Source: an optimization exercise on an open RTL-to-GDS flow (aim: small area, a short achievable clock period and few clock cycles per item). Production flows keep margins and buffers that such runs may drop. Where RTL was checked, it was by simulation tests only, not by an equivalence proof against the original. The series may have gaps, and a smaller design here may also do less where the tests do not look. Function not checked in runs 1, 8 to 11 and 15: the RTL went through the layout flow alone.

<file path="flow/run.sh">
#!/bin/bash
# synth_recipe.tcl (not shown) runs the flow's synth.tcl, then flattens the netlist and writes it again
# the make line also repeats each setting of config.mk as NAME=value (left out here)
make -C /OpenROAD-flow-scripts/flow DESIGN_CONFIG=/design/flow/config.mk WORK_HOME=/design/flow/orfs CLKGATE_MAP_FILE= SYNTH_SCRIPT=/design/flow/synth_recipe.tcl finish
</file>
<file path="flow/config.mk">
export PLATFORM = sky130hd
export DESIGN_NAME = logarithm
export DESIGN_NICKNAME = logarithm
export VERILOG_FILES = /design/flow/design.v
export SDC_FILE = /design/flow/constraint.sdc
export NUM_CORES = 4
export LEC_CHECK = 0
export CAP_MARGIN = 20
export CORE_MARGIN = 2
export CORE_UTILIZATION = 40
export SETUP_SLACK_MARGIN = 3.5
export SLEW_MARGIN = 60
export SYNTH_HIERARCHICAL = 1
export SYNTH_MINIMUM_KEEP_SIZE = 0
</file>
<file path="flow/constraint.sdc">
create_clock -name core_clock -period 9.0 [get_ports {clk}]
set_input_delay 1.8000 -clock core_clock [delete_from_list [all_inputs] [get_ports {clk}]]
set_output_delay 1.8000 -clock core_clock [all_outputs]
set_load 0.01 [all_outputs]
</file>
<file path="flow/design.v">
module logarithm #(
	parameter n = 16,
	parameter m = 24,
	parameter k = 5 ,
	parameter p = 24
) (
	input        clk  ,  
	input        reset,  
	input        start,
	input  [0:n] x    ,
	output [1:p] y    ,
	output       done
);
	reg  [23:0] f;
	reg  [24:0] r;           
	wire s1;
	wire c2;
	wire s3;
	wire c4;
	wire s5;
	wire c6;
	wire s7;
	wire c8;
	wire s9;
	wire c10;
	wire s11;
	wire c12;
	wire s13;
	wire c14;
	wire s15;
	wire c16;
	wire s17;
	wire c18;
	wire s19;
	wire c20;
	wire s21;
	wire c22;
	wire s23;
	wire c24;
	wire s25;
	wire c26;
	wire s27;
	wire c28;
	wire s29;
	wire c30;
	wire s31;
	wire c32;
	wire s33;
	wire c34;
	wire s35;
	wire c36;
	wire s37;
	wire c38;
	wire s39;
	wire c40;
	wire s41;
	wire c42;
	wire s43;
	wire c44;
	wire s45;
	wire c46;
	wire s47;
	wire c48;
	wire s49;
	wire c50;
	wire s51;
	wire c52;
	wire s53;
	wire c54;
	wire s55;
	wire c56;
	wire s57;
	wire c58;
	wire s59;
	wire c60;
	wire s61;
	wire c62;
	wire s63;
	wire c64;
	wire s65;
	wire c66;
	wire s67;
	wire c68;
	wire s69;
	wire c70;
	wire s71;
	wire c72;
	wire s73;
	wire c74;
	wire s75;
	wire c76;
	wire s77;
	wire c78;
	wire s79;
	wire c80;
	wire s81;
	wire c82;
	wire s83;
	wire c84;
	wire s85;
	wire c86;
	wire s87;
	wire c88;
	wire s89;
	wire c90;
	wire s91;
	wire c92;
	wire s93;
	wire c94;
	wire s95;
	wire c96;
	wire s97;
	wire c98;
	wire s99;
	wire c100;
	wire s101;
	wire c102;
	wire s103;
	wire c104;
	wire s105;
	wire c106;
	wire s107;
	wire c108;
	wire s109;
	wire c110;
	wire s111;
	wire c112;
	wire s113;
	wire c114;
	wire s115;
	wire c116;
	wire s117;
	wire c118;
	wire s119;
	wire c120;
	wire s121;
	wire c122;
	wire s123;
	wire c124;
	wire s125;
	wire c126;
	wire s127;
	wire c128;
	wire s129;
	wire c130;
	wire s131;
	wire c132;
	wire s133;
	wire c134;
	wire s135;
	wire c136;
	wire s137;
	wire c138;
	wire s139;
	wire c140;
	wire s141;
	wire c142;
	wire s143;
	wire c144;
	wire s145;
	wire c146;
	wire s147;
	wire c148;
	wire s149;
	wire c150;
	wire s151;
	wire c152;
	wire s153;
	wire c154;
	wire s155;
	wire c156;
	wire s157;
	wire c158;
	wire s159;
	wire c160;
	wire s161;
	wire c162;
	wire s163;
	wire c164;
	wire s165;
	wire c166;
	wire s167;
	wire c168;
	wire s169;
	wire c170;
	wire s171;
	wire c172;
	wire s173;
	wire c174;
	wire s175;
	wire c176;
	wire s177;
	wire c178;
	wire s179;
	wire c180;
	wire s181;
	wire c182;
	wire s183;
	wire c184;
	wire s185;
	wire c186;
	wire s187;
	wire c188;
	wire s189;
	wire c190;
	wire s191;
	wire c192;
	wire s193;
	wire c194;
	wire s195;
	wire c196;
	wire s197;
	wire c198;
	wire s199;
	wire c200;
	wire s201;
	wire c202;
	wire s203;
	wire c204;
	wire s205;
	wire c206;
	wire s207;
	wire c208;
	wire s209;
	wire c210;
	wire s211;
	wire c212;
	wire s213;
	wire c214;
	wire s215;
	wire c216;
	wire s217;
	wire c218;
	wire s219;
	wire c220;
	wire s221;
	wire c222;
	wire s223;
	wire c224;
	wire s225;
	wire c226;
	wire s227;
	wire c228;
	wire s229;
	wire c230;
	wire s231;
	wire c232;
	wire s233;
	wire c234;
	wire s235;
	wire c236;
	wire s237;
	wire c238;
	wire s239;
	wire c240;
	wire s241;
	wire c242;
	wire s243;
	wire c244;
	wire s245;
	wire c246;
	wire s247;
	wire c248;
	wire s249;
	wire c250;
	wire s251;
	wire c252;
	wire s253;
	wire c254;
	wire s255;
	wire c256;
	wire s257;
	wire c258;
	wire s259;
	wire c260;
	wire s261;
	wire c262;
	wire s263;
	wire c264;
	wire s265;
	wire c266;
	wire s267;
	wire c268;
	wire s269;
	wire c270;
	wire s271;
	wire c272;
	wire s273;
	wire c274;
	wire s275;
	wire c276;
	wire s277;
	wire c278;
	wire s279;
	wire c280;
	wire s281;
	wire c282;
	wire s283;
	wire c284;
	wire s285;
	wire c286;
	wire s287;
	wire c288;
	wire s289;
	wire c290;
	wire s291;
	wire c292;
	wire s293;
	wire c294;
	wire s295;
	wire c296;
	wire s297;
	wire c298;
	wire s299;
	wire c300;
	wire s301;
	wire c302;
	wire s303;
	wire c304;
	wire s305;
	wire c306;
	wire s307;
	wire c308;
	wire s309;
	wire c310;
	wire s311;
	wire c312;
	wire s313;
	wire c314;
	wire s315;
	wire c316;
	wire s317;
	wire c318;
	wire s319;
	wire c320;
	wire s321;
	wire c322;
	wire s323;
	wire c324;
	wire s325;
	wire c326;
	wire s327;
	wire c328;
	wire s329;
	wire c330;
	wire s331;
	wire c332;
	wire s333;
	wire c334;
	wire s335;
	wire c336;
	wire s337;
	wire c338;
	wire s339;
	wire c340;
	wire s341;
	wire c342;
	wire s343;
	wire c344;
	wire s345;
	wire c346;
	wire s347;
	wire c348;
	wire s349;
	wire c350;
	wire s351;
	wire c352;
	wire s353;
	wire c354;
	wire s355;
	wire c356;
	wire s357;
	wire c358;
	wire s359;
	wire c360;
	wire s361;
	wire c362;
	wire s363;
	wire c364;
	wire s365;
	wire c366;
	wire s367;
	wire c368;
	wire s369;
	wire c370;
	wire s371;
	wire c372;
	wire s373;
	wire c374;
	wire s375;
	wire c376;
	wire s377;
	wire c378;
	wire s379;
	wire c380;
	wire s381;
	wire c382;
	wire s383;
	wire c384;
	wire s385;
	wire c386;
	wire s387;
	wire c388;
	wire s389;
	wire c390;
	wire s391;
	wire c392;
	wire s393;
	wire c394;
	wire s395;
	wire c396;
	wire s397;
	wire c398;
	wire s399;
	wire c400;
	wire s401;
	wire c402;
	wire s403;
	wire c404;
	wire s405;
	wire c406;
	wire s407;
	wire c408;
	wire s409;
	wire c410;
	wire s411;
	wire c412;
	wire s413;
	wire c414;
	wire s415;
	wire c416;
	wire s417;
	wire c418;
	wire s419;
	wire c420;
	wire s421;
	wire c422;
	wire s423;
	wire c424;
	wire s425;
	wire c426;
	wire s427;
	wire c428;
	wire s429;
	wire c430;
	wire s431;
	wire c432;
	wire s433;
	wire c434;
	wire s435;
	wire c436;
	wire s437;
	wire c438;
	wire s439;
	wire c440;
	wire s441;
	wire c442;
	wire s443;
	wire c444;
	wire s445;
	wire c446;
	wire s447;
	wire c448;
	wire s449;
	wire c450;
	wire s451;
	wire c452;
	wire s453;
	wire c454;
	wire s455;
	wire c456;
	wire s457;
	wire c458;
	wire s459;
	wire c460;
	wire s461;
	wire c462;
	wire s463;
	wire c464;
	wire s465;
	wire c466;
	wire s467;
	wire c468;
	wire s469;
	wire c470;
	wire s471;
	wire c472;
	wire s473;
	wire c474;
	wire s475;
	wire c476;
	wire s477;
	wire c478;
	wire s479;
	wire c480;
	wire s481;
	wire c482;
	wire s483;
	wire c484;
	wire s485;
	wire c486;
	wire s487;
	wire c488;
	wire s489;
	wire c490;
	wire s491;
	wire c492;
	wire s493;
	wire c494;
	wire s495;
	wire c496;
	wire s497;
	wire c498;
	wire s499;
	wire c500;
	wire s501;
	wire c502;
	wire s503;
	wire c504;
	wire s505;
	wire c506;
	wire pg2;
	wire pt2;
	wire pg4;
	wire pt4;
	wire pg5;
	wire pt5;
	wire pg6;
	wire pt6;
	wire pg7;
	wire pt7;
	wire pg8;
	wire pt8;
	wire pg9;
	wire pt9;
	wire pg10;
	wire pt10;
	wire pg11;
	wire pt11;
	wire pg12;
	wire pt12;
	wire pg13;
	wire pt13;
	wire pg14;
	wire pt14;
	wire pg15;
	wire pt15;
	wire pg16;
	wire pt16;
	wire pg17;
	wire pt17;
	wire pg18;
	wire pt18;
	wire pg19;
	wire pt19;
	wire pg20;
	wire pt20;
	wire pg21;
	wire pt21;
	wire pg22;
	wire pt22;
	wire pg23;
	wire pt23;
	wire pg24;
	wire pt24;
	wire pg25;
	wire pt25;
	wire pg26;
	wire pt26;
	wire pg27;
	wire pt27;
	wire pg28;
	wire pt28;
	wire pg29;
	wire pt29;
	wire pg30;
	wire pt30;
	wire pg31;
	wire pt31;
	wire pg32;
	wire pt32;
	wire pg33;
	wire pt33;
	wire pg34;
	wire pt34;
	wire pg35;
	wire pt35;
	wire pg36;
	wire pt36;
	wire pg37;
	wire pt37;
	wire pg38;
	wire pt38;
	wire pg39;
	wire pt39;
	wire pg40;
	wire pt40;
	wire pg41;
	wire pt41;
	wire pg42;
	wire pt42;
	wire pg43;
	wire pt43;
	wire pg44;
	wire pt44;
	wire pg45;
	wire pt45;
	wire pg46;
	wire pt46;
	wire pg47;
	wire pt47;
	wire cg1;
	wire ct1;
	wire cg2;
	wire ct2;
	wire cg3;
	wire ct3;
	wire cg4;
	wire ct4;
	wire cg5;
	wire ct5;
	wire cg6;
	wire ct6;
	wire cg7;
	wire ct7;
	wire cg8;
	wire ct8;
	wire cg9;
	wire ct9;
	wire cg10;
	wire ct10;
	wire cg11;
	wire ct11;
	wire cg12;
	wire ct12;
	wire cg13;
	wire ct13;
	wire cg14;
	wire ct14;
	wire cg15;
	wire ct15;
	wire cg16;
	wire ct16;
	wire cg17;
	wire ct17;
	wire ci0;
	wire cg18;
	wire ct18;
	wire cg19;
	wire cg20;
	wire cg21;
	wire cg22;
	wire ci1;
	wire cg23;
	wire ci2;
	wire ci3;
	wire cg24;
	wire ct24;
	wire cg25;
	wire cg26;
	wire ct26;
	wire cg27;
	wire ct27;
	wire cg28;
	wire ci4;
	wire ci5;
	wire cg29;
	wire ct29;
	wire cg30;
	wire ct30;
	wire cg31;
	wire cg32;
	wire ct32;
	wire cg33;
	wire ct33;
	wire cg34;
	wire ct34;
	wire cg35;
	wire cg36;
	wire ct36;
	wire cg37;
	wire ct37;
	wire cg38;
	wire cg39;
	wire ct39;
	wire ci6;
	wire ci7;
	wire cg40;
	wire ct40;
	wire cg41;
	wire ct41;
	wire cg42;
	wire ci8;
	wire ci9;
	wire cg43;
	wire ct43;
	wire cg44;
	wire ct44;
	wire cg45;
	wire ct45;
	wire cg46;
	wire cg47;
	wire ct47;
	wire cg48;
	wire ct48;
	wire cg49;
	wire ct49;
	wire cg50;
	wire ct50;
	wire cg51;
	wire ci10;
	wire cg52;
	wire cg53;
	wire ct53;
	wire cg54;
	wire ci11;
	wire ci12;
	wire cg55;
	wire ct55;
	wire cg56;
	wire cg57;
	wire ct57;
	wire cg58;
	wire ct58;
	wire cg59;
	wire cg60;
	wire ct60;
	wire cg61;
	wire cg62;
	wire ct62;
	wire ci13;
	wire ci14;
	wire cg63;
	wire ct63;
	wire cg64;
	wire ci15;
	wire ci16;
	wire cg65;
	wire ct65;
	wire cg66;
	wire ct66;
	wire cg67;
	wire cg68;
	wire ct68;
	wire cg69;
	wire ct69;
	wire cg70;
	wire ct70;
	wire cg71;
	wire ci17;
	wire ci18;
	wire cg72;
	wire ct72;
	wire cg73;
	wire cg74;
	wire ct74;
	wire cg75;
	wire ct75;
	wire cg76;
	wire ci19;
	wire ci20;
	wire cg77;
	wire ct77;
	wire cg78;
	wire ct78;
	wire cg79;
	wire cg80;
	wire ct80;
	wire cg81;
	wire ct81;
	wire cg82;
	wire ct82;
	wire cg83;
	wire cg84;
	wire ct84;
	wire cg85;
	wire ct85;
	wire cg86;
	wire cg87;
	wire ct87;
	wire ci21;
	wire ci22;
	wire cg88;
	wire ct88;
	wire cg89;
	wire ct89;
	wire cg90;
	wire ci23;
	wire ci24;
	wire cg91;
	wire ct91;
	wire cg92;
	wire ct92;
	wire cg93;
	wire ct93;
	wire cg94;
	wire cg95;
	wire ct95;
	wire cg96;
	wire ct96;
	wire cg97;
	wire ct97;
	wire cg98;
	wire ct98;
	wire cg99;
	wire ci25;
	wire cg100;
	wire ct100;
	wire cg101;
	log_xnor us1 (~f[9], ~(f[0] & f[17]), s1);
	log_or uc2 (~f[9], ~(f[0] & f[17]), c2);
	log_xnor us3 (~(f[0] & f[18]), ~(f[1] & f[17]), s3);
	log_or uc4 (~(f[0] & f[18]), ~(f[1] & f[17]), c4);
	log_fa us5 (~f[10], ~(f[0] & f[19]), ~(f[1] & f[18]), s5, c6);
	log_xnor us7 (~(f[2] & f[17]), ~(f[3] & f[16]), s7);
	log_or uc8 (~(f[2] & f[17]), ~(f[3] & f[16]), c8);
	log_fa us9 (~(f[0] & f[20]), ~(f[1] & f[19]), ~(f[2] & f[18]), s9, c10);
	log_xnor us11 (~(f[3] & f[17]), ~(f[4] & f[16]), s11);
	log_or uc12 (~(f[3] & f[17]), ~(f[4] & f[16]), c12);
	log_fa us13 (~f[11], ~(f[0] & f[21]), ~(f[1] & f[20]), s13, c14);
	log_fa us15 (~(f[2] & f[19]), ~(f[3] & f[18]), ~(f[4] & f[17]), s15, c16);
	log_xnor us17 (~(f[5] & f[16]), ~(f[6] & f[15]), s17);
	log_or uc18 (~(f[5] & f[16]), ~(f[6] & f[15]), c18);
	log_fa us19 (~(f[0] & f[22]), ~(f[1] & f[21]), ~(f[2] & f[20]), s19, c20);
	log_fa us21 (~(f[3] & f[19]), ~(f[4] & f[18]), ~(f[5] & f[17]), s21, c22);
	log_xnor us23 (~(f[6] & f[16]), ~(f[7] & f[15]), s23);
	log_or uc24 (~(f[6] & f[16]), ~(f[7] & f[15]), c24);
	log_fa us25 (~f[12], ~(f[0] & f[23]), ~(f[1] & f[22]), s25, c26);
	log_fa us27 (~(f[2] & f[21]), ~(f[3] & f[20]), ~(f[4] & f[19]), s27, c28);
	log_fa us29 (~(f[5] & f[18]), ~(f[6] & f[17]), ~(f[7] & f[16]), s29, c30);
	log_xnor us31 (~(f[8] & f[15]), ~(f[9] & f[14]), s31);
	log_or uc32 (~(f[8] & f[15]), ~(f[9] & f[14]), c32);
	log_fa us33 (~f[0], ~(f[1] & f[23]), ~(f[2] & f[22]), s33, c34);
	log_fa us35 (~(f[3] & f[21]), ~(f[4] & f[20]), ~(f[5] & f[19]), s35, c36);
	log_fa us37 (~(f[6] & f[18]), ~(f[7] & f[17]), ~(f[8] & f[16]), s37, c38);
	log_xnor us39 (~(f[9] & f[15]), ~(f[10] & f[14]), s39);
	log_or uc40 (~(f[9] & f[15]), ~(f[10] & f[14]), c40);
	log_fa us41 (~f[13], ~f[1], ~(f[2] & f[23]), s41, c42);
	log_fa us43 (~(f[3] & f[22]), ~(f[4] & f[21]), ~(f[5] & f[20]), s43, c44);
	log_fa us45 (~(f[6] & f[19]), ~(f[7] & f[18]), ~(f[8] & f[17]), s45, c46);
	log_fa us47 (~(f[9] & f[16]), ~(f[10] & f[15]), ~(f[11] & f[14]), s47, c48);
	log_fa us49 (~f[2], ~(f[3] & f[23]), ~(f[4] & f[22]), s49, c50);
	log_fa us51 (~(f[5] & f[21]), ~(f[6] & f[20]), ~(f[7] & f[19]), s51, c52);
	log_fa us53 (~(f[8] & f[18]), ~(f[9] & f[17]), ~(f[10] & f[16]), s53, c54);
	log_fa us55 (~f[14], ~f[3], ~(f[4] & f[23]), s55, c56);
	log_fa us57 (~(f[5] & f[22]), ~(f[6] & f[21]), ~(f[7] & f[20]), s57, c58);
	log_fa us59 (~(f[8] & f[19]), ~(f[9] & f[18]), ~(f[10] & f[17]), s59, c60);
	log_fa us61 (~f[4], ~(f[5] & f[23]), ~(f[6] & f[22]), s61, c62);
	log_fa us63 (~(f[7] & f[21]), ~(f[8] & f[20]), ~(f[9] & f[19]), s63, c64);
	log_fa us65 (~f[15], ~f[5], ~(f[6] & f[23]), s65, c66);
	log_fa us67 (~(f[7] & f[22]), ~(f[8] & f[21]), ~(f[9] & f[20]), s67, c68);
	log_fa us69 (~f[6], ~(f[7] & f[23]), ~(f[8] & f[22]), s69, c70);
	log_fa us71 (~f[16], ~f[7], ~(f[8] & f[23]), s71, c72);
	log_xnor us73 (~f[6], ~(f[0] & f[11]), s73);
	log_or uc74 (~f[6], ~(f[0] & f[11]), c74);
	log_xnor us75 (~(f[0] & f[12]), ~(f[1] & f[11]), s75);
	log_or uc76 (~(f[0] & f[12]), ~(f[1] & f[11]), c76);
	log_fa us77 (~f[7], ~(f[0] & f[13]), ~(f[1] & f[12]), s77, c78);
	log_xnor us79 (~(f[2] & f[11]), ~(f[3] & f[10]), s79);
	log_or uc80 (~(f[2] & f[11]), ~(f[3] & f[10]), c80);
	log_fa us81 (~(f[0] & f[14]), ~(f[1] & f[13]), ~(f[2] & f[12]), s81, c82);
	log_xnor us83 (~(f[3] & f[11]), ~(f[4] & f[10]), s83);
	log_or uc84 (~(f[3] & f[11]), ~(f[4] & f[10]), c84);
	log_fa us85 (~f[8], ~(f[0] & f[15]), ~(f[1] & f[14]), s85, c86);
	log_fa us87 (~(f[2] & f[13]), ~(f[3] & f[12]), ~(f[4] & f[11]), s87, c88);
	log_xnor us89 (~(f[5] & f[10]), ~(f[6] & f[9]), s89);
	log_or uc90 (~(f[5] & f[10]), ~(f[6] & f[9]), c90);
	log_fa us91 (~(f[0] & f[16]), ~(f[1] & f[15]), ~(f[2] & f[14]), s91, c92);
	log_fa us93 (~(f[3] & f[13]), ~(f[4] & f[12]), ~(f[5] & f[11]), s93, c94);
	log_xnor us95 (~(f[6] & f[10]), ~(f[7] & f[9]), s95);
	log_or uc96 (~(f[6] & f[10]), ~(f[7] & f[9]), c96);
	log_fa us97 (~(f[1] & f[16]), ~(f[2] & f[15]), ~(f[3] & f[14]), s97, c98);
	log_fa us99 (~(f[4] & f[13]), ~(f[5] & f[12]), ~(f[6] & f[11]), s99, c100);
	log_fa us101 (~(f[7] & f[10]), ~(f[8] & f[9]), s1, s101, c102);
	log_fa us103 (~(f[2] & f[16]), ~(f[3] & f[15]), ~(f[4] & f[14]), s103, c104);
	log_fa us105 (~(f[5] & f[13]), ~(f[6] & f[12]), ~(f[7] & f[11]), s105, c106);
	log_fa us107 (~(f[8] & f[10]), c2, s3, s107, c108);
	log_fa us109 (~(f[4] & f[15]), ~(f[5] & f[14]), ~(f[6] & f[13]), s109, c110);
	log_fa us111 (~(f[7] & f[12]), ~(f[8] & f[11]), ~(f[9] & f[10]), s111, c112);
	log_fa us113 (c4, s7, s5, s113, c114);
	log_fa us115 (~(f[5] & f[15]), ~(f[6] & f[14]), ~(f[7] & f[13]), s115, c116);
	log_fa us117 (~(f[8] & f[12]), ~(f[9] & f[11]), c8, s117, c118);
	log_fa us119 (s11, c6, s9, s119, c120);
	log_fa us121 (~(f[7] & f[14]), ~(f[8] & f[13]), ~(f[9] & f[12]), s121, c122);
	log_fa us123 (~(f[10] & f[11]), c12, s17, s123, c124);
	log_fa us125 (c10, s13, s15, s125, c126);
	log_fa us127 (~(f[8] & f[14]), ~(f[9] & f[13]), ~(f[10] & f[12]), s127, c128);
	log_fa us129 (c18, s23, c14, s129, c130);
	log_fa us131 (c16, s19, s21, s131, c132);
	log_fa us133 (~(f[10] & f[13]), ~(f[11] & f[12]), c24, s133, c134);
	log_fa us135 (s31, c20, c22, s135, c136);
	log_fa us137 (s25, s27, s29, s137, c138);
	log_fa us139 (~(f[11] & f[13]), c32, s39, s139, c140);
	log_fa us141 (c26, c28, c30, s141, c142);
	log_fa us143 (s33, s35, s37, s143, c144);
	log_fa us145 (~(f[12] & f[13]), c40, s41, s145, c146);
	log_fa us147 (c34, c36, c38, s147, c148);
	log_fa us149 (s43, s45, s47, s149, c150);
	log_fa us151 (~(f[11] & f[15]), ~(f[12] & f[14]), c42, s151, c152);
	log_fa us153 (c44, c46, c48, s153, c154);
	log_fa us155 (s49, s51, s53, s155, c156);
	log_fa us157 (~(f[11] & f[16]), ~(f[12] & f[15]), ~(f[13] & f[14]), s157, c158);
	log_fa us159 (s55, c50, c52, s159, c160);
	log_fa us161 (c54, s57, s59, s161, c162);
	log_fa us163 (~(f[10] & f[18]), ~(f[11] & f[17]), ~(f[12] & f[16]), s163, c164);
	log_fa us165 (~(f[13] & f[15]), c56, c58, s165, c166);
	log_fa us167 (c60, s61, s63, s167, c168);
	log_fa us169 (~(f[10] & f[19]), ~(f[11] & f[18]), ~(f[12] & f[17]), s169, c170);
	log_fa us171 (~(f[13] & f[16]), ~(f[14] & f[15]), s65, s171, c172);
	log_fa us173 (c62, c64, s67, s173, c174);
	log_fa us175 (~(f[9] & f[21]), ~(f[10] & f[20]), ~(f[11] & f[19]), s175, c176);
	log_fa us177 (~(f[12] & f[18]), ~(f[13] & f[17]), ~(f[14] & f[16]), s177, c178);
	log_fa us179 (c66, c68, s69, s179, c180);
	log_fa us181 (~(f[9] & f[22]), ~(f[10] & f[21]), ~(f[11] & f[20]), s181, c182);
	log_fa us183 (~(f[12] & f[19]), ~(f[13] & f[18]), ~(f[14] & f[17]), s183, c184);
	log_fa us185 (~(f[15] & f[16]), s71, c70, s185, c186);
	log_fa us187 (~f[8], ~(f[9] & f[23]), ~(f[10] & f[22]), s187, c188);
	log_fa us189 (~(f[11] & f[21]), ~(f[12] & f[20]), ~(f[13] & f[19]), s189, c190);
	log_fa us191 (~(f[14] & f[18]), ~(f[15] & f[17]), c72, s191, c192);
	log_fa us193 (~f[17], ~f[9], ~(f[10] & f[23]), s193, c194);
	log_fa us195 (~(f[11] & f[22]), ~(f[12] & f[21]), ~(f[13] & f[20]), s195, c196);
	log_fa us197 (~(f[14] & f[19]), ~(f[15] & f[18]), ~(f[16] & f[17]), s197, c198);
	log_fa us199 (~f[10], ~(f[11] & f[23]), ~(f[12] & f[22]), s199, c200);
	log_fa us201 (~(f[13] & f[21]), ~(f[14] & f[20]), ~(f[15] & f[19]), s201, c202);
	log_fa us203 (~f[18], ~f[11], ~(f[12] & f[23]), s203, c204);
	log_fa us205 (~(f[13] & f[22]), ~(f[14] & f[21]), ~(f[15] & f[20]), s205, c206);
	log_fa us207 (~f[12], ~(f[13] & f[23]), ~(f[14] & f[22]), s207, c208);
	log_fa us209 (~f[19], ~f[13], ~(f[14] & f[23]), s209, c210);
	log_xnor us211 (~f[4], ~(f[0] & f[7]), s211);
	log_or uc212 (~f[4], ~(f[0] & f[7]), c212);
	log_xnor us213 (~(f[0] & f[8]), ~(f[1] & f[7]), s213);
	log_or uc214 (~(f[0] & f[8]), ~(f[1] & f[7]), c214);
	log_fa us215 (~f[5], ~(f[0] & f[9]), ~(f[1] & f[8]), s215, c216);
	log_xnor us217 (~(f[2] & f[7]), ~(f[3] & f[6]), s217);
	log_or uc218 (~(f[2] & f[7]), ~(f[3] & f[6]), c218);
	log_fa us219 (~(f[0] & f[10]), ~(f[1] & f[9]), ~(f[2] & f[8]), s219, c220);
	log_xnor us221 (~(f[3] & f[7]), ~(f[4] & f[6]), s221);
	log_or uc222 (~(f[3] & f[7]), ~(f[4] & f[6]), c222);
	log_fa us223 (~(f[1] & f[10]), ~(f[2] & f[9]), ~(f[3] & f[8]), s223, c224);
	log_fa us225 (~(f[4] & f[7]), ~(f[5] & f[6]), s73, s225, c226);
	log_fa us227 (~(f[2] & f[10]), ~(f[3] & f[9]), ~(f[4] & f[8]), s227, c228);
	log_fa us229 (~(f[5] & f[7]), c74, s75, s229, c230);
	log_fa us231 (~(f[4] & f[9]), ~(f[5] & f[8]), ~(f[6] & f[7]), s231, c232);
	log_fa us233 (c76, s79, s77, s233, c234);
	log_fa us235 (~(f[5] & f[9]), ~(f[6] & f[8]), c80, s235, c236);
	log_fa us237 (s83, c78, s81, s237, c238);
	log_fa us239 (~(f[7] & f[8]), c84, s89, s239, c240);
	log_fa us241 (c82, s85, s87, s241, c242);
	log_fa us243 (c90, s95, c86, s243, c244);
	log_fa us245 (c88, s91, s93, s245, c246);
	log_fa us247 (c96, c92, c94, s247, c248);
	log_fa us249 (s97, s99, s101, s249, c250);
	log_fa us251 (c98, c100, s103, s251, c252);
	log_fa us253 (s105, c102, s107, s253, c254);
	log_fa us255 (c104, c106, s109, s255, c256);
	log_fa us257 (s111, c108, s113, s257, c258);
	log_fa us259 (c110, c112, s115, s259, c260);
	log_fa us261 (s117, s119, c114, s261, c262);
	log_fa us263 (c116, s121, c118, s263, c264);
	log_fa us265 (s123, c120, s125, s265, c266);
	log_fa us267 (c122, s127, c124, s267, c268);
	log_fa us269 (s129, c126, s131, s269, c270);
	log_fa us271 (c128, s133, c130, s271, c272);
	log_fa us273 (s135, c132, s137, s273, c274);
	log_fa us275 (c134, s139, c136, s275, c276);
	log_fa us277 (s141, c138, s143, s277, c278);
	log_fa us279 (c140, s145, c142, s279, c280);
	log_fa us281 (s147, c144, s149, s281, c282);
	log_fa us283 (s151, c146, c148, s283, c284);
	log_fa us285 (s153, c150, s155, s285, c286);
	log_fa us287 (s157, c152, c154, s287, c288);
	log_fa us289 (s159, c156, s161, s289, c290);
	log_fa us291 (c158, s163, c160, s291, c292);
	log_fa us293 (s165, c162, s167, s293, c294);
	log_fa us295 (c164, s169, s171, s295, c296);
	log_fa us297 (c166, s173, c168, s297, c298);
	log_fa us299 (c170, s175, s177, s299, c300);
	log_fa us301 (c172, s179, c174, s301, c302);
	log_fa us303 (c176, c178, s181, s303, c304);
	log_fa us305 (s183, s185, c180, s305, c306);
	log_fa us307 (c182, c184, s187, s307, c308);
	log_fa us309 (s189, s191, c186, s309, c310);
	log_fa us311 (s193, c188, c190, s311, c312);
	log_fa us313 (s195, s197, c192, s313, c314);
	log_fa us315 (~(f[16] & f[18]), c194, c196, s315, c316);
	log_fa us317 (c198, s199, s201, s317, c318);
	log_fa us319 (~(f[16] & f[19]), ~(f[17] & f[18]), s203, s319, c320);
	log_fa us321 (c200, c202, s205, s321, c322);
	log_fa us323 (~(f[15] & f[21]), ~(f[16] & f[20]), ~(f[17] & f[19]), s323, c324);
	log_fa us325 (c204, c206, s207, s325, c326);
	log_fa us327 (~(f[15] & f[22]), ~(f[16] & f[21]), ~(f[17] & f[20]), s327, c328);
	log_fa us329 (~(f[18] & f[19]), s209, c208, s329, c330);
	log_fa us331 (~f[14], ~(f[15] & f[23]), ~(f[16] & f[22]), s331, c332);
	log_fa us333 (~(f[17] & f[21]), ~(f[18] & f[20]), c210, s333, c334);
	log_fa us335 (~f[20], ~f[15], ~(f[16] & f[23]), s335, c336);
	log_fa us337 (~(f[17] & f[22]), ~(f[18] & f[21]), ~(f[19] & f[20]), s337, c338);
	log_fa us339 (~f[16], ~(f[17] & f[23]), ~(f[18] & f[22]), s339, c340);
	log_fa us341 (~f[21], ~f[17], ~(f[18] & f[23]), s341, c342);
	log_xnor us343 (~f[3], ~(f[0] & f[5]), s343);
	log_or uc344 (~f[3], ~(f[0] & f[5]), c344);
	log_xnor us345 (~(f[0] & f[6]), ~(f[1] & f[5]), s345);
	log_or uc346 (~(f[0] & f[6]), ~(f[1] & f[5]), c346);
	log_fa us347 (~(f[1] & f[6]), ~(f[2] & f[5]), ~(f[3] & f[4]), s347, c348);
	log_fa us349 (~(f[2] & f[6]), ~(f[3] & f[5]), c212, s349, c350);
	log_fa us351 (~(f[4] & f[5]), c214, s217, s351, c352);
	log_fa us353 (c218, s221, c216, s353, c354);
	log_fa us355 (c222, c220, s223, s355, c356);
	log_fa us357 (c224, s227, c226, s357, c358);
	log_fa us359 (c228, s231, c230, s359, c360);
	log_fa us361 (c232, s235, s237, s361, c362);
	log_fa us363 (c236, s239, c238, s363, c364);
	log_fa us365 (c240, s243, c242, s365, c366);
	log_fa us367 (c244, s247, c246, s367, c368);
	log_fa us369 (c248, s251, c250, s369, c370);
	log_fa us371 (s255, c252, c254, s371, c372);
	log_fa us373 (s259, c256, c258, s373, c374);
	log_fa us375 (c260, s263, c262, s375, c376);
	log_fa us377 (s267, c264, c266, s377, c378);
	log_fa us379 (c268, s271, c270, s379, c380);
	log_fa us381 (s275, c272, c274, s381, c382);
	log_fa us383 (s279, c276, c278, s383, c384);
	log_fa us385 (c280, s283, c282, s385, c386);
	log_fa us387 (c284, s287, c286, s387, c388);
	log_fa us389 (s291, c288, c290, s389, c390);
	log_fa us391 (s295, c292, s297, s391, c392);
	log_fa us393 (s299, c296, c298, s393, c394);
	log_fa us395 (s303, c300, c302, s395, c396);
	log_fa us397 (s307, c304, s309, s397, c398);
	log_fa us399 (s311, c308, s313, s399, c400);
	log_fa us401 (c312, s315, s317, s401, c402);
	log_fa us403 (s319, c316, s321, s403, c404);
	log_fa us405 (s323, c320, s325, s405, c406);
	log_fa us407 (c324, s327, s329, s407, c408);
	log_fa us409 (c328, s331, s333, s409, c410);
	log_fa us411 (s335, c332, s337, s411, c412);
	log_fa us413 (~(f[19] & f[21]), c336, c338, s413, c414);
	log_fa us415 (~(f[19] & f[22]), ~(f[20] & f[21]), s341, s415, c416);
	log_fa us417 (~f[18], ~(f[19] & f[23]), ~(f[20] & f[22]), s417, c418);
	log_fa us419 (~f[22], ~f[19], ~(f[20] & f[23]), s419, c420);
	log_xnor us421 (~f[2], ~(f[0] & f[3]), s421);
	log_or uc422 (~f[2], ~(f[0] & f[3]), c422);
	log_xnor us423 (~(f[0] & f[4]), ~(f[1] & f[3]), s423);
	log_or uc424 (~(f[0] & f[4]), ~(f[1] & f[3]), c424);
	log_fa us425 (~(f[1] & f[4]), ~(f[2] & f[3]), s343, s425, c426);
	log_fa us427 (~(f[2] & f[4]), c344, s345, s427, c428);
	log_fa us429 (c346, s211, s347, s429, c430);
	log_fa us431 (s213, c348, s349, s431, c432);
	log_fa us433 (s215, c350, s351, s433, c434);
	log_fa us435 (s219, c352, s353, s435, c436);
	log_fa us437 (s225, c354, s355, s437, c438);
	log_fa us439 (s229, c356, s357, s439, c440);
	log_fa us441 (s233, s359, c358, s441, c442);
	log_fa us443 (c234, c360, s361, s443, c444);
	log_fa us445 (s241, s363, c362, s445, c446);
	log_fa us447 (s245, s365, c364, s447, c448);
	log_fa us449 (s249, c366, s367, s449, c450);
	log_fa us451 (s253, c368, s369, s451, c452);
	log_fa us453 (s257, c370, s371, s453, c454);
	log_fa us455 (s261, s373, c372, s455, c456);
	log_fa us457 (s265, c374, s375, s457, c458);
	log_fa us459 (s269, s377, c376, s459, c460);
	log_fa us461 (s273, s379, c378, s461, c462);
	log_fa us463 (s277, s381, c380, s463, c464);
	log_fa us465 (s281, s383, c382, s465, c466);
	log_fa us467 (s285, s385, c384, s467, c468);
	log_fa us469 (s289, c386, s387, s469, c470);
	log_fa us471 (s293, s389, c388, s471, c472);
	log_fa us473 (c294, s391, c390, s473, c474);
	log_fa us475 (s301, s393, c392, s475, c476);
	log_fa us477 (s305, s395, c394, s477, c478);
	log_fa us479 (c306, s397, c396, s479, c480);
	log_fa us481 (c310, s399, c398, s481, c482);
	log_fa us483 (c314, s401, c400, s483, c484);
	log_fa us485 (c318, s403, c402, s485, c486);
	log_fa us487 (c322, s405, c404, s487, c488);
	log_fa us489 (c326, s407, c406, s489, c490);
	log_fa us491 (c330, s409, c408, s491, c492);
	log_fa us493 (c334, s411, c410, s493, c494);
	log_fa us495 (s339, s413, c412, s495, c496);
	log_fa us497 (c340, s415, c414, s497, c498);
	log_fa us499 (c342, s417, c416, s499, c500);
	log_fa us501 (~(f[21] & f[22]), s419, c418, s501, c502);
	log_fa us503 (~f[20], ~(f[21] & f[23]), c420, s503, c504);
	log_fa us505 (~f[23], ~f[21], ~(f[22] & f[23]), s505, c506);
	wire [49:0] ta = {1'b1, ~f[23], c506, c504, c502, c500, c498, c496, c494, c492, c490, c488, c486, c484, c482, c480, c478, c476, c474, c472, c470, c468, c466, c464, c462, c460, c458, c456, c454, c452, c450, c448, c446, c444, c442, c440, c438, c436, c434, c432, c430, c428, c426, c424, c422, s421, ~(f[0] & f[2]), ~f[1], 1'b1, ~f[0]};
	wire [49:0] tb = {1'b1, 1'b1, ~f[22], s505, s503, s501, s499, s497, s495, s493, s491, s489, s487, s485, s483, s481, s479, s477, s475, s473, s471, s469, s467, s465, s463, s461, s459, s457, s455, s453, s451, s449, s447, s445, s443, s441, s439, s437, s435, s433, s431, s429, s427, s425, s423, ~(f[1] & f[2]), 1'b1, ~(f[0] & f[1]), 1'b1, 1'b1};
	wire [49:0] t, cy, pp_;
	log_nor u_pg2 (~f[1], ~(f[0] & f[1]), pg2);
	log_nand u_pt2 (~f[1], ~(f[0] & f[1]), pt2);
	log_nor u_pg4 (s421, ~(f[1] & f[2]), pg4);
	log_nand u_pt4 (s421, ~(f[1] & f[2]), pt4);
	log_nor u_pg5 (c422, s423, pg5);
	log_nand u_pt5 (c422, s423, pt5);
	log_nor u_pg6 (c424, s425, pg6);
	log_nand u_pt6 (c424, s425, pt6);
	log_nor u_pg7 (c426, s427, pg7);
	log_nand u_pt7 (c426, s427, pt7);
	log_nor u_pg8 (c428, s429, pg8);
	log_nand u_pt8 (c428, s429, pt8);
	log_nor u_pg9 (c430, s431, pg9);
	log_nand u_pt9 (c430, s431, pt9);
	log_nor u_pg10 (c432, s433, pg10);
	log_nand u_pt10 (c432, s433, pt10);
	log_nor u_pg11 (c434, s435, pg11);
	log_nand u_pt11 (c434, s435, pt11);
	log_nor u_pg12 (c436, s437, pg12);
	log_nand u_pt12 (c436, s437, pt12);
	log_nor u_pg13 (c438, s439, pg13);
	log_nand u_pt13 (c438, s439, pt13);
	log_nor u_pg14 (c440, s441, pg14);
	log_nand u_pt14 (c440, s441, pt14);
	log_nor u_pg15 (c442, s443, pg15);
	log_nand u_pt15 (c442, s443, pt15);
	log_nor u_pg16 (c444, s445, pg16);
	log_nand u_pt16 (c444, s445, pt16);
	log_nor u_pg17 (c446, s447, pg17);
	log_nand u_pt17 (c446, s447, pt17);
	log_nor u_pg18 (c448, s449, pg18);
	log_nand u_pt18 (c448, s449, pt18);
	log_nor u_pg19 (c450, s451, pg19);
	log_nand u_pt19 (c450, s451, pt19);
	log_nor u_pg20 (c452, s453, pg20);
	log_nand u_pt20 (c452, s453, pt20);
	log_nor u_pg21 (c454, s455, pg21);
	log_nand u_pt21 (c454, s455, pt21);
	log_nor u_pg22 (c456, s457, pg22);
	log_nand u_pt22 (c456, s457, pt22);
	log_nor u_pg23 (c458, s459, pg23);
	log_nand u_pt23 (c458, s459, pt23);
	log_nor u_pg24 (c460, s461, pg24);
	log_nand u_pt24 (c460, s461, pt24);
	log_nor u_pg25 (c462, s463, pg25);
	log_nand u_pt25 (c462, s463, pt25);
	log_nor u_pg26 (c464, s465, pg26);
	log_nand u_pt26 (c464, s465, pt26);
	log_nor u_pg27 (c466, s467, pg27);
	log_nand u_pt27 (c466, s467, pt27);
	log_nor u_pg28 (c468, s469, pg28);
	log_nand u_pt28 (c468, s469, pt28);
	log_nor u_pg29 (c470, s471, pg29);
	log_nand u_pt29 (c470, s471, pt29);
	log_nor u_pg30 (c472, s473, pg30);
	log_nand u_pt30 (c472, s473, pt30);
	log_nor u_pg31 (c474, s475, pg31);
	log_nand u_pt31 (c474, s475, pt31);
	log_nor u_pg32 (c476, s477, pg32);
	log_nand u_pt32 (c476, s477, pt32);
	log_nor u_pg33 (c478, s479, pg33);
	log_nand u_pt33 (c478, s479, pt33);
	log_nor u_pg34 (c480, s481, pg34);
	log_nand u_pt34 (c480, s481, pt34);
	log_nor u_pg35 (c482, s483, pg35);
	log_nand u_pt35 (c482, s483, pt35);
	log_nor u_pg36 (c484, s485, pg36);
	log_nand u_pt36 (c484, s485, pt36);
	log_nor u_pg37 (c486, s487, pg37);
	log_nand u_pt37 (c486, s487, pt37);
	log_nor u_pg38 (c488, s489, pg38);
	log_nand u_pt38 (c488, s489, pt38);
	log_nor u_pg39 (c490, s491, pg39);
	log_nand u_pt39 (c490, s491, pt39);
	log_nor u_pg40 (c492, s493, pg40);
	log_nand u_pt40 (c492, s493, pt40);
	log_nor u_pg41 (c494, s495, pg41);
	log_nand u_pt41 (c494, s495, pt41);
	log_nor u_pg42 (c496, s497, pg42);
	log_nand u_pt42 (c496, s497, pt42);
	log_nor u_pg43 (c498, s499, pg43);
	log_nand u_pt43 (c498, s499, pt43);
	log_nor u_pg44 (c500, s501, pg44);
	log_nand u_pt44 (c500, s501, pt44);
	log_nor u_pg45 (c502, s503, pg45);
	log_nand u_pt45 (c502, s503, pt45);
	log_nor u_pg46 (c504, s505, pg46);
	log_nand u_pt46 (c504, s505, pt46);
	log_nor u_pg47 (c506, ~f[22], pg47);
	log_nand u_pt47 (c506, ~f[22], pt47);
	log_aoi21 u_cg1 (pt23, pg22, pg23, cg1);
	log_nand u_ct1 (pt23, pt22, ct1);
	log_aoi21 u_cg2 (pt21, pg20, pg21, cg2);
	log_nand u_ct2 (pt21, pt20, ct2);
	log_oai21 u_cg3 (ct1, cg2, cg1, cg3);
	log_nor u_ct3 (ct1, ct2, ct3);
	log_aoi21 u_cg4 (pt19, pg18, pg19, cg4);
	log_nand u_ct4 (pt19, pt18, ct4);
	log_aoi21 u_cg5 (pt17, pg16, pg17, cg5);
	log_nand u_ct5 (pt17, pt16, ct5);
	log_oai21 u_cg6 (ct4, cg5, cg4, cg6);
	log_nor u_ct6 (ct4, ct5, ct6);
	log_aoi21 u_cg7 (ct3, cg6, cg3, cg7);
	log_nand u_ct7 (ct3, ct6, ct7);
	log_aoi21 u_cg8 (pt15, pg14, pg15, cg8);
	log_nand u_ct8 (pt15, pt14, ct8);
	log_aoi21 u_cg9 (pt13, pg12, pg13, cg9);
	log_nand u_ct9 (pt13, pt12, ct9);
	log_oai21 u_cg10 (ct8, cg9, cg8, cg10);
	log_nor u_ct10 (ct8, ct9, ct10);
	log_aoi21 u_cg11 (pt11, pg10, pg11, cg11);
	log_nand u_ct11 (pt11, pt10, ct11);
	log_aoi21 u_cg12 (pt9, pg8, pg9, cg12);
	log_nand u_ct12 (pt9, pt8, ct12);
	log_oai21 u_cg13 (ct11, cg12, cg11, cg13);
	log_nor u_ct13 (ct11, ct12, ct13);
	log_aoi21 u_cg14 (ct10, cg13, cg10, cg14);
	log_nand u_ct14 (ct10, ct13, ct14);
	log_aoi21 u_cg15 (pt7, pg6, pg7, cg15);
	log_nand u_ct15 (pt7, pt6, ct15);
	log_aoi21 u_cg16 (pt5, pg4, pg5, cg16);
	log_nand u_ct16 (pt5, pt4, ct16);
	log_oai21 u_cg17 (ct15, cg16, cg15, cg17);
	log_nor u_ct17 (ct15, ct16, ct17);
	log_inv u_ci0 (~(f[0] & f[2]), ci0);
	log_aoi21 u_cg18 (ci0, pg2, 1'b0, cg18);
	log_nand u_ct18 (ci0, pt2, ct18);
	log_aoi21 u_cg19 (1'b0, 1'b0, 1'b0, cg19);
	log_oai21 u_cg20 (ct18, cg19, cg18, cg20);
	log_aoi21 u_cg21 (ct17, cg20, cg17, cg21);
	log_oai21 u_cg22 (ct14, cg21, cg14, cg22);
	log_inv u_ci1 (cg22, ci1);
	log_oai21 u_cg23 (ct7, ci1, cg7, cg23);
	log_inv u_ci2 (cg7, ci2);
	log_inv u_ci3 (ct7, ci3);
	log_aoi21 u_cg24 (pt24, ci2, pg24, cg24);
	log_nand u_ct24 (pt24, ci3, ct24);
	log_oai21 u_cg25 (ct24, ci1, cg24, cg25);
	log_aoi21 u_cg26 (pt25, pg24, pg25, cg26);
	log_nand u_ct26 (pt25, pt24, ct26);
	log_oai21 u_cg27 (ct26, cg7, cg26, cg27);
	log_nor u_ct27 (ct26, ct7, ct27);
	log_aoi21 u_cg28 (ct27, cg22, cg27, cg28);
	log_inv u_ci4 (cg26, ci4);
	log_inv u_ci5 (ct26, ci5);
	log_aoi21 u_cg29 (pt26, ci4, pg26, cg29);
	log_nand u_ct29 (pt26, ci5, ct29);
	log_oai21 u_cg30 (ct29, cg7, cg29, cg30);
	log_nor u_ct30 (ct29, ct7, ct30);
	log_aoi21 u_cg31 (ct30, cg22, cg30, cg31);
	log_aoi21 u_cg32 (pt27, pg26, pg27, cg32);
	log_nand u_ct32 (pt27, pt26, ct32);
	log_oai21 u_cg33 (ct32, cg26, cg32, cg33);
	log_nor u_ct33 (ct32, ct26, ct33);
	log_aoi21 u_cg34 (ct33, ci2, cg33, cg34);
	log_nand u_ct34 (ct33, ci3, ct34);
	log_oai21 u_cg35 (ct34, ci1, cg34, cg35);
	log_aoi21 u_cg36 (pt28, cg33, pg28, cg36);
	log_nand u_ct36 (pt28, ct33, ct36);
	log_oai21 u_cg37 (ct36, cg7, cg36, cg37);
	log_nor u_ct37 (ct36, ct7, ct37);
	log_aoi21 u_cg38 (ct37, cg22, cg37, cg38);
	log_aoi21 u_cg39 (pt29, pg28, pg29, cg39);
	log_nand u_ct39 (pt29, pt28, ct39);
	log_inv u_ci6 (cg33, ci6);
	log_inv u_ci7 (ct33, ci7);
	log_oai21 u_cg40 (ct39, ci6, cg39, cg40);
	log_nor u_ct40 (ct39, ci7, ct40);
	log_aoi21 u_cg41 (ct40, ci2, cg40, cg41);
	log_nand u_ct41 (ct40, ci3, ct41);
	log_oai21 u_cg42 (ct41, ci1, cg41, cg42);
	log_inv u_ci8 (cg39, ci8);
	log_inv u_ci9 (ct39, ci9);
	log_aoi21 u_cg43 (pt30, ci8, pg30, cg43);
	log_nand u_ct43 (pt30, ci9, ct43);
	log_oai21 u_cg44 (ct43, ci6, cg43, cg44);
	log_nor u_ct44 (ct43, ci7, ct44);
	log_aoi21 u_cg45 (ct44, ci2, cg44, cg45);
	log_nand u_ct45 (ct44, ci3, ct45);
	log_oai21 u_cg46 (ct45, ci1, cg45, cg46);
	log_aoi21 u_cg47 (pt31, pg30, pg31, cg47);
	log_nand u_ct47 (pt31, pt30, ct47);
	log_oai21 u_cg48 (ct47, cg39, cg47, cg48);
	log_nor u_ct48 (ct47, ct39, ct48);
	log_aoi21 u_cg49 (ct48, cg33, cg48, cg49);
	log_nand u_ct49 (ct48, ct33, ct49);
	log_oai21 u_cg50 (ct49, cg7, cg49, cg50);
	log_nor u_ct50 (ct49, ct7, ct50);
	log_aoi21 u_cg51 (ct50, cg22, cg50, cg51);
	log_inv u_ci10 (cg51, ci10);
	log_aoi21 u_cg52 (pt32, ci10, pg32, cg52);
	log_aoi21 u_cg53 (pt33, pg32, pg33, cg53);
	log_nand u_ct53 (pt33, pt32, ct53);
	log_oai21 u_cg54 (ct53, cg51, cg53, cg54);
	log_inv u_ci11 (cg53, ci11);
	log_inv u_ci12 (ct53, ci12);
	log_aoi21 u_cg55 (pt34, ci11, pg34, cg55);
	log_nand u_ct55 (pt34, ci12, ct55);
	log_oai21 u_cg56 (ct55, cg51, cg55, cg56);
	log_aoi21 u_cg57 (pt35, pg34, pg35, cg57);
	log_nand u_ct57 (pt35, pt34, ct57);
	log_oai21 u_cg58 (ct57, cg53, cg57, cg58);
	log_nor u_ct58 (ct57, ct53, ct58);
	log_aoi21 u_cg59 (ct58, ci10, cg58, cg59);
	log_aoi21 u_cg60 (pt36, cg58, pg36, cg60);
	log_nand u_ct60 (pt36, ct58, ct60);
	log_oai21 u_cg61 (ct60, cg51, cg60, cg61);
	log_aoi21 u_cg62 (pt37, pg36, pg37, cg62);
	log_nand u_ct62 (pt37, pt36, ct62);
	log_inv u_ci13 (cg58, ci13);
	log_inv u_ci14 (ct58, ci14);
	log_oai21 u_cg63 (ct62, ci13, cg62, cg63);
	log_nor u_ct63 (ct62, ci14, ct63);
	log_aoi21 u_cg64 (ct63, ci10, cg63, cg64);
	log_inv u_ci15 (cg62, ci15);
	log_inv u_ci16 (ct62, ci16);
	log_aoi21 u_cg65 (pt38, ci15, pg38, cg65);
	log_nand u_ct65 (pt38, ci16, ct65);
	log_oai21 u_cg66 (ct65, ci13, cg65, cg66);
	log_nor u_ct66 (ct65, ci14, ct66);
	log_aoi21 u_cg67 (ct66, ci10, cg66, cg67);
	log_aoi21 u_cg68 (pt39, pg38, pg39, cg68);
	log_nand u_ct68 (pt39, pt38, ct68);
	log_oai21 u_cg69 (ct68, cg62, cg68, cg69);
	log_nor u_ct69 (ct68, ct62, ct69);
	log_aoi21 u_cg70 (ct69, cg58, cg69, cg70);
	log_nand u_ct70 (ct69, ct58, ct70);
	log_oai21 u_cg71 (ct70, cg51, cg70, cg71);
	log_inv u_ci17 (cg70, ci17);
	log_inv u_ci18 (ct70, ci18);
	log_aoi21 u_cg72 (pt40, ci17, pg40, cg72);
	log_nand u_ct72 (pt40, ci18, ct72);
	log_oai21 u_cg73 (ct72, cg51, cg72, cg73);
	log_aoi21 u_cg74 (pt41, pg40, pg41, cg74);
	log_nand u_ct74 (pt41, pt40, ct74);
	log_oai21 u_cg75 (ct74, cg70, cg74, cg75);
	log_nor u_ct75 (ct74, ct70, ct75);
	log_aoi21 u_cg76 (ct75, ci10, cg75, cg76);
	log_inv u_ci19 (cg74, ci19);
	log_inv u_ci20 (ct74, ci20);
	log_aoi21 u_cg77 (pt42, ci19, pg42, cg77);
	log_nand u_ct77 (pt42, ci20, ct77);
	log_oai21 u_cg78 (ct77, cg70, cg77, cg78);
	log_nor u_ct78 (ct77, ct70, ct78);
	log_aoi21 u_cg79 (ct78, ci10, cg78, cg79);
	log_aoi21 u_cg80 (pt43, pg42, pg43, cg80);
	log_nand u_ct80 (pt43, pt42, ct80);
	log_oai21 u_cg81 (ct80, cg74, cg80, cg81);
	log_nor u_ct81 (ct80, ct74, ct81);
	log_aoi21 u_cg82 (ct81, ci17, cg81, cg82);
	log_nand u_ct82 (ct81, ci18, ct82);
	log_oai21 u_cg83 (ct82, cg51, cg82, cg83);
	log_aoi21 u_cg84 (pt44, cg81, pg44, cg84);
	log_nand u_ct84 (pt44, ct81, ct84);
	log_oai21 u_cg85 (ct84, cg70, cg84, cg85);
	log_nor u_ct85 (ct84, ct70, ct85);
	log_aoi21 u_cg86 (ct85, ci10, cg85, cg86);
	log_aoi21 u_cg87 (pt45, pg44, pg45, cg87);
	log_nand u_ct87 (pt45, pt44, ct87);
	log_inv u_ci21 (cg81, ci21);
	log_inv u_ci22 (ct81, ci22);
	log_oai21 u_cg88 (ct87, ci21, cg87, cg88);
	log_nor u_ct88 (ct87, ci22, ct88);
	log_aoi21 u_cg89 (ct88, ci17, cg88, cg89);
	log_nand u_ct89 (ct88, ci18, ct89);
	log_oai21 u_cg90 (ct89, cg51, cg89, cg90);
	log_inv u_ci23 (cg87, ci23);
	log_inv u_ci24 (ct87, ci24);
	log_aoi21 u_cg91 (pt46, ci23, pg46, cg91);
	log_nand u_ct91 (pt46, ci24, ct91);
	log_oai21 u_cg92 (ct91, ci21, cg91, cg92);
	log_nor u_ct92 (ct91, ci22, ct92);
	log_aoi21 u_cg93 (ct92, ci17, cg92, cg93);
	log_nand u_ct93 (ct92, ci18, ct93);
	log_oai21 u_cg94 (ct93, cg51, cg93, cg94);
	log_aoi21 u_cg95 (pt47, pg46, pg47, cg95);
	log_nand u_ct95 (pt47, pt46, ct95);
	log_oai21 u_cg96 (ct95, cg87, cg95, cg96);
	log_nor u_ct96 (ct95, ct87, ct96);
	log_aoi21 u_cg97 (ct96, cg81, cg96, cg97);
	log_nand u_ct97 (ct96, ct81, ct97);
	log_oai21 u_cg98 (ct97, cg70, cg97, cg98);
	log_nor u_ct98 (ct97, ct70, ct98);
	log_aoi21 u_cg99 (ct98, ci10, cg98, cg99);
	log_inv u_ci25 (~f[23], ci25);
	log_aoi21 u_cg100 (ci25, cg98, 1'b0, cg100);
	log_nand u_ct100 (ci25, ct98, ct100);
	log_oai21 u_cg101 (ct100, cg51, cg100, cg101);
	assign cy[24] = cg23;
	assign cy[25] = cg25;
	assign cy[26] = ~cg28;
	assign cy[27] = ~cg31;
	assign cy[28] = cg35;
	assign cy[29] = ~cg38;
	assign cy[30] = cg42;
	assign cy[31] = cg46;
	assign cy[32] = ~cg51;
	assign cy[33] = ~cg52;
	assign cy[34] = cg54;
	assign cy[35] = cg56;
	assign cy[36] = ~cg59;
	assign cy[37] = cg61;
	assign cy[38] = ~cg64;
	assign cy[39] = ~cg67;
	assign cy[40] = cg71;
	assign cy[41] = cg73;
	assign cy[42] = ~cg76;
	assign cy[43] = ~cg79;
	assign cy[44] = cg83;
	assign cy[45] = ~cg86;
	assign cy[46] = cg90;
	assign cy[47] = cg94;
	assign cy[48] = ~cg99;
	assign cy[49] = cg101;
	assign pp_[24] = c460 ^ s461;
	assign pp_[25] = c462 ^ s463;
	assign pp_[26] = c464 ^ s465;
	assign pp_[27] = c466 ^ s467;
	assign pp_[28] = c468 ^ s469;
	assign pp_[29] = c470 ^ s471;
	assign pp_[30] = c472 ^ s473;
	assign pp_[31] = c474 ^ s475;
	assign pp_[32] = c476 ^ s477;
	assign pp_[33] = c478 ^ s479;
	assign pp_[34] = c480 ^ s481;
	assign pp_[35] = c482 ^ s483;
	assign pp_[36] = c484 ^ s485;
	assign pp_[37] = c486 ^ s487;
	assign pp_[38] = c488 ^ s489;
	assign pp_[39] = c490 ^ s491;
	assign pp_[40] = c492 ^ s493;
	assign pp_[41] = c494 ^ s495;
	assign pp_[42] = c496 ^ s497;
	assign pp_[43] = c498 ^ s499;
	assign pp_[44] = c500 ^ s501;
	assign pp_[45] = c502 ^ s503;
	assign pp_[46] = c504 ^ s505;
	assign pp_[47] = c506 ^ ~f[22];
	assign pp_[48] = ~~f[23];
	assign pp_[49] = 1'b0;
	assign t[49:24] = pp_[49:24] ^ cy[49:24];
	assign t[23:0] = 24'd0;
	wire [25:0] s  = t[49:24];
	wire        b  = f >= 24'd6949351;
	wire [23:0] fn = b ? {s[25], s[23:1]} : s[23:0];
	always @(posedge clk)
		f <= r[24] ? {x[1:n], {(m-n){1'b0}}} : fn;
	always @(posedge clk or negedge reset) begin
		if (~reset)
			r[24] <= 1'b1;
		else if (start | ~r[24])
			r[24] <= start ? 1'b0 : r[23];
	end
	always @(posedge clk) begin
		if (start | ~r[24])
			r[23:0] <= start ? 24'd1 : {r[22:0], b & x[0]};
	end
	assign done = r[24];
	assign y    = r[23:0];
endmodule
module log_fa (input a, input b, input c, output s, output co);
	assign s  = a ^ b ^ c;
	assign co = (a & b) | (a & c) | (b & c);
endmodule
module log_xor (input a, input b, output y);
	assign y = a ^ b;
endmodule
module log_maj (input a, input b, input c, output y);
	assign y = (a & b) | (a & c) | (b & c);
endmodule
module log_nand (input a, input b, output y);
	assign y = ~(a & b);
endmodule
module log_nor (input a, input b, output y);
	assign y = ~(a | b);
endmodule
module log_inv (input a, output y);
	assign y = ~a;
endmodule
module log_aoi21 (input a, input b, input c, output y);
	assign y = ~((a & b) | c);
endmodule
module log_oai21 (input a, input b, input c, output y);
	assign y = ~((a | b) & c);
endmodule
module log_xnor (input a, input b, output y);
	assign y = ~(a ^ b);
endmodule
module log_or (input a, input b, output y);
	assign y = a | b;
endmodule
</file>
**Run 1: signal wires on met2**

(2 px per micron)
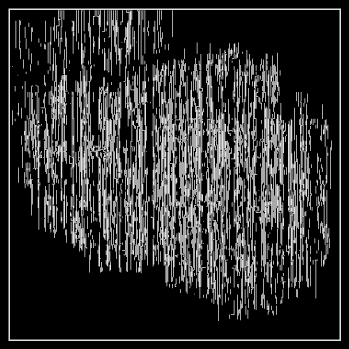
longest straight run: 64.6 microns
nets with wire on the layer: 1311
share of all routed wire: 50%
main direction: vertical

**Run 1: the metal 3 layer**

(4 px per micron)
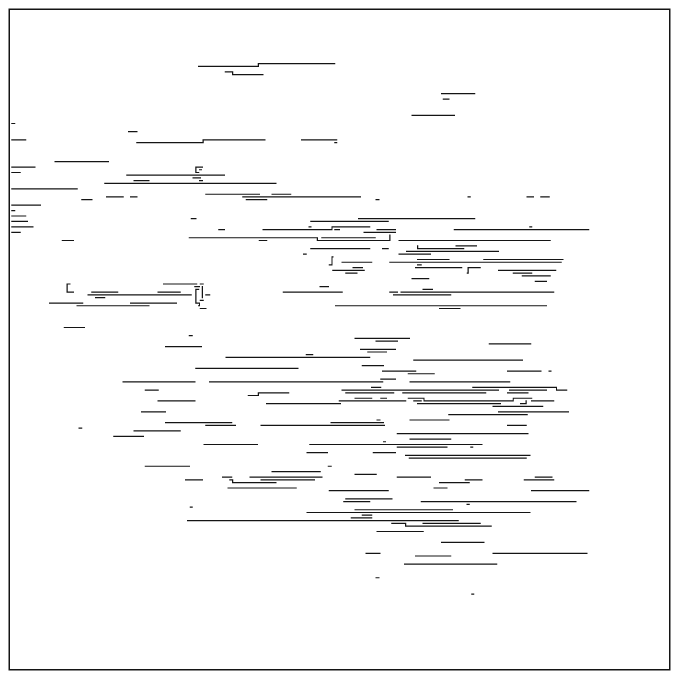
share of all routed wire: 7.3%
nets with wire on the layer: 147
met3 routing resource usage after global routing: 2.59%
sum of routed wire length over all layers: 31.7 mm
DR vias: 8530

**Run 1: the metal 4 layer**

(3 px per micron) Supply wires on this layer in gray.
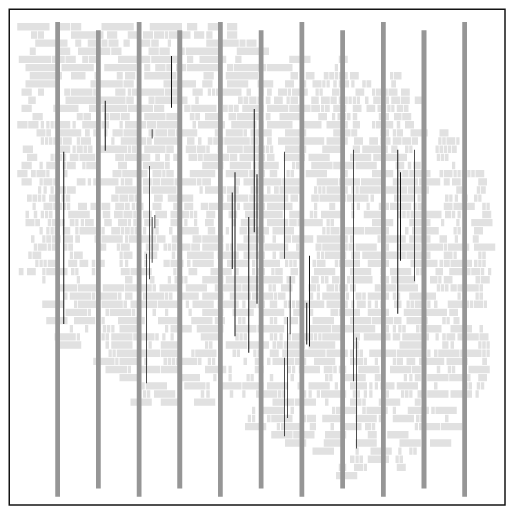
share of all routed wire: 2.5%
nets with wire on the layer: 22

**Run 1: signal routing as the flow saved it**

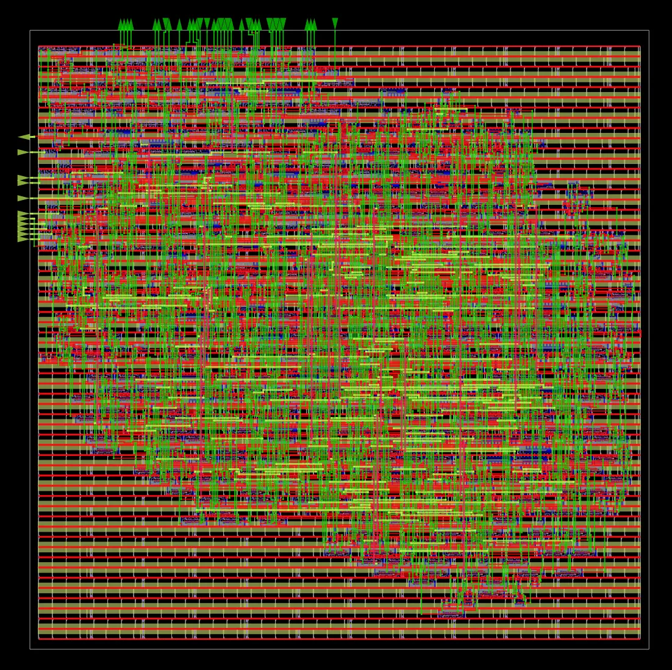
gr usage total: 21.4%
Met1 Wirelength: 12.7 mm
Highest Signal Layer: met4
average detailed-routed wire length per instance: 20.2 microns
met3 wirelength from detailed routing: 2.33 mm

==> results.txt, run 1 <==
- The run finished with no timing, DRC or antenna violations.
- The clock reaches the later pin of the worst-skew pair after 0.29 ns.
- In this design, the largest share of critical-path delay is due to adder cells.
- The remaining antenna violation count is 0.
- In this run the standard cell core region covers 25300 sq um.
- Row generation in the floorplan step produced 58 rows.
- In the final layout, the multi-input gates occupy 8710 sq um.
- The congestion estimate from routability-driven global placement came to 0.845.
- The class of the most critical hold timing path is reg2reg.
- Adding up every negative setup slack in the final design gives 0 ns.
- STA classifies the critical path startpoint as a register.
- Summed over all nets, wire length on met2 after detailed routing comes to 15.9 mm.
- At the pin with the least slew margin, the transition time is 0.532 ns.
- The overall die width is 165 microns.
- The net count of the finished layout is 1490.
- After detailed placement, the design holds a cell count of 1487.
- The most common cell after layout, fill and taps aside is nand2_1.
- Setup repair after global routing left no endpoint under its margin.
- The global-route congestion overflow total is 0.
- The CTS H-tree depth is 2.
- The cell sitting at the root of the clock tree is a clkbuf_16.
- In this run the tightest slew margin relative to its limit is 64.4%.
- The total non-filler cell area in the finished layout is 12600 sq um.
- The wire-length estimate of the detail-placed layout is 21.0 mm.
- The ratio of routed vias to standard cells is 5.43.
- During synthesis, Yosys emitted a total of 7 warnings.
- The die covers 27100 sq um.
- The number of hold buffers added after CTS was 0.
- The final critical path takes up 59.8% of the cycle.
- In this run the worst path has a maximum fanout of 13.
- The number of distinct library cells after synthesis is 50.
- Clock skew on the completed layout was measured at 0.00811 ns.
- The top cell types in the final layout, fill and taps aside, are nand2_1, fa_1, nor2_1.
- Summing all flip-flop and latch instances after layout gives 1320 sq um.
- Traced cell by cell, the critical path runs through buf_12, clkinvlp_4, fa_1, fa_1, fa_1, fa_1, fa_1, nand2_1, nand2_1, nor2_4, nand2_1, o21ai_2, a21oi_4, buf_12, buf_12, buf_4, o21ai_1, xor2_1, xnor2_1, a311oi_1.
- The post-layout instance count excluding filler cells is 1570.
- After detailed placement, the total cell area comes to 11100 sq um.
- Cells with a size suffix above 1 make up 19.8% of the layout.
- The antenna diode count is 0.
- The detailed-route DRC error count is 0.
- The kind of critical path is reg2reg.
- The number of enable-type register cells in the synthesized netlist is 24.
- After clock tree synthesis, the clock-pin slew on the worst setup and hold paths is 0.07 ns.
- Max-cap violations in this run came to 0.
- The largest net degree at the start of global routing is 36.
- For the worst setup path, the data required time is 9.19 ns.
- The cell type with the largest total area after synthesis is fa_1.
- The element type at the critical path end is a register.
- The signed area change from the synthesized netlist to the final layout is 22.3%.
- The delay of the slowest cell on the worst path is 0.58 ns.
- TritonCTS created 5 clock buffers.
- The cell type with the highest occurrence count on the critical path is fa_1.
- The initial standard-cell utilization of the core is 40.9%.
- Static timing analysis puts the maximum clock frequency at 186 MHz.
- The total of fill cells in the finished design is 2341.
- The first detailed-routing pass took 5 iterations.
- The number of failing setup endpoints in the final timing report is 0.
- The count of input and output buffers is 44.
- The fraction of registers with async set or reset after synthesis is 2.04%.
- The final hold violation count is 0.
- The boundary pin count is 45.
- Clock tree synthesis found a total of 49 sinks.
- The first-pass GRT wire length is 44.6 mm.
- In the post-synthesis netlist, the biggest area contributors are fa_1, nand2_1, edfxtp_1, a21oi_2, xnor2_1.
- The critical path buffer and inverter count is 5.
- Measured along the y axis, the die boundary spans 165 microns.
- The synthesized design contains 49 register bits.
- The routed design could run at a clock period as short as 5.39 ns.
- The initial antenna violation count is 0.
- The slowest stage of the critical path belongs to the cell fa_1.
- The DRC marker count from the first detailed-route iteration is 697.
- The via count of the first global-routing pass is 8407.
- The average size of a mapped cell is 8.90 sq um.
- The utilization after layout is 50.0%.
- The primary flip-flop cell chosen by synthesis mapping is edfxtp_1.
- TritonCTS built the clock tree.
- The number of buffers between clock root and the deepest sink is 2.
- The post-synthesis instance area is 10300 sq um.
- STA puts the critical path data arrival time at 5.57 ns.
- For this run, the register share of the synthesized area comes to 11.9%.
- The number of instances in the synthesized netlist is 1161.
- The number of max-slew violations in the final report was 0.
- The area share of the largest cell type after synthesis is 44.8%.
run 1: final timing paths:
path,from,to,slack [ns],depth (start not counted)
worst max register to register,f[11]$_DFF_P_,f[11]$_DFF_P_,3.61,20
min in group asynchronous,reset,r[24]$_DFFE_PN1P_,1.81,1
max in group asynchronous,reset,r[24]$_DFFE_PN1P_,7.17,1
worst min register to register,r[23]$_SDFFCE_PP0P_,r[24]$_DFFE_PN1P_,0.54,2
worst min-delay path,r[23]$_SDFFCE_PP0P_,r[24]$_DFFE_PN1P_,0.54,2
worst max-delay path,f[11]$_DFF_P_,f[11]$_DFF_P_,3.61,20
run 1: worst reg2reg max path, delay by kind of cell, from the launching register on:
family / cells / cell delay [ns]
fa+ha+maj: 5 / 2.45
buf+inv: 5 / 0.74
compound gates: 4 / 0.70
simple gates: 4 / 0.62
flops: 1 / 0.40
xor+xnor: 2 / 0.37
run 1: per-module statistics from Yosys, one instance, submodules excluded, excerpt:
module,cells inside,times used,area (sq um),flops+latches
log_aoi21,1,59,8.76,0
log_fa,1,231,20.0,0
log_inv,1,26,3.75,0
log_nor,1,70,3.75,0
log_oai21,1,41,5.00,0
log_or,1,22,6.26,0
log_xnor,1,22,8.76,0
logarithm,599,1,3950,49
run 1: cells in the mapped netlist, drive strengths merged (2+ instances only):
cell / instances
xnor2: 58
o21ai: 48
o311ai: 4
nand2b: 2
a221o: 3
xor2: 12
buf: 20
nor3: 14
a221oi: 6
and2: 2
o311a: 2
clkbuf: 59
a31oi: 2
nor2b: 23
nand2: 375
dfxtp: 24
edfxtp: 24
nor2: 88
nand3: 3
fa: 231
a21o: 2
a21oi: 70
or2: 22
a311oi: 2
inv: 53
run 1: state kept, by name (all words and copies together) (netlist names):
signal	flops
r	25
f	24
run 1: cell families (layout without fill, tap and decap cells):
| logic type | after synthesis | after routing | share of synthesized area, % |
|---|---|---|---|
| compound gates | 144 | 144 | 10.7 |
| xor+xnor | 70 | 70 | 5.93 |
| fa+ha+maj | 231 | 231 | 44.8 |
| buf+inv | 132 | 207 | 5.18 |
| flops | 49 | 49 | 11.9 |
| mux | 1 | 1 | 0.145 |
| other cells | 1 | 5 | 0.0363 |
| simple gates | 533 | 533 | 21.3 |
run 1: layer usage:
metal  vias to the layer above  track usage (%)
li1                       3770                -
met1                      4338             28.6
met2                       372             37.3
met3                        50             2.59
met4                         0             4.62
met5                         -                0
run 1: stage by stage:
| step | worst slack, ns | hold WS, ns |
|---|---|---|
| 2_1_floorplan | 3.51 | 0.535 |
| 6_report | 3.61 | 0.539 |
| 3_5_place_dp | 3.05 | 0.528 |
| 5_1_grt | 3.45 | 0.557 |
| 4_1_cts | 3.50 | 0.547 |
| 3_3_place_gp | 2.78 | 0.506 |
run 1: layout make-up:
cell class	instances	share of cell area, %
Multi-Input combinational cell	984	69.0
Timing Repair Buffer	146	14.4
Sequential cell	49	10.4
Tap cell	330	3.27
Inverter	53	1.84
Clock buffer	7	1.05
Clock inverter	1	0.0594
run 1: repair_timing:
action | 4_1_cts | 5_1_grt
resized for setup | 32 | 111
cloned | 1 | 17
pin swaps | 1 | 28
setup buffers | 7 | 50
setup endpoints to repair | 15 | 16
--- run 2 (diff from run 1) ---
--- a/flow/design.v
+++ b/flow/design.v
@@ -1426,11 +1426,39 @@
 	assign pp_[48] = ~~f[23];
 	assign pp_[49] = 1'b0;
-	assign t[49:24] = pp_[49:24] ^ cy[49:24];
+	log_xor u_sum24 (pp_[24], cy[24], t[24]);
+	log_xor u_sum25 (pp_[25], cy[25], t[25]);
+	log_xor u_sum26 (pp_[26], cy[26], t[26]);
+	log_xor u_sum27 (pp_[27], cy[27], t[27]);
+	log_xor u_sum28 (pp_[28], cy[28], t[28]);
+	log_xor u_sum29 (pp_[29], cy[29], t[29]);
+	log_xor u_sum30 (pp_[30], cy[30], t[30]);
+	log_xor u_sum31 (pp_[31], cy[31], t[31]);
+	log_xor u_sum32 (pp_[32], cy[32], t[32]);
+	log_xor u_sum33 (pp_[33], cy[33], t[33]);
+	log_xor u_sum34 (pp_[34], cy[34], t[34]);
+	log_xor u_sum35 (pp_[35], cy[35], t[35]);
+	log_xor u_sum36 (pp_[36], cy[36], t[36]);
+	log_xor u_sum37 (pp_[37], cy[37], t[37]);
+	log_xor u_sum38 (pp_[38], cy[38], t[38]);
+	log_xor u_sum39 (pp_[39], cy[39], t[39]);
+	log_xor u_sum40 (pp_[40], cy[40], t[40]);
+	log_xor u_sum41 (pp_[41], cy[41], t[41]);
+	log_xor u_sum42 (pp_[42], cy[42], t[42]);
+	log_xor u_sum43 (pp_[43], cy[43], t[43]);
+	log_xor u_sum44 (pp_[44], cy[44], t[44]);
+	log_xor u_sum45 (pp_[45], cy[45], t[45]);
+	log_xor u_sum46 (pp_[46], cy[46], t[46]);
+	log_xor u_sum47 (pp_[47], cy[47], t[47]);
+	log_xor u_sum48 (pp_[48], cy[48], t[48]);
+	log_xor u_sum49 (pp_[49], cy[49], t[49]);
 	assign t[23:0] = 24'd0;
 	wire [25:0] s  = t[49:24];
 	wire        b  = f >= 24'd6949351;
-	wire [23:0] fn = b ? {s[25], s[23:1]} : s[23:0];
+	wire        ld = r[24];
+	wire        sh = ~ld & b;    
+	wire        sk = ~ld & ~b;   
 	always @(posedge clk)
-		f <= r[24] ? {x[1:n], {(m-n){1'b0}}} : fn;
+		f <= ({24{sh}} & {s[25], s[23:1]}) | ({24{sk}} & s[23:0]) |
+		     ({24{ld}} & {x[1:n], {(m-n){1'b0}}});
 	always @(posedge clk or negedge reset) begin
 		if (~reset)
--- a/flow/config.mk
+++ b/flow/config.mk
@@ -8,6 +8,7 @@
 export CAP_MARGIN = 20
 export CORE_MARGIN = 2
-export CORE_UTILIZATION = 40
-export SETUP_SLACK_MARGIN = 3.5
+export CORE_UTILIZATION = 60
+export PLACE_DENSITY = 0.7
+export SETUP_SLACK_MARGIN = 3
 export SLEW_MARGIN = 60
 export SYNTH_HIERARCHICAL = 1
**Run 2: signal wires on met2**

(3 px per micron)
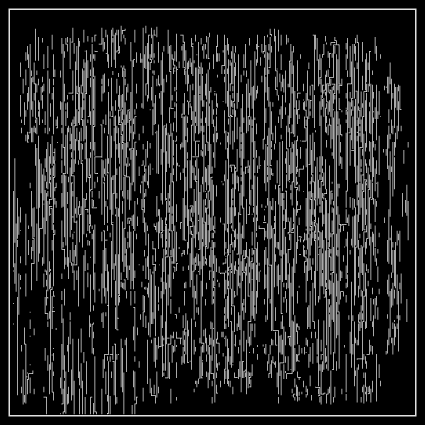
main direction: vertical
wire length on this layer: 12800 microns
nets with wire on the layer: 1243
share of all routed wire: 49%
longest straight run: 80.6 microns

==> results.txt, run 2 <==
- Among all flip-flop cells after synthesis, the most frequent one is edfxtp_1.
- The peak clock frequency supported by timing came to 178 MHz (-4.4%).
- The number of distinct library cells after synthesis is 32 (-36%).
- The last weighted congestion value of the routability-driven placer is 0.876 (+3.7%).
- The path class of the tightest hold or removal check is reg2reg.
- The combined flip-flop and latch cell area is 1240 sq um (-5.7%).
- Setup repair after global routing left no endpoint under its margin.
- The via count of the first global-routing pass is 8368 (-0.46%).
- The number of enable-type register cells in the synthesized netlist is 24 (unchanged).
- The flip-flop count of the largest register after layout came to 25 (unchanged).
- The layout net count is 1430 (-4.0%).
- The latest clock arrival within the worst-skew pair is 0.29 ns (about the same).
- The final total negative setup slack was 0 ns (unchanged).
- The global-route congestion overflow total is 0 (unchanged).
- The boundary pin count is 45 (unchanged).
- The critical path startpoint category is a register.
- The worst setup path is captured at a register.
- The critical path buffer and inverter count is 3 (-2).
- The global routing met3 resource utilization is 3.64% (+1.1 points).
- The remaining antenna violation count was 0 (unchanged).
- The average size of a mapped cell was 8.69 sq um (-2.4%).
- The critical path in this run is classified as reg2reg.
- The endpoint required time on the critical path is 9.22 ns (+0.03 ns).
- The final routed wire length divided by cell count was 18.5 microns (-8.4%).
- Walking the worst path, the cells encountered are buf_4, nand2_1, fa_1, fa_1, fa_1, fa_1, fa_1, nand2_1, a21oi_2, o21ai_1, a21oi_2, o21ai_1, a21oi_4, inv_1, a21oi_2, inv_1, xor2_1, o21ai_0, a21oi_1.
- The count of input and output buffers is 44 (unchanged).
- The cell type with the highest occurrence count on the critical path is fa_1.
- The final worst setup slack is 3.37 ns (-0.247 ns).
- The overall routing resource usage is 30.3% (+8.9 points).
- The met2 track demand over resource in global routing is 50.4% (+13 points).
- The number of max-slew violations in the final report came to 0 (unchanged).
- The final cycle utilization of the critical path came to 62.6% (+2.7 points).
- The detailed-route DRC error count is 0 (unchanged).
- The initial standard-cell utilization of the core is 61.7% (+21 points).
- The area share of the largest cell type after synthesis was 44.9% (+0.15 points).
- The clock tree root driver cell is clkbuf_16.
- TritonCTS built the clock tree.
- The placement-stage cell area is 10900 sq um (-1.9%).
- In this run the worst setup path begins at f[19]$_DFF_P_.
- The minimum clock period after layout was 5.63 ns (+0.247 ns).
- The post-layout instance count excluding filler cells is 1400 (-11%).
- The clock slew at the register clock pins of the worst setup and hold paths is 0.07 ns (about the same).
- The worst slack after detailed placement is 3.39 ns (+0.342 ns).
- The share of the yosys chip area belonging to registers is 11.9% (+0.040 points).
- The clock sink total is 49 (unchanged).
- The number of instances in the synthesized netlist is 1185 (+2.1%).
- After synthesis, the cell types taking the most area are fa_1, nand2_1, edfxtp_1, a21oi_2, dfxtp_1.
- The final hold violation count was 0 (unchanged).
- In this run the critical register-to-register path is launched from f[19]$_DFF_P_.
- The worst hold-check slack came to 0.531 ns (-0.00848 ns).
- The multi-input logic area is 8540 sq um (-2.0%).
- The first-pass GRT wire length was 43.2 mm (-3.2%).
- The post-synthesis instance area is 10300 sq um (-0.34%).
- The routed wire length was 25.9 mm (-18%).
- The largest register by flop count is r.
- The die outline height was 135 microns (-18%).
- The overall die width is 135 microns (-18%).
- The share of layout cells above drive strength 1 is 8.73% (-11 points).
- The cell type with the largest total area after synthesis is fa_1.
- The global routing's busiest layer is met2.
- The library cells used most frequently in the layout, excluding fill and tap cells, are nand2_1, fa_1, nor2_1.
- The DRC marker count from the first detailed-route iteration is 526 (-25%).
- The number of cells upsized or downsized after cts is 0 (-100%).
- The hold buffer count at cts is 0 (unchanged).
- In the final layout, the registers with the most flip-flops are r (25), f (24).
- The total core area is 16700 sq um (-34%).
- The fraction of registers with async set or reset after synthesis is 2.04% (unchanged).
- The die area came to 18200 sq um (-33%).
- The initial antenna violation count was 0 (unchanged).
- The count of synthesis-stage warnings from yosys is 7 (unchanged).
- The number of buffers between clock root and the deepest sink is 2 (unchanged).
- The signed area change from the synthesized netlist to the final layout is 7.36%.
- The worst clock skew was 0.00624 ns (-0.00187 ns).
- The number of rows created at floorplan came to 47 (-19%).
- The number of storage elements in the synthesis netlist was 49 (unchanged).
- The slew at the pin closest to its max-slew limit is 0.576 ns (+0.0437 ns).
- The number of cells after detailed placement was 1392 (-6.4%).
- The via count is 8070 (-5.4%).
- The flow ran to the end and the layout has no timing, DRC or antenna violations.
- The number of failing setup endpoints in the final timing report came to 0 (unchanged).
- The antenna diode count is 0 (unchanged).
- The number of buffers added by the clock tree synthesis step is 5 (unchanged).
- The number of buffers added for setup after CTS is 0 (-7).
- The met1 usage in global routing is 43.4% (+15 points).
- The total of fill cells in the finished design is 1409 (-40%).
- The library cell used most frequently in the layout, excluding fill and tap cells, is nand2_1.
- The detailed-routing iteration count for the pre-antenna-repair pass came to 5 (unchanged).
- The commonest cells after synthesis are nand2_1, fa_1, clkbuf_1, nor2_1, inv_1.
- The CTS H-tree depth is 2 (unchanged).
- The data arrival time of the critical path is 5.85 ns (+0.28 ns).
- The delay of the slowest cell on the worst path came to 0.58 ns (about the same).
- In this run the most critical hold path is launched from r[23]$_SDFFCE_PP0P_.
- The utilization after layout was 66.2% (+16 points).
- The library cell contributing the largest single delay on the critical path is fa_1.
- The largest net degree at the start of global routing is 44 (+22%).
- The most frequently used cell type in the post-synthesis netlist is nand2_1.
- The half-perimeter wire length of the detailed placement result was 19.4 mm (-7.6%).
- The worst slew slack as a fraction of its limit is 61.6% (-2.8 points).
- The ratio of routed vias to standard cells came to 5.76 (+6.1%).
- The total non-filler cell area in the finished layout is 11100 sq um (-12%).
- The max-capacitance violation count is 0 (unchanged).
- The maximum fanout encountered on the critical timing path is 19 (+6).
- The kind of cell adding the most delay to the critical path is adder cells.
Testbench counts for the RTL of run 2, summed over its fixed seeds: cycles 41,600, items 1,600.
**Run 2: the metal 3 layer**

(6 px per micron)
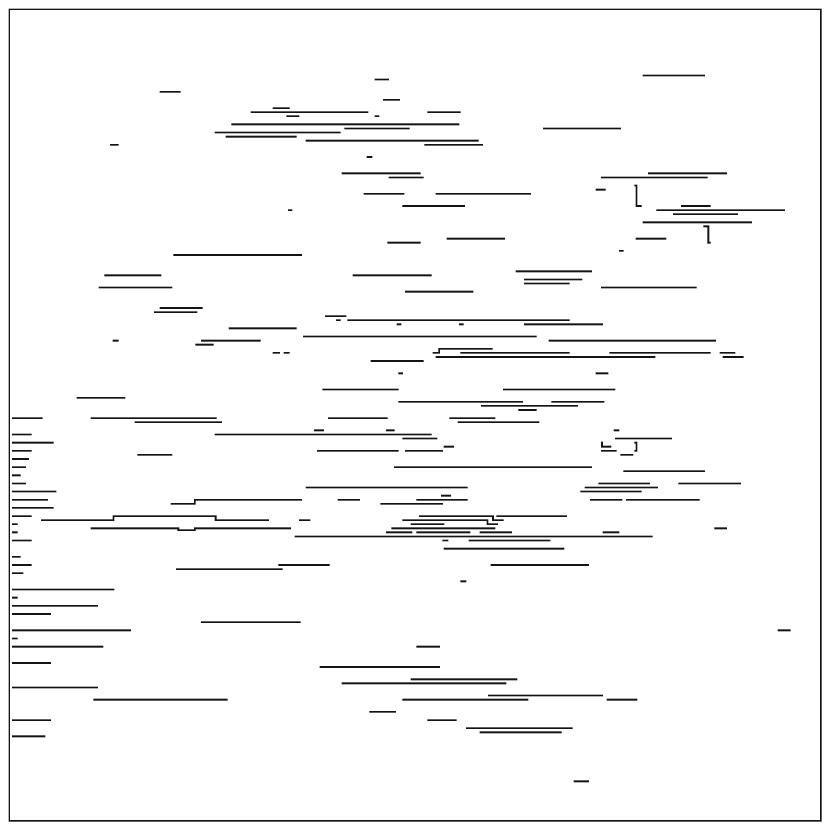
wire length on this layer: 1780 microns
main direction: horizontal
share of all routed wire: 6.9%
longest straight run: 59.3 microns

[run 2: final timing paths]
| kind | depth (start not counted) | slack, ns | to |
|---|---|---|---|
| setup / recovery | 19 | 3.37 | f[18]$_DFF_P_ |
| hold / removal | 2 | 0.53 | r[24]$_DFFE_PN1P_ |
| setup reg to reg | 19 | 3.37 | f[18]$_DFF_P_ |
| hold reg to reg | 2 | 0.53 | r[24]$_DFFE_PN1P_ |
| max in group asynchronous | 1 | 7.16 | r[24]$_DFFE_PN1P_ |
| min in group asynchronous | 1 | 1.82 | r[24]$_DFFE_PN1P_ |
[run 2: cell type report]
cell class                      instances  share of cell area (%)
Timing Repair Buffer                   65                    5.36
Tap cell                              220                    2.49
Clock buffer                            5                    1.13
Inverter                               61                    2.07
Clock inverter                          3                   0.441
Sequential cell                        49                    11.2
Multi-Input combinational cell        997                    77.3
[run 2: per-module statistics from Yosys, one instance, submodules excluded, a selection]
module     times used  flip-flops and latches  area, sq um
log_aoi21          59                       0         8.76
logarithm           1                      49         3700
log_xnor           22                       0         8.76
log_xor            25                       0         8.76
log_oai21          41                       0         5.00
log_or             22                       0         6.26
log_inv            26                       0         3.75
[run 2: kinds of logic after synthesis]
group / share of synthesized area, %
XOR/XNOR: 6.04
adder cells (fa/ha/maj): 44.9
other: 0.0364
flip-flops: 11.9
buffers and inverters: 5.58
AO/OA/AOI/OAI: 10.7
AND/OR/NAND/NOR: 20.9
[run 2: worst register-to-register path, cell delays in order (launching register included)]
cell     delay, ns
dfxtp_1       0.49
buf_4         0.34
nand2_1       0.12
fa_1          0.58
fa_1          0.43
fa_1          0.39
fa_1          0.47
fa_1          0.54
nand2_1       0.09
a21oi_2       0.13
o21ai_1       0.08
a21oi_2       0.38
o21ai_1       0.20
a21oi_4       0.35
inv_1         0.30
a21oi_2       0.18
inv_1         0.05
xor2_1        0.19
o21ai_0       0.11
a21oi_1       0.15
[run 2: per-layer routing]
metal | vias to the layer above | routed length [microns]
met4 | 0 | 577
met3 | 40 | 1780
met5 | - | 0
met1 | 4066 | 10800
li1 | 3647 | -
met2 | 317 | 12800
--- run 3 (diff from run 2) ---
--- a/flow/config.mk
+++ b/flow/config.mk
@@ -8,7 +8,6 @@
 export CAP_MARGIN = 20
 export CORE_MARGIN = 2
-export CORE_UTILIZATION = 60
-export PLACE_DENSITY = 0.7
-export SETUP_SLACK_MARGIN = 3
+export CORE_UTILIZATION = 40
+export SETUP_SLACK_MARGIN = 3.5
 export SLEW_MARGIN = 60
 export SYNTH_HIERARCHICAL = 1
**Run 3: signal wires on met2**

(2 px per micron)
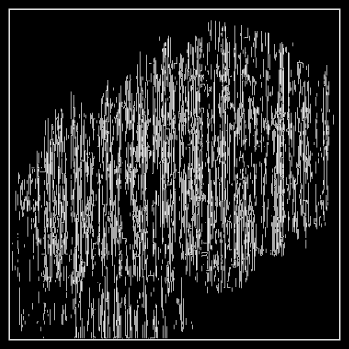
share of all routed wire: 49%
longest straight run: 55.4 microns
nets with wire on the layer: 1230
main direction: vertical
wire length on this layer: 14100 microns

==> results.txt, run 3 <==
- The ratio of routed vias to standard cells came to 5.38 (-6.7%).
- The post-synthesis mux area share is 0% (unchanged).
- The overall routing resource usage is 21.7% (-8.6 points).
- The worst clock skew is 0.00552 ns (-0.000717 ns).
- Sorting the synthesized cells by how often they occur yields nand2_1, fa_1, clkbuf_1, nor2_1, inv_1.
- The clock slew at the register clock pins of the worst setup and hold paths came to 0.07 ns (about the same).
- The share of the yosys chip area belonging to registers is 11.9% (unchanged).
- The launch point of the worst hold path is r[23]$_SDFFCE_PP0P_.
- The total of fill cells in the finished design is 2512 (+78%).
- The min-delay analysis places its worst path in the category reg2reg.
- The final hold violation count was 0 (unchanged).
- The via count is 8149 (+0.98%).
- Among all flip-flop cells after synthesis, the most frequent one is edfxtp_1.
- The final cycle utilization of the critical path is 59.0% (-3.5 points).
- The start point of the critical path is f[19]$_DFF_P_.
- The overall die width is 164 microns (+22%).
- The area share of fa/ha/maj cells after synthesis is 44.9% (unchanged).
- The number of instances in the synthesized netlist is 1185 (unchanged).
- The multi-input logic area is 8560 sq um (+0.26%).
- The clock tree root driver cell is clkbuf_16.
- The half-perimeter wire length of the detailed placement result was 20.4 mm (+5.2%).
- The detailed-routing iteration count for the pre-antenna-repair pass is 5 (unchanged).
- The slew at the pin closest to its max-slew limit is 0.571 ns (-0.00541 ns).
- The post-synthesis instance area is 10300 sq um (unchanged).
- The complex-gate fraction of the synthesized area is 10.7% (unchanged).
- The worst slew slack as a fraction of its limit is 61.6% (about the same).
- The number of buffers added by the clock tree synthesis step is 5 (unchanged).
- In the post-synthesis netlist, the biggest area contributors are fa_1, nand2_1, edfxtp_1, a21oi_2, dfxtp_1.
- The total core area is 25300 sq um (+51%).
- Of all cell types, the one taking the most synthesized area is fa_1.
- The utilization after layout is 44.8% (-21 points).
- The die area is 27000 sq um (+48%).
- The number of distinct library cells after synthesis came to 32 (unchanged).
- Leaving out fill and tap cells, the most frequent cell in the layout is nand2_1.
- The remaining antenna violation count came to 0 (unchanged).
- The minimum clock period after layout is 5.31 ns (-0.318 ns).
- The layout net count is 1436 (+0.42%).
- The DRC marker count from the first detailed-route iteration was 537 (+2.1%).
- The number of storage elements in the synthesis netlist is 49 (unchanged).
- The highest routed metal layer is met4.
- The hold buffer count at cts is 0 (unchanged).
- The first-pass GRT wire length is 45.1 mm (+4.4%).
- The initial antenna violation count is 0 (unchanged).
- The clock sink total was 49 (unchanged).
- The last weighted congestion value of the routability-driven placer is 0.848 (-3.2%).
- The largest registers in the layout are r (25), f (24).
- The final total negative setup slack came to 0 ns (unchanged).
- The worst register-to-register path begins at f[19]$_DFF_P_.
- The number of enable-type register cells in the synthesized netlist is 24 (unchanged).
- The boundary pin count is 45 (unchanged).
- The global-route congestion overflow total is 0 (unchanged).
- The count of input and output buffers came to 44 (unchanged).
- The run finished with no timing, DRC or antenna violations.
- The number of max-slew violations in the final report is 0 (unchanged).
- The combined flip-flop and latch cell area was 1250 sq um (+0.30%).
- The register with the most flip-flops in the final layout is r.
- The max-capacitance violation count was 0 (unchanged).
- The flip-flop count of the largest register after layout came to 25 (unchanged).
- The initial standard-cell utilization of the core is 40.8% (-21 points).
- The average size of a mapped cell is 8.69 sq um (unchanged).
- The largest net degree at the start of global routing is 44 (unchanged).
- The number of buffers between clock root and the deepest sink came to 2 (unchanged).
- The peak clock frequency supported by timing is 188 MHz (+6.0%).
- The antenna diode count is 0 (unchanged).
- The count of synthesis-stage warnings from yosys is 7 (unchanged).
- The data arrival time of the critical path is 5.52 ns (-0.33 ns).
- The latest clock arrival within the worst-skew pair is 0.29 ns (about the same).
- The number of rows created at floorplan is 58 (+23%).
- Setup repair after global routing could not meet its margin everywhere.
- The critical path startpoint category is a register.
- The maximum fanout encountered on the critical timing path was 16 (-3).
- TritonCTS built the clock tree.
- The met2 wire length came to 14.1 mm (+11%).
- The main combinational cell family by area after synthesis is adder cells.
- The most frequently used cell type in the post-synthesis netlist is nand2_1.
- The detailed-route wire length on metal 1 came to 12.3 mm (+13%).
- The detailed-route DRC error count is 0 (unchanged).
- The endpoint required time on the critical path was 9.21 ns (about the same).
- The area share of the largest cell type after synthesis is 44.9% (unchanged).
- The fraction of registers with async set or reset after synthesis was 2.04% (unchanged).
- In the layout the commonest cells are nand2_1, fa_1, nor2_1.
- The CTS H-tree depth was 2 (unchanged).
- The xor and xnor area share after synthesis is 6.04% (unchanged).
- The number of failing setup endpoints in the final timing report is 0 (unchanged).
- The simple logic cell fraction of the synthesized area was 20.9% (unchanged).
- The share of layout cells above drive strength 1 is 9.19% (+0.46 points).
- The kind of critical path is reg2reg.
- The area growth from synthesis to layout is 9.99%.
- The worst setup path is captured at a register.
- The via count of the first global-routing pass is 8446 (+0.93%).
- The die outline height came to 164 microns (+22%).
**Run 3: signal routing as the flow saved it**

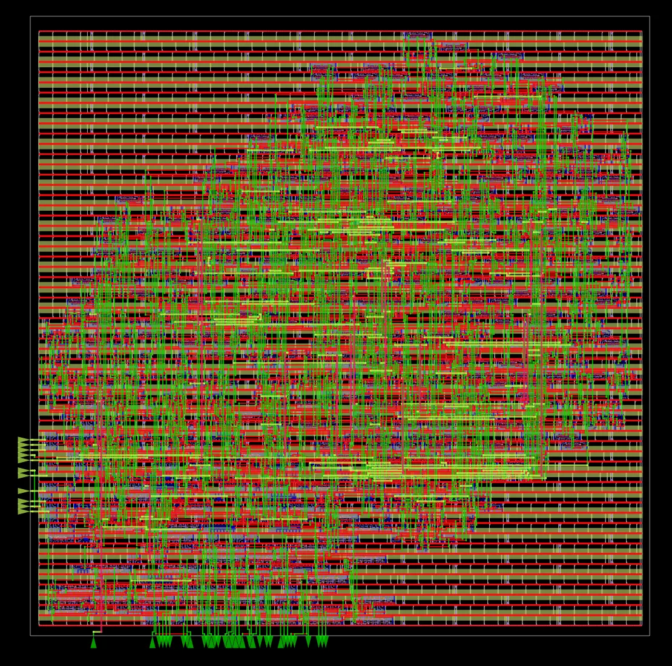
met3 wirelength from detailed routing: 1.67 mm
sum of routed wire length over all layers: 28.6 mm
average detailed-routed wire length per instance: 18.9 microns

==> run 3: cell types whose count changed in the layout (fill, tap and decap cells not counted), sizes merged <==
cell           delta
clkdlybuf4s50     +1
inv               -1
buf               +5
clkinv            +2
bufinv            -1
==> run 3: final timing paths <==
check	to	slack [ns]	cells past startpoint
min in group asynchronous	r[24]$_DFFE_PN1P_	1.82	1
worst min-delay path	r[24]$_DFFE_PN1P_	0.54	2
worst min register to register	r[24]$_DFFE_PN1P_	0.54	2
worst max register to register	f[19]$_DFF_P_	3.69	19
max in group asynchronous	r[24]$_DFFE_PN1P_	7.16	1
worst max-delay path	f[19]$_DFF_P_	3.69	19
==> run 3: cell type report <==
type	count	area share [%]
multi-input cells	997	75.6
flip-flops and latches	49	11.0
repair buffers	71	6.39
well taps	330	3.65
inverters	61	2.05
clock buffers	5	1.10
clock inverters	3	0.188
==> run 3: cells by family (layout without fill, tap and decap cells) <==
family | after synthesis | in the layout
adder cells (fa/ha/maj) | 231 | 231
other | 1 | 6
flip-flops | 49 | 49
AND/OR/NAND/NOR | 520 | 520
AO/OA/AOI/OAI | 169 | 169
XOR/XNOR | 71 | 71
buffers and inverters | 144 | 140
==> run 3: layer usage <==
metal | up-vias | GRT usage [%]
met2 | 282 | 36.6
met3 | 43 | 2.66
met4 | 0 | 5.14
li1 | 3662 | -
met1 | 4162 | 29.9
met5 | - | 0
==> run 3: through the flow <==
step / setup WS, ns / cells / hold WS (ns) / area (sq um)
2_1_floorplan: 3.85 / 1190 / 0.535 / 10300
3_3_place_gp: 2.78 / 1506 / 0.512 / 11000
3_5_place_dp: 3.20 / 1506 / 0.516 / 11000
4_1_cts: 3.54 / 1515 / 0.549 / 11200
5_1_grt: 3.46 / 1516 / 0.572 / 11300
6_report: 3.69 / 1516 / 0.542 / 11300
==> run 3: worst max-delay path, stage by stage, from the launching register on <==
cell and delay [ns]:
dfxtp_4 0.48, buf_4 0.28, nand2_1 0.10, fa_1 0.55
fa_1 0.44, fa_1 0.39, fa_1 0.47, fa_1 0.54
nand2_1 0.08, a21oi_2 0.14, o21ai_1 0.12, a21oi_4 0.25
o21ai_1 0.16, a21oi_4 0.23, clkinvlp_4 0.29, a21oi_2 0.18
inv_1 0.05, xor2_1 0.19, a31oi_1 0.10, a21oi_1 0.17
==> run 3: Yosys stat by module (local to each module, per instance) <==
module | cells | area, sq um | flops+latches
log_aoi21 | 1 | 8.76 | 0
log_fa | 1 | 20.0 | 0
log_inv | 1 | 3.75 | 0
log_nand | 1 | 3.75 | 0
log_nor | 1 | 3.75 | 0
log_oai21 | 1 | 5.00 | 0
log_or | 1 | 6.26 | 0
log_xnor | 1 | 8.76 | 0
log_xor | 1 | 8.76 | 0
logarithm | 598 | 3700 | 49
==> run 3: repair_timing <==
item                                    CTS  global route
endpoints found under the setup margin   14            17
endpoints found under the hold margin     0             0
gates cloned                              0             0
setup buffers                             1             1
resized for setup                         2            27
pin swaps                                 0             1
--- run 4 (diff from run 3) ---
--- a/flow/config.mk
+++ b/flow/config.mk
@@ -9,5 +9,5 @@
 export CORE_MARGIN = 2
 export CORE_UTILIZATION = 40
-export SETUP_SLACK_MARGIN = 3.5
+export SETUP_SLACK_MARGIN = 4
 export SLEW_MARGIN = 60
 export SYNTH_HIERARCHICAL = 1
**Run 4: met1 routing**

(2 px per micron) Supply wires on this layer in gray.
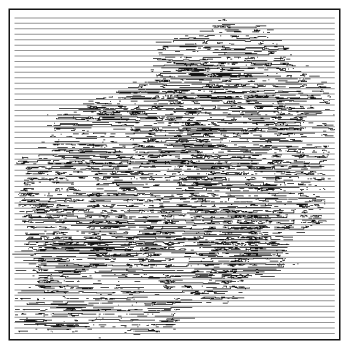
share of all routed wire: 39%
wire length on this layer: 12900 microns
nets with wire on the layer: 1423

==> results.txt, run 4 <==
- The number of distinct library cells after synthesis is 32 (unchanged).
- The number of max-slew violations in the final report is 0 (unchanged).
- The CTS H-tree depth came to 2 (unchanged).
- The cell type with the largest total area after synthesis is fa_1.
- The worst slack after detailed placement came to 3.61 ns (+0.409 ns).
- The number of instances in the synthesized netlist is 1185 (unchanged).
- The number of rows created at floorplan was 58 (unchanged).
- The slack of the worst reg-to-reg path is 4.01 ns (+0.32 ns).
- The most common cell after layout, fill and taps aside is nand2_1.
- The depth of the worst register-to-register path is 20 (+1).
- In the final layout, the registers with the most flip-flops are r (25), f (24).
- The total non-filler cell area in the finished layout is 13100 sq um (+16%).
- The number of buffers added by the clock tree synthesis step was 5 (unchanged).
- The overall routing resource usage is 22.4% (+0.73 points).
- The signed area change from the synthesized netlist to the final layout is 27.3%.
- The initial standard-cell utilization of the core was 40.8% (unchanged).
- The last weighted congestion value of the routability-driven placer was 0.863 (+1.7%).
- The area share of the largest cell type after synthesis is 44.9% (unchanged).
- Among all stages on the critical path, the largest delay is contributed by fa_1.
- For hold timing, the worst endpoint is r[24]$_DFFE_PN1P_.
- The DRC marker count from the first detailed-route iteration came to 744 (+39%).
- The startpoint identified for the worst register-to-register timing path is f[5]$_DFF_P_.
- The CTS tree is built.
- The share of layout cells above drive strength 1 is 21.7% (+12 points).
- Traced cell by cell, the critical path runs through buf_12, buf_12, clkinvlp_4, fa_1, fa_1, fa_1, fa_2, fa_1, nor2_2, a21oi_2, o21ai_2, a21oi_2, o21ai_2, a21oi_4, clkinv_4, a21oi_2, inv_1, xor2_1, a31oi_1, a21oi_1.
- The number of cells after detailed placement is 1507 (+0.066%).
- The die outline height is 164 microns (unchanged).
- The detailed-route DRC error count is 0 (unchanged).
- The data arrival time of the critical path is 5.16 ns (-0.36 ns).
- The critical path buffer and inverter count is 5 (+2).
- The delay of the slowest cell on the worst path is 0.57 ns (+0.02 ns).
- The element type at the critical path end is a register.
- The maximum fanout encountered on the critical timing path is 7 (-9).
- The latest clock arrival within the worst-skew pair is 0.29 ns (about the same).
- Among cell families on the critical path, the largest total delay comes from adder cells.
- The share of the yosys chip area belonging to registers is 11.9% (unchanged).
- The half-perimeter wire length of the detailed placement result is 20.1 mm (-1.6%).
- The terminus of the critical flop-to-flop path is f[12]$_DFF_P_.
- The detailed-routing iteration count for the pre-antenna-repair pass is 5 (unchanged).
- The ratio of routed vias to standard cells was 5.46 (+1.6%).
- The max-capacitance violation count is 0 (unchanged).
- The count of input and output buffers was 44 (unchanged).
- The flow ran to the end and the layout has no timing, DRC or antenna violations.
- The largest net degree at the start of global routing came to 44 (unchanged).
- The post-layout instance count excluding filler cells is 1623 (+7.1%).
- The total core area is 25300 sq um (unchanged).
- The first-pass GRT wire length is 46.2 mm (+2.4%).
- The critical path in this run is classified as reg2reg.
- The number of enable-type register cells in the synthesized netlist came to 24 (unchanged).
- The number of buffers between clock root and the deepest sink was 2 (unchanged).
- The die area is 27000 sq um (unchanged).
- The via count is 8866 (+8.8%).
- The minimum clock period after layout is 4.99 ns (-0.323 ns).
- The number of failing setup endpoints in the final timing report is 0 (unchanged).
- The slew at the pin closest to its max-slew limit is 0.497 ns (-0.0740 ns).
- The via count of the first global-routing pass came to 8650 (+2.4%).
- In the layout the commonest cells are nand2_1, fa_1, buf_4.
- The overall die width was 164 microns (unchanged).
- The primary flip-flop cell chosen by synthesis mapping is edfxtp_1.
- The most frequently used cell type in the post-synthesis netlist is nand2_1.
- The worst slew slack as a fraction of its limit is 66.7% (+5.1 points).
- The flip-flop count of the largest register after layout is 25 (unchanged).
- The critical path startpoint category is a register.
- The number of storage elements in the synthesis netlist is 49 (unchanged).
- The launch point of the worst hold path is r[23]$_SDFFCE_PP0P_.
- The total of fill cells in the finished design came to 2249 (-10%).
- The cell type with the highest occurrence count on the critical path is fa_1.
- The layout net count came to 1541 (+7.3%).
- The final total negative setup slack is 0 ns (unchanged).
- The final hold violation count was 0 (unchanged).
- The peak clock frequency supported by timing is 200 MHz (+6.5%).
- The clock tree root driver cell is clkbuf_16.
- Yosys attributes the largest share of cell area to fa_1, nand2_1, edfxtp_1, a21oi_2, dfxtp_1.
- The endpoint required time on the critical path is 9.17 ns (-0.04 ns).
- The remaining antenna violation count is 0 (unchanged).
- The clock sink total came to 49 (unchanged).
- The worst hold-check slack was 0.514 ns (-0.0284 ns).
- The post-synthesis instance area came to 10300 sq um (unchanged).
- The initial antenna violation count was 1 (+1).
- The routed wire length was 33.4 mm (+17%).
- The final routed wire length divided by cell count was 20.6 microns (+9.2%).
- The min-delay analysis places its worst path in the category reg2reg.
- The final worst setup slack is 4.01 ns (+0.323 ns).
- The clock slew at the register clock pins of the worst setup and hold paths came to 0.06 ns (about the same).
- The final cycle utilization of the critical path was 55.5% (-3.6 points).
**Run 4: the metal 4 layer**

(3 px per micron) Supply wires on this layer in gray.
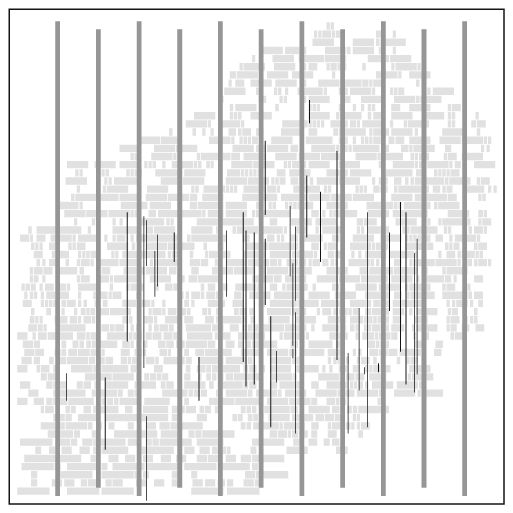
longest straight run: 71.4 microns
nets with wire on the layer: 34

[run 4: cell counts after synthesis]
Identical to the previous run, type by type.
[run 4: cell families (layout without fill, tap and decap cells)]
group / Yosys count / count (layout) / share of synthesized area [%]
and+or+nand+nor: 520 / 520 / 20.9
adders and majority gates: 231 / 231 / 44.9
AOI/OAI and AO/OA: 169 / 169 / 10.7
buffers and inverters: 144 / 245 / 5.58
xor gates and xnor gates: 71 / 71 / 6.04
DFF: 49 / 49 / 11.9
other: 1 / 8 / 0.0364
[run 4: modules after synthesis (local to each module, per instance)]
module     times used  flip-flops and latches
log_xor            25                       0
log_fa            231                       0
log_nand           91                       0
log_inv            26                       0
log_or             22                       0
log_xnor           22                       0
log_aoi21          59                       0
logarithm           1                      49
log_oai21          41                       0
log_nor            70                       0
[run 4: cell type report]
cell class | count | area [sq um] | area share [%]
inverter | 61 | 260 | 1.99
multi-input combinational | 997 | 8730 | 66.6
clock buffer | 7 | 154 | 1.17
timing repair buffer | 176 | 2230 | 17.0
clock inverter | 1 | 5.00 | 0.0382
tap | 330 | 413 | 3.15
antenna | 2 | 5.00 | 0.0382
sequential | 49 | 1320 | 10.0
[run 4: worst max-delay path by stage]
stage	from	endpoint	slack, ns	cells after the start
after floorplan	f[13]$_DFF_P_	f[14]$_DFF_P_	4.03	20
after global placement	f[12]$_DFF_P_	f[15]$_DFF_P_	3.20	18
after detailed placement	f[14]$_DFF_P_	f[15]$_DFF_P_	3.61	19
final	f[5]$_DFF_P_	f[12]$_DFF_P_	4.01	20
after global routing	f[22]$_DFF_P_	f[18]$_DFF_P_	3.83	20
after CTS	f[3]$_DFF_P_	f[22]$_DFF_P_	4.00	18
[run 4: routing by layer]
| layer | vias up | global-route usage, % | wire (microns) |
|---|---|---|---|
| li1 | 3881 | - | - |
| met1 | 4498 | 29.1 | 12900 |
| met2 | 406 | 38.3 | 16500 |
| met3 | 81 | 4.32 | 2880 |
| met4 | 0 | 6.17 | 1080 |
| met5 | - | 0 | 0 |
[run 4: per-stage QoR]
stage | utilization [%]
after detailed placement | 43.8
after global placement | 43.7
after global routing | 51.9
after floorplan | -
final | 51.9
after CTS | 45.8
[run 4: repair_timing]
action	4_1_cts	5_1_grt
setup endpoints to repair	19	23
pin swaps	3	37
hold endpoints to repair	0	0
gates resized for setup	59	120
buffers inserted	6	78
gates cloned	3	19
[run 4: worst reg2reg max path: cells and delay by family (launching register included)]
kind | cells | cell delay, ns
AND/OR/NAND/NOR | 1 | 0.08
buffers and inverters | 5 | 0.58
adder cells (fa/ha/maj) | 5 | 2.59
AO/OA/AOI/OAI | 8 | 1.11
flip-flops | 1 | 0.36
XOR/XNOR | 1 | 0.17
--- run 5 (diff from run 4) ---
--- a/flow/config.mk
+++ b/flow/config.mk
@@ -9,5 +9,5 @@
 export CORE_MARGIN = 2
 export CORE_UTILIZATION = 40
-export SETUP_SLACK_MARGIN = 4
+export SETUP_SLACK_MARGIN = 3
 export SLEW_MARGIN = 60
 export SYNTH_HIERARCHICAL = 1
**Run 5: the metal 4 layer**

(3 px per micron) Supply wires on this layer in gray.
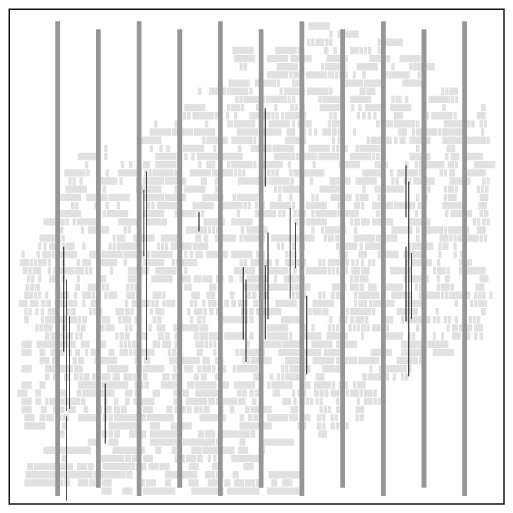
nets with wire on the layer: 15
longest straight run: 64.6 microns
share of all routed wire: 2.0%
DR vias: 8116
sum of routed wire length over all layers: 28.3 mm

==> results.txt, run 5 <==
- The clock slew at the register clock pins of the worst setup and hold paths is 0.07 ns (about the same).
- The amount of wire on met3 after detailed routing came to 1.80 mm (-38%).
- The post-layout instance count excluding filler cells came to 1514 (-6.7%).
- The clock sink total is 49 (unchanged).
- The flip-flop count of the largest register after layout is 25 (unchanged).
- The number of cells upsized or downsized after cts is 0 (-100%).
- The combined flip-flop and latch cell area is 1240 sq um (-5.6%).
- The DRC marker count from the first detailed-route iteration is 542 (-27%).
- The number of buffers added by the clock tree synthesis step came to 5 (unchanged).
- In the final layout, the registers with the most flip-flops are r (25), f (24).
- The hold buffer count at cts is 0.
- The share of the yosys chip area belonging to registers is 11.9% (unchanged).
- In the post-synthesis netlist, the cell with the most instances is nand2_1.
- The initial standard-cell utilization of the core came to 40.8% (unchanged).
- The share of layout cells above drive strength 1 is 8.70% (-13 points).
- The overall die width came to 164 microns (unchanged).
- The die outline height was 164 microns (unchanged).
- The number of max-slew violations in the final report is 0 (unchanged).
- The half-perimeter wire length of the detailed placement result is 20.4 mm (+1.6%).
- The final routed wire length divided by cell count is 18.7 microns (-9.1%).
- The slew at the pin closest to its max-slew limit was 0.568 ns (+0.0718 ns).
- The CTS H-tree depth is 2 (unchanged).
- The remaining antenna violation count is 0 (unchanged).
- The number of buffers added for setup after CTS is 0 (-6).
- The peak clock frequency supported by timing is 177 MHz (-12%).
- The element type at the critical path end is a register.
- The via count of the first global-routing pass is 8442 (-2.4%).
- The count of input and output buffers is 44 (unchanged).
- The most common cell after layout, fill and taps aside is nand2_1.
- The antenna diode count was 0 (-2).
- The number of distinct library cells after synthesis came to 32 (unchanged).
- The number of failing setup endpoints in the final timing report was 0 (unchanged).
- The worst slew slack as a fraction of its limit is 61.8% (-4.9 points).
- The worst setup path is launched from a register.
- The largest register by flop count is r.
- The initial antenna violation count was 0 (-1).
- The number of instances in the synthesized netlist is 1185 (unchanged).
- The latest clock arrival within the worst-skew pair is 0.29 ns (about the same).
- Sorting the synthesized cells by area gives the leading types as fa_1, nand2_1, edfxtp_1, a21oi_2, dfxtp_1.
- The run finished with no timing, DRC or antenna violations.
- The max-capacitance violation count is 0 (unchanged).
- The endpoint required time on the critical path is 9.21 ns (+0.04 ns).
- The number of cells after detailed placement is 1506 (-0.066%).
- Setup repair after global routing left no endpoint under its margin.
- The class of the most critical hold timing path is reg2reg.
- The final cycle utilization of the critical path is 62.9% (+7.4 points).
- The total of fill cells in the finished design is 2534 (+13%).
- The first-pass GRT wire length came to 45.1 mm (-2.5%).
- The data arrival time of the critical path is 5.87 ns (+0.71 ns).
- In this run the mean area of a mapped cell was 8.69 sq um.
- The die area is 27000 sq um (unchanged).
- The highest routed metal layer is met4.
- The met2 wire length came to 14.0 mm (-15%).
- The ratio of routed vias to standard cells was 5.36 (-1.9%).
- The primary flip-flop cell chosen by synthesis mapping is edfxtp_1.
- The post-synthesis instance area is 10300 sq um (unchanged).
- The number of buffers between clock root and the deepest sink was 2 (unchanged).
- Summed over all layers, the global routing overflow is 0.
- The area share of the largest cell type after synthesis is 44.9% (unchanged).
- The number of storage elements in the synthesis netlist is 49 (unchanged).
- Sorting the synthesized cells by how often they occur yields nand2_1, fa_1, clkbuf_1, nor2_1, inv_1.
- 45 I/O pins were placed.
- Clock tree synthesis selected as its root buffer the cell clkbuf_16.
- Across the routed clock network, the largest skew measured is 0.00627 ns.
- The detailed-route wire length on metal 1 is 11.9 mm (-7.7%).
- The number of rows created at floorplan is 58 (unchanged).
- The multi-input logic area came to 8550 sq um (-2.1%).
- Leaving out fill and tap cells, the most frequent cells in the layout are nand2_1, fa_1, nor2_1.
- The detailed-route DRC error count came to 0 (unchanged).
- The overall routing resource usage is 21.6% (-0.75 points).
- The minimum clock period after layout is 5.66 ns (+0.669 ns).
- The largest net degree at the start of global routing was 44 (unchanged).
- The number of enable-type register cells in the synthesized netlist is 24 (unchanged).
- The cell type with the largest total area after synthesis is fa_1.
- The detailed-routing iteration count for the pre-antenna-repair pass came to 5 (unchanged).
- The signed area change from the synthesized netlist to the final layout is 8.81%.
- After synthesis, the share of flip-flops with an asynchronous set or reset is 2.04%.
- The last weighted congestion value of the routability-driven placer was 0.848 (-1.7%).
- The worst slack after detailed placement is 3.20 ns (-0.409 ns).
- The maximum fanout encountered on the critical timing path is 25 (+18).
- The Yosys step of the flow raised 7 warnings.
- The total core area is 25300 sq um (unchanged).
- The layout net count is 1434 (-6.9%).
- The final total negative setup slack came to 0 ns (unchanged).
- The final hold violation count is 0 (unchanged).
- The final worst setup slack was 3.34 ns (-0.669 ns).
- TritonCTS built the clock tree.
- The critical path is of the reg2reg type.
**Run 5: the metal 3 layer**

(4 px per micron)
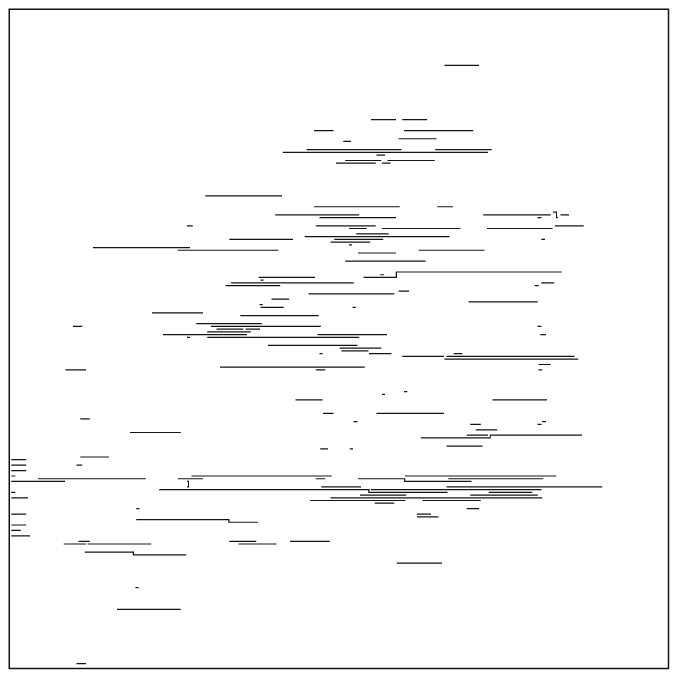
nets with wire on the layer: 86
longest straight run: 52.7 microns
share of all routed wire: 6.3%
wire length on this layer: 1800 microns
main direction: horizontal

run 5: cell counts after synthesis:
No cell type changed its count.
run 5: cell type report:
cell class / instances / area share, %
inverter: 61 / 2.04
multi-input combinational: 997 / 76.3
clock buffer: 5 / 1.12
clock inverter: 3 / 0.190
tap: 330 / 3.69
timing repair buffer: 69 / 5.61
sequential: 49 / 11.1
run 5: final timing paths:
path,start,end,slack [ns],depth (start not counted)
max,f[13]$_DFF_P_,f[19]$_DFF_P_,3.34,19
min,r[23]$_SDFFCE_PP0P_,r[24]$_DFFE_PN1P_,0.54,2
min in group asynchronous,reset,r[24]$_DFFE_PN1P_,1.82,1
max in group asynchronous,reset,r[24]$_DFFE_PN1P_,7.16,1
max reg2reg,f[13]$_DFF_P_,f[19]$_DFF_P_,3.34,19
min reg2reg,r[23]$_SDFFCE_PP0P_,r[24]$_DFFE_PN1P_,0.54,2
run 5: Yosys stat by module, one instance, submodules excluded:
module | cells inside | flip-flops and latches | copies in the design
log_nor | 1 | 0 | 70
log_inv | 1 | 0 | 26
log_aoi21 | 1 | 0 | 59
logarithm | 598 | 49 | 1
log_xnor | 1 | 0 | 22
log_fa | 1 | 0 | 231
log_nand | 1 | 0 | 91
log_oai21 | 1 | 0 | 41
log_xor | 1 | 0 | 25
log_or | 1 | 0 | 22
run 5: layer usage:
| layer | GRT usage, % | up-vias |
|---|---|---|
| li1 | - | 3666 |
| met1 | 29.8 | 4128 |
| met2 | 36.7 | 278 |
| met3 | 2.66 | 44 |
| met4 | 5.06 | 0 |
| met5 | 0 | - |
run 5: kinds of logic (layout without fill, tap and decap cells):
| kind of cell | Yosys count | after routing | synth area share (%) |
|---|---|---|---|
| and+or+nand+nor | 520 | 520 | 20.9 |
| xor gates and xnor gates | 71 | 71 | 6.04 |
| DFF | 49 | 49 | 11.9 |
| AOI/OAI and AO/OA | 169 | 169 | 10.7 |
| adders and majority gates | 231 | 231 | 44.9 |
| buffers and inverters | 144 | 138 | 5.58 |
| other | 1 | 6 | 0.0364 |
run 5: worst max-delay path: stages (launching register included):
cell and delay [ns]:
dfxtp_1 0.31, buf_4 0.33, inv_1 0.22, fa_1 0.59, fa_1 0.46, fa_1 0.51, fa_1 0.52, fa_1 0.59
nand2_1 0.13, nand2_1 0.10, o21ai_1 0.18, a21oi_2 0.17, o21ai_1 0.10, a21oi_4 0.36, inv_1 0.31, a21oi_2 0.18
inv_1 0.05, xor2_1 0.19, a31oi_1 0.10, a21oi_1 0.17
run 5: metrics by stage:
stage	hold slack, ns	area [sq um]	util [%]
CTS	0.549	11200	44.3
floorplan	0.535	10300	-
global placement	0.512	11000	43.6
detailed placement	0.516	11000	43.7
global route	0.572	11200	44.4
finish	0.542	11200	44.4
--- run 6 (diff from run 5) ---
--- a/flow/design.v
+++ b/flow/design.v
@@ -667,4 +667,6 @@
 	wire cg29;
 	wire ct29;
+	wire ci6;
+	wire ci7;
 	wire cg30;
 	wire ct30;
@@ -674,4 +676,6 @@
 	wire cg33;
 	wire ct33;
+	wire ci8;
+	wire ci9;
 	wire cg34;
 	wire ct34;
@@ -684,6 +688,6 @@
 	wire cg39;
 	wire ct39;
-	wire ci6;
-	wire ci7;
+	wire ci10;
+	wire ci11;
 	wire cg40;
 	wire ct40;
@@ -691,6 +695,6 @@
 	wire ct41;
 	wire cg42;
-	wire ci8;
-	wire ci9;
+	wire ci12;
+	wire ci13;
 	wire cg43;
 	wire ct43;
@@ -709,13 +713,16 @@
 	wire ct50;
 	wire cg51;
-	wire ci10;
+	wire ci14;
+	wire ci15;
 	wire cg52;
 	wire cg53;
 	wire ct53;
 	wire cg54;
-	wire ci11;
-	wire ci12;
+	wire ci16;
+	wire ci17;
 	wire cg55;
 	wire ct55;
+	wire ci18;
+	wire ci19;
 	wire cg56;
 	wire cg57;
@@ -723,4 +730,6 @@
 	wire cg58;
 	wire ct58;
+	wire ci20;
+	wire ci21;
 	wire cg59;
 	wire cg60;
@@ -729,11 +738,11 @@
 	wire cg62;
 	wire ct62;
-	wire ci13;
-	wire ci14;
+	wire ci22;
+	wire ci23;
 	wire cg63;
 	wire ct63;
 	wire cg64;
-	wire ci15;
-	wire ci16;
+	wire ci24;
+	wire ci25;
 	wire cg65;
 	wire ct65;
@@ -748,8 +757,10 @@
 	wire ct70;
 	wire cg71;
-	wire ci17;
-	wire ci18;
+	wire ci26;
+	wire ci27;
 	wire cg72;
 	wire ct72;
+	wire ci28;
+	wire ci29;
 	wire cg73;
 	wire cg74;
@@ -757,11 +768,17 @@
 	wire cg75;
 	wire ct75;
+	wire ci30;
+	wire ci31;
 	wire cg76;
-	wire ci19;
-	wire ci20;
+	wire ci32;
+	wire ci33;
 	wire cg77;
 	wire ct77;
+	wire ci34;
+	wire ci35;
 	wire cg78;
 	wire ct78;
+	wire ci36;
+	wire ci37;
 	wire cg79;
 	wire cg80;
@@ -769,6 +786,10 @@
 	wire cg81;
 	wire ct81;
+	wire ci38;
+	wire ci39;
 	wire cg82;
 	wire ct82;
+	wire ci40;
+	wire ci41;
 	wire cg83;
 	wire cg84;
@@ -776,16 +797,20 @@
 	wire cg85;
 	wire ct85;
+	wire ci42;
+	wire ci43;
 	wire cg86;
 	wire cg87;
 	wire ct87;
-	wire ci21;
-	wire ci22;
+	wire ci44;
+	wire ci45;
 	wire cg88;
 	wire ct88;
 	wire cg89;
 	wire ct89;
+	wire ci46;
+	wire ci47;
 	wire cg90;
-	wire ci23;
-	wire ci24;
+	wire ci48;
+	wire ci49;
 	wire cg91;
 	wire ct91;
@@ -794,4 +819,6 @@
 	wire cg93;
 	wire ct93;
+	wire ci50;
+	wire ci51;
 	wire cg94;
 	wire cg95;
@@ -803,6 +830,8 @@
 	wire cg98;
 	wire ct98;
+	wire ci52;
+	wire ci53;
 	wire cg99;
-	wire ci25;
+	wire ci54;
 	wire cg100;
 	wire ct100;
@@ -1219,9 +1248,9 @@
 	log_inv u_ci1 (cg22, ci1);
 	log_oai21 u_cg23 (ct7, ci1, cg7, cg23);
-	log_inv u_ci2 (cg7, ci2);
-	log_inv u_ci3 (ct7, ci3);
-	log_aoi21 u_cg24 (pt24, ci2, pg24, cg24);
-	log_nand u_ct24 (pt24, ci3, ct24);
-	log_oai21 u_cg25 (ct24, ci1, cg24, cg25);
+	log_inv u_ci2 (pg24, ci2);
+	log_inv u_ci3 (pt24, ci3);
+	log_oai21 u_cg24 (ci3, cg7, ci2, cg24);
+	log_nor u_ct24 (ci3, ct7, ct24);
+	log_aoi21 u_cg25 (ct24, cg22, cg24, cg25);
 	log_aoi21 u_cg26 (pt25, pg24, pg25, cg26);
 	log_nand u_ct26 (pt25, pt24, ct26);
@@ -1229,10 +1258,12 @@
 	log_nor u_ct27 (ct26, ct7, ct27);
 	log_aoi21 u_cg28 (ct27, cg22, cg27, cg28);
-	log_inv u_ci4 (cg26, ci4);
-	log_inv u_ci5 (ct26, ci5);
-	log_aoi21 u_cg29 (pt26, ci4, pg26, cg29);
-	log_nand u_ct29 (pt26, ci5, ct29);
-	log_oai21 u_cg30 (ct29, cg7, cg29, cg30);
-	log_nor u_ct30 (ct29, ct7, ct30);
+	log_inv u_ci4 (pg26, ci4);
+	log_inv u_ci5 (pt26, ci5);
+	log_oai21 u_cg29 (ci5, cg26, ci4, cg29);
+	log_nor u_ct29 (ci5, ct26, ct29);
+	log_inv u_ci6 (cg29, ci6);
+	log_inv u_ci7 (ct29, ci7);
+	log_oai21 u_cg30 (ci7, cg7, ci6, cg30);
+	log_nor u_ct30 (ci7, ct7, ct30);
 	log_aoi21 u_cg31 (ct30, cg22, cg30, cg31);
 	log_aoi21 u_cg32 (pt27, pg26, pg27, cg32);
@@ -1240,7 +1271,9 @@
 	log_oai21 u_cg33 (ct32, cg26, cg32, cg33);
 	log_nor u_ct33 (ct32, ct26, ct33);
-	log_aoi21 u_cg34 (ct33, ci2, cg33, cg34);
-	log_nand u_ct34 (ct33, ci3, ct34);
-	log_oai21 u_cg35 (ct34, ci1, cg34, cg35);
+	log_inv u_ci8 (cg33, ci8);
+	log_inv u_ci9 (ct33, ci9);
+	log_oai21 u_cg34 (ci9, cg7, ci8, cg34);
+	log_nor u_ct34 (ci9, ct7, ct34);
+	log_aoi21 u_cg35 (ct34, cg22, cg34, cg35);
 	log_aoi21 u_cg36 (pt28, cg33, pg28, cg36);
 	log_nand u_ct36 (pt28, ct33, ct36);
@@ -1250,20 +1283,20 @@
 	log_aoi21 u_cg39 (pt29, pg28, pg29, cg39);
 	log_nand u_ct39 (pt29, pt28, ct39);
-	log_inv u_ci6 (cg33, ci6);
-	log_inv u_ci7 (ct33, ci7);
-	log_oai21 u_cg40 (ct39, ci6, cg39, cg40);
-	log_nor u_ct40 (ct39, ci7, ct40);
-	log_aoi21 u_cg41 (ct40, ci2, cg40, cg41);
-	log_nand u_ct41 (ct40, ci3, ct41);
-	log_oai21 u_cg42 (ct41, ci1, cg41, cg42);
-	log_inv u_ci8 (cg39, ci8);
-	log_inv u_ci9 (ct39, ci9);
-	log_aoi21 u_cg43 (pt30, ci8, pg30, cg43);
-	log_nand u_ct43 (pt30, ci9, ct43);
-	log_oai21 u_cg44 (ct43, ci6, cg43, cg44);
-	log_nor u_ct44 (ct43, ci7, ct44);
-	log_aoi21 u_cg45 (ct44, ci2, cg44, cg45);
-	log_nand u_ct45 (ct44, ci3, ct45);
-	log_oai21 u_cg46 (ct45, ci1, cg45, cg46);
+	log_inv u_ci10 (cg39, ci10);
+	log_inv u_ci11 (ct39, ci11);
+	log_aoi21 u_cg40 (ci11, cg33, ci10, cg40);
+	log_nand u_ct40 (ci11, ct33, ct40);
+	log_oai21 u_cg41 (ct40, cg7, cg40, cg41);
+	log_nor u_ct41 (ct40, ct7, ct41);
+	log_aoi21 u_cg42 (ct41, cg22, cg41, cg42);
+	log_inv u_ci12 (pg30, ci12);
+	log_inv u_ci13 (pt30, ci13);
+	log_oai21 u_cg43 (ci13, cg39, ci12, cg43);
+	log_nor u_ct43 (ci13, ct39, ct43);
+	log_aoi21 u_cg44 (ct43, cg33, cg43, cg44);
+	log_nand u_ct44 (ct43, ct33, ct44);
+	log_oai21 u_cg45 (ct44, cg7, cg44, cg45);
+	log_nor u_ct45 (ct44, ct7, ct45);
+	log_aoi21 u_cg46 (ct45, cg22, cg45, cg46);
 	log_aoi21 u_cg47 (pt31, pg30, pg31, cg47);
 	log_nand u_ct47 (pt31, pt30, ct47);
@@ -1275,19 +1308,24 @@
 	log_nor u_ct50 (ct49, ct7, ct50);
 	log_aoi21 u_cg51 (ct50, cg22, cg50, cg51);
-	log_inv u_ci10 (cg51, ci10);
-	log_aoi21 u_cg52 (pt32, ci10, pg32, cg52);
+	log_inv u_ci14 (pg32, ci14);
+	log_inv u_ci15 (pt32, ci15);
+	log_oai21 u_cg52 (ci15, cg51, ci14, cg52);
 	log_aoi21 u_cg53 (pt33, pg32, pg33, cg53);
 	log_nand u_ct53 (pt33, pt32, ct53);
 	log_oai21 u_cg54 (ct53, cg51, cg53, cg54);
-	log_inv u_ci11 (cg53, ci11);
-	log_inv u_ci12 (ct53, ci12);
-	log_aoi21 u_cg55 (pt34, ci11, pg34, cg55);
-	log_nand u_ct55 (pt34, ci12, ct55);
-	log_oai21 u_cg56 (ct55, cg51, cg55, cg56);
+	log_inv u_ci16 (pg34, ci16);
+	log_inv u_ci17 (pt34, ci17);
+	log_oai21 u_cg55 (ci17, cg53, ci16, cg55);
+	log_nor u_ct55 (ci17, ct53, ct55);
+	log_inv u_ci18 (cg55, ci18);
+	log_inv u_ci19 (ct55, ci19);
+	log_oai21 u_cg56 (ci19, cg51, ci18, cg56);
 	log_aoi21 u_cg57 (pt35, pg34, pg35, cg57);
 	log_nand u_ct57 (pt35, pt34, ct57);
 	log_oai21 u_cg58 (ct57, cg53, cg57, cg58);
 	log_nor u_ct58 (ct57, ct53, ct58);
-	log_aoi21 u_cg59 (ct58, ci10, cg58, cg59);
+	log_inv u_ci20 (cg58, ci20);
+	log_inv u_ci21 (ct58, ci21);
+	log_oai21 u_cg59 (ci21, cg51, ci20, cg59);
 	log_aoi21 u_cg60 (pt36, cg58, pg36, cg60);
 	log_nand u_ct60 (pt36, ct58, ct60);
@@ -1295,16 +1333,16 @@
 	log_aoi21 u_cg62 (pt37, pg36, pg37, cg62);
 	log_nand u_ct62 (pt37, pt36, ct62);
-	log_inv u_ci13 (cg58, ci13);
-	log_inv u_ci14 (ct58, ci14);
-	log_oai21 u_cg63 (ct62, ci13, cg62, cg63);
-	log_nor u_ct63 (ct62, ci14, ct63);
-	log_aoi21 u_cg64 (ct63, ci10, cg63, cg64);
-	log_inv u_ci15 (cg62, ci15);
-	log_inv u_ci16 (ct62, ci16);
-	log_aoi21 u_cg65 (pt38, ci15, pg38, cg65);
-	log_nand u_ct65 (pt38, ci16, ct65);
-	log_oai21 u_cg66 (ct65, ci13, cg65, cg66);
-	log_nor u_ct66 (ct65, ci14, ct66);
-	log_aoi21 u_cg67 (ct66, ci10, cg66, cg67);
+	log_inv u_ci22 (cg62, ci22);
+	log_inv u_ci23 (ct62, ci23);
+	log_aoi21 u_cg63 (ci23, cg58, ci22, cg63);
+	log_nand u_ct63 (ci23, ct58, ct63);
+	log_oai21 u_cg64 (ct63, cg51, cg63, cg64);
+	log_inv u_ci24 (pg38, ci24);
+	log_inv u_ci25 (pt38, ci25);
+	log_oai21 u_cg65 (ci25, cg62, ci24, cg65);
+	log_nor u_ct65 (ci25, ct62, ct65);
+	log_aoi21 u_cg66 (ct65, cg58, cg65, cg66);
+	log_nand u_ct66 (ct65, ct58, ct66);
+	log_oai21 u_cg67 (ct66, cg51, cg66, cg67);
 	log_aoi21 u_cg68 (pt39, pg38, pg39, cg68);
 	log_nand u_ct68 (pt39, pt38, ct68);
@@ -1314,51 +1352,69 @@
 	log_nand u_ct70 (ct69, ct58, ct70);
 	log_oai21 u_cg71 (ct70, cg51, cg70, cg71);
-	log_inv u_ci17 (cg70, ci17);
-	log_inv u_ci18 (ct70, ci18);
-	log_aoi21 u_cg72 (pt40, ci17, pg40, cg72);
-	log_nand u_ct72 (pt40, ci18, ct72);
-	log_oai21 u_cg73 (ct72, cg51, cg72, cg73);
+	log_inv u_ci26 (pg40, ci26);
+	log_inv u_ci27 (pt40, ci27);
+	log_oai21 u_cg72 (ci27, cg70, ci26, cg72);
+	log_nor u_ct72 (ci27, ct70, ct72);
+	log_inv u_ci28 (cg72, ci28);
+	log_inv u_ci29 (ct72, ci29);
+	log_oai21 u_cg73 (ci29, cg51, ci28, cg73);
 	log_aoi21 u_cg74 (pt41, pg40, pg41, cg74);
 	log_nand u_ct74 (pt41, pt40, ct74);
 	log_oai21 u_cg75 (ct74, cg70, cg74, cg75);
 	log_nor u_ct75 (ct74, ct70, ct75);
-	log_aoi21 u_cg76 (ct75, ci10, cg75, cg76);
-	log_inv u_ci19 (cg74, ci19);
-	log_inv u_ci20 (ct74, ci20);
-	log_aoi21 u_cg77 (pt42, ci19, pg42, cg77);
-	log_nand u_ct77 (pt42, ci20, ct77);
-	log_oai21 u_cg78 (ct77, cg70, cg77, cg78);
-	log_nor u_ct78 (ct77, ct70, ct78);
-	log_aoi21 u_cg79 (ct78, ci10, cg78, cg79);
+	log_inv u_ci30 (cg75, ci30);
+	log_inv u_ci31 (ct75, ci31);
+	log_oai21 u_cg76 (ci31, cg51, ci30, cg76);
+	log_inv u_ci32 (pg42, ci32);
+	log_inv u_ci33 (pt42, ci33);
+	log_oai21 u_cg77 (ci33, cg74, ci32, cg77);
+	log_nor u_ct77 (ci33, ct74, ct77);
+	log_inv u_ci34 (cg77, ci34);
+	log_inv u_ci35 (ct77, ci35);
+	log_oai21 u_cg78 (ci35, cg70, ci34, cg78);
+	log_nor u_ct78 (ci35, ct70, ct78);
+	log_inv u_ci36 (cg78, ci36);
+	log_inv u_ci37 (ct78, ci37);
+	log_oai21 u_cg79 (ci37, cg51, ci36, cg79);
 	log_aoi21 u_cg80 (pt43, pg42, pg43, cg80);
 	log_nand u_ct80 (pt43, pt42, ct80);
 	log_oai21 u_cg81 (ct80, cg74, cg80, cg81);
 	log_nor u_ct81 (ct80, ct74, ct81);
-	log_aoi21 u_cg82 (ct81, ci17, cg81, cg82);
-	log_nand u_ct82 (ct81, ci18, ct82);
-	log_oai21 u_cg83 (ct82, cg51, cg82, cg83);
+	log_inv u_ci38 (cg81, ci38);
+	log_inv u_ci39 (ct81, ci39);
+	log_oai21 u_cg82 (ci39, cg70, ci38, cg82);
+	log_nor u_ct82 (ci39, ct70, ct82);
+	log_inv u_ci40 (cg82, ci40);
+	log_inv u_ci41 (ct82, ci41);
+	log_oai21 u_cg83 (ci41, cg51, ci40, cg83);
 	log_aoi21 u_cg84 (pt44, cg81, pg44, cg84);
 	log_nand u_ct84 (pt44, ct81, ct84);
 	log_oai21 u_cg85 (ct84, cg70, cg84, cg85);
 	log_nor u_ct85 (ct84, ct70, ct85);
-	log_aoi21 u_cg86 (ct85, ci10, cg85, cg86);
+	log_inv u_ci42 (cg85, ci42);
+	log_inv u_ci43 (ct85, ci43);
+	log_oai21 u_cg86 (ci43, cg51, ci42, cg86);
 	log_aoi21 u_cg87 (pt45, pg44, pg45, cg87);
 	log_nand u_ct87 (pt45, pt44, ct87);
-	log_inv u_ci21 (cg81, ci21);
-	log_inv u_ci22 (ct81, ci22);
-	log_oai21 u_cg88 (ct87, ci21, cg87, cg88);
-	log_nor u_ct88 (ct87, ci22, ct88);
-	log_aoi21 u_cg89 (ct88, ci17, cg88, cg89);
-	log_nand u_ct89 (ct88, ci18, ct89);
-	log_oai21 u_cg90 (ct89, cg51, cg89, cg90);
-	log_inv u_ci23 (cg87, ci23);
-	log_inv u_ci24 (ct87, ci24);
-	log_aoi21 u_cg91 (pt46, ci23, pg46, cg91);
-	log_nand u_ct91 (pt46, ci24, ct91);
-	log_oai21 u_cg92 (ct91, ci21, cg91, cg92);
-	log_nor u_ct92 (ct91, ci22, ct92);
-	log_aoi21 u_cg93 (ct92, ci17, cg92, cg93);
-	log_nand u_ct93 (ct92, ci18, ct93);
-	log_oai21 u_cg94 (ct93, cg51, cg93, cg94);
+	log_inv u_ci44 (cg87, ci44);
+	log_inv u_ci45 (ct87, ci45);
+	log_aoi21 u_cg88 (ci45, cg81, ci44, cg88);
+	log_nand u_ct88 (ci45, ct81, ct88);
+	log_oai21 u_cg89 (ct88, cg70, cg88, cg89);
+	log_nor u_ct89 (ct88, ct70, ct89);
+	log_inv u_ci46 (cg89, ci46);
+	log_inv u_ci47 (ct89, ci47);
+	log_oai21 u_cg90 (ci47, cg51, ci46, cg90);
+	log_inv u_ci48 (pg46, ci48);
+	log_inv u_ci49 (pt46, ci49);
+	log_oai21 u_cg91 (ci49, cg87, ci48, cg91);
+	log_nor u_ct91 (ci49, ct87, ct91);
+	log_aoi21 u_cg92 (ct91, cg81, cg91, cg92);
+	log_nand u_ct92 (ct91, ct81, ct92);
+	log_oai21 u_cg93 (ct92, cg70, cg92, cg93);
+	log_nor u_ct93 (ct92, ct70, ct93);
+	log_inv u_ci50 (cg93, ci50);
+	log_inv u_ci51 (ct93, ci51);
+	log_oai21 u_cg94 (ci51, cg51, ci50, cg94);
 	log_aoi21 u_cg95 (pt47, pg46, pg47, cg95);
 	log_nand u_ct95 (pt47, pt46, ct95);
@@ -1369,34 +1425,36 @@
 	log_oai21 u_cg98 (ct97, cg70, cg97, cg98);
 	log_nor u_ct98 (ct97, ct70, ct98);
-	log_aoi21 u_cg99 (ct98, ci10, cg98, cg99);
-	log_inv u_ci25 (~f[23], ci25);
-	log_aoi21 u_cg100 (ci25, cg98, 1'b0, cg100);
-	log_nand u_ct100 (ci25, ct98, ct100);
+	log_inv u_ci52 (cg98, ci52);
+	log_inv u_ci53 (ct98, ci53);
+	log_oai21 u_cg99 (ci53, cg51, ci52, cg99);
+	log_inv u_ci54 (~f[23], ci54);
+	log_aoi21 u_cg100 (ci54, cg98, 1'b0, cg100);
+	log_nand u_ct100 (ci54, ct98, ct100);
 	log_oai21 u_cg101 (ct100, cg51, cg100, cg101);
 	assign cy[24] = cg23;
-	assign cy[25] = cg25;
+	assign cy[25] = ~cg25;
 	assign cy[26] = ~cg28;
 	assign cy[27] = ~cg31;
-	assign cy[28] = cg35;
+	assign cy[28] = ~cg35;
 	assign cy[29] = ~cg38;
-	assign cy[30] = cg42;
-	assign cy[31] = cg46;
+	assign cy[30] = ~cg42;
+	assign cy[31] = ~cg46;
 	assign cy[32] = ~cg51;
-	assign cy[33] = ~cg52;
+	assign cy[33] = cg52;
 	assign cy[34] = cg54;
 	assign cy[35] = cg56;
-	assign cy[36] = ~cg59;
+	assign cy[36] = cg59;
 	assign cy[37] = cg61;
-	assign cy[38] = ~cg64;
-	assign cy[39] = ~cg67;
+	assign cy[38] = cg64;
+	assign cy[39] = cg67;
 	assign cy[40] = cg71;
 	assign cy[41] = cg73;
-	assign cy[42] = ~cg76;
-	assign cy[43] = ~cg79;
+	assign cy[42] = cg76;
+	assign cy[43] = cg79;
 	assign cy[44] = cg83;
-	assign cy[45] = ~cg86;
+	assign cy[45] = cg86;
 	assign cy[46] = cg90;
 	assign cy[47] = cg94;
-	assign cy[48] = ~cg99;
+	assign cy[48] = cg99;
 	assign cy[49] = cg101;
 	assign pp_[24] = c460 ^ s461;
--- a/flow/config.mk
+++ b/flow/config.mk
@@ -9,5 +9,5 @@
 export CORE_MARGIN = 2
 export CORE_UTILIZATION = 40
-export SETUP_SLACK_MARGIN = 3
+export SETUP_SLACK_MARGIN = 3.5
 export SLEW_MARGIN = 60
 export SYNTH_HIERARCHICAL = 1
**Run 6: the metal 4 layer**

(3 px per micron) Supply wires on this layer in gray.
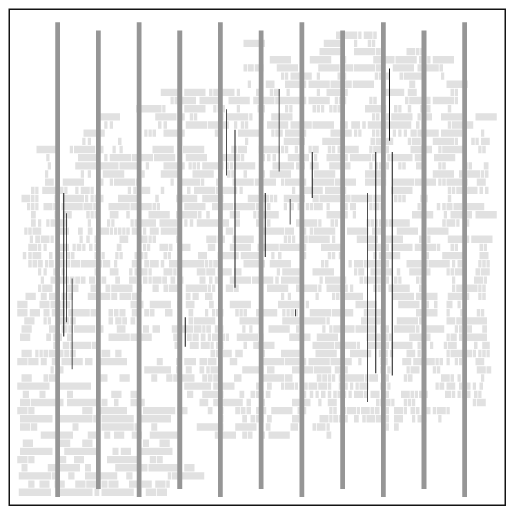
main direction: vertical
nets with wire on the layer: 14
wire length on this layer: 511 microns
longest straight run: 74.1 microns
share of all routed wire: 1.8%

==> results.txt, run 6 <==
- The flow ran to the end and the layout has no timing, DRC or antenna violations.
- The met1 usage in global routing is 28.1% (-1.7 points).
- The clock slew at the register clock pins of the worst setup and hold paths is 0.08 ns (about the same).
- The post-layout instance count excluding filler cells is 1540 (+1.7%).
- The die area is 27200 sq um (+0.46%).
- Setup repair after global routing left no endpoint under its margin.
- The worst hold path stage count is 2 (unchanged).
- The number of buffers between clock root and the deepest sink is 2 (unchanged).
- The latest clock arrival within the worst-skew pair is 0.29 ns (about the same).
- The number of enable-type register cells in the synthesized netlist came to 24 (unchanged).
- The total core area came to 25300 sq um (unchanged).
- The die outline height is 165 microns (+0.23%).
- The cell type with the largest total area after synthesis is fa_1.
- The detailed-routing iteration count for the pre-antenna-repair pass is 5 (unchanged).
- The initial antenna violation count is 0 (unchanged).
- The share of the yosys chip area belonging to registers is 11.9% (-0.056 points).
- The total non-filler cell area in the finished layout is 11300 sq um (+0.81%).
- The number of distinct library cells after synthesis came to 32 (unchanged).
- The flip-flop count of the largest register after layout came to 25 (unchanged).
- The depth of the worst register-to-register path is 17 (-2).
- The fraction of registers with async set or reset after synthesis is 2.04% (unchanged).
- The final total negative setup slack is 0 ns (unchanged).
- The clock tree root driver cell is clkbuf_16.
- The data arrival time of the critical path was 5.33 ns (-0.54 ns).
- The global routing met3 resource utilization is 2.44% (-0.23 points).
- The number of failing setup endpoints in the final timing report is 0 (unchanged).
- The signed area change from the synthesized netlist to the final layout is 9.18%.
- The slew at the pin closest to its max-slew limit is 0.567 ns (-0.00139 ns).
- Sorting the synthesized cells by area gives the leading types as fa_1, nand2_1, edfxtp_1, dfxtp_1, a21oi_2.
- The final cycle utilization of the critical path was 57.3% (-5.6 points).
- The minimum clock period after layout came to 5.15 ns (-0.507 ns).
- The max-capacitance violation count is 0 (unchanged).
- TritonCTS built the clock tree.
- The class of the most critical hold timing path is reg2reg.
- The count of synthesis-stage warnings from yosys is 7 (unchanged).
- The number of rows created at floorplan is 58 (unchanged).
- The maximum fanout encountered on the critical timing path was 25 (unchanged).
- The post-synthesis instance area is 10300 sq um (+0.47%).
- The kind of critical path is reg2reg.
- The endpoint required time on the critical path is 9.18 ns (-0.03 ns).
- The most frequently used cell type in the post-synthesis netlist is nand2_1.
- The global-route congestion overflow total came to 0 (unchanged).
- The largest register by flop count is r.
- The antenna diode count is 0 (unchanged).
- The peak clock frequency supported by timing is 194 MHz (+9.8%).
- The final routed wire length divided by cell count was 18.2 microns (-2.6%).
- The via count of the first global-routing pass came to 8682 (+2.8%).
- The overall die width is 165 microns (+0.23%).
- The boundary pin count is 45 (unchanged).
- The number of storage elements in the synthesis netlist was 49 (unchanged).
- The number of max-slew violations in the final report was 0 (unchanged).
- The count of input and output buffers is 44 (unchanged).
- The number of instances in the synthesized netlist is 1209 (+2.0%).
- The ratio of routed vias to standard cells is 5.31 (-0.97%).
- The via count is 8175 (+0.73%).
- The number of cells after detailed placement is 1531 (+1.7%).
- The half-perimeter wire length of the detailed placement result is 20.3 mm (-0.47%).
- The worst clock skew is 0.00659 ns (+0.000312 ns).
- The placement-stage cell area is 11100 sq um (+0.41%).
- The number of buffers added by the clock tree synthesis step was 5 (unchanged).
- The worst slew slack as a fraction of its limit came to 62.1% (+0.35 points).
- The final hold violation count was 0 (unchanged).
- The detailed-route DRC error count is 0 (unchanged).
- In the final layout, the registers with the most flip-flops are r (25), f (24).
- The initial standard-cell utilization of the core came to 41.0% (+0.19 points).
- The first-pass GRT wire length is 45.4 mm (+0.67%).
- The layout net count is 1460 (+1.8%).
- The element type at the critical path end is a register.
- The CTS H-tree depth is 2 (unchanged).
- The library cell used most frequently in the layout, excluding fill and tap cells, is nand2_1.
- After synthesis, the most frequently instantiated cells are nand2_1, fa_1, inv_1, nor2_1, clkbuf_1.
- The DRC marker count from the first detailed-route iteration was 537 (-0.92%).
- The largest net degree at the start of global routing is 44 (unchanged).
- STA classifies the critical path startpoint as a register.
- The routed wire length was 28.1 mm (-0.92%).
- The final worst setup slack is 3.85 ns (+0.507 ns).
- The hold buffer count at cts is 0 (unchanged).
- The share of layout cells above drive strength 1 is 8.02% (-0.68 points).
- The met2 track demand over resource in global routing came to 38.9% (+2.2 points).
- The remaining antenna violation count is 0 (unchanged).
- The top cell types in the final layout, fill and taps aside, are nand2_1, fa_1, inv_1.
- The overall routing resource usage is 21.7% (+0.030 points).
- For this run, the leading register cell type out of synthesis is edfxtp_1.
- The area share of the largest cell type after synthesis is 44.7% (-0.21 points).
- The worst slack after detailed placement was 3.39 ns (+0.188 ns).
- The last weighted congestion value of the routability-driven placer is 0.878 (+3.5%).
- In this run the most used layer during global routing was met2.
- The clock sink total is 49 (unchanged).
- The average size of a mapped cell is 8.56 sq um (-1.5%).
Testbench counts for the RTL of run 6, summed over its fixed seeds: cycles 41,600, items 1,600.
**Run 6: met1 routing**

(2 px per micron) Supply wires on this layer in gray.
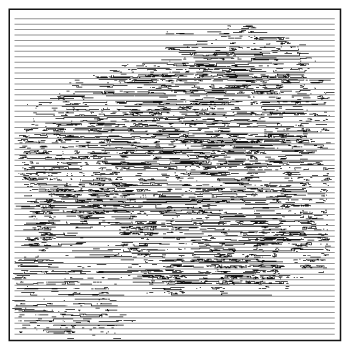
longest straight run: 72.7 microns
nets with wire on the layer: 1324

==> run 6: per-layer routing <==
| metal | share of wire (%) | up-vias |
|---|---|---|
| li1 | - | 3705 |
| met1 | 42 | 4202 |
| met2 | 51 | 238 |
| met3 | 5.3 | 30 |
| met4 | 1.8 | 0 |
| met5 | 0 | - |
==> run 6: final timing paths <==
kind / start / endpoint / slack (ns)
worst max-delay path: f[6]$_DFF_P_ / f[23]$_DFF_P_ / 3.85
worst min-delay path: r[23]$_SDFFCE_PP0P_ / r[24]$_DFFE_PN1P_ / 0.53
worst max register to register: f[6]$_DFF_P_ / f[23]$_DFF_P_ / 3.85
worst min register to register: r[23]$_SDFFCE_PP0P_ / r[24]$_DFFE_PN1P_ / 0.53
max in group asynchronous: reset / r[24]$_DFFE_PN1P_ / 7.17
min in group asynchronous: reset / r[24]$_DFFE_PN1P_ / 1.82
==> run 6: critical path: stages, from the launching register on <==
cell and delay (ns):
dfxtp_1 0.33, buf_4 0.34, inv_1 0.21, fa_1 0.63, fa_1 0.45, fa_1 0.42
fa_1 0.48, fa_1 0.61, nor2_1 0.09, a21oi_2 0.20, o21ai_2 0.16, a21oi_2 0.40
o21ai_1 0.14, a21oi_2 0.17, o21ai_1 0.09, xor2_1 0.16, o21ai_0 0.07, a21oi_1 0.08
==> run 6: cell families (layout without fill, tap and decap cells) <==
logic type | count (synthesis) | in the layout | share of synthesized area, %
AOI/OAI and AO/OA | 169 | 169 | 10.2
other | 1 | 6 | 0.0362
and+or+nand+nor | 520 | 520 | 20.8
buffers and inverters | 168 | 164 | 6.42
DFF | 49 | 49 | 11.9
xor gates and xnor gates | 71 | 71 | 6.01
adders and majority gates | 231 | 231 | 44.7
==> run 6: final cells by class <==
type                            count  area, sq um
Inverter                           85          319
Clock inverter                      3         28.8
Clock buffer                        5          125
Tap cell                          330          413
Timing Repair Buffer               71          654
Sequential cell                    49         1240
Fill cell                        2511        14000
Multi-Input combinational cell    997         8520
==> run 6: timing repair <==
item,in CTS,in global routing
resized for setup,1,8
hold endpoints to repair,0,0
setup endpoints to repair,17,20
setup buffers,1,0
==> run 6: modules after synthesis, one instance, submodules excluded <==
module     copies in the design  cells inside  flip-flops and latches
log_xnor                     22             1                       0
log_nor                      78             1                       0
log_fa                      231             1                       0
log_xor                      25             1                       0
log_nand                     83             1                       0
log_inv                      53             1                       0
log_oai21                    52             1                       0
log_or                       22             1                       0
log_aoi21                    48             1                       0
logarithm                     1           595                      49
==> run 6: metrics by stage <==
stage	utilization (%)	hold slack, ns
detailed placement	43.9	0.517
floorplan	-	0.535
global route	44.7	0.594
global placement	43.8	0.512
CTS	44.6	0.547
finish	44.7	0.527
--- run 7 (diff from run 6) ---
--- a/flow/config.mk
+++ b/flow/config.mk
@@ -9,5 +9,5 @@
 export CORE_MARGIN = 2
 export CORE_UTILIZATION = 40
-export SETUP_SLACK_MARGIN = 3.5
+export SETUP_SLACK_MARGIN = 3.8
 export SLEW_MARGIN = 60
 export SYNTH_HIERARCHICAL = 1
**Run 7: the metal 4 layer**

(3 px per micron) Supply wires on this layer in gray.
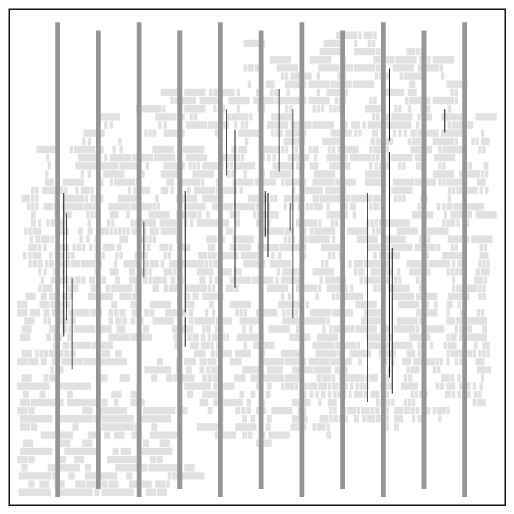
share of all routed wire: 2.2%
nets with wire on the layer: 16
main direction: vertical
longest straight run: 74.8 microns
wire length on this layer: 620 microns
sum of routed wire length over all layers: 28.1 mm
DR vias: 8221

==> results.txt, run 7 <==
- The flow ran to the end and the layout has no timing, DRC or antenna violations.
- The library cell used most frequently in the layout, excluding fill and tap cells, is nand2_1.
- The beginning of the worst register-to-register path is f[13]$_DFF_P_.
- The cell type with the highest occurrence count on the critical path is fa_1.
- The path class of the tightest hold or removal check is reg2reg.
- The number of rows created at floorplan is 58 (unchanged).
- The last weighted congestion value of the routability-driven placer is 0.878 (unchanged).
- The CTS tree is built.
- The clock tree root driver cell is clkbuf_16.
- In this run the most critical hold path is launched from r[23]$_SDFFCE_PP0P_.
- The share of the yosys chip area belonging to registers is 11.9% (unchanged).
- The kind of critical path is reg2reg.
- The ratio of routed vias to standard cells came to 5.33 (+0.43%).
- STA classifies the critical path startpoint as a register.
- The clock slew at the register clock pins of the worst setup and hold paths came to 0.08 ns (about the same).
- The number of failing setup endpoints in the final timing report is 0 (unchanged).
- For this run, the leading register cell type out of synthesis is edfxtp_1.
- The library cell contributing the largest single delay on the critical path is fa_1.
- The data arrival time of the critical path is 5.13 ns (-0.20 ns).
- The largest net degree at the start of global routing is 44 (unchanged).
- The CTS H-tree depth is 2 (unchanged).
- The peak clock frequency supported by timing was 203 MHz (+4.6%).
- The total core area came to 25300 sq um (unchanged).
- The via count of the first global-routing pass is 8693 (+0.13%).
- The number of instances in the synthesized netlist is 1209 (unchanged).
- The area share of the largest cell type after synthesis is 44.7% (unchanged).
- The average size of a mapped cell came to 8.56 sq um (unchanged).
- In the final layout, the registers with the most flip-flops are r (25), f (24).
- Leaving out fill and tap cells, the most frequent cells in the layout are nand2_1, fa_1, inv_1.
- The final hold violation count was 0 (unchanged).
- The die outline height is 165 microns (unchanged).
- The initial standard-cell utilization of the core came to 41.0% (unchanged).
- The DRC marker count from the first detailed-route iteration is 514 (-4.3%).
- The number of enable-type register cells in the synthesized netlist is 24 (unchanged).
- The overall routing resource usage came to 21.7% (+0.038 points).
- The final routed wire length divided by cell count is 18.2 microns (-0.17%).
- The max-capacitance violation count came to 0 (unchanged).
- The die area came to 27200 sq um (unchanged).
- The final cycle utilization of the critical path came to 54.7% (-2.5 points).
- The latest clock arrival within the worst-skew pair was 0.29 ns (about the same).
- The slack of the worst reg-to-reg path is 4.07 ns (+0.23 ns).
- Counting flops per register, the top entry is r.
- Traced cell by cell, the critical path runs through inv_1, fa_1, fa_1, fa_1, fa_1, fa_1, nor2_1, a21oi_2, o21ai_4, a21oi_2, o21ai_2, a21oi_4, buf_12, o21ai_1, xor2_1, a31oi_1, a21oi_1.
- The share of layout cells above drive strength 1 is 8.75% (+0.73 points).
- The hold buffer count at cts is 0 (unchanged).
- The slew at the pin closest to its max-slew limit is 0.579 ns (+0.0121 ns).
- The worst hold path stage count is 2 (unchanged).
- The worst clock skew was 0.00680 ns (+0.000217 ns).
- Ranked by total cell area, the synthesized netlist is headed by fa_1, nand2_1, edfxtp_1, dfxtp_1, a21oi_2.
- The layout net count is 1462 (+0.14%).
- The number of max-slew violations in the final report is 0 (unchanged).
- The number of storage elements in the synthesis netlist was 49 (unchanged).
- The final total negative setup slack is 0 ns (unchanged).
- The end of the worst hold path is r[24]$_DFFE_PN1P_.
- The depth of the worst register-to-register path is 17 (unchanged).
- The maximum fanout encountered on the critical timing path is 25 (unchanged).
- The most frequently used cell type in the post-synthesis netlist is nand2_1.
- The element type at the critical path end is a register.
- The initial antenna violation count is 0 (unchanged).
- The number of buffers added by the clock tree synthesis step is 5 (unchanged).
- The cell type with the largest total area after synthesis is fa_1.
- The post-synthesis instance area is 10300 sq um (unchanged).
- The terminus of the critical flop-to-flop path is f[13]$_DFF_P_.
- The count of input and output buffers came to 44 (unchanged).
- The first-pass GRT wire length was 45.4 mm (+0.17%).
- The antenna diode count came to 0 (unchanged).
- The endpoint required time on the critical path is 9.21 ns (+0.03 ns).
- Among cell families on the critical path, the largest total delay comes from adder cells.
- The global-route congestion overflow total is 0 (unchanged).
- The half-perimeter wire length of the detailed placement result is 20.3 mm (unchanged).
- Ranked by instance count, the synthesized netlist is headed by nand2_1, fa_1, inv_1, nor2_1, clkbuf_1.
- Setup repair after global routing left no endpoint under its margin.
- The critical path buffer and inverter count came to 2 (unchanged).
- The detailed-routing iteration count for the pre-antenna-repair pass is 7 (+2).
- The minimum clock period after layout is 4.93 ns (-0.227 ns).
- The worst slew slack as a fraction of its limit is 61.3% (-0.81 points).
- The detailed-route DRC error count is 0 (unchanged).
- The number of distinct library cells after synthesis is 32 (unchanged).
- The fraction of registers with async set or reset after synthesis is 2.04% (unchanged).
- The number of buffers between clock root and the deepest sink is 2 (unchanged).
- The clock sink total came to 49 (unchanged).
- The boundary pin count is 45 (unchanged).
- The delay of the slowest cell on the worst path is 0.59 ns (-0.04 ns).
- The remaining antenna violation count came to 0 (unchanged).
- The flip-flop count of the largest register after layout is 25 (unchanged).
- The count of synthesis-stage warnings from yosys is 7 (unchanged).
- The overall die width came to 165 microns (unchanged).
- The signed area change from the synthesized netlist to the final layout is 11.3%.
**Run 7: signal wires on met2**

(2 px per micron)
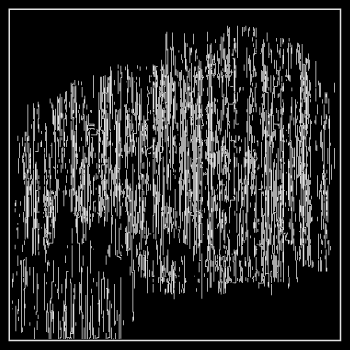
nets with wire on the layer: 1276
share of all routed wire: 51%
fraction of met2 tracks used by global routing: 39.1%

==> run 7: per-module statistics from Yosys (local to each module, per instance), excerpt <==
module / cells / times used / cell area (sq um) / flops+latches
log_nand: 1 / 83 / 3.75 / 0
log_oai21: 1 / 52 / 5.00 / 0
log_nor: 1 / 78 / 3.75 / 0
log_xnor: 1 / 22 / 8.76 / 0
log_or: 1 / 22 / 6.26 / 0
log_inv: 1 / 53 / 3.75 / 0
log_fa: 1 / 231 / 20.0 / 0
==> run 7: worst register-to-register path, cell delays in order, from the launching register on <==
cell	delay [ns]
dfxtp_4	0.54
inv_1	0.17
fa_1	0.57
fa_1	0.43
fa_1	0.51
fa_1	0.51
fa_1	0.59
nor2_1	0.10
a21oi_2	0.19
o21ai_4	0.12
a21oi_2	0.15
o21ai_2	0.08
a21oi_4	0.14
buf_12	0.16
o21ai_1	0.10
xor2_1	0.20
a31oi_1	0.12
a21oi_1	0.17
==> run 7: cell families (layout without fill, tap and decap cells) <==
| group | count (synthesis) | count (layout) | synth area share [%] |
|---|---|---|---|
| AOI/OAI and AO/OA | 169 | 169 | 10.2 |
| other | 1 | 6 | 0.0362 |
| adders and majority gates | 231 | 231 | 44.7 |
| buffers and inverters | 168 | 166 | 6.42 |
| DFF | 49 | 49 | 11.9 |
| and+or+nand+nor | 520 | 520 | 20.8 |
| xor gates and xnor gates | 71 | 71 | 6.01 |
==> run 7: how the worst max path moves through the flow <==
| stage | from | to | slack, ns | cells after the start |
|---|---|---|---|---|
| final | f[13]$_DFF_P_ | f[13]$_DFF_P_ | 4.07 | 17 |
| after global routing | f[18]$_DFF_P_ | f[11]$_DFF_P_ | 3.79 | 18 |
| after CTS | f[6]$_DFF_P_ | f[22]$_DFF_P_ | 3.87 | 17 |
| after detailed placement | f[19]$_DFF_P_ | f[11]$_DFF_P_ | 3.39 | 17 |
| after global placement | f[13]$_DFF_P_ | f[23]$_DFF_P_ | 3.15 | 16 |
| after floorplan | f[13]$_DFF_P_ | f[11]$_DFF_P_ | 3.96 | 18 |
==> run 7: metrics by stage <==
step / worst slack (ns) / hold WS (ns) / area (sq um) / cells / utilization [%]
2_1_floorplan: 3.96 / 0.535 / 10400 / 1214 / -
3_3_place_gp: 3.15 / 0.512 / 11100 / 1531 / 43.8
3_5_place_dp: 3.39 / 0.517 / 11100 / 1531 / 43.9
4_1_cts: 3.87 / 0.547 / 11300 / 1540 / 44.7
5_1_grt: 3.79 / 0.594 / 11500 / 1542 / 45.6
6_report: 4.07 / 0.527 / 11500 / 1542 / 45.6
==> run 7: layer usage <==
layer  GRT usage (%)  vias to the layer above  wire length [microns]
li1                -                     3707                      -
met1            28.0                     4212                  11500
met2            39.1                      265                  14300
met3            2.44                       37                   1710
met4            4.98                        0                    620
met5               0                        -                      0
==> run 7: layout make-up <==
cell class / instances / area [sq um]
fillers: 2496 / 13700
multi-input cells: 997 / 8570
flip-flops and latches: 49 / 1240
repair buffers: 73 / 817
well taps: 330 / 413
inverters: 85 / 323
clock buffers: 5 / 125
clock inverters: 3 / 28.8
==> run 7: timing repair <==
item	CTS	global route
gates cloned	0	0
setup buffers	1	2
setup endpoints to repair	19	19
pin swaps	0	1
resized for setup	7	53
## Run 8: large edit since run 7, in outline
flow/design.v: 1564 -> 1713 lines; modules unchanged: 10
  logarithm: edited, 1533 -> 1682 lines
**Run 8: signal routing as the flow saved it**

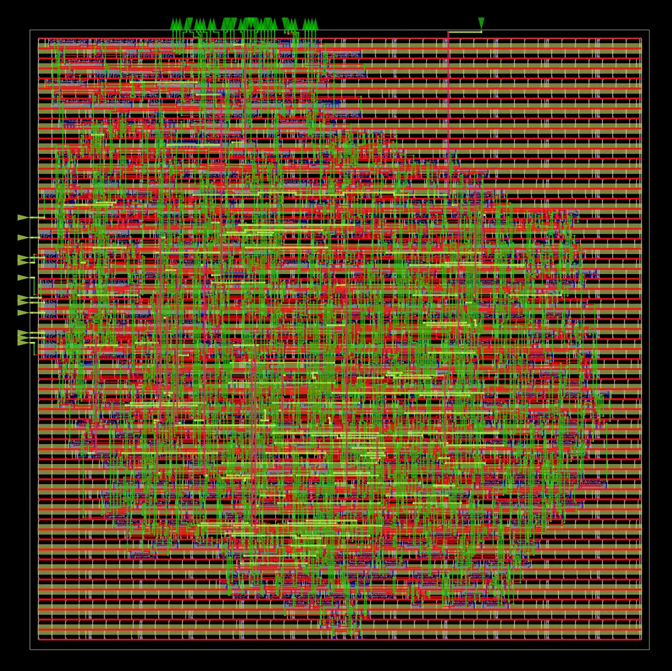
average detailed-routed wire length per instance: 17.6 microns
wire length on met2: 14.3 mm
met3 wirelength from detailed routing: 1.39 mm
Met1 Wirelength: 12.7 mm
sum of routed wire length over all layers: 29.1 mm

==> results.txt, run 8 <==
- The run finished with no timing, DRC or antenna violations.
- The peak clock frequency supported by timing is 208 MHz (+2.3%).
- The min-delay analysis places its worst path in the category reg2reg.
- The half-perimeter wire length of the detailed placement result is 20.6 mm (+1.7%).
- The count of input and output buffers is 44 (unchanged).
- In the final layout, the registers with the most flip-flops are r (25), f (24).
- The DRC marker count from the first detailed-route iteration came to 526 (+2.3%).
- The number of enable-type register cells in the synthesized netlist is 24 (unchanged).
- The max-capacitance violation count is 0 (unchanged).
- The overall die width is 168 microns (+2.1%).
- The termination of the worst setup path is f[20]$_DFF_P_.
- The combined flip-flop and latch cell area is 1240 sq um (-0.20%).
- The last weighted congestion value of the routability-driven placer is 0.851 (-3.1%).
- The number of failing setup endpoints in the final timing report is 0 (unchanged).
- The number of buffers added by the clock tree synthesis step is 5 (unchanged).
- The startpoint identified for the worst register-to-register timing path is f[10]$_DFF_P_.
- The initial antenna violation count came to 0 (unchanged).
- The endpoint identified for the worst register-to-register timing path is f[20]$_DFF_P_.
- The worst slack after detailed placement was 3.66 ns (+0.266 ns).
- The clock slew at the register clock pins of the worst setup and hold paths is 0.07 ns (about the same).
- The detailed-routing iteration count for the pre-antenna-repair pass came to 5 (-2).
- The start point of the critical path is f[10]$_DFF_P_.
- The initial standard-cell utilization of the core is 40.4% (-0.61 points).
- The via count is 8671 (+5.5%).
- The flip-flop count of the largest register after layout is 25 (unchanged).
- STA classifies the critical path endpoint as a register.
- The count of synthesis-stage warnings from yosys came to 7 (unchanged).
- The overall routing resource usage was 21.0% (-0.73 points).
- The final hold violation count came to 0 (unchanged).
- The number of max-slew violations in the final report is 0 (unchanged).
- The most common cell after layout, fill and taps aside is nand2_1.
- The final worst setup slack was 4.18 ns (+0.111 ns).
- The tree is rooted in a clkbuf_16.
- The kind of critical path is reg2reg.
- The number of storage elements in the synthesis netlist was 49 (unchanged).
- The global-route congestion overflow total was 0 (unchanged).
- The via count of the first global-routing pass is 8875 (+2.1%).
- Leaving out fill and tap cells, the most frequent cells in the layout are nand2_1, fa_1, xor2_1.
- The first-pass GRT wire length is 46.8 mm (+2.9%).
- r holds more flip-flops than any other register.
- The die area is 28300 sq um (+4.2%).
- The layout net count is 1513 (+3.5%).
- TritonCTS built the clock tree.
- The remaining antenna violation count came to 0 (unchanged).
- Sorting the synthesized cells by area gives the leading types as fa_1, nand2_1, xor2_1, edfxtp_1, maj3_2.
- The antenna diode count is 0 (unchanged).
- The slew at the pin closest to its max-slew limit was 0.555 ns (-0.0239 ns).
- The post-synthesis instance area is 10800 sq um (+4.3%).
- The worst clock skew was 0.00736 ns (+0.000563 ns).
- The final cycle utilization of the critical path is 53.5% (-1.2 points).
- The number of buffers between clock root and the deepest sink was 2 (unchanged).
- The minimum clock period after layout is 4.82 ns (-0.111 ns).
- The average size of a mapped cell was 8.24 sq um (-3.7%).
- The number of rows created at floorplan is 60 (+3.4%).
- The share of layout cells above drive strength 1 is 11.4% (+2.7 points).
- The depth of the worst register-to-register path came to 18 (+1).
- The endpoint required time on the critical path is 9.23 ns (+0.02 ns).
- The multi-input logic area is 8970 sq um (+4.7%).
- The clock sink total is 49 (unchanged).
- The area growth from synthesis to layout is 9.42%.
- In the synthesized netlist the dominant register cell turns out to be edfxtp_1.
- The die outline height was 168 microns (+2.1%).
- The total core area is 26700 sq um (+5.8%).
- STA classifies the critical path startpoint as a register.
- Sorting the synthesized cells by how often they occur yields nand2_1, fa_1, xor2_1, inv_1, nor2_1.
- The boundary pin count came to 45 (unchanged).
- The total of fill cells in the finished design came to 2675 (+7.2%).
- The number of instances in the synthesized netlist is 1309 (+8.3%).
- The CTS H-tree depth was 2 (unchanged).
- The largest total area in the synthesized netlist belongs to fa_1.
- The number of distinct library cells after synthesis is 33 (+3.1%).
- The latest clock arrival within the worst-skew pair is 0.29 ns (about the same).
- The maximum fanout encountered on the critical timing path was 25 (unchanged).
- nand2_1 is the most common cell in the netlist.
- The worst slew slack as a fraction of its limit is 62.7% (+1.4 points).
- The area share of the largest cell type after synthesis is 33.8% (-11 points).
- Setup repair after global routing left no endpoint under its margin.
- The share of the yosys chip area belonging to registers is 11.4% (-0.48 points).
- The data arrival time of the critical path is 5.04 ns (-0.09 ns).
- The largest net degree at the start of global routing is 44 (unchanged).
- The slack of the worst reg-to-reg path is 4.18 ns (+0.11 ns).
- The fraction of registers with async set or reset after synthesis is 2.04% (unchanged).
- The ratio of routed vias to standard cells is 5.25 (-1.6%).
- The detailed-route DRC error count is 0 (unchanged).
- The final total negative setup slack is 0 ns (unchanged).
**Run 8: met1 routing**

(2 px per micron) Supply wires on this layer in gray.
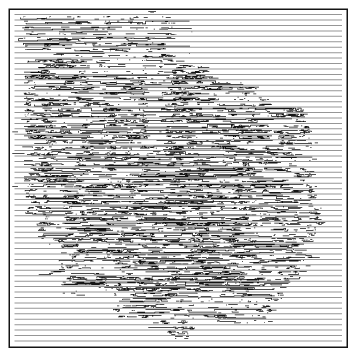
main direction: horizontal
longest straight run: 45.8 microns
nets with wire on the layer: 1378
share of all routed wire: 44%
wire length on this layer: 12700 microns

==> run 8: logic make-up after synthesis <==
group,count (synthesis),share of synthesized area [%]
AO/OA/AOI/OAI,169,9.84
other,1,0.0348
AND/OR/NAND/NOR,520,19.9
adder cells (fa/ha/maj),231,38.9
flip-flops,49,11.4
buffers and inverters,170,6.23
XOR/XNOR,169,13.7
==> run 8: routing by layer <==
metal | global-route usage [%] | vias to the layer above | routed length [microns]
li1 | - | 4054 | -
met1 | 28.2 | 4348 | 12700
met2 | 36.5 | 224 | 14300
met3 | 2.07 | 45 | 1390
met4 | 4.95 | 0 | 637
met5 | 0 | - | 0
==> run 8: worst max-delay path: stages (launching register included) <==
cell and delay (ns):
dfxtp_1 0.31, buf_4 0.33, inv_1 0.20, fa_1 0.56
xor2_1 0.21, fa_1 0.39, fa_1 0.46, fa_1 0.53
nand2_1 0.08, a21oi_2 0.13, o21ai_1 0.11, a21oi_4 0.31
o21ai_1 0.18, a21oi_4 0.17, buf_12 0.17, o21ai_1 0.10
xor2_1 0.21, a31oi_1 0.10, a21oi_1 0.15
==> run 8: final cells by class <==
cell class / instances / share of cell area, %
clock buffers: 5 / 1.06
clock inverters: 3 / 0.212
inverters: 87 / 2.77
multi-input cells: 1095 / 76.0
flip-flops and latches: 49 / 10.5
well taps: 341 / 3.61
repair buffers: 73 / 5.87
==> run 8: worst min-delay path by stage <==
stage | start | depth (start not counted) | end
after floorplan | r[23]$_SDFFCE_PP0P_ | 2 | r[24]$_DFFE_PN1P_
after global placement | r[23]$_SDFFCE_PP0P_ | 2 | r[24]$_DFFE_PN1P_
after detailed placement | r[23]$_SDFFCE_PP0P_ | 2 | r[24]$_DFFE_PN1P_
after CTS | r[23]$_SDFFCE_PP0P_ | 2 | r[24]$_DFFE_PN1P_
after global routing | r[23]$_SDFFCE_PP0P_ | 2 | r[24]$_DFFE_PN1P_
final | r[23]$_SDFFCE_PP0P_ | 2 | r[24]$_DFFE_PN1P_
==> run 8: stage by stage <==
step	utilization [%]	instances	hold WS (ns)	instance area [sq um]
floorplan	-	1314	0.535	10800
global placement	43.2	1643	0.517	11500
detailed placement	43.2	1643	0.523	11600
CTS	43.9	1652	0.542	11700
global route	44.2	1653	0.587	11800
finish	44.2	1653	0.540	11800
==> run 8: what timing repair did <==
item                                    in CTS  in global routing
hold buffers                                 0                  0
gates cloned                                 0                  0
endpoints found under the setup margin      17                 18
gates resized for setup                      0                 15
setup buffers                                1                  1
pin swaps                                    0                  1
==> run 8: per-module statistics from Yosys (local to each module, per instance), a selection <==
module / flops+latches / cells
log_fa: 0 / 1
log_nor: 0 / 1
log_or: 0 / 1
log_maj: 0 / 1
log_aoi21: 0 / 1
log_inv: 0 / 1
--- run 9 (diff from run 8) ---
--- a/flow/config.mk
+++ b/flow/config.mk
@@ -9,5 +9,5 @@
 export CORE_MARGIN = 2
 export CORE_UTILIZATION = 40
-export SETUP_SLACK_MARGIN = 3.8
+export SETUP_SLACK_MARGIN = 4.2
 export SLEW_MARGIN = 60
 export SYNTH_HIERARCHICAL = 1
**Run 9: signal routing as the flow saved it**

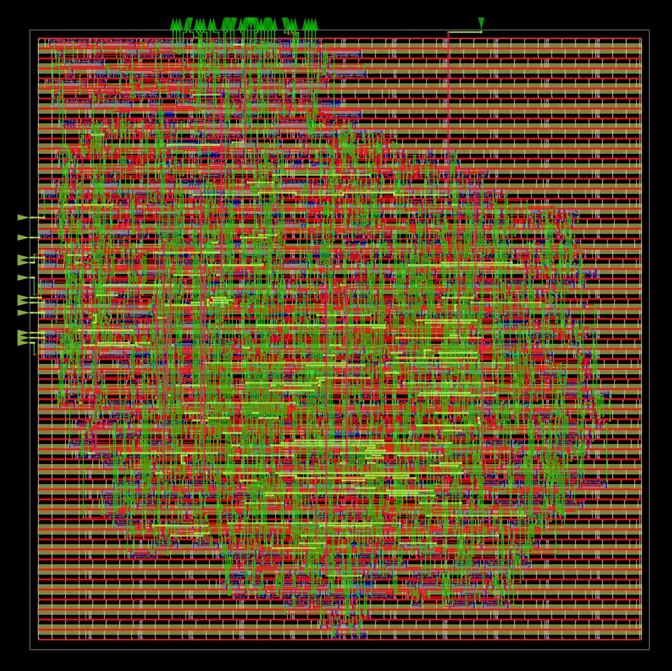
met3 wirelength from detailed routing: 1.52 mm
wire length on met2: 15.3 mm
average detailed-routed wire length per instance: 18.3 microns
Met1 Wirelength: 13.1 mm
sum of routed wire length over all layers: 30.7 mm

==> results.txt, run 9 <==
- The number of instances in the synthesized netlist is 1309 (unchanged).
- The number of cells after detailed placement came to 1643 (unchanged).
- The flip-flop count of the largest register after layout is 25 (unchanged).
- The slew at the pin closest to its max-slew limit is 0.557 ns (+0.00212 ns).
- The layout net count came to 1537 (+1.6%).
- The number of buffers added by the clock tree synthesis step is 5 (unchanged).
- The total non-filler cell area in the finished layout is 12500 sq um (+6.1%).
- The endpoint required time on the critical path was 9.23 ns (about the same).
- The overall die width was 168 microns (unchanged).
- The number of max-slew violations in the final report is 0 (unchanged).
- The clock sink total is 49 (unchanged).
- The cell type with the highest occurrence count on the critical path is xor2_1.
- The DRC marker count from the first detailed-route iteration is 630 (+20%).
- The delay of the slowest cell on the worst path is 0.56 ns (about the same).
- The data arrival time of the critical path is 4.84 ns (-0.20 ns).
- The total of fill cells in the finished design is 2577 (-3.7%).
- The total core area is 26700 sq um (unchanged).
- The most common cell after layout, fill and taps aside is nand2_1.
- The clock tree root driver cell is clkbuf_16.
- The peak clock frequency supported by timing is 217 MHz (+4.4%).
- The worst slack after detailed placement is 3.66 ns (unchanged).
- The worst hold-check slack is 0.540 ns (-0.000301 ns).
- The first-pass GRT wire length is 47.0 mm (+0.44%).
- The final hold violation count is 0 (unchanged).
- The global-route congestion overflow total is 0 (unchanged).
- The area share of fa/ha/maj cells after synthesis came to 38.9% (unchanged).
- The boundary pin count is 45 (unchanged).
- In the synthesized netlist the dominant register cell turns out to be edfxtp_1.
- The hold buffer count at cts is 0 (unchanged).
- The initial antenna violation count came to 0 (unchanged).
- The post-synthesis instance area is 10800 sq um (unchanged).
- From synthesis to final layout, the design area changed by 16.1%.
- Traced cell by cell, the critical path runs through nand2_1, or2_1, fa_1, xor2_1, xor2_1, xor2_1, xor2_2, xor2_1, xor2_2, nor2_2, a21oi_4, o21ai_4, a21oi_2, o21ai_2, a21oi_4, buf_12, o21ai_1, xor2_1, a31oi_1, a21oi_1.
- The ratio of routed vias to standard cells is 5.33 (+1.6%).
- The die outline height is 168 microns (unchanged).
- The xor and xnor area share after synthesis is 13.7% (unchanged).
- The share of the yosys chip area belonging to registers came to 11.4% (unchanged).
- The remaining antenna violation count is 0 (unchanged).
- The number of buffers between clock root and the deepest sink came to 2 (unchanged).
- The latest clock arrival within the worst-skew pair is 0.29 ns (about the same).
- The max-capacitance violation count is 0 (unchanged).
- The flow ran to the end and the layout has no timing, DRC or antenna violations.
- The half-perimeter wire length of the detailed placement result is 20.6 mm (unchanged).
- The critical path buffer and inverter count is 1 (-2).
- The post-layout instance count excluding filler cells is 1677 (+1.5%).
- Setup repair after global routing left no endpoint under its margin.
- The number of distinct library cells after synthesis was 33 (unchanged).
- The number of cells on the critical path was 20 (+2).
- The via count of the first global-routing pass is 8892 (+0.19%).
- The fraction of registers with async set or reset after synthesis is 2.04% (unchanged).
- The CTS H-tree depth is 2 (unchanged).
- The kind of cell adding the most delay to the critical path is XOR/XNOR gates.
- The simple logic cell fraction of the synthesized area is 19.9% (unchanged).
- The largest register by flop count is r.
- The worst hold path belongs to the class reg2reg.
- The number of rows created at floorplan is 60 (unchanged).
- The largest registers in the layout are r (25), f (24).
- The initial standard-cell utilization of the core is 40.4% (unchanged).
- The final total negative setup slack is 0 ns (unchanged).
- The element type at the critical path end is a register.
- By area the synthesized netlist is led by fa_1, nand2_1, xor2_1, edfxtp_1, maj3_2.
- The number of storage elements in the synthesis netlist is 49 (unchanged).
- The last weighted congestion value of the routability-driven placer was 0.851 (unchanged).
- The library cell contributing the largest single delay on the critical path is dfxtp_4.
- The minimum clock period after layout is 4.61 ns (-0.204 ns).
- The count of synthesis-stage warnings from yosys came to 7 (unchanged).
- The die area came to 28300 sq um (unchanged).
- The number of failing setup endpoints in the final timing report is 0 (unchanged).
- The antenna diode count is 0 (unchanged).
- The synthesized design spends more area on one cell type than any other, namely fa_1.
- The detailed-route DRC error count was 0 (unchanged).
- The overall routing resource usage was 21.1% (+0.086 points).
- The detailed-routing iteration count for the pre-antenna-repair pass is 6 (+1).
- TritonCTS built the clock tree.
- The largest net degree at the start of global routing is 44 (unchanged).
- The most frequently used cell type in the post-synthesis netlist is nand2_1.
- The post-synthesis mux area share is 0% (unchanged).
- The count of input and output buffers is 44 (unchanged).
- In the layout the commonest cells are nand2_1, fa_1, xor2_1.
- The placement-stage cell area is 11600 sq um (unchanged).
- The worst hold path stage count is 2 (unchanged).
- The clock slew at the register clock pins of the worst setup and hold paths is 0.07 ns (about the same).
- The final worst setup slack was 4.39 ns (+0.204 ns).
- The complex-gate fraction of the synthesized area was 9.84% (unchanged).
- The final cycle utilization of the critical path is 51.2% (-2.3 points).
- The worst setup path is launched from a register.
- After synthesis, the most frequently instantiated cells are nand2_1, fa_1, xor2_1, inv_1, nor2_1.
- The worst clock skew is 0.00650 ns (-0.000863 ns).
- The maximum fanout encountered on the critical timing path is 24 (-4.0%).
- The average size of a mapped cell was 8.24 sq um (unchanged).
- The depth of the worst register-to-register path is 20 (+2).
- The number of enable-type register cells in the synthesized netlist came to 24 (unchanged).
- The via count is 8935 (+3.0%).
- The area share of the largest cell type after synthesis is 33.8% (unchanged).
- The worst slew slack as a fraction of its limit came to 62.6% (-0.14 points).
- After synthesis, the largest family of logic cells by area is adder cells.
- The worst setup path is of the reg2reg kind.
- The share of layout cells above drive strength 1 is 15.8% (+4.4 points).
**Run 9: signal wires on met2**

(2 px per micron)
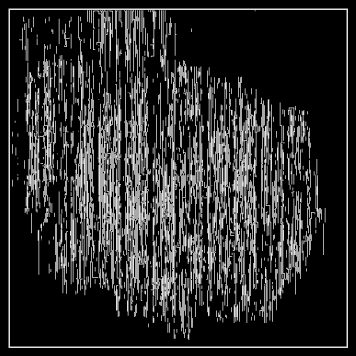
main direction: vertical
share of all routed wire: 50%
nets with wire on the layer: 1320

==> run 9: changes by cell type in the layout (fill, tap and decap cells not counted), moves of 5 or more <==
| cell | before | now |
|---|---|---|
| dfxtp_1 | 22 | 15 |
| fa_1 | 182 | 177 |
| xor2_2 | 1 | 11 |
| fa_2 | 0 | 5 |
| dfxtp_4 | 1 | 7 |
| clkbuf_16 | 5 | 11 |
| xor2_1 | 145 | 135 |
| buf_8 | 0 | 5 |
| buf_12 | 1 | 17 |
==> run 9: logic make-up (layout without fill, tap and decap cells) <==
logic type,Yosys count,after routing
xor+xnor,169,169
fa+ha+maj,231,231
compound gates,169,170
buf+inv,170,191
other cells,1,6
simple gates,520,520
flops,49,49
==> run 9: per-layer routing <==
metal  vias up  global-route usage, %  wire length [microns]
li1       4108                      -                      -
met1      4502                   28.3                  13100
met2       284                   36.6                  15300
met3        41                   2.07                   1520
met4         0                   5.17                    722
met5         -                      0                      0
==> run 9: tightest hold or removal path, delay by kind of cell (launching register included) <==
family        cells  cell delay [ns]
flops             1             0.37
simple gates      2             0.13
==> run 9: final timing paths <==
path,startpoint,endpoint,slack (ns)
setup / recovery,f[7]$_DFF_P_,f[20]$_DFF_P_,4.39
hold / removal,r[23]$_SDFFCE_PP0P_,r[24]$_DFFE_PN1P_,0.54
setup reg to reg,f[7]$_DFF_P_,f[20]$_DFF_P_,4.39
hold reg to reg,r[23]$_SDFFCE_PP0P_,r[24]$_DFFE_PN1P_,0.54
max in group asynchronous,reset,r[24]$_DFFE_PN1P_,7.17
min in group asynchronous,reset,r[24]$_DFFE_PN1P_,1.81
==> run 9: cell type report <==
class / count / area (sq um) / area share, %
Clock buffer: 5 / 125 / 0.999
Clock inverter: 3 / 25.0 / 0.200
Inverter: 87 / 342 / 2.73
Multi-Input combinational cell: 1096 / 9150 / 73.0
Sequential cell: 49 / 1260 / 10.1
Tap cell: 341 / 427 / 3.41
Timing Repair Buffer: 96 / 1200 / 9.56
==> run 9: what timing repair did <==
item | 4_1_cts | 5_1_grt
pin swaps | 1 | 25
buffers inserted | 1 | 18
endpoints found under the setup margin | 23 | 24
gates cloned | 1 | 6
resized for setup | 13 | 107
==> run 9: stage by stage <==
stage,util (%)
after global routing,46.9
after floorplan,-
after global placement,43.2
after detailed placement,43.2
final,46.9
after CTS,44.1
==> run 9: modules after synthesis (local to each module, per instance), excerpt <==
module,times used,cells inside,flops+latches,area (sq um)
log_aoi21,49,1,0,8.76
log_xor,123,1,0,8.76
log_xnor,22,1,0,8.76
log_or,22,1,0,6.26
log_maj,49,1,0,11.3
log_oai21,51,1,0,5.00
logarithm,1,596,49,3690
==> run 10: too many edits to list; what changed since run 9 <==
flow/design.v: 1713 -> 1926 lines; modules unchanged: 10
  logarithm: edited, 1682 -> 1895 lines
--- a/flow/config.mk
+++ b/flow/config.mk
@@ -9,5 +9,5 @@
 export CORE_MARGIN = 2
 export CORE_UTILIZATION = 40
-export SETUP_SLACK_MARGIN = 4.2
+export SETUP_SLACK_MARGIN = 3.5
 export SLEW_MARGIN = 60
 export SYNTH_HIERARCHICAL = 1
**Run 10: the metal 4 layer**

(3 px per micron) Supply wires on this layer in gray.
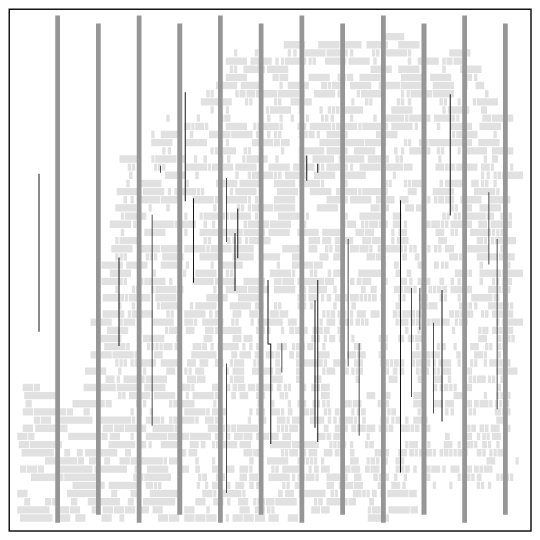
main direction: vertical
wire length on this layer: 895 microns
DR vias: 9825
sum of routed wire length over all layers: 37.5 mm

==> results.txt, run 10 <==
- The run finished with no timing, DRC or antenna violations.
- The endpoint required time on the critical path is 9.17 ns (-0.06 ns).
- The number of distinct library cells after synthesis is 47 (+42%).
- The utilization after layout is 43.9% (-2.9 points).
- The share of the yosys chip area belonging to registers came to 10.7% (-0.69 points).
- The clock tree root driver cell is clkbuf_16.
- The largest net degree at the start of global routing is 55 (+25%).
- The element type at the critical path end is a register.
- The largest registers in the layout are r (25), f (24).
- The end of the worst hold path is r[24]$_DFFE_PN1P_.
- The maximum fanout encountered on the critical timing path is 16 (-33%).
- The number of rows created at floorplan is 62 (+3.3%).
- The top cell types in the final layout, fill and taps aside, are nand2_1, fa_1, nor2_1.
- The detailed-routing iteration count for the pre-antenna-repair pass is 5 (-1).
- The commonest cells after synthesis are nand2_1, fa_1, nor2_1, a21oi_2, o21ai_1.
- The final cycle utilization of the critical path is 59.9% (+8.6 points).
- The register with the most flip-flops in the final layout is r.
- The beginning of the worst register-to-register path is f[4]$_SDFF_PP0_.
- The number of max-slew violations in the final report was 0 (unchanged).
- The worst hold path stage count was 2 (unchanged).
- The final hold violation count is 0 (unchanged).
- The slack of the worst reg-to-reg path was 3.61 ns (-0.78 ns).
- The post-synthesis instance area came to 11500 sq um (+6.4%).
- The number of failing setup endpoints in the final timing report is 0 (unchanged).
- The primary flip-flop cell chosen by synthesis mapping is edfxtp_1.
- The half-perimeter wire length of the detailed placement result is 29.5 mm (+43%).
- Summed over all instances, the cell type with the most area after synthesis is fa_1.
- The data arrival time of the critical path is 5.56 ns (+0.72 ns).
- The count of synthesis-stage warnings from yosys is 7 (unchanged).
- The library cell contributing the largest single delay on the critical path is fa_1.
- The depth of the worst register-to-register path came to 19 (-5.0%).
- The area share of the largest cell type after synthesis is 40.3% (+6.5 points).
- The cell family contributing the most delay on the critical path is adder cells.
- The fraction of registers with async set or reset after synthesis is 2.04% (unchanged).
- The class of the most critical hold timing path is reg2reg.
- The number of instances in the synthesized netlist is 1383 (+5.7%).
- The detailed-route DRC error count is 0 (unchanged).
- The boundary pin count is 45 (unchanged).
- Leaving out fill and tap cells, the most frequent cell in the layout is nand2_1.
- The via count of the first global-routing pass is 10.1k (+14%).
- The average size of a mapped cell is 8.30 sq um (+0.74%).
- The delay of the slowest cell on the worst path came to 0.54 ns (-0.02 ns).
- The most frequently used cell type in the post-synthesis netlist is nand2_1.
- The first-pass GRT wire length is 58.7 mm (+25%).
- The DRC marker count from the first detailed-route iteration is 869 (+38%).
- The peak clock frequency supported by timing was 186 MHz (-14%).
- The global-route congestion overflow total is 0 (unchanged).
- The die area is 30100 sq um (+6.3%).
- The number of buffers added by the clock tree synthesis step was 5 (unchanged).
- The last weighted congestion value of the routability-driven placer is 0.978 (+15%).
- The clock sink total is 49 (unchanged).
- The worst slack after detailed placement is 3.33 ns (-0.330 ns).
- The share of layout cells above drive strength 1 is 13.3% (-2.5 points).
- The signed area change from the synthesized netlist to the final layout is 8.98%.
- The overall routing resource usage came to 25.5% (+4.4 points).
- The CTS tree is built.
- The total non-filler cell area in the finished layout was 12500 sq um (about the same).
- The number of buffers between clock root and the deepest sink was 2 (unchanged).
- The hold buffer count at cts is 0 (unchanged).
- Setup repair after global routing could not meet its margin everywhere.
- The CTS H-tree depth was 2 (unchanged).
- The total core area is 28500 sq um (+6.5%).
- The final total negative setup slack was 0 ns (unchanged).
- The worst register-to-register path ends at f[17]$_DFF_P_.
- STA classifies the critical path startpoint as a register.
- The overall die width is 173 microns (+3.1%).
- The flip-flop count of the largest register after layout came to 25 (unchanged).
- The worst clock skew was 0.0106 ns (+0.00410 ns).
- The latest clock arrival within the worst-skew pair is 0.31 ns (+0.02 ns).
- The remaining antenna violation count was 0 (unchanged).
- The initial antenna violation count came to 1 (+1).
- The placement-stage cell area came to 12300 sq um (+6.2%).
- The die outline height was 173 microns (+3.1%).
- The ratio of routed vias to standard cells is 5.54 (+4.1%).
- The kind of critical path is reg2reg.
- The count of input and output buffers was 44 (unchanged).
- In this run the most critical hold path is launched from r[23]$_SDFFCE_PP0P_.
- Walking the worst path, the cells encountered are buf_4, nand2_1, fa_1, fa_1, fa_1, fa_1, fa_1, nand2_1, nand2_1, nor2_2, nand2_1, nor2_1, nand2_1, o21ai_1, xor2_1, xnor2_1, nor2_1, o21ai_0, o311ai_1.
- The final routed wire length divided by cell count is 21.2 microns (+16%).
- The critical path buffer and inverter count is 1 (unchanged).
- The initial standard-cell utilization of the core is 40.3% (about the same).
- The max-capacitance violation count is 0 (unchanged).
- The number of storage elements in the synthesis netlist came to 49 (unchanged).
- Sorting the synthesized cells by area gives the leading types as fa_1, nand2_1, a21oi_2, edfxtp_1, nor2_1.
- The final worst setup slack was 3.61 ns (-0.776 ns).
- The layout net count is 1637 (+6.5%).
- The clock slew at the register clock pins of the worst setup and hold paths was 0.08 ns (about the same).
- The number of enable-type register cells in the synthesized netlist came to 24 (unchanged).
- The minimum clock period after layout is 5.39 ns (+0.776 ns).
**Run 10: the metal 3 layer**

(4 px per micron)
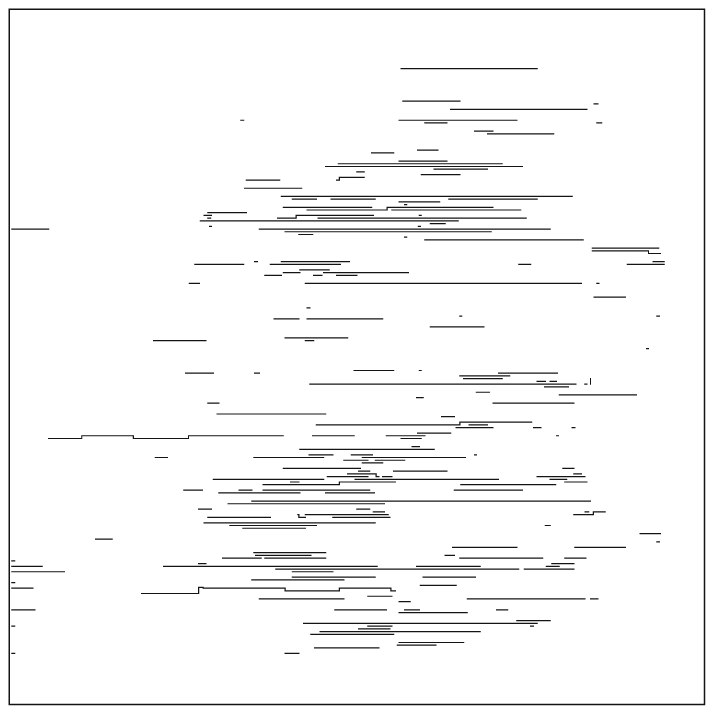
nets with wire on the layer: 145
longest straight run: 84.6 microns

[run 10: cell type report]
cell class                      instances  area (sq um)
Tap cell                              384           480
Inverter                               39           146
Fill cell                            2860         16000
Timing Repair Buffer                   67           638
Sequential cell                        49          1250
Antenna cell                            1          2.50
Multi-Input combinational cell       1224          9840
Clock buffer                            5           125
Clock inverter                          3          28.8
[run 10: how the worst max path moves through the flow]
stage	endpoint	cells past startpoint	from	slack, ns
after floorplan	f[17]$_DFF_P_	20	f[13]$_DFF_P_	4.05
after global placement	f[17]$_DFF_P_	18	f[1]$_SDFF_PP0_	2.78
after detailed placement	f[17]$_DFF_P_	18	f[1]$_SDFF_PP0_	3.33
after CTS	f[17]$_DFF_P_	19	f[3]$_SDFF_PP0_	3.51
after global routing	f[17]$_DFF_P_	19	f[4]$_SDFF_PP0_	3.42
final	f[17]$_DFF_P_	19	f[4]$_SDFF_PP0_	3.61
[run 10: Yosys stat by module, one instance, submodules excluded]
module,cells inside,copies in the design,flip-flops and latches
log_aoi21,1,117,0
log_fa,1,231,0
log_inv,1,13,0
log_nand,1,147,0
log_nor,1,121,0
log_oai21,1,102,0
log_or,1,22,0
log_xnor,1,22,0
logarithm,608,1,49
[run 10: metrics by stage]
step | hold WS (ns) | std cells
after floorplan | 0.535 | 1394
after global placement | 0.485 | 1762
after CTS | 0.520 | 1770
final | 0.510 | 1772
after global routing | 0.597 | 1771
after detailed placement | 0.501 | 1762
[run 10: cell families (layout without fill, tap and decap cells)]
group | Yosys count | count (layout) | synth area share, %
AND/OR/NAND/NOR | 633 | 633 | 22.1
adder cells (fa/ha/maj) | 231 | 231 | 40.3
XOR/XNOR | 70 | 70 | 5.34
buffers and inverters | 121 | 114 | 4.34
AO/OA/AOI/OAI | 277 | 277 | 17.1
flip-flops | 49 | 49 | 10.7
other | 2 | 14 | 0.0654
[run 10: what timing repair did]
action,in CTS,in global routing
gates resized for setup,2,23
setup endpoints to repair,7,17
setup buffers,0,1
[run 10: per-layer routing]
metal	vias to the layer above	global-route usage (%)	routed length, microns
met2	381	42.0	18100
met1	4971	34.4	15600
li1	4420	-	-
met4	0	6.46	895
met5	-	0	0
met3	53	5.37	2950
[run 10: tightest hold or removal path, cell delays in order (launching register included)]
cell and delay, ns:
edfxtp_1 0.35, nor2_1 0.04, nor2_1 0.07
--- run 11 (diff from run 10) ---
--- a/flow/design.v
+++ b/flow/design.v
@@ -1874,11 +1874,39 @@
 	assign pp_[48] = ~~f[23];
 	assign pp_[49] = 1'b0;
-	assign t[49:24] = pp_[49:24] ^ cy[49:24];
+	log_xor u_sum24 (pp_[24], cy[24], t[24]);
+	log_xor u_sum25 (pp_[25], cy[25], t[25]);
+	log_xor u_sum26 (pp_[26], cy[26], t[26]);
+	log_xor u_sum27 (pp_[27], cy[27], t[27]);
+	log_xor u_sum28 (pp_[28], cy[28], t[28]);
+	log_xor u_sum29 (pp_[29], cy[29], t[29]);
+	log_xor u_sum30 (pp_[30], cy[30], t[30]);
+	log_xor u_sum31 (pp_[31], cy[31], t[31]);
+	log_xor u_sum32 (pp_[32], cy[32], t[32]);
+	log_xor u_sum33 (pp_[33], cy[33], t[33]);
+	log_xor u_sum34 (pp_[34], cy[34], t[34]);
+	log_xor u_sum35 (pp_[35], cy[35], t[35]);
+	log_xor u_sum36 (pp_[36], cy[36], t[36]);
+	log_xor u_sum37 (pp_[37], cy[37], t[37]);
+	log_xor u_sum38 (pp_[38], cy[38], t[38]);
+	log_xor u_sum39 (pp_[39], cy[39], t[39]);
+	log_xor u_sum40 (pp_[40], cy[40], t[40]);
+	log_xor u_sum41 (pp_[41], cy[41], t[41]);
+	log_xor u_sum42 (pp_[42], cy[42], t[42]);
+	log_xor u_sum43 (pp_[43], cy[43], t[43]);
+	log_xor u_sum44 (pp_[44], cy[44], t[44]);
+	log_xor u_sum45 (pp_[45], cy[45], t[45]);
+	log_xor u_sum46 (pp_[46], cy[46], t[46]);
+	log_xor u_sum47 (pp_[47], cy[47], t[47]);
+	log_xor u_sum48 (pp_[48], cy[48], t[48]);
+	log_xor u_sum49 (pp_[49], cy[49], t[49]);
 	assign t[23:0] = 24'd0;
 	wire [25:0] s  = t[49:24];
 	wire        b  = f >= 24'd6949351;
-	wire [23:0] fn = b ? {s[25], s[23:1]} : s[23:0];
+	wire        ld = r[24];
+	wire        sh = ~ld & b;    
+	wire        sk = ~ld & ~b;   
 	always @(posedge clk)
-		f <= r[24] ? {x[1:n], {(m-n){1'b0}}} : fn;
+		f <= ({24{sh}} & {s[25], s[23:1]}) | ({24{sk}} & s[23:0]) |
+		     ({24{ld}} & {x[1:n], {(m-n){1'b0}}});
 	always @(posedge clk or negedge reset) begin
 		if (~reset)
--- a/flow/config.mk
+++ b/flow/config.mk
@@ -9,5 +9,5 @@
 export CORE_MARGIN = 2
 export CORE_UTILIZATION = 40
-export SETUP_SLACK_MARGIN = 3.5
+export SETUP_SLACK_MARGIN = 3
 export SLEW_MARGIN = 60
 export SYNTH_HIERARCHICAL = 1
**Run 11: the metal 3 layer**

(4 px per micron)
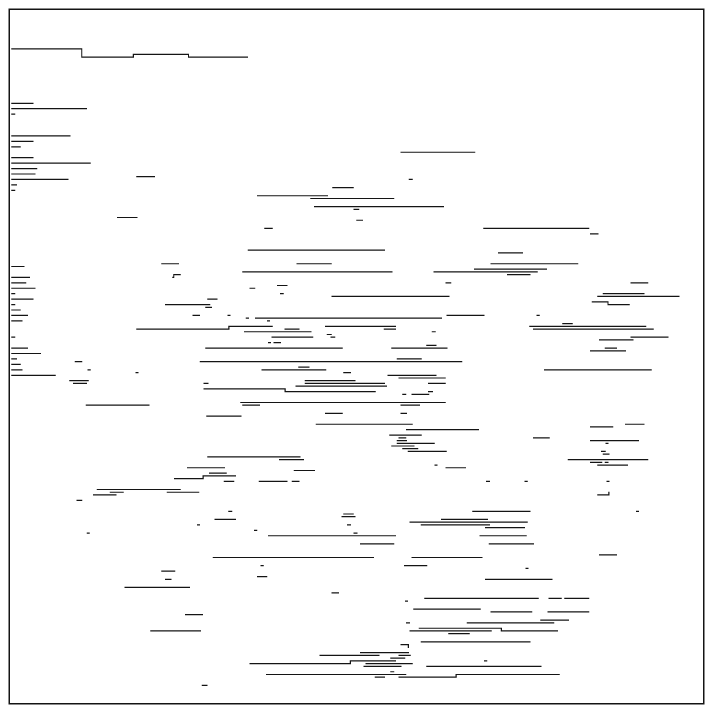
share of all routed wire: 5.9%
nets with wire on the layer: 155
longest straight run: 65.3 microns
wire length on this layer: 2190 microns
main direction: horizontal

==> results.txt, run 11 <==
- The flow ran to the end and the layout has no timing, DRC or antenna violations.
- The most numerous cell type found on the critical path is fa_1.
- The CTS tree is built.
- The post-layout instance count excluding filler cells came to 1783 (+0.62%).
- The delay of the slowest cell on the worst path came to 0.64 ns (+0.10 ns).
- The signal on the critical path passes through buf_4, inv_1, fa_1, fa_1, fa_1, fa_1, fa_1, nand2_1, nand2_1, nor2_1, nand2_1, nor2_1, nand2_1, o21ai_1, xor2_1, a31oi_1, a21oi_1.
- The total core area is 28000 sq um (-1.6%).
- Setup repair after global routing left no endpoint under its margin.
- The worst hold path stage count is 2 (unchanged).
- The remaining antenna violation count is 0 (unchanged).
- The number of buffers added for setup after CTS came to 0 (unchanged).
- The latest clock arrival within the worst-skew pair is 0.31 ns (about the same).
- The routed wire length was 37.2 mm (-0.95%).
- The worst hold path terminates at r[24]$_DFFE_PN1P_.
- The via count of the first global-routing pass is 10.6k (+4.7%).
- On the critical path, the stage with the largest delay is an instance of dfxtp_1.
- The share of the yosys chip area belonging to registers is 10.7% (+0.020 points).
- The number of distinct library cells after synthesis came to 32 (-32%).
- The signed area change from the synthesized netlist to the final layout is 8.82%.
- In this run the critical register-to-register path is launched from f[4]$_DFF_P_.
- The DRC marker count from the first detailed-route iteration was 748 (-14%).
- The initial standard-cell utilization of the core is 40.9% (+0.59 points).
- After synthesis, the cell types taking the most area are fa_1, nand2_1, a21oi_2, edfxtp_1, o21ai_1.
- The count of input and output buffers is 44 (unchanged).
- The clock sink total came to 49 (unchanged).
- The half-perimeter wire length of the detailed placement result is 28.6 mm (-2.8%).
- The number of buffers added by the clock tree synthesis step is 5 (unchanged).
- The slack of the worst reg-to-reg path is 3.40 ns (-0.21 ns).
- The worst hold-check slack is 0.520 ns (+0.0104 ns).
- The final cycle utilization of the critical path is 62.2% (+2.3 points).
- The fraction of registers with async set or reset after synthesis is 2.04% (unchanged).
- The slew at the pin closest to its max-slew limit is 0.508 ns.
- The number of cells after detailed placement came to 1775 (+0.74%).
- The CTS H-tree depth is 2 (unchanged).
- The hold buffer count at cts is 0 (unchanged).
- The via count is 9899 (+0.75%).
- The element type at the critical path end is a register.
- The detailed-route DRC error count is 0 (unchanged).
- The overall die width was 173 microns (about the same).
- The final hold violation count is 0 (unchanged).
- In the layout the commonest cells are nand2_1, fa_1, nor2_1.
- The antenna diode count is 0 (-1).
- The minimum clock period after layout was 5.60 ns (+0.208 ns).
- The number of rows created at floorplan is 61 (-1.6%).
- The largest net degree at the start of global routing is 44 (-20%).
- The number of buffers between clock root and the deepest sink is 2 (unchanged).
- The worst clock skew came to 0.00843 ns (-0.00217 ns).
- The layout net count was 1655 (+1.1%).
- The number of instances in the synthesized netlist is 1397 (+1.0%).
- The maximum fanout encountered on the critical timing path is 16 (unchanged).
- Headroom to the max-slew limit came out at 65.9%.
- The final total negative setup slack was 0 ns (unchanged).
- The number of max-slew violations in the final report is 0 (unchanged).
- The largest registers in the layout are r (25), f (24).
- The boundary pin count is 45 (unchanged).
- The average size of a mapped cell is 8.20 sq um (-1.2%).
- The ratio of routed vias to standard cells is 5.55 (+0.13%).
- The synthesized design spends more area on one cell type than any other, namely fa_1.
- The depth of the worst register-to-register path was 17 (-2).
- The flip-flop count of the largest register after layout is 25 (unchanged).
- The launch point of the worst hold path is r[23]$_SDFFCE_PP0P_.
- The most common cell after layout, fill and taps aside is nand2_1.
- In this run the critical register-to-register path is captured at f[19]$_DFF_P_.
- The area share of the largest cell type after synthesis is 40.4% (+0.075 points).
- The max-capacitance violation count is 0 (unchanged).
- The kind of critical path is reg2reg.
- The most used flip-flop cell after synthesis is edfxtp_1.
- The die area is 30000 sq um (-0.18%).
- The data arrival time of the critical path was 5.83 ns (+0.27 ns).
- The initial antenna violation count is 0 (-1).
- STA classifies the critical path startpoint as a register.
- The global-route congestion overflow total is 0 (unchanged).
- The number of failing setup endpoints in the final timing report is 0 (unchanged).
- The detailed-routing iteration count for the pre-antenna-repair pass is 5 (unchanged).
- The number of cells upsized or downsized after cts was 0 (-2).
- The tightest min-delay check is of the reg2reg type.
- Sorting the synthesized cells by how often they occur yields nand2_1, fa_1, nor2_1, a21oi_2, o21ai_1.
- The endpoint required time on the critical path is 9.24 ns (+0.07 ns).
- The number of storage elements in the synthesis netlist is 49 (unchanged).
- The clock slew at the register clock pins of the worst setup and hold paths is 0.08 ns (about the same).
- The die outline height was 173 microns (about the same).
- The last weighted congestion value of the routability-driven placer is 0.979 (about the same).
- The clock tree root driver cell is clkbuf_16.
- The largest register by flop count is r.
- The number of enable-type register cells in the synthesized netlist is 24 (unchanged).
- The first-pass GRT wire length is 58.8 mm (+0.12%).
- nand2_1 is the most common cell in the netlist.
- The share of layout cells above drive strength 1 is 11.4% (-2.0 points).
- The post-synthesis instance area was 11500 sq um (-0.19%).
- The total of fill cells in the finished design is 2878 (+0.63%).
- The count of synthesis-stage warnings from yosys is 7 (unchanged).
- The peak clock frequency supported by timing was 179 MHz (-3.7%).
**Run 11: signal routing as the flow saved it**

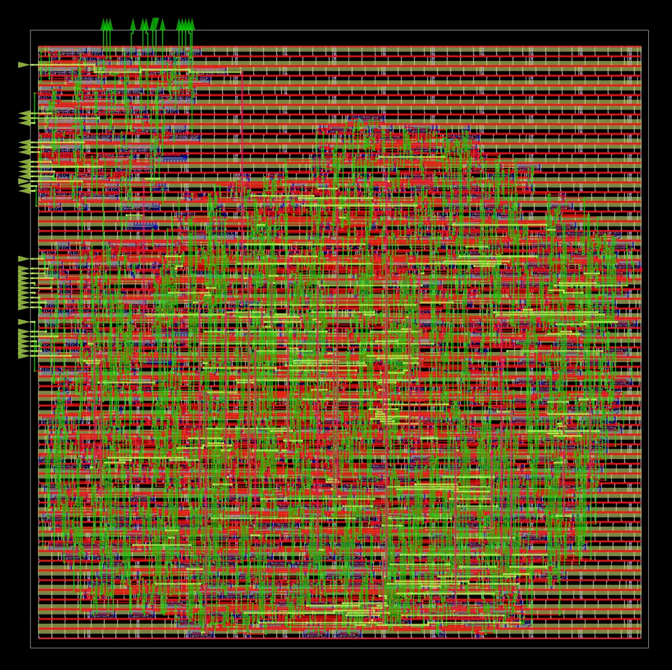
gr usage total: 25.3%
average detailed-routed wire length per instance: 20.8 microns

run 11: cell types whose count changed after synthesis, moves of 8 or more:
cell / previous run / this run
xnor2_1: 54 / 23
a31oi_1: 0 / 16
o21ai_0: 15 / 23
nand3_1: 0 / 9
a21oi_1: 6 / 24
nand2_1: 440 / 423
o311ai_1: 11 / 0
xor2_1: 16 / 48
nor2_1: 138 / 124
nor2b_1: 23 / 39
run 11: worst max-delay path, delay by kind of cell, from the launching register on:
family | cells | cell delay, ns
flip-flops | 1 | 0.64
buffers and inverters | 2 | 0.53
XOR/XNOR | 1 | 0.21
AND/OR/NAND/NOR | 6 | 1.10
adder cells (fa/ha/maj) | 5 | 2.52
AO/OA/AOI/OAI | 3 | 0.51
run 11: cells by family after synthesis:
family / count (synthesis) / synth area share (%)
xor gates and xnor gates: 71 / 5.43
other: 2 / 0.0655
and+or+nand+nor: 627 / 22.2
adders and majority gates: 231 / 40.4
buffers and inverters: 129 / 4.52
AOI/OAI and AO/OA: 288 / 16.7
DFF: 49 / 10.7
run 11: area by class of cell:
cell class | count | area, sq um | share of cell area [%]
Clock buffer | 5 | 125 | 1.00
Clock inverter | 3 | 43.8 | 0.351
Multi-Input combinational cell | 1231 | 9780 | 78.4
Inverter | 46 | 173 | 1.38
Tap cell | 378 | 473 | 3.79
Timing Repair Buffer | 71 | 643 | 5.16
Sequential cell | 49 | 1230 | 9.88
run 11: worst max path at each step:
stage / from / end / cells after the start
after floorplan: f[13]$_DFF_P_ / f[13]$_DFF_P_ / 18
after global placement: f[4]$_DFF_P_ / f[11]$_DFF_P_ / 17
after detailed placement: f[4]$_DFF_P_ / f[11]$_DFF_P_ / 17
after CTS: f[4]$_DFF_P_ / f[11]$_DFF_P_ / 17
after global routing: f[4]$_DFF_P_ / f[11]$_DFF_P_ / 17
final: f[4]$_DFF_P_ / f[19]$_DFF_P_ / 17
run 11: layer usage:
layer	routed length, microns	track usage (%)	vias up
met5	0	0	-
met4	1170	7.87	0
met3	2190	2.41	62
met2	17400	42.1	380
met1	16400	35.0	5011
li1	-	-	4446
run 11: stage by stage:
step           cell area (sq um)  setup slack, ns  util (%)
5_1_grt                    12500             3.10      44.5
6_report                   12500             3.40      44.5
2_1_floorplan              11500             4.27         -
3_3_place_gp               12300             3.54      43.8
4_1_cts                    12500             3.46      44.5
3_5_place_dp               12300             3.50      43.9
run 11: Yosys stat by module, one instance, submodules excluded:
module	cell area [sq um]	copies in the design	cells
log_aoi21	8.76	117	1
log_fa	20.0	231	1
log_inv	3.75	13	1
log_nand	3.75	147	1
log_nor	3.75	121	1
log_oai21	5.00	102	1
log_or	6.26	22	1
log_xnor	8.76	22	1
log_xor	8.76	25	1
logarithm	3700	1	597
==> run 12: too many edits to list; what changed since run 11 <==
flow/design.v: 1954 -> 1564 lines; modules unchanged: 10
  logarithm: edited, 1923 -> 1533 lines
--- a/flow/config.mk
+++ b/flow/config.mk
@@ -9,5 +9,5 @@
 export CORE_MARGIN = 2
 export CORE_UTILIZATION = 40
-export SETUP_SLACK_MARGIN = 3
+export SETUP_SLACK_MARGIN = 3.8
 export SLEW_MARGIN = 60
 export SYNTH_HIERARCHICAL = 1
**Run 12: signal wires on met2**

(2 px per micron)
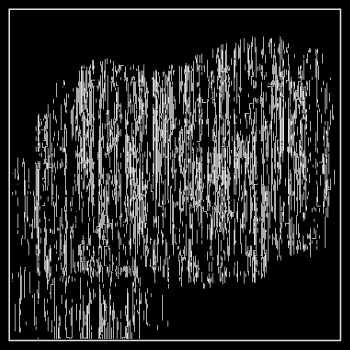
wire length on this layer: 13100 microns
main direction: vertical
longest straight run: 76.5 microns

==> results.txt, run 12 <==
- The half-perimeter wire length of the detailed placement result is 19.6 mm (-32%).
- The worst hold-check slack is 0.529 ns (+0.00937 ns).
- The initial standard-cell utilization of the core is 41.0% (+0.056 points).
- The CTS H-tree depth was 2 (unchanged).
- The minimum clock period after layout is 4.98 ns (-0.613 ns).
- The fraction of registers with async set or reset after synthesis is 2.04% (unchanged).
- The total core area is 25300 sq um (-9.8%).
- The primary flip-flop cell chosen by synthesis mapping is edfxtp_1.
- The final routed wire length divided by cell count is 17.5 microns (-16%).
- The share of the yosys chip area belonging to registers is 11.9% (+1.2 points).
- The first-pass GRT wire length is 43.7 mm (-26%).
- The number of cells after detailed placement is 1530 (-14%).
- The endpoint required time on the critical path is 9.21 ns (-0.03 ns).
- The clock tree root driver cell is clkbuf_16.
- The number of storage elements in the synthesis netlist is 49 (unchanged).
- The flip-flop count of the largest register after layout came to 25 (unchanged).
- The initial antenna violation count came to 0 (unchanged).
- In the post-synthesis netlist, the cell with the most instances is nand2_1.
- The placement-stage cell area is 11100 sq um (-9.8%).
- The largest register by flop count is r.
- The detailed-routing iteration count for the pre-antenna-repair pass is 5 (unchanged).
- The slew at the pin closest to its max-slew limit is 0.557 ns (+0.0491 ns).
- The max-capacitance violation count was 0 (unchanged).
- After synthesis, the cell types taking the most area are fa_1, nand2_1, edfxtp_1, dfxtp_1, a21oi_2.
- The last weighted congestion value of the routability-driven placer is 0.848 (-13%).
- The clock sink total is 49 (unchanged).
- The maximum fanout encountered on the critical timing path is 24 (+8).
- STA classifies the critical path endpoint as a register.
- The worst setup path is of the reg2reg kind.
- The area share of the largest cell type after synthesis is 44.7% (+4.3 points).
- The data arrival time of the critical path is 5.19 ns (-0.64 ns).
- The detailed-route DRC error count came to 0 (unchanged).
- The number of failing setup endpoints in the final timing report is 0 (unchanged).
- The largest registers in the layout are r (25), f (24).
- The latest clock arrival within the worst-skew pair is 0.30 ns (about the same).
- The clock slew at the register clock pins of the worst setup and hold paths is 0.08 ns (about the same).
- The most common cell after layout, fill and taps aside is nand2_1.
- The run finished with no timing, DRC or antenna violations.
- The via count of the first global-routing pass is 8423 (-21%).
- The delay of the slowest cell on the worst path is 0.59 ns (-0.05 ns).
- The DRC marker count from the first detailed-route iteration is 551 (-26%).
- The number of instances in the synthesized netlist is 1209 (-13%).
- The boundary pin count is 45 (unchanged).
- The number of rows created at floorplan came to 58 (-4.9%).
- The number of buffers between clock root and the deepest sink is 2 (unchanged).
- The ratio of routed vias to standard cells is 5.28 (-5.0%).
- The global-route congestion overflow total was 0 (unchanged).
- The total non-filler cell area in the finished layout came to 11400 sq um (-8.6%).
- Sorting the synthesized cells by how often they occur yields nand2_1, fa_1, inv_1, nor2_1, clkbuf_1.
- The antenna diode count is 0 (unchanged).
- The remaining antenna violation count is 0 (unchanged).
- The largest total area in the synthesized netlist belongs to fa_1.
- The critical path startpoint category is a register.
- The die outline height is 165 microns (-4.9%).
- The signal on the critical path passes through buf_4, nand2_1, fa_1, fa_1, fa_1, fa_1, fa_1, nand2_1, nand2_1, nor2_4, nand2_1, o21ai_2, a21oi_4, buf_12, o21ai_1, xor2_1, a31oi_1, a21oi_1.
- The via count is 8119 (-18%).
- The post-layout instance count excluding filler cells is 1539 (-14%).
- The library cells used most frequently in the layout, excluding fill and tap cells, are nand2_1, fa_1, inv_1.
- The layout net count is 1459 (-12%).
- The most numerous cell type found on the critical path is fa_1.
- The die area came to 27200 sq um (-9.5%).
- The signed area change from the synthesized netlist to the final layout is 10.2%.
- The worst slew slack as a fraction of its limit is 62.6% (-3.3 points).
- The utilization after layout is 45.1% (+0.63 points).
- The final cycle utilization of the critical path is 55.4% (-6.8 points).
- The library cell contributing the largest single delay on the critical path is fa_1.
- The overall die width is 165 microns (-4.9%).
- The largest net degree at the start of global routing was 44 (unchanged).
- The number of distinct library cells after synthesis is 32 (unchanged).
- The share of layout cells above drive strength 1 came to 8.44% (-3.0 points).
- The average size of a mapped cell is 8.56 sq um (+4.3%).
Testbench counts for the RTL of run 12, summed over its fixed seeds: cycles 41,600, items 1,600.
**Run 12: signal routing as the flow saved it**

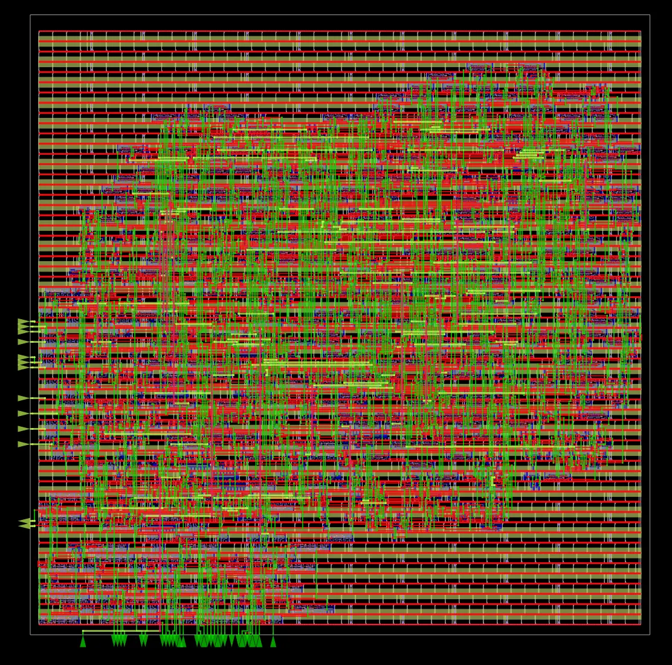
Met1 Wirelength: 12.1 mm
gr usage total: 20.5%

run 12: changes by cell type in the layout (fill, tap and decap cells not counted), sizes merged:
cell    previous run  this run
a21oi            141        72
buf               27        26
clkinv             1         0
conb              14         6
inv               47        87
nand2            423       359
nor2             124        81
o21ai            128        78
run 12: what timing repair did:
item / 4_1_cts / 5_1_grt
hold buffers: 0 / 0
resized for setup: 5 / 25
setup endpoints to repair: 17 / 19
setup buffers: 1 / 0
pin swaps: 0 / 1
run 12: cell families after synthesis:
kind of cell	Yosys count	synth area share, %
buffers and inverters	168	6.42
xor gates and xnor gates	71	6.01
adders and majority gates	231	44.7
other	1	0.0362
AOI/OAI and AO/OA	169	10.2
and+or+nand+nor	520	20.8
DFF	49	11.9
run 12: worst max-delay path, delay by kind of cell (launching register included):
family,cells,cell delay (ns)
flops,1,0.31
xor+xnor,1,0.19
compound gates,5,0.70
fa+ha+maj,5,2.50
buf+inv,2,0.48
simple gates,5,0.70
run 12: area by class of cell:
cell class,instances,area [sq um]
Clock inverter,3,47.5
Clock buffer,5,125
Tap cell,330,413
Timing Repair Buffer,70,689
Sequential cell,49,1250
Fill cell,2528,13900
Inverter,85,319
Multi-Input combinational cell,997,8560
run 12: layer usage:
metal | part of all wire (%) | global-route usage [%] | vias to the layer above | wire, microns
li1 | - | - | 3704 | -
met1 | 45 | 28.8 | 4160 | 12100
met2 | 49 | 34.9 | 215 | 13100
met3 | 4.6 | 1.63 | 40 | 1240
met4 | 1.8 | 4.55 | 0 | 479
met5 | 0 | 0 | - | 0
run 12: per-stage QoR:
stage	setup slack [ns]
6_report	4.02
5_1_grt	3.79
4_1_cts	3.81
3_5_place_dp	3.41
3_3_place_gp	3.05
2_1_floorplan	4.02
run 12: path summary, 6_finish.rpt:
kind | end | start | slack, ns | cells past startpoint
setup / recovery | f[17]$_DFF_P_ | f[5]$_DFF_P_ | 4.02 | 18
hold / removal | r[24]$_DFFE_PN1P_ | r[23]$_SDFFCE_PP0P_ | 0.53 | 2
setup reg to reg | f[17]$_DFF_P_ | f[5]$_DFF_P_ | 4.02 | 18
hold reg to reg | r[24]$_DFFE_PN1P_ | r[23]$_SDFFCE_PP0P_ | 0.53 | 2
max in group asynchronous | r[24]$_DFFE_PN1P_ | reset | 7.17 | 1
min in group asynchronous | r[24]$_DFFE_PN1P_ | reset | 1.81 | 1
run 12: per-module statistics from Yosys, one instance, submodules excluded:
module	area [sq um]	cells	copies in the design
logarithm	3690	595	1
log_fa	20.0	1	231
log_aoi21	8.76	1	48
log_xnor	8.76	1	22
log_xor	8.76	1	25
log_or	6.26	1	22
log_oai21	5.00	1	52
log_inv	3.75	1	53
log_nand	3.75	1	83
log_nor	3.75	1	78
--- run 13 (diff from run 12) ---
==> flow/flow/run.sh (new file) <==
#!/bin/bash
# Standard layout, with the smallest buffer on the ports instead of the
# delay buffer that buffer_ports picks by default.
set -e
export BUFFER_PORTS_ARGS="-buffer_cell sky130_fd_sc_hd__buf_1"
bash standard.sh finish > standard_flow.log 2>&1
==> flow/standard.sh (new file) <==
#!/bin/bash
# synth_recipe.tcl (not shown) runs the flow's synth.tcl, then flattens the netlist and writes it again
# the make line also repeats each setting of config.mk as NAME=value (left out here)
make -C /OpenROAD-flow-scripts/flow DESIGN_CONFIG=/design/flow/config.mk WORK_HOME=/design/flow/orfs CLKGATE_MAP_FILE= SYNTH_SCRIPT=/design/flow/synth_recipe.tcl "${@:-finish}"
--- a/flow/config.mk
+++ b/flow/config.mk
@@ -9,5 +9,5 @@
 export CORE_MARGIN = 2
 export CORE_UTILIZATION = 40
-export SETUP_SLACK_MARGIN = 3.8
+export SETUP_SLACK_MARGIN = 4.0
 export SLEW_MARGIN = 60
 export SYNTH_HIERARCHICAL = 1
removed: flow/run.sh
**Run 13: the metal 3 layer**

(4 px per micron)
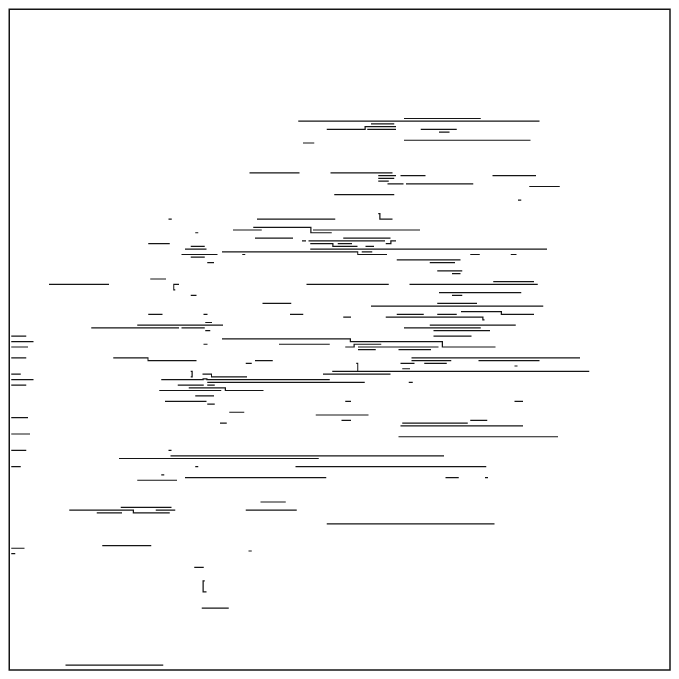
wire length on this layer: 1890 microns
nets with wire on the layer: 98
longest straight run: 68.1 microns
main direction: horizontal
share of all routed wire: 6.4%
sum of routed wire length over all layers: 29.4 mm
DR vias: 8308
met3 routing resource usage after global routing: 2.26%

==> results.txt, run 13 <==
- The initial standard-cell utilization of the core is 41.0% (unchanged).
- The detailed-routing iteration count for the pre-antenna-repair pass came to 5 (unchanged).
- The number of storage elements in the synthesis netlist came to 49 (unchanged).
- The placement-stage cell area is 10800 sq um (-2.5%).
- The multi-input logic area came to 8600 sq um (+0.54%).
- The number of distinct library cells after synthesis came to 32 (unchanged).
- The largest net degree at the start of global routing is 44 (unchanged).
- Leaving out fill and tap cells, the most frequent cell in the layout is nand2_1.
- The share of layout cells above drive strength 1 is 11.9% (+3.5 points).
- Sorting the synthesized cells by area gives the leading types as fa_1, nand2_1, edfxtp_1, dfxtp_1, a21oi_2.
- The critical path buffer and inverter count was 2 (unchanged).
- The number of failing setup endpoints in the final timing report is 0 (unchanged).
- The area share of the largest cell type after synthesis was 44.7% (unchanged).
- The maximum fanout encountered on the critical timing path is 17 (-29%).
- The start point of the critical path is f[21]$_DFF_P_.
- The global-route congestion overflow total was 0 (unchanged).
- By instance count, the cell type seen most on the critical path is fa_1.
- The final worst setup slack is 4.17 ns (+0.155 ns).
- The critical path goes through buf_12, nand2_1, fa_2, fa_1, fa_1, fa_1, fa_2, nor2_1, a21oi_2, o21ai_4, a21oi_2, o21ai_2, a21oi_4, buf_12, o21ai_1, xor2_1, a31oi_1, a21oi_1.
- The first-pass GRT wire length is 44.4 mm (+1.6%).
- The post-layout instance count excluding filler cells is 1561 (+1.4%).
- Ranked by instance count, the synthesized netlist is headed by nand2_1, fa_1, inv_1, nor2_1, clkbuf_1.
- The number of cells on the critical path is 18 (unchanged).
- The total non-filler cell area in the finished layout was 11700 sq um (+2.4%).
- The kind of critical path is reg2reg.
- The layout net count is 1481 (+1.5%).
- The final cycle utilization of the critical path is 53.6% (-1.7 points).
- The detailed-route DRC error count is 0 (unchanged).
- The slew at the pin closest to its max-slew limit is 0.543 ns (-0.0146 ns).
- The utilization after layout was 46.2% (+1.1 points).
- The data arrival time of the critical path came to 5.05 ns (-0.14 ns).
- The final routed wire length divided by cell count was 18.8 microns (+7.6%).
- The share of the yosys chip area belonging to registers is 11.9% (unchanged).
- The total core area was 25300 sq um (unchanged).
- The total of fill cells in the finished design came to 2446 (-3.2%).
- In the layout the commonest cells are nand2_1, fa_1, inv_1.
- The overall die width is 165 microns (unchanged).
- The flow ran to the end and the layout has no timing, DRC or antenna violations.
- The delay of the slowest cell on the worst path is 0.63 ns (+0.04 ns).
- The DRC marker count from the first detailed-route iteration came to 735 (+33%).
- The worst hold-check slack is 0.537 ns (+0.00746 ns).
- The minimum clock period after layout came to 4.83 ns (-0.155 ns).
- Broken down by cell family, the worst path's largest delay share belongs to adder cells.
- The element type at the critical path end is a register.
- The endpoint identified for the worst register-to-register timing path is f[11]$_DFF_P_.
- The fraction of registers with async set or reset after synthesis is 2.04% (unchanged).
- The largest register by flop count is r.
- The number of rows created at floorplan is 58 (unchanged).
- The die outline height is 165 microns (unchanged).
- The worst setup path is launched from a register.
- The clock sink total is 49 (unchanged).
- The average size of a mapped cell is 8.56 sq um (unchanged).
- The combined flip-flop and latch cell area is 1290 sq um (+3.2%).
- The overall routing resource usage is 21.0% (+0.50 points).
- The termination of the worst setup path is f[11]$_DFF_P_.
- The latest clock arrival within the worst-skew pair is 0.30 ns (about the same).
- The half-perimeter wire length of the detailed placement result came to 19.7 mm (+0.57%).
- The ratio of routed vias to standard cells is 5.32 (+0.89%).
- The clock tree root driver cell is clkbuf_16.
- The library cell contributing the largest single delay on the critical path is fa_2.
- The final hold violation count is 0.
- The via count of the first global-routing pass is 8554 (+1.6%).
- The antenna diode count is 0 (unchanged).
- The depth of the worst register-to-register path was 18 (unchanged).
- The worst slack after detailed placement is 3.47 ns (+0.0609 ns).
- The endpoint required time on the critical path is 9.22 ns (about the same).
- The area growth from synthesis to layout is 12.9%.
- The remaining antenna violation count is 0 (unchanged).
- The die area is 27200 sq um (unchanged).
- The beginning of the worst register-to-register path is f[21]$_DFF_P_.
- Yosys instantiated no cell more often than nand2_1.
- The boundary pin count is 45 (unchanged).
- The number of instances in the synthesized netlist is 1209 (unchanged).
- The cell type with the largest total area after synthesis is fa_1.
- The number of cells after detailed placement came to 1526 (-0.26%).
- The flip-flop count of the largest register after layout came to 25 (unchanged).
- The last weighted congestion value of the routability-driven placer was 0.847 (-0.15%).
- The number of buffers between clock root and the deepest sink is 2 (unchanged).
**Run 13: the metal 4 layer**

(3 px per micron) Supply wires on this layer in gray.
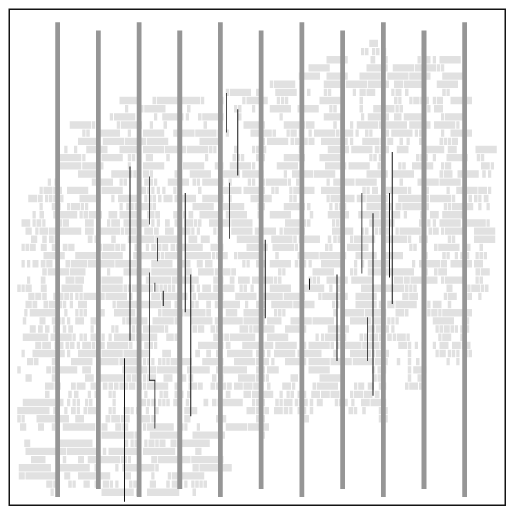
main direction: vertical
wire length on this layer: 566 microns
share of all routed wire: 1.9%

-- run 13: logic make-up after synthesis --
family / Yosys count / share of synthesized area, %
buffers and inverters: 168 / 6.42
and+or+nand+nor: 520 / 20.8
other: 1 / 0.0362
AOI/OAI and AO/OA: 169 / 10.2
xor gates and xnor gates: 71 / 6.01
DFF: 49 / 11.9
adders and majority gates: 231 / 44.7
-- run 13: layout make-up --
class	count	share of cell area, %
timing repair buffer	92	7.76
tap	330	3.54
sequential	49	11.0
inverter	85	2.73
multi-input combinational	997	73.7
clock buffer	5	1.07
clock inverter	3	0.171
-- run 13: worst min-delay path by stage --
| stage | to | slack [ns] | depth (start not counted) | start |
|---|---|---|---|---|
| after detailed placement | r[24]$_DFFE_PN1P_ | 0.52 | 2 | r[23]$_SDFFCE_PP0P_ |
| after global placement | r[24]$_DFFE_PN1P_ | 0.50 | 2 | r[23]$_SDFFCE_PP0P_ |
| after floorplan | r[24]$_DFFE_PN1P_ | 0.54 | 2 | r[23]$_SDFFCE_PP0P_ |
| final | r[24]$_DFFE_PN1P_ | 0.54 | 2 | r[23]$_SDFFCE_PP0P_ |
| after CTS | r[24]$_DFFE_PN1P_ | 0.54 | 2 | r[23]$_SDFFCE_PP0P_ |
| after global routing | r[5]$_SDFFCE_PP0P_ | 0.58 | 1 | r[4]$_SDFFCE_PP0P_ |
-- run 13: routing by layer --
layer	GRT usage [%]	share of wire [%]
met5	0	0
met1	28.9	42
met4	4.98	1.9
met3	2.26	6.4
met2	36.0	49
-- run 13: timing repair --
item / CTS / global route
endpoints found under the setup margin: 22 / 24
gates cloned: 0 / 9
buffers inserted: 2 / 15
gates resized for setup: 18 / 72
pin swaps: 1 / 11
-- run 13: modules after synthesis, one instance, submodules excluded --
module	cells inside	area, sq um	times used	flip-flops and latches
logarithm	595	3690	1	49
log_fa	1	20.0	231	0
log_aoi21	1	8.76	48	0
log_xnor	1	8.76	22	0
log_xor	1	8.76	25	0
log_or	1	6.26	22	0
log_oai21	1	5.00	52	0
log_inv	1	3.75	53	0
log_nand	1	3.75	83	0
log_nor	1	3.75	78	0
-- run 13: tightest hold or removal path, cell delays in order, from the launching register on --
cell      delay, ns
edfxtp_1       0.36
nor2_1         0.05
nor2_1         0.09
--- run 14 (diff from run 13) ---
--- a/flow/config.mk
+++ b/flow/config.mk
@@ -9,5 +9,5 @@
 export CORE_MARGIN = 2
 export CORE_UTILIZATION = 40
-export SETUP_SLACK_MARGIN = 4.0
+export SETUP_SLACK_MARGIN = 3.8
 export SLEW_MARGIN = 60
 export SYNTH_HIERARCHICAL = 1
**Run 14: the metal 3 layer**

(4 px per micron)
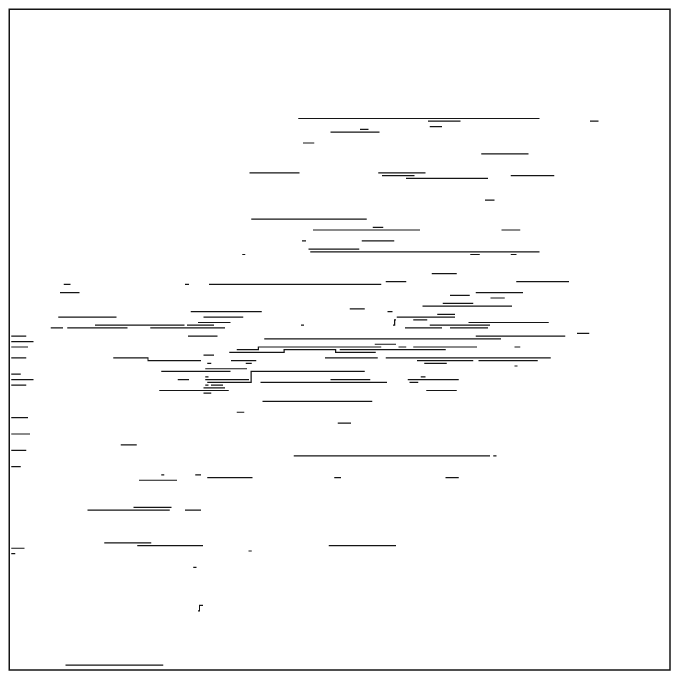
share of all routed wire: 5.1%
nets with wire on the layer: 82
longest straight run: 60.0 microns
main direction: horizontal
met3 routing resource usage after global routing: 2.29%
sum of routed wire length over all layers: 27.3 mm

==> results.txt, run 14 <==
- The clock tree root driver cell is clkbuf_16.
- The endpoint required time on the critical path is 9.23 ns (about the same).
- The post-layout instance count excluding filler cells is 1544 (-1.1%).
- The path with the worst hold slack has its endpoint at r[24]$_DFFE_PN1P_.
- By instance count, the cell type seen most on the critical path is fa_1.
- The cell type with the largest total area after synthesis is fa_1.
- The remaining antenna violation count is 0 (unchanged).
- The worst slack after detailed placement is 3.47 ns (unchanged).
- The final cycle utilization of the critical path is 55.7% (+2.0 points).
- The antenna diode count is 0 (unchanged).
- The ratio of routed vias to standard cells was 5.22 (-2.0%).
- The total of fill cells in the finished design is 2507 (+2.5%).
- The number of buffers between clock root and the deepest sink is 2 (unchanged).
- The via count of the first global-routing pass is 8529 (-0.29%).
- The element type at the critical path end is a register.
- Leaving out fill and tap cells, the most frequent cell in the layout is nand2_1.
- The number of failing setup endpoints in the final timing report is 0 (unchanged).
- The delay of the slowest cell on the worst path is 0.58 ns (-0.05 ns).
- The critical path startpoint category is a register.
- The detailed-route DRC error count is 0 (unchanged).
- The total non-filler cell area in the finished layout is 11200 sq um (-4.2%).
- The run finished with no timing, DRC or antenna violations.
- Traced cell by cell, the critical path runs through buf_6, nand2_1, fa_1, fa_1, fa_1, fa_1, fa_1, nand2_1, a21oi_2, o21ai_1, a21oi_4, o21ai_1, a21oi_4, buf_12, o21ai_1, xor2_1, a31oi_1, a21oi_1.
- The startpoint identified for the worst register-to-register timing path is f[19]$_DFF_P_.
- The signed area change from the synthesized netlist to the final layout is 8.08%.
- The largest net degree at the start of global routing is 44 (unchanged).
- The kind of critical path is reg2reg.
- The largest register by flop count is r.
- The first-pass GRT wire length is 44.2 mm (-0.33%).
- The total core area is 25300 sq um (unchanged).
- Sorting the synthesized cells by how often they occur yields nand2_1, fa_1, inv_1, nor2_1, clkbuf_1.
- The number of cells after detailed placement was 1526 (unchanged).
- The number of storage elements in the synthesis netlist is 49 (unchanged).
- The boundary pin count is 45 (unchanged).
- The minimum clock period after layout is 5.01 ns (+0.182 ns).
- The die outline height is 165 microns (unchanged).
- The number of rows created at floorplan is 58 (unchanged).
- Yosys attributes the largest share of cell area to fa_1, nand2_1, edfxtp_1, dfxtp_1, a21oi_2.
- The die area is 27200 sq um (unchanged).
- The worst register-to-register path ends at f[16]$_DFF_P_.
- The final hold violation count came to 0 (unchanged).
- The area share of the largest cell type after synthesis is 44.7% (unchanged).
- The placement-stage cell area was 10800 sq um (unchanged).
- The final worst setup slack came to 3.99 ns (-0.182 ns).
- The slew at the pin closest to its max-slew limit was 0.540 ns (-0.00296 ns).
- The last weighted congestion value of the routability-driven placer came to 0.847 (unchanged).
- The maximum fanout encountered on the critical timing path came to 24 (+7).
- The utilization after layout was 44.3% (-2.0 points).
- The fraction of registers with async set or reset after synthesis was 2.04% (unchanged).
- The share of the yosys chip area belonging to registers is 11.9% (unchanged).
- The launch point of the worst hold path is r[23]$_SDFFCE_PP0P_.
- The data arrival time of the critical path is 5.24 ns (+0.19 ns).
- The initial standard-cell utilization of the core is 41.0% (unchanged).
- In the layout the commonest cells are nand2_1, fa_1, inv_1.
- The share of layout cells above drive strength 1 is 8.98% (-3.0 points).
- The average size of a mapped cell is 8.56 sq um (unchanged).
- The number of instances in the synthesized netlist came to 1209 (unchanged).
- The half-perimeter wire length of the detailed placement result came to 19.7 mm (unchanged).
**Run 14: signal routing as the flow saved it**

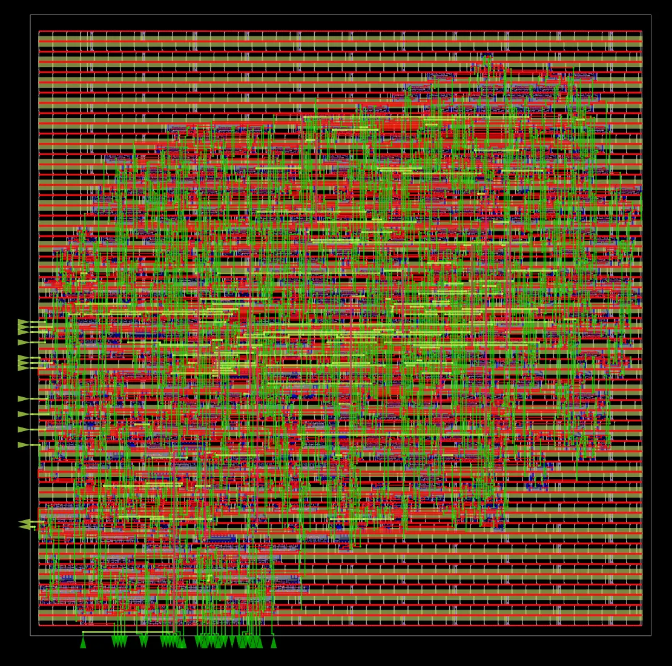
gr usage total: 21.0%
met3 wirelength from detailed routing: 1.39 mm
average detailed-routed wire length per instance: 17.7 microns
DR vias: 8053
wire length on met2: 13.5 mm

==> run 14: critical path, delay by kind of cell, from the launching register on <==
family          cells  cell delay (ns)
fa+ha+maj           5             2.44
compound gates      8             1.26
buf+inv             2             0.42
flops               1             0.34
xor+xnor            1             0.23
simple gates        2             0.21
==> run 14: Yosys stat by module, one instance, submodules excluded, excerpt <==
module,area (sq um),flip-flops and latches,cells inside
log_oai21,5.00,0,1
log_inv,3.75,0,1
log_nand,3.75,0,1
log_aoi21,8.76,0,1
log_fa,20.0,0,1
log_xnor,8.76,0,1
log_nor,3.75,0,1
log_xor,8.76,0,1
==> run 14: repair_timing <==
action	in CTS	in global routing
pin swaps	0	1
setup buffers	1	7
setup endpoints to repair	17	21
resized for setup	5	28
hold endpoints to repair	0	0
==> run 14: worst max path at each step <==
| stage | from | endpoint | depth (start not counted) |
|---|---|---|---|
| 6_report | f[19]$_DFF_P_ | f[16]$_DFF_P_ | 18 |
| 5_1_grt | f[21]$_DFF_P_ | f[8]$_DFF_P_ | 18 |
| 4_1_cts | f[19]$_DFF_P_ | f[8]$_DFF_P_ | 18 |
| 3_5_place_dp | f[0]$_DFF_P_ | f[8]$_DFF_P_ | 16 |
| 3_3_place_gp | f[0]$_DFF_P_ | f[8]$_DFF_P_ | 16 |
| 2_1_floorplan | f[0]$_DFF_P_ | f[11]$_DFF_P_ | 18 |
==> run 14: metal layers <==
| metal | wire [microns] | share of wire (%) | GRT usage [%] | vias to the layer above |
|---|---|---|---|---|
| li1 | - | - | - | 3722 |
| met1 | 12000 | 44 | 28.8 | 4066 |
| met2 | 13500 | 49 | 35.8 | 229 |
| met3 | 1390 | 5.1 | 2.29 | 36 |
| met4 | 467 | 1.7 | 4.78 | 0 |
| met5 | 0 | 0 | 0 | - |
==> run 14: kinds of logic (layout without fill, tap and decap cells) <==
group | after synthesis | count (layout) | share of synthesized area [%]
xor gates and xnor gates | 71 | 71 | 6.01
buffers and inverters | 168 | 168 | 6.42
DFF | 49 | 49 | 11.9
AOI/OAI and AO/OA | 169 | 169 | 10.2
other | 1 | 6 | 0.0362
and+or+nand+nor | 520 | 520 | 20.8
adders and majority gates | 231 | 231 | 44.7
==> run 14: final cells by class <==
cell class                 count  area, sq um  share of cell area [%]
tap                          330          413                    3.69
clock buffer                   5          125                    1.12
inverter                      85          319                    2.85
sequential                    49         1260                    11.3
clock inverter                 3         20.0                   0.179
multi-input combinational    997         8560                    76.5
timing repair buffer          75          485                    4.34
--- run 15 (diff from run 14) ---
--- a/flow/design.v
+++ b/flow/design.v
@@ -13,5 +13,4 @@
 );
 	reg  [23:0] f;
-	reg  [24:0] r;           
 	wire s1;
 	wire c2;
@@ -1513,22 +1512,84 @@
 	wire [25:0] s  = t[49:24];
 	wire        b  = f >= 24'd6949351;
-	wire        ld = r[24];
-	wire        sh = ~ld & b;    
-	wire        sk = ~ld & ~b;   
+	wire ge1 = f >= 24'd1518468;
+	wire ge2 = f >= 24'd3174369;
+	wire ge3 = f >= 24'd4980142;
+	wire ge4 = b;
+	wire ge5 = f >= 24'd9096789;
+	wire ge6 = f >= 24'd11438586;
+	wire ge7 = f >= 24'd13992335;
+	wire tb0 = ge4;
+	wire tb1 = (tb0 ? ge6 : ge2);
+	wire tb2 = (tb0 ? (tb1 ? ge7 : ge5) : (tb1 ? ge3 : ge1));
+	wire [2:0] tbits = {tb0, tb1, tb2};
+	reg  [21:0] sr;          
+	wire        dn = sr[21];
+	wire        sh = ~dn & b;      
+	wire        sk = ~dn & ~b;     
+	wire        hd = dn & ~start;  
+	wire [23:0] fh;
+	log_and u_hold0 (hd, f[0], fh[0]);
+	log_and u_hold1 (hd, f[1], fh[1]);
+	log_and u_hold2 (hd, f[2], fh[2]);
+	log_and u_hold3 (hd, f[3], fh[3]);
+	log_and u_hold4 (hd, f[4], fh[4]);
+	log_and u_hold5 (hd, f[5], fh[5]);
+	log_and u_hold6 (hd, f[6], fh[6]);
+	log_and u_hold7 (hd, f[7], fh[7]);
+	log_and u_hold8 (hd, f[8], fh[8]);
+	log_and u_hold9 (hd, f[9], fh[9]);
+	log_and u_hold10 (hd, f[10], fh[10]);
+	log_and u_hold11 (hd, f[11], fh[11]);
+	log_and u_hold12 (hd, f[12], fh[12]);
+	log_and u_hold13 (hd, f[13], fh[13]);
+	log_and u_hold14 (hd, f[14], fh[14]);
+	log_and u_hold15 (hd, f[15], fh[15]);
+	log_and u_hold16 (hd, f[16], fh[16]);
+	log_and u_hold17 (hd, f[17], fh[17]);
+	log_and u_hold18 (hd, f[18], fh[18]);
+	log_and u_hold19 (hd, f[19], fh[19]);
+	log_and u_hold20 (hd, f[20], fh[20]);
+	log_and u_hold21 (hd, f[21], fh[21]);
+	log_and u_hold22 (hd, f[22], fh[22]);
+	log_and u_hold23 (hd, f[23], fh[23]);
+	wire [23:0] fs;              
+	log_a22oi u_sel0 (sh, s[1], sk, s[0], fs[0]);
+	log_a22oi u_sel1 (sh, s[2], sk, s[1], fs[1]);
+	log_a22oi u_sel2 (sh, s[3], sk, s[2], fs[2]);
+	log_a22oi u_sel3 (sh, s[4], sk, s[3], fs[3]);
+	log_a22oi u_sel4 (sh, s[5], sk, s[4], fs[4]);
+	log_a22oi u_sel5 (sh, s[6], sk, s[5], fs[5]);
+	log_a22oi u_sel6 (sh, s[7], sk, s[6], fs[6]);
+	log_a22oi u_sel7 (sh, s[8], sk, s[7], fs[7]);
+	log_a22oi u_sel8 (sh, s[9], sk, s[8], fs[8]);
+	log_a22oi u_sel9 (sh, s[10], sk, s[9], fs[9]);
+	log_a22oi u_sel10 (sh, s[11], sk, s[10], fs[10]);
+	log_a22oi u_sel11 (sh, s[12], sk, s[11], fs[11]);
+	log_a22oi u_sel12 (sh, s[13], sk, s[12], fs[12]);
+	log_a22oi u_sel13 (sh, s[14], sk, s[13], fs[13]);
+	log_a22oi u_sel14 (sh, s[15], sk, s[14], fs[14]);
+	log_a22oi u_sel15 (sh, s[16], sk, s[15], fs[15]);
+	log_a22oi u_sel16 (sh, s[17], sk, s[16], fs[16]);
+	log_a22oi u_sel17 (sh, s[18], sk, s[17], fs[17]);
+	log_a22oi u_sel18 (sh, s[19], sk, s[18], fs[18]);
+	log_a22oi u_sel19 (sh, s[20], sk, s[19], fs[19]);
+	log_a22oi u_sel20 (sh, s[21], sk, s[20], fs[20]);
+	log_a22oi u_sel21 (sh, s[22], sk, s[21], fs[21]);
+	log_a22oi u_sel22 (sh, s[23], sk, s[22], fs[22]);
+	log_a22oi u_sel23 (sh, s[25], sk, s[23], fs[23]);
 	always @(posedge clk)
-		f <= ({24{sh}} & {s[25], s[23:1]}) | ({24{sk}} & s[23:0]) |
-		     ({24{ld}} & {x[1:n], {(m-n){1'b0}}});
+		f <= ~fs | fh | ({24{start & x[0]}} & {x[1:n], {(m-n){1'b0}}});
 	always @(posedge clk or negedge reset) begin
 		if (~reset)
-			r[24] <= 1'b1;
-		else if (start | ~r[24])
-			r[24] <= start ? 1'b0 : r[23];
+			sr[21] <= 1'b1;
+		else if (start | ~dn)
+			sr[21] <= start ? 1'b0 : sr[20];
 	end
 	always @(posedge clk) begin
-		if (start | ~r[24])
-			r[23:0] <= start ? 24'd1 : {r[22:0], b & x[0]};
+		if (start | ~dn)
+			sr[20:0] <= start ? 21'd1 : {sr[19:0], b};
 	end
-	assign done = r[24];
-	assign y    = r[23:0];
+	assign done = dn;
+	assign y    = {sr[20:0], tbits};
 endmodule
 module log_fa (input a, input b, input c, output s, output co);
@@ -1542,4 +1603,10 @@
 	assign y = (a & b) | (a & c) | (b & c);
 endmodule
+module log_a22oi (input a, input b, input c, input d, output y);
+	assign y = ~((a & b) | (c & d));
+endmodule
+module log_and (input a, input b, output y);
+	assign y = a & b;
+endmodule
 module log_nand (input a, input b, output y);
 	assign y = ~(a & b);
--- a/flow/config.mk
+++ b/flow/config.mk
@@ -9,5 +9,5 @@
 export CORE_MARGIN = 2
 export CORE_UTILIZATION = 40
-export SETUP_SLACK_MARGIN = 3.8
+export SETUP_SLACK_MARGIN = 4.0
 export SLEW_MARGIN = 60
 export SYNTH_HIERARCHICAL = 1
**Run 15: signal wires on met2**

(2 px per micron)
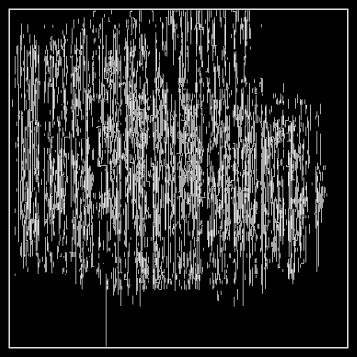
nets with wire on the layer: 1344
main direction: vertical

==> results.txt, run 15 <==
- After clock tree synthesis, the flow added hold-fix buffers numbering 0.
- The DRC marker count from the first detailed-route iteration is 625.
- The element type at the critical path end is a register.
- Counting flops per register, the top entry is f.
- The number of rows created at floorplan is 60 (+3.4%).
- The boundary pin count came to 45 (unchanged).
- The combined flip-flop and latch cell area came to 1190 sq um (-5.4%).
- The peak clock frequency supported by timing is 207 MHz.
- The largest net degree at the start of global routing is 32 (-27%).
- The first-pass GRT wire length came to 47.9 mm (+8.2%).
- In this run, synthesis inferred 21 flip-flops with an integrated enable.
- The remaining antenna violation count came to 0 (unchanged).
- The number of failing setup endpoints in the final timing report is 0 (unchanged).
- The number of max-slew violations in the final report is 0.
- The share of layout cells above drive strength 1 is 14.7% (+5.8 points).
- The first detailed-routing pass ran for 5 iterations.
- The ratio of routed vias to standard cells is 5.45 (+4.5%).
- The clock slew at the register clock pins of the worst setup and hold paths is 0.10 ns.
- The endpoint required time on the critical path is 9.19 ns (-0.04 ns).
- The run finished with no timing, DRC or antenna violations.
- The multi-input logic area came to 9190 sq um (+7.4%).
- The initial standard-cell utilization of the core was 40.5% (-0.48 points).
- The largest registers in the layout are f (24), sr (22).
- The synthesized netlist contains 53 unique library cells.
- The utilization after layout was 46.5% (+2.3 points).
- The kind of critical path is reg2reg.
- The number of buffers between clock root and the deepest sink came to 2 (unchanged).
- The via count is 8893 (+10%).
- Max-cap violations in this run came to 0.
- The CTS tree is built.
- The routed wire length is 32.4 mm (+19%).
- The overall routing resource usage is 21.5% (+0.51 points).
- The average size of a mapped cell is 8.63 sq um (+0.83%).
- The data arrival time of the critical path came to 5.02 ns (-0.22 ns).
- For this run the aggregate overflow at the end of global routing stands at 0.
- The last weighted congestion value of the routability-driven placer is 0.859 (+1.5%).
- The total of fill cells in the finished design was 2510 (+0.12%).
- In this run the horizontal extent of the chip is 168 microns.
- The signed area change from the synthesized netlist to the final layout is 15.0%.
- The post-synthesis instance area is 10800 sq um.
- The number of instances in the synthesized netlist is 1254 (+3.7%).
- The die area came to 28400 sq um (+4.5%).
- The clock tree root driver cell is clkbuf_16.
- In this run the worst hold path is classified as reg2reg.
- In the final timing run, aggregate negative setup slack is 0 ns.
- The final routed wire length divided by cell count was 19.9 microns (+12%).
- The final hold violation count is 0 (unchanged).
- The via count of the first global-routing pass was 9157 (+7.4%).
- Counting instances in the post-synthesis netlist gives the leading cell types as nand2_1, fa_1, nor2_1, inv_1, o21ai_1.
- The area share of the largest cell type after synthesis came to 42.7% (-2.0 points).
- The maximum fanout encountered on the critical timing path is 17 (-29%).
- Final hold analysis gives a worst-case slack of 0.517 ns.
- The number of buffers added by the clock tree synthesis step is 5.
- The die outline height is 168 microns (+2.2%).
- The Yosys step of the flow raised 7 warnings.
- The share of the yosys chip area belonging to registers is 10.5% (-1.4 points).
- Setup repair after global routing could not meet its margin everywhere.
- The minimum clock period after layout is 4.83 ns (-0.183 ns).
- The initial antenna violation count is 2.
- Leaving out fill and tap cells, the most frequent cell in the layout is nand2_1.
- The fraction of registers with async set or reset after synthesis is 2.17% (+0.13 points).
- The worst slew slack as a fraction of its limit is 59.9%.
- The cell type with the largest total area after synthesis is fa_1.
- Yosys attributes the largest share of cell area to fa_1, nand2_1, edfxtp_1, dfxtp_1, a21oi_2.
- The half-perimeter wire length of the detailed placement result is 21.2 mm (+7.6%).
- The total core area is 26700 sq um (+5.8%).
- The flip-flop count of the largest register after layout is 24.
- The worst setup path is launched from a register.
- In the final design database the tool counted 1540 nets.
- Between clock sinks in the finished design, the worst skew comes to 0.0223 ns.
- The primary flip-flop cell chosen by synthesis mapping is dfxtp_1.
- Among all cell types in the netlist, the one instantiated most often is nand2_1.
- The library cells used most frequently in the layout, excluding fill and tap cells, are nand2_1, fa_1, inv_1.
- The count of input and output buffers is 44.
- For this design, the sink count on the clock tree is 46.
- The CTS H-tree depth is 2.
- The detailed-route DRC error count is 0 (unchanged).
- The antenna diode count was 0 (unchanged).
- The final cycle utilization of the critical path is 53.6% (-2.0 points).
- At the later pin of the worst-skew pair, clock insertion delay measures 0.32 ns.
- The number of storage elements in the synthesis netlist is 46 (-6.1%).
- The slew at the pin closest to its max-slew limit was 0.601 ns (+0.0611 ns).
**Run 15: the metal 3 layer**

(4 px per micron)
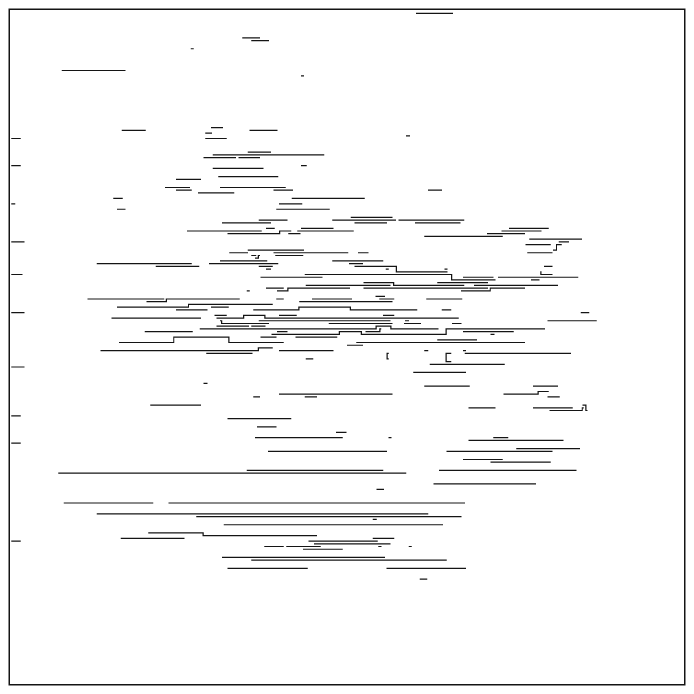
wire length on this layer: 2650 microns
nets with wire on the layer: 122
share of all routed wire: 8.2%
main direction: horizontal

[run 15: cell count changes after synthesis, sizes merged, moves of 16 or more]
cell / before / now
buf: 7 / 42
o21ai: 78 / 55
a22oi: 0 / 25
clkbuf: 76 / 37
and2: 0 / 25
nand3b: 0 / 16
nor2b: 39 / 20
[run 15: per-module statistics from Yosys, one instance, submodules excluded, excerpt]
module	area [sq um]	copies in the design	cells inside
logarithm	3710	1	592
log_aoi21	8.76	48	1
log_xor	8.76	25	1
log_inv	3.75	53	1
log_a22oi	12.5	24	1
log_xnor	8.76	22	1
log_nor	3.75	78	1
log_fa	20.0	231	1
[run 15: final timing paths]
path / startpoint / endpoint / cells past startpoint / slack [ns]
worst max-delay path: f[0]$_DFF_P_ / f[18]$_DFF_P_ / 18 / 4.17
worst min-delay path: sr[20]$_SDFFCE_PP0N_ / sr[21]$_DFFE_PN1N_ / 2 / 0.52
worst max register to register: f[0]$_DFF_P_ / f[18]$_DFF_P_ / 18 / 4.17
worst min register to register: sr[20]$_SDFFCE_PP0N_ / sr[21]$_DFFE_PN1N_ / 2 / 0.52
max in group asynchronous: reset / sr[21]$_DFFE_PN1N_ / 1 / 7.57
min in group asynchronous: reset / sr[21]$_DFFE_PN1N_ / 1 / 1.41
[run 15: final cells by class]
class                           instances  share of cell area (%)
Clock buffer                            5                    1.01
Inverter                               88                    2.66
Clock inverter                          3                   0.191
Sequential cell                        46                    9.59
Multi-Input combinational cell       1047                    73.9
Timing Repair Buffer                  101                    9.27
Tap cell                              341                    3.43
[run 15: kinds of logic (layout without fill, tap and decap cells)]
family,Yosys count,after routing,synth area share (%)
xor gates and xnor gates,71,71,5.75
adders and majority gates,231,231,42.7
DFF,46,46,10.5
buffers and inverters,167,197,6.26
other,1,6,0.0347
and+or+nand+nor,580,580,23.1
AOI/OAI and AO/OA,158,159,11.6
[run 15: timing repair]
action / 4_1_cts / 5_1_grt
gates cloned: 0 / 16
endpoints found under the setup margin: 17 / 19
pin swaps: 0 / 7
buffers inserted: 1 / 14
gates resized for setup: 21 / 100
[run 15: critical path, stage by stage, from the launching register on]
cell and delay, ns:
dfxtp_4 0.42, buf_12 0.16, nand2_1 0.09, fa_1 0.52, fa_1 0.51, fa_1 0.40
fa_1 0.46, fa_1 0.55, nand2_1 0.13, a21oi_4 0.22, o21ai_4 0.12, a21oi_2 0.15
o21ai_2 0.09, a21oi_4 0.14, buf_12 0.17, o21ai_1 0.09, xor2_1 0.20, a22oi_2 0.17
nand3b_1 0.08
[run 15: routing by layer]
metal	global-route usage (%)	wire (microns)	vias to the layer above
met5	0	0	-
met4	5.88	1110	0
met3	3.16	2650	48
met2	36.7	15800	379
met1	28.7	12800	4473
li1	-	-	3993
[run 15: through the flow]
step / area (sq um) / instances / worst slack, ns
after CTS: 11600 / 1601 / 4.00
after global placement: 11300 / 1592 / 3.44
after global routing: 12400 / 1631 / 3.97
after detailed placement: 11300 / 1592 / 3.53
final: 12400 / 1631 / 4.17
after floorplan: 10900 / 1259 / 4.00
--- run 16 (diff from run 15) ---
--- a/flow/design.v
+++ b/flow/design.v
@@ -295,4 +295,5 @@
 	wire s281;
 	wire c282;
+	wire ps281;
 	wire s283;
 	wire c284;
@@ -387,28 +388,40 @@
 	wire s373;
 	wire c374;
+	wire ps373;
 	wire s375;
 	wire c376;
 	wire s377;
 	wire c378;
+	wire ps377;
 	wire s379;
 	wire c380;
+	wire ps379;
 	wire s381;
 	wire c382;
+	wire ps381;
 	wire s383;
 	wire c384;
+	wire ps383;
 	wire s385;
 	wire c386;
+	wire ps385;
 	wire s387;
 	wire c388;
+	wire ps387;
 	wire s389;
 	wire c390;
+	wire ps389;
 	wire s391;
 	wire c392;
+	wire ps391;
 	wire s393;
 	wire c394;
+	wire ps393;
 	wire s395;
 	wire c396;
+	wire ps395;
 	wire s397;
 	wire c398;
+	wire ps397;
 	wire s399;
 	wire c400;
@@ -471,6 +484,8 @@
 	wire s457;
 	wire c458;
+	wire ps457;
 	wire s459;
 	wire c460;
+	wire ps459;
 	wire s461;
 	wire c462;
@@ -479,20 +494,27 @@
 	wire s465;
 	wire c466;
+	wire ps465;
 	wire s467;
 	wire c468;
+	wire ps467;
 	wire s469;
 	wire c470;
+	wire ps469;
 	wire s471;
 	wire c472;
+	wire ps471;
 	wire s473;
 	wire c474;
+	wire ps473;
 	wire s475;
 	wire c476;
 	wire s477;
 	wire c478;
+	wire ps477;
 	wire s479;
 	wire c480;
 	wire s481;
 	wire c482;
+	wire ps481;
 	wire s483;
 	wire c484;
@@ -994,5 +1016,7 @@
 	log_fa us277 (s141, c138, s143, s277, c278);
 	log_fa us279 (c140, s145, c142, s279, c280);
-	log_fa us281 (s147, c144, s149, s281, c282);
+	log_xor ups281 (s147, c144, ps281);
+	log_xor us281 (ps281, s149, s281);
+	log_maj uc282 (s147, c144, s149, c282);
 	log_fa us283 (s151, c146, s153, s283, c284);
 	log_fa us285 (c148, c150, s155, s285, c286);
@@ -1042,17 +1066,41 @@
 	log_fa us369 (c248, s251, c250, s369, c370);
 	log_fa us371 (s255, c252, c254, s371, c372);
-	log_fa us373 (c256, s259, c258, s373, c374);
+	log_xor ups373 (c256, s259, ps373);
+	log_xor us373 (ps373, c258, s373);
+	log_maj uc374 (c256, s259, c258, c374);
 	log_fa us375 (c260, s263, c262, s375, c376);
-	log_fa us377 (s267, c264, c266, s377, c378);
-	log_fa us379 (c268, s271, c270, s379, c380);
-	log_fa us381 (s275, c272, c274, s381, c382);
-	log_fa us383 (s279, c276, c278, s383, c384);
-	log_fa us385 (c280, s283, c282, s385, c386);
-	log_fa us387 (c284, s287, c286, s387, c388);
-	log_fa us389 (s291, c288, s293, s389, c390);
-	log_fa us391 (s295, c292, c294, s391, c392);
-	log_fa us393 (s299, c296, s301, s393, c394);
-	log_fa us395 (c300, s303, c302, s395, c396);
-	log_fa us397 (c304, s307, s309, s397, c398);
+	log_xor ups377 (s267, c264, ps377);
+	log_xor us377 (ps377, c266, s377);
+	log_maj uc378 (s267, c264, c266, c378);
+	log_xor ups379 (c268, s271, ps379);
+	log_xor us379 (ps379, c270, s379);
+	log_maj uc380 (c268, s271, c270, c380);
+	log_xor ups381 (s275, c272, ps381);
+	log_xor us381 (ps381, c274, s381);
+	log_maj uc382 (s275, c272, c274, c382);
+	log_xor ups383 (s279, c276, ps383);
+	log_xor us383 (ps383, c278, s383);
+	log_maj uc384 (s279, c276, c278, c384);
+	log_xor ups385 (c280, s283, ps385);
+	log_xor us385 (ps385, c282, s385);
+	log_maj uc386 (c280, s283, c282, c386);
+	log_xor ups387 (c284, s287, ps387);
+	log_xor us387 (ps387, c286, s387);
+	log_maj uc388 (c284, s287, c286, c388);
+	log_xor ups389 (s291, c288, ps389);
+	log_xor us389 (ps389, s293, s389);
+	log_maj uc390 (s291, c288, s293, c390);
+	log_xor ups391 (s295, c292, ps391);
+	log_xor us391 (ps391, c294, s391);
+	log_maj uc392 (s295, c292, c294, c392);
+	log_xor ups393 (s299, c296, ps393);
+	log_xor us393 (ps393, s301, s393);
+	log_maj uc394 (s299, c296, s301, c394);
+	log_xor ups395 (c300, s303, ps395);
+	log_xor us395 (ps395, c302, s395);
+	log_maj uc396 (c300, s303, c302, c396);
+	log_xor ups397 (c304, s307, ps397);
+	log_xor us397 (ps397, s309, s397);
+	log_maj uc398 (c304, s307, s309, c398);
 	log_fa us399 (s311, c308, s313, s399, c400);
 	log_fa us401 (s315, c312, s317, s401, c402);
@@ -1086,17 +1134,35 @@
 	log_fa us453 (s257, s371, c370, s453, c454);
 	log_fa us455 (s261, s373, c372, s455, c456);
-	log_fa us457 (s265, c374, s375, s457, c458);
-	log_fa us459 (s269, s377, c376, s459, c460);
+	log_xor ups457 (s265, c374, ps457);
+	log_xor us457 (ps457, s375, s457);
+	log_maj uc458 (s265, c374, s375, c458);
+	log_xor ups459 (s269, s377, ps459);
+	log_xor us459 (ps459, c376, s459);
+	log_maj uc460 (s269, s377, c376, c460);
 	log_fa us461 (s273, s379, c378, s461, c462);
 	log_fa us463 (s277, s381, c380, s463, c464);
-	log_fa us465 (s281, s383, c382, s465, c466);
-	log_fa us467 (s285, c384, s385, s467, c468);
-	log_fa us469 (s289, c386, s387, s469, c470);
-	log_fa us471 (c290, c388, s389, s471, c472);
-	log_fa us473 (s297, s391, c390, s473, c474);
+	log_xor ups465 (s281, s383, ps465);
+	log_xor us465 (ps465, c382, s465);
+	log_maj uc466 (s281, s383, c382, c466);
+	log_xor ups467 (s285, c384, ps467);
+	log_xor us467 (ps467, s385, s467);
+	log_maj uc468 (s285, c384, s385, c468);
+	log_xor ups469 (s289, c386, ps469);
+	log_xor us469 (ps469, s387, s469);
+	log_maj uc470 (s289, c386, s387, c470);
+	log_xor ups471 (c290, c388, ps471);
+	log_xor us471 (ps471, s389, s471);
+	log_maj uc472 (c290, c388, s389, c472);
+	log_xor ups473 (s297, s391, ps473);
+	log_xor us473 (ps473, c390, s473);
+	log_maj uc474 (s297, s391, c390, c474);
 	log_fa us475 (c298, s393, c392, s475, c476);
-	log_fa us477 (s305, s395, c394, s477, c478);
+	log_xor ups477 (s305, s395, ps477);
+	log_xor us477 (ps477, c394, s477);
+	log_maj uc478 (s305, s395, c394, c478);
 	log_fa us479 (c306, s397, c396, s479, c480);
-	log_fa us481 (c310, s399, c398, s481, c482);
+	log_xor ups481 (c310, s399, ps481);
+	log_xor us481 (ps481, c398, s481);
+	log_maj uc482 (c310, s399, c398, c482);
 	log_fa us483 (c314, s401, c400, s483, c484);
 	log_fa us485 (c318, s403, c402, s485, c486);
**Run 16: the metal 3 layer**

(4 px per micron)
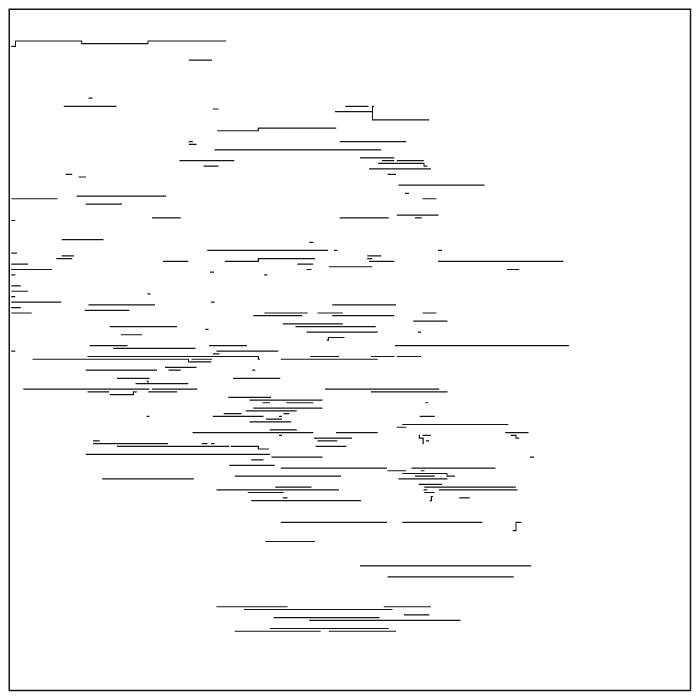
longest straight run: 45.8 microns
nets with wire on the layer: 106
share of all routed wire: 6.7%
main direction: horizontal
wire length on this layer: 2070 microns
met3 routing resource usage after global routing: 3.07%
DR vias: 8957
sum of routed wire length over all layers: 30.9 mm

==> results.txt, run 16 <==
- The global-route congestion overflow total was 0 (unchanged).
- The CTS tree is built.
- The ratio of routed vias to standard cells came to 5.42 (-0.62%).
- The die outline height is 170 microns (+0.87%).
- The utilization after layout is 44.5% (-2.1 points).
- The flip-flop count of the largest register after layout is 24 (unchanged).
- The overall routing resource usage came to 22.0% (+0.53 points).
- The final hold violation count is 0 (unchanged).
- The last weighted congestion value of the routability-driven placer is 0.892 (+3.9%).
- The number of enable-type register cells in the synthesized netlist is 21 (unchanged).
- The library cell contributing the largest single delay on the critical path is fa_1.
- The max-capacitance violation count is 0 (unchanged).
- The post-synthesis mux area share is 0% (unchanged).
- The largest register by flop count is f.
- The share of layout cells above drive strength 1 is 13.3% (-1.5 points).
- The die area is 28900 sq um (+1.7%).
- The total non-filler cell area in the finished layout is 12000 sq um (-3.4%).
- From synthesis to final layout, the design area changed by 9.13%.
- The clock sink total is 46 (unchanged).
- The number of buffers between clock root and the deepest sink is 2 (unchanged).
- The minimum clock period after layout is 4.76 ns (-0.0624 ns).
- The delay of the slowest cell on the worst path is 0.57 ns (+0.02 ns).
- The flow ran to the end and the layout has no timing, DRC or antenna violations.
- The maximum fanout encountered on the critical timing path is 26 (+9).
- The peak clock frequency supported by timing is 210 MHz (+1.3%).
- The count of input and output buffers is 44 (unchanged).
- The worst hold-check slack is 0.528 ns (+0.0112 ns).
- The library cell used most frequently in the layout, excluding fill and tap cells, is nand2_1.
- The area share of the largest cell type after synthesis came to 38.0% (-4.7 points).
- The number of distinct library cells after synthesis is 54 (+1.9%).
- The number of failing setup endpoints in the final timing report came to 0 (unchanged).
- The placement-stage cell area was 11500 sq um (+1.6%).
- The initial standard-cell utilization of the core is 40.7% (+0.26 points).
- The CTS H-tree depth was 2 (unchanged).
- The final total negative setup slack is 0 ns (unchanged).
- The critical path buffer and inverter count is 2 (unchanged).
- Setup repair after global routing left no endpoint under its margin.
- Leaving out fill and tap cells, the most frequent cells in the layout are nand2_1, fa_1, xor2_1.
- The xor and xnor area share after synthesis is 9.15% (+3.4 points).
- The largest registers in the layout are f (24), sr (22).
- The total core area is 27000 sq um (+1.1%).
- The first-pass GRT wire length came to 49.7 mm (+3.7%).
- The endpoint required time on the critical path is 9.24 ns (+0.05 ns).
- The slew at the pin closest to its max-slew limit is 0.553 ns (-0.0479 ns).
- The min-delay analysis places its worst path in the category reg2reg.
- The count of synthesis-stage warnings from yosys is 7 (unchanged).
- The number of cells after detailed placement is 1637 (+2.8%).
- The post-layout instance count excluding filler cells is 1653 (+1.3%).
- The layout net count is 1540 (unchanged).
- The DRC marker count from the first detailed-route iteration was 685 (+9.6%).
- The average size of a mapped cell was 8.48 sq um (-1.7%).
- The detailed-routing iteration count for the pre-antenna-repair pass came to 5 (unchanged).
- In this run the clock root is driven by a clkbuf_16.
Testbench counts for the RTL of run 16, summed over its fixed seeds: cycles 36,800, items 1,600.
**Run 16: met1 routing**

(2 px per micron) Supply wires on this layer in gray.
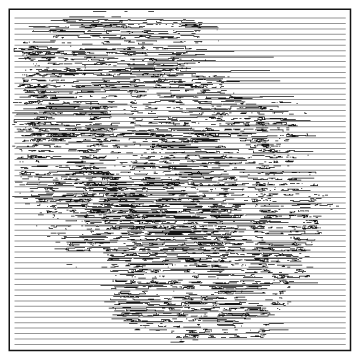
wire length on this layer: 13000 microns
longest straight run: 51.5 microns
main direction: horizontal
share of all routed wire: 42%
nets with wire on the layer: 1425

-- run 16: cell types whose count changed in the layout (fill, tap and decap cells not counted), moves of 3 or more --
cell / previous run / this run
buf_4: 16 / 8
maj3_2: 0 / 22
buf_6: 2 / 14
dfxtp_1: 7 / 15
fa_1: 230 / 209
nand2_1: 368 / 371
dfxtp_4: 14 / 5
nor2_4: 5 / 2
buf_12: 22 / 7
xor2_1: 48 / 92
clkbuf_16: 20 / 8
-- run 16: worst reg2reg max path, delay by kind of cell (launching register included) --
family | cells | cell delay [ns]
adder cells (fa/ha/maj) | 5 | 2.26
AND/OR/NAND/NOR | 7 | 1.03
XOR/XNOR | 1 | 0.30
flip-flops | 1 | 0.33
AO/OA/AOI/OAI | 3 | 0.37
buffers and inverters | 2 | 0.42
-- run 16: final timing paths --
kind	start	to	slack, ns	cells after the start
max	f[20]$_DFF_P_	f[9]$_DFF_P_	4.24	18
min	sr[20]$_SDFFCE_PP0N_	sr[21]$_DFFE_PN1N_	0.53	2
max reg2reg	f[20]$_DFF_P_	f[9]$_DFF_P_	4.24	18
min reg2reg	sr[20]$_SDFFCE_PP0N_	sr[21]$_DFFE_PN1N_	0.53	2
max in group asynchronous	reset	sr[21]$_DFFE_PN1N_	7.56	1
min in group asynchronous	reset	sr[21]$_DFFE_PN1N_	1.42	1
-- run 16: layer usage --
metal,global-route usage (%),vias up,wire length (microns)
li1,-,4091,-
met1,29.3,4469,13000
met2,37.7,343,15000
met3,3.07,54,2070
met4,6.06,0,777
met5,0,-,0
-- run 16: final cells by class --
cell class / instances / area, sq um
sequential: 46 / 1160
tap: 341 / 427
fill: 2668 / 15000
clock inverter: 3 / 23.8
clock buffer: 5 / 125
multi-input combinational: 1091 / 9310
timing repair buffer: 79 / 644
inverter: 88 / 330
-- run 16: Yosys stat by module (local to each module, per instance) --
module     copies in the design  cell area (sq um)  flops+latches  cells
log_a22oi                    24               12.5              0      1
log_or                       22               6.26              0      1
log_nor                      78               3.75              0      1
log_oai21                    52               5.00              0      1
log_xor                      69               8.76              0      1
log_xnor                     22               8.76              0      1
log_inv                      53               3.75              0      1
log_nand                     83               3.75              0      1
log_maj                      22               11.3              0      1
log_fa                      209               20.0              0      1
log_and                      24               6.26              0      1
log_aoi21                    48               8.76              0      1
logarithm                     1               3710             46    592
-- run 16: timing repair --
action / CTS / global route
pin swaps: 1 / 1
cloned: 1 / 3
endpoints found under the setup margin: 18 / 19
setup buffers: 1 / 3
resized for setup: 10 / 56
hold buffers: 0 / 0

==> notes/layouts.md <==
Pictures saved along the way, in no particular order.

Signal wires on met2.
(2 px per micron)
picture 1
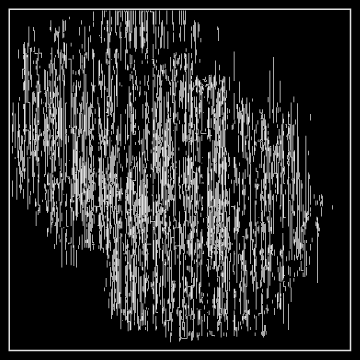
picture 2
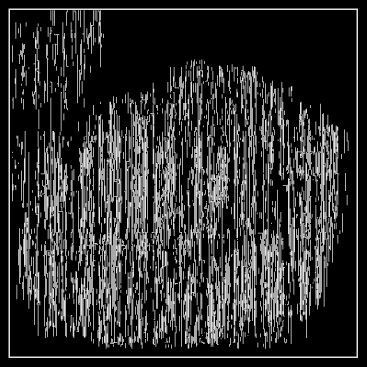
picture 3
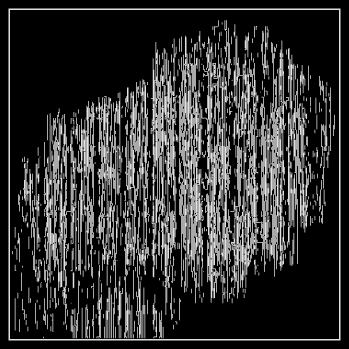
Run 16 is picture 1.
Run 4 is picture 3.
Run 11 is picture 2.

Key to picture 3:
share of all routed wire: 49%
main direction: vertical
longest straight run: 60.9 microns


## Gallery

The metal 3 layer.
(4 px per micron)
panel A
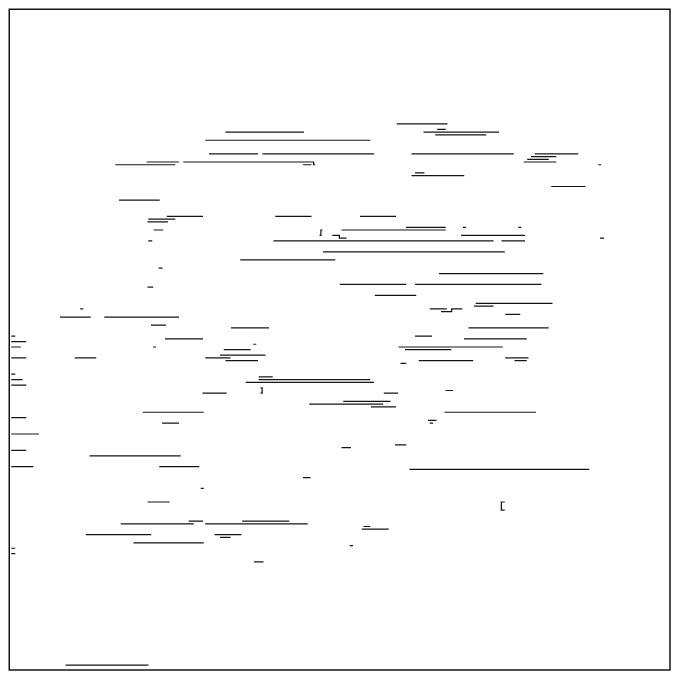
panel B
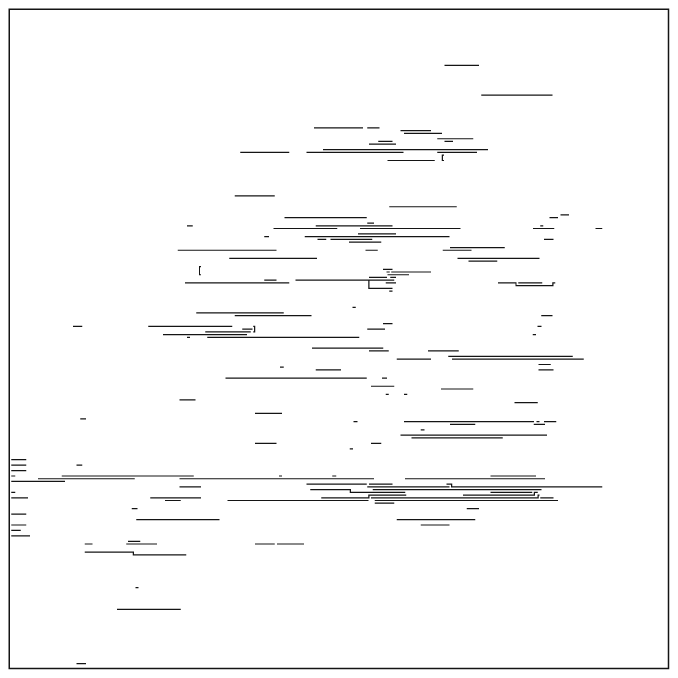
panel C
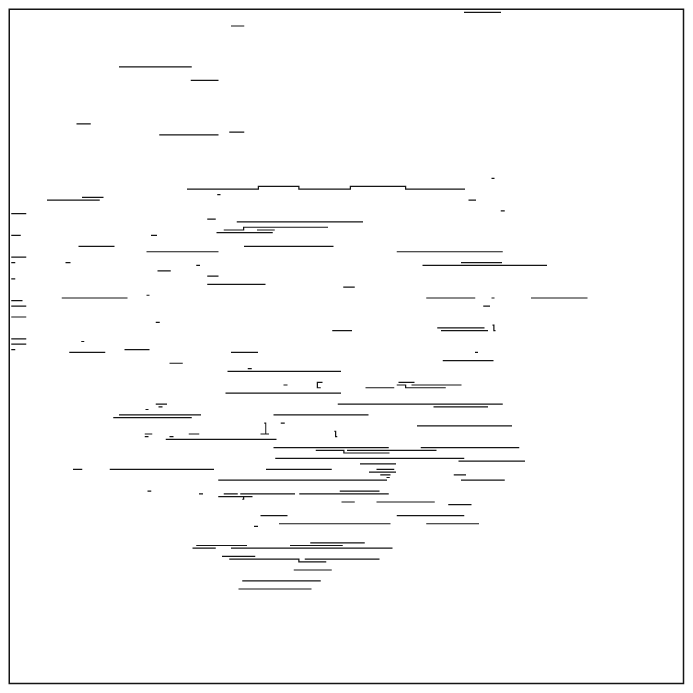
For run 8, see panel C.
For run 12, see panel A.
For run 3, see panel B.

Key to panel A:
share of all routed wire: 4.6%
wire length on this layer: 1240 microns

==> port drivers added, routing unchanged <==
In the flow no input, the clock included, has a driving cell. The finished layouts below were timed again as built, in two steps. Step 1 (the two cells are an assumption about what drives the block):
set clk [get_ports {clk}]
set_driving_cell -lib_cell sky130_fd_sc_hd__clkbuf_16 $clk
set_driving_cell -lib_cell sky130_fd_sc_hd__buf_2 [delete_from_list [all_inputs] $clk]
Step 2 also shifts input and output timing later by t, the mid clock arrival at the registers, as if the neighbouring blocks saw the same clock. Slacks: ideal ports / drivers / drivers and shift; pairs: ideal ports / drivers.
run | t, ns | setup slack, ns | worst slew at a driven data input, ns
run 1 | 0.312 | 3.615 / 3.615 / 3.615 | 0.05
run 2 | 0.321 | 3.368 / 3.368 / 3.368 | 0.04
run 3 | 0.317 | 3.686 / 3.686 / 3.686 | 0.04
run 4 | 0.318 | 4.009 / 4.009 / 4.009 | 0.05
run 5 | 0.317 | 3.340 / 3.340 / 3.340 | 0.05
run 6 | 0.319 | 3.846 / 3.846 / 3.846 | 0.05
run 7 | 0.319 | 4.073 / 4.073 / 4.073 | 0.05
run 8 | 0.333 | 4.185 / 4.185 / 4.185 | 0.05
run 9 | 0.333 | 4.389 / 4.389 / 4.389 | 0.05
run 10 | 0.349 | 3.612 / 3.612 / 3.612 | 0.06
run 11 | 0.346 | 3.404 / 3.404 / 3.404 | 0.04
run 12 | 0.324 | 4.017 / 4.017 / 4.017 | 0.05
run 13 | 0.326 | 4.173 / 4.173 / 4.173 | 0.04
run 14 | 0.324 | 3.990 / 3.990 / 3.990 | 0.04
run 15 | 0.357 | 4.173 / 4.173 / 4.173 | 0.04
run 16 | 0.343 | 4.236 / 4.236 / 4.236 | 0.05
After both steps setup and hold are still met in every run listed.
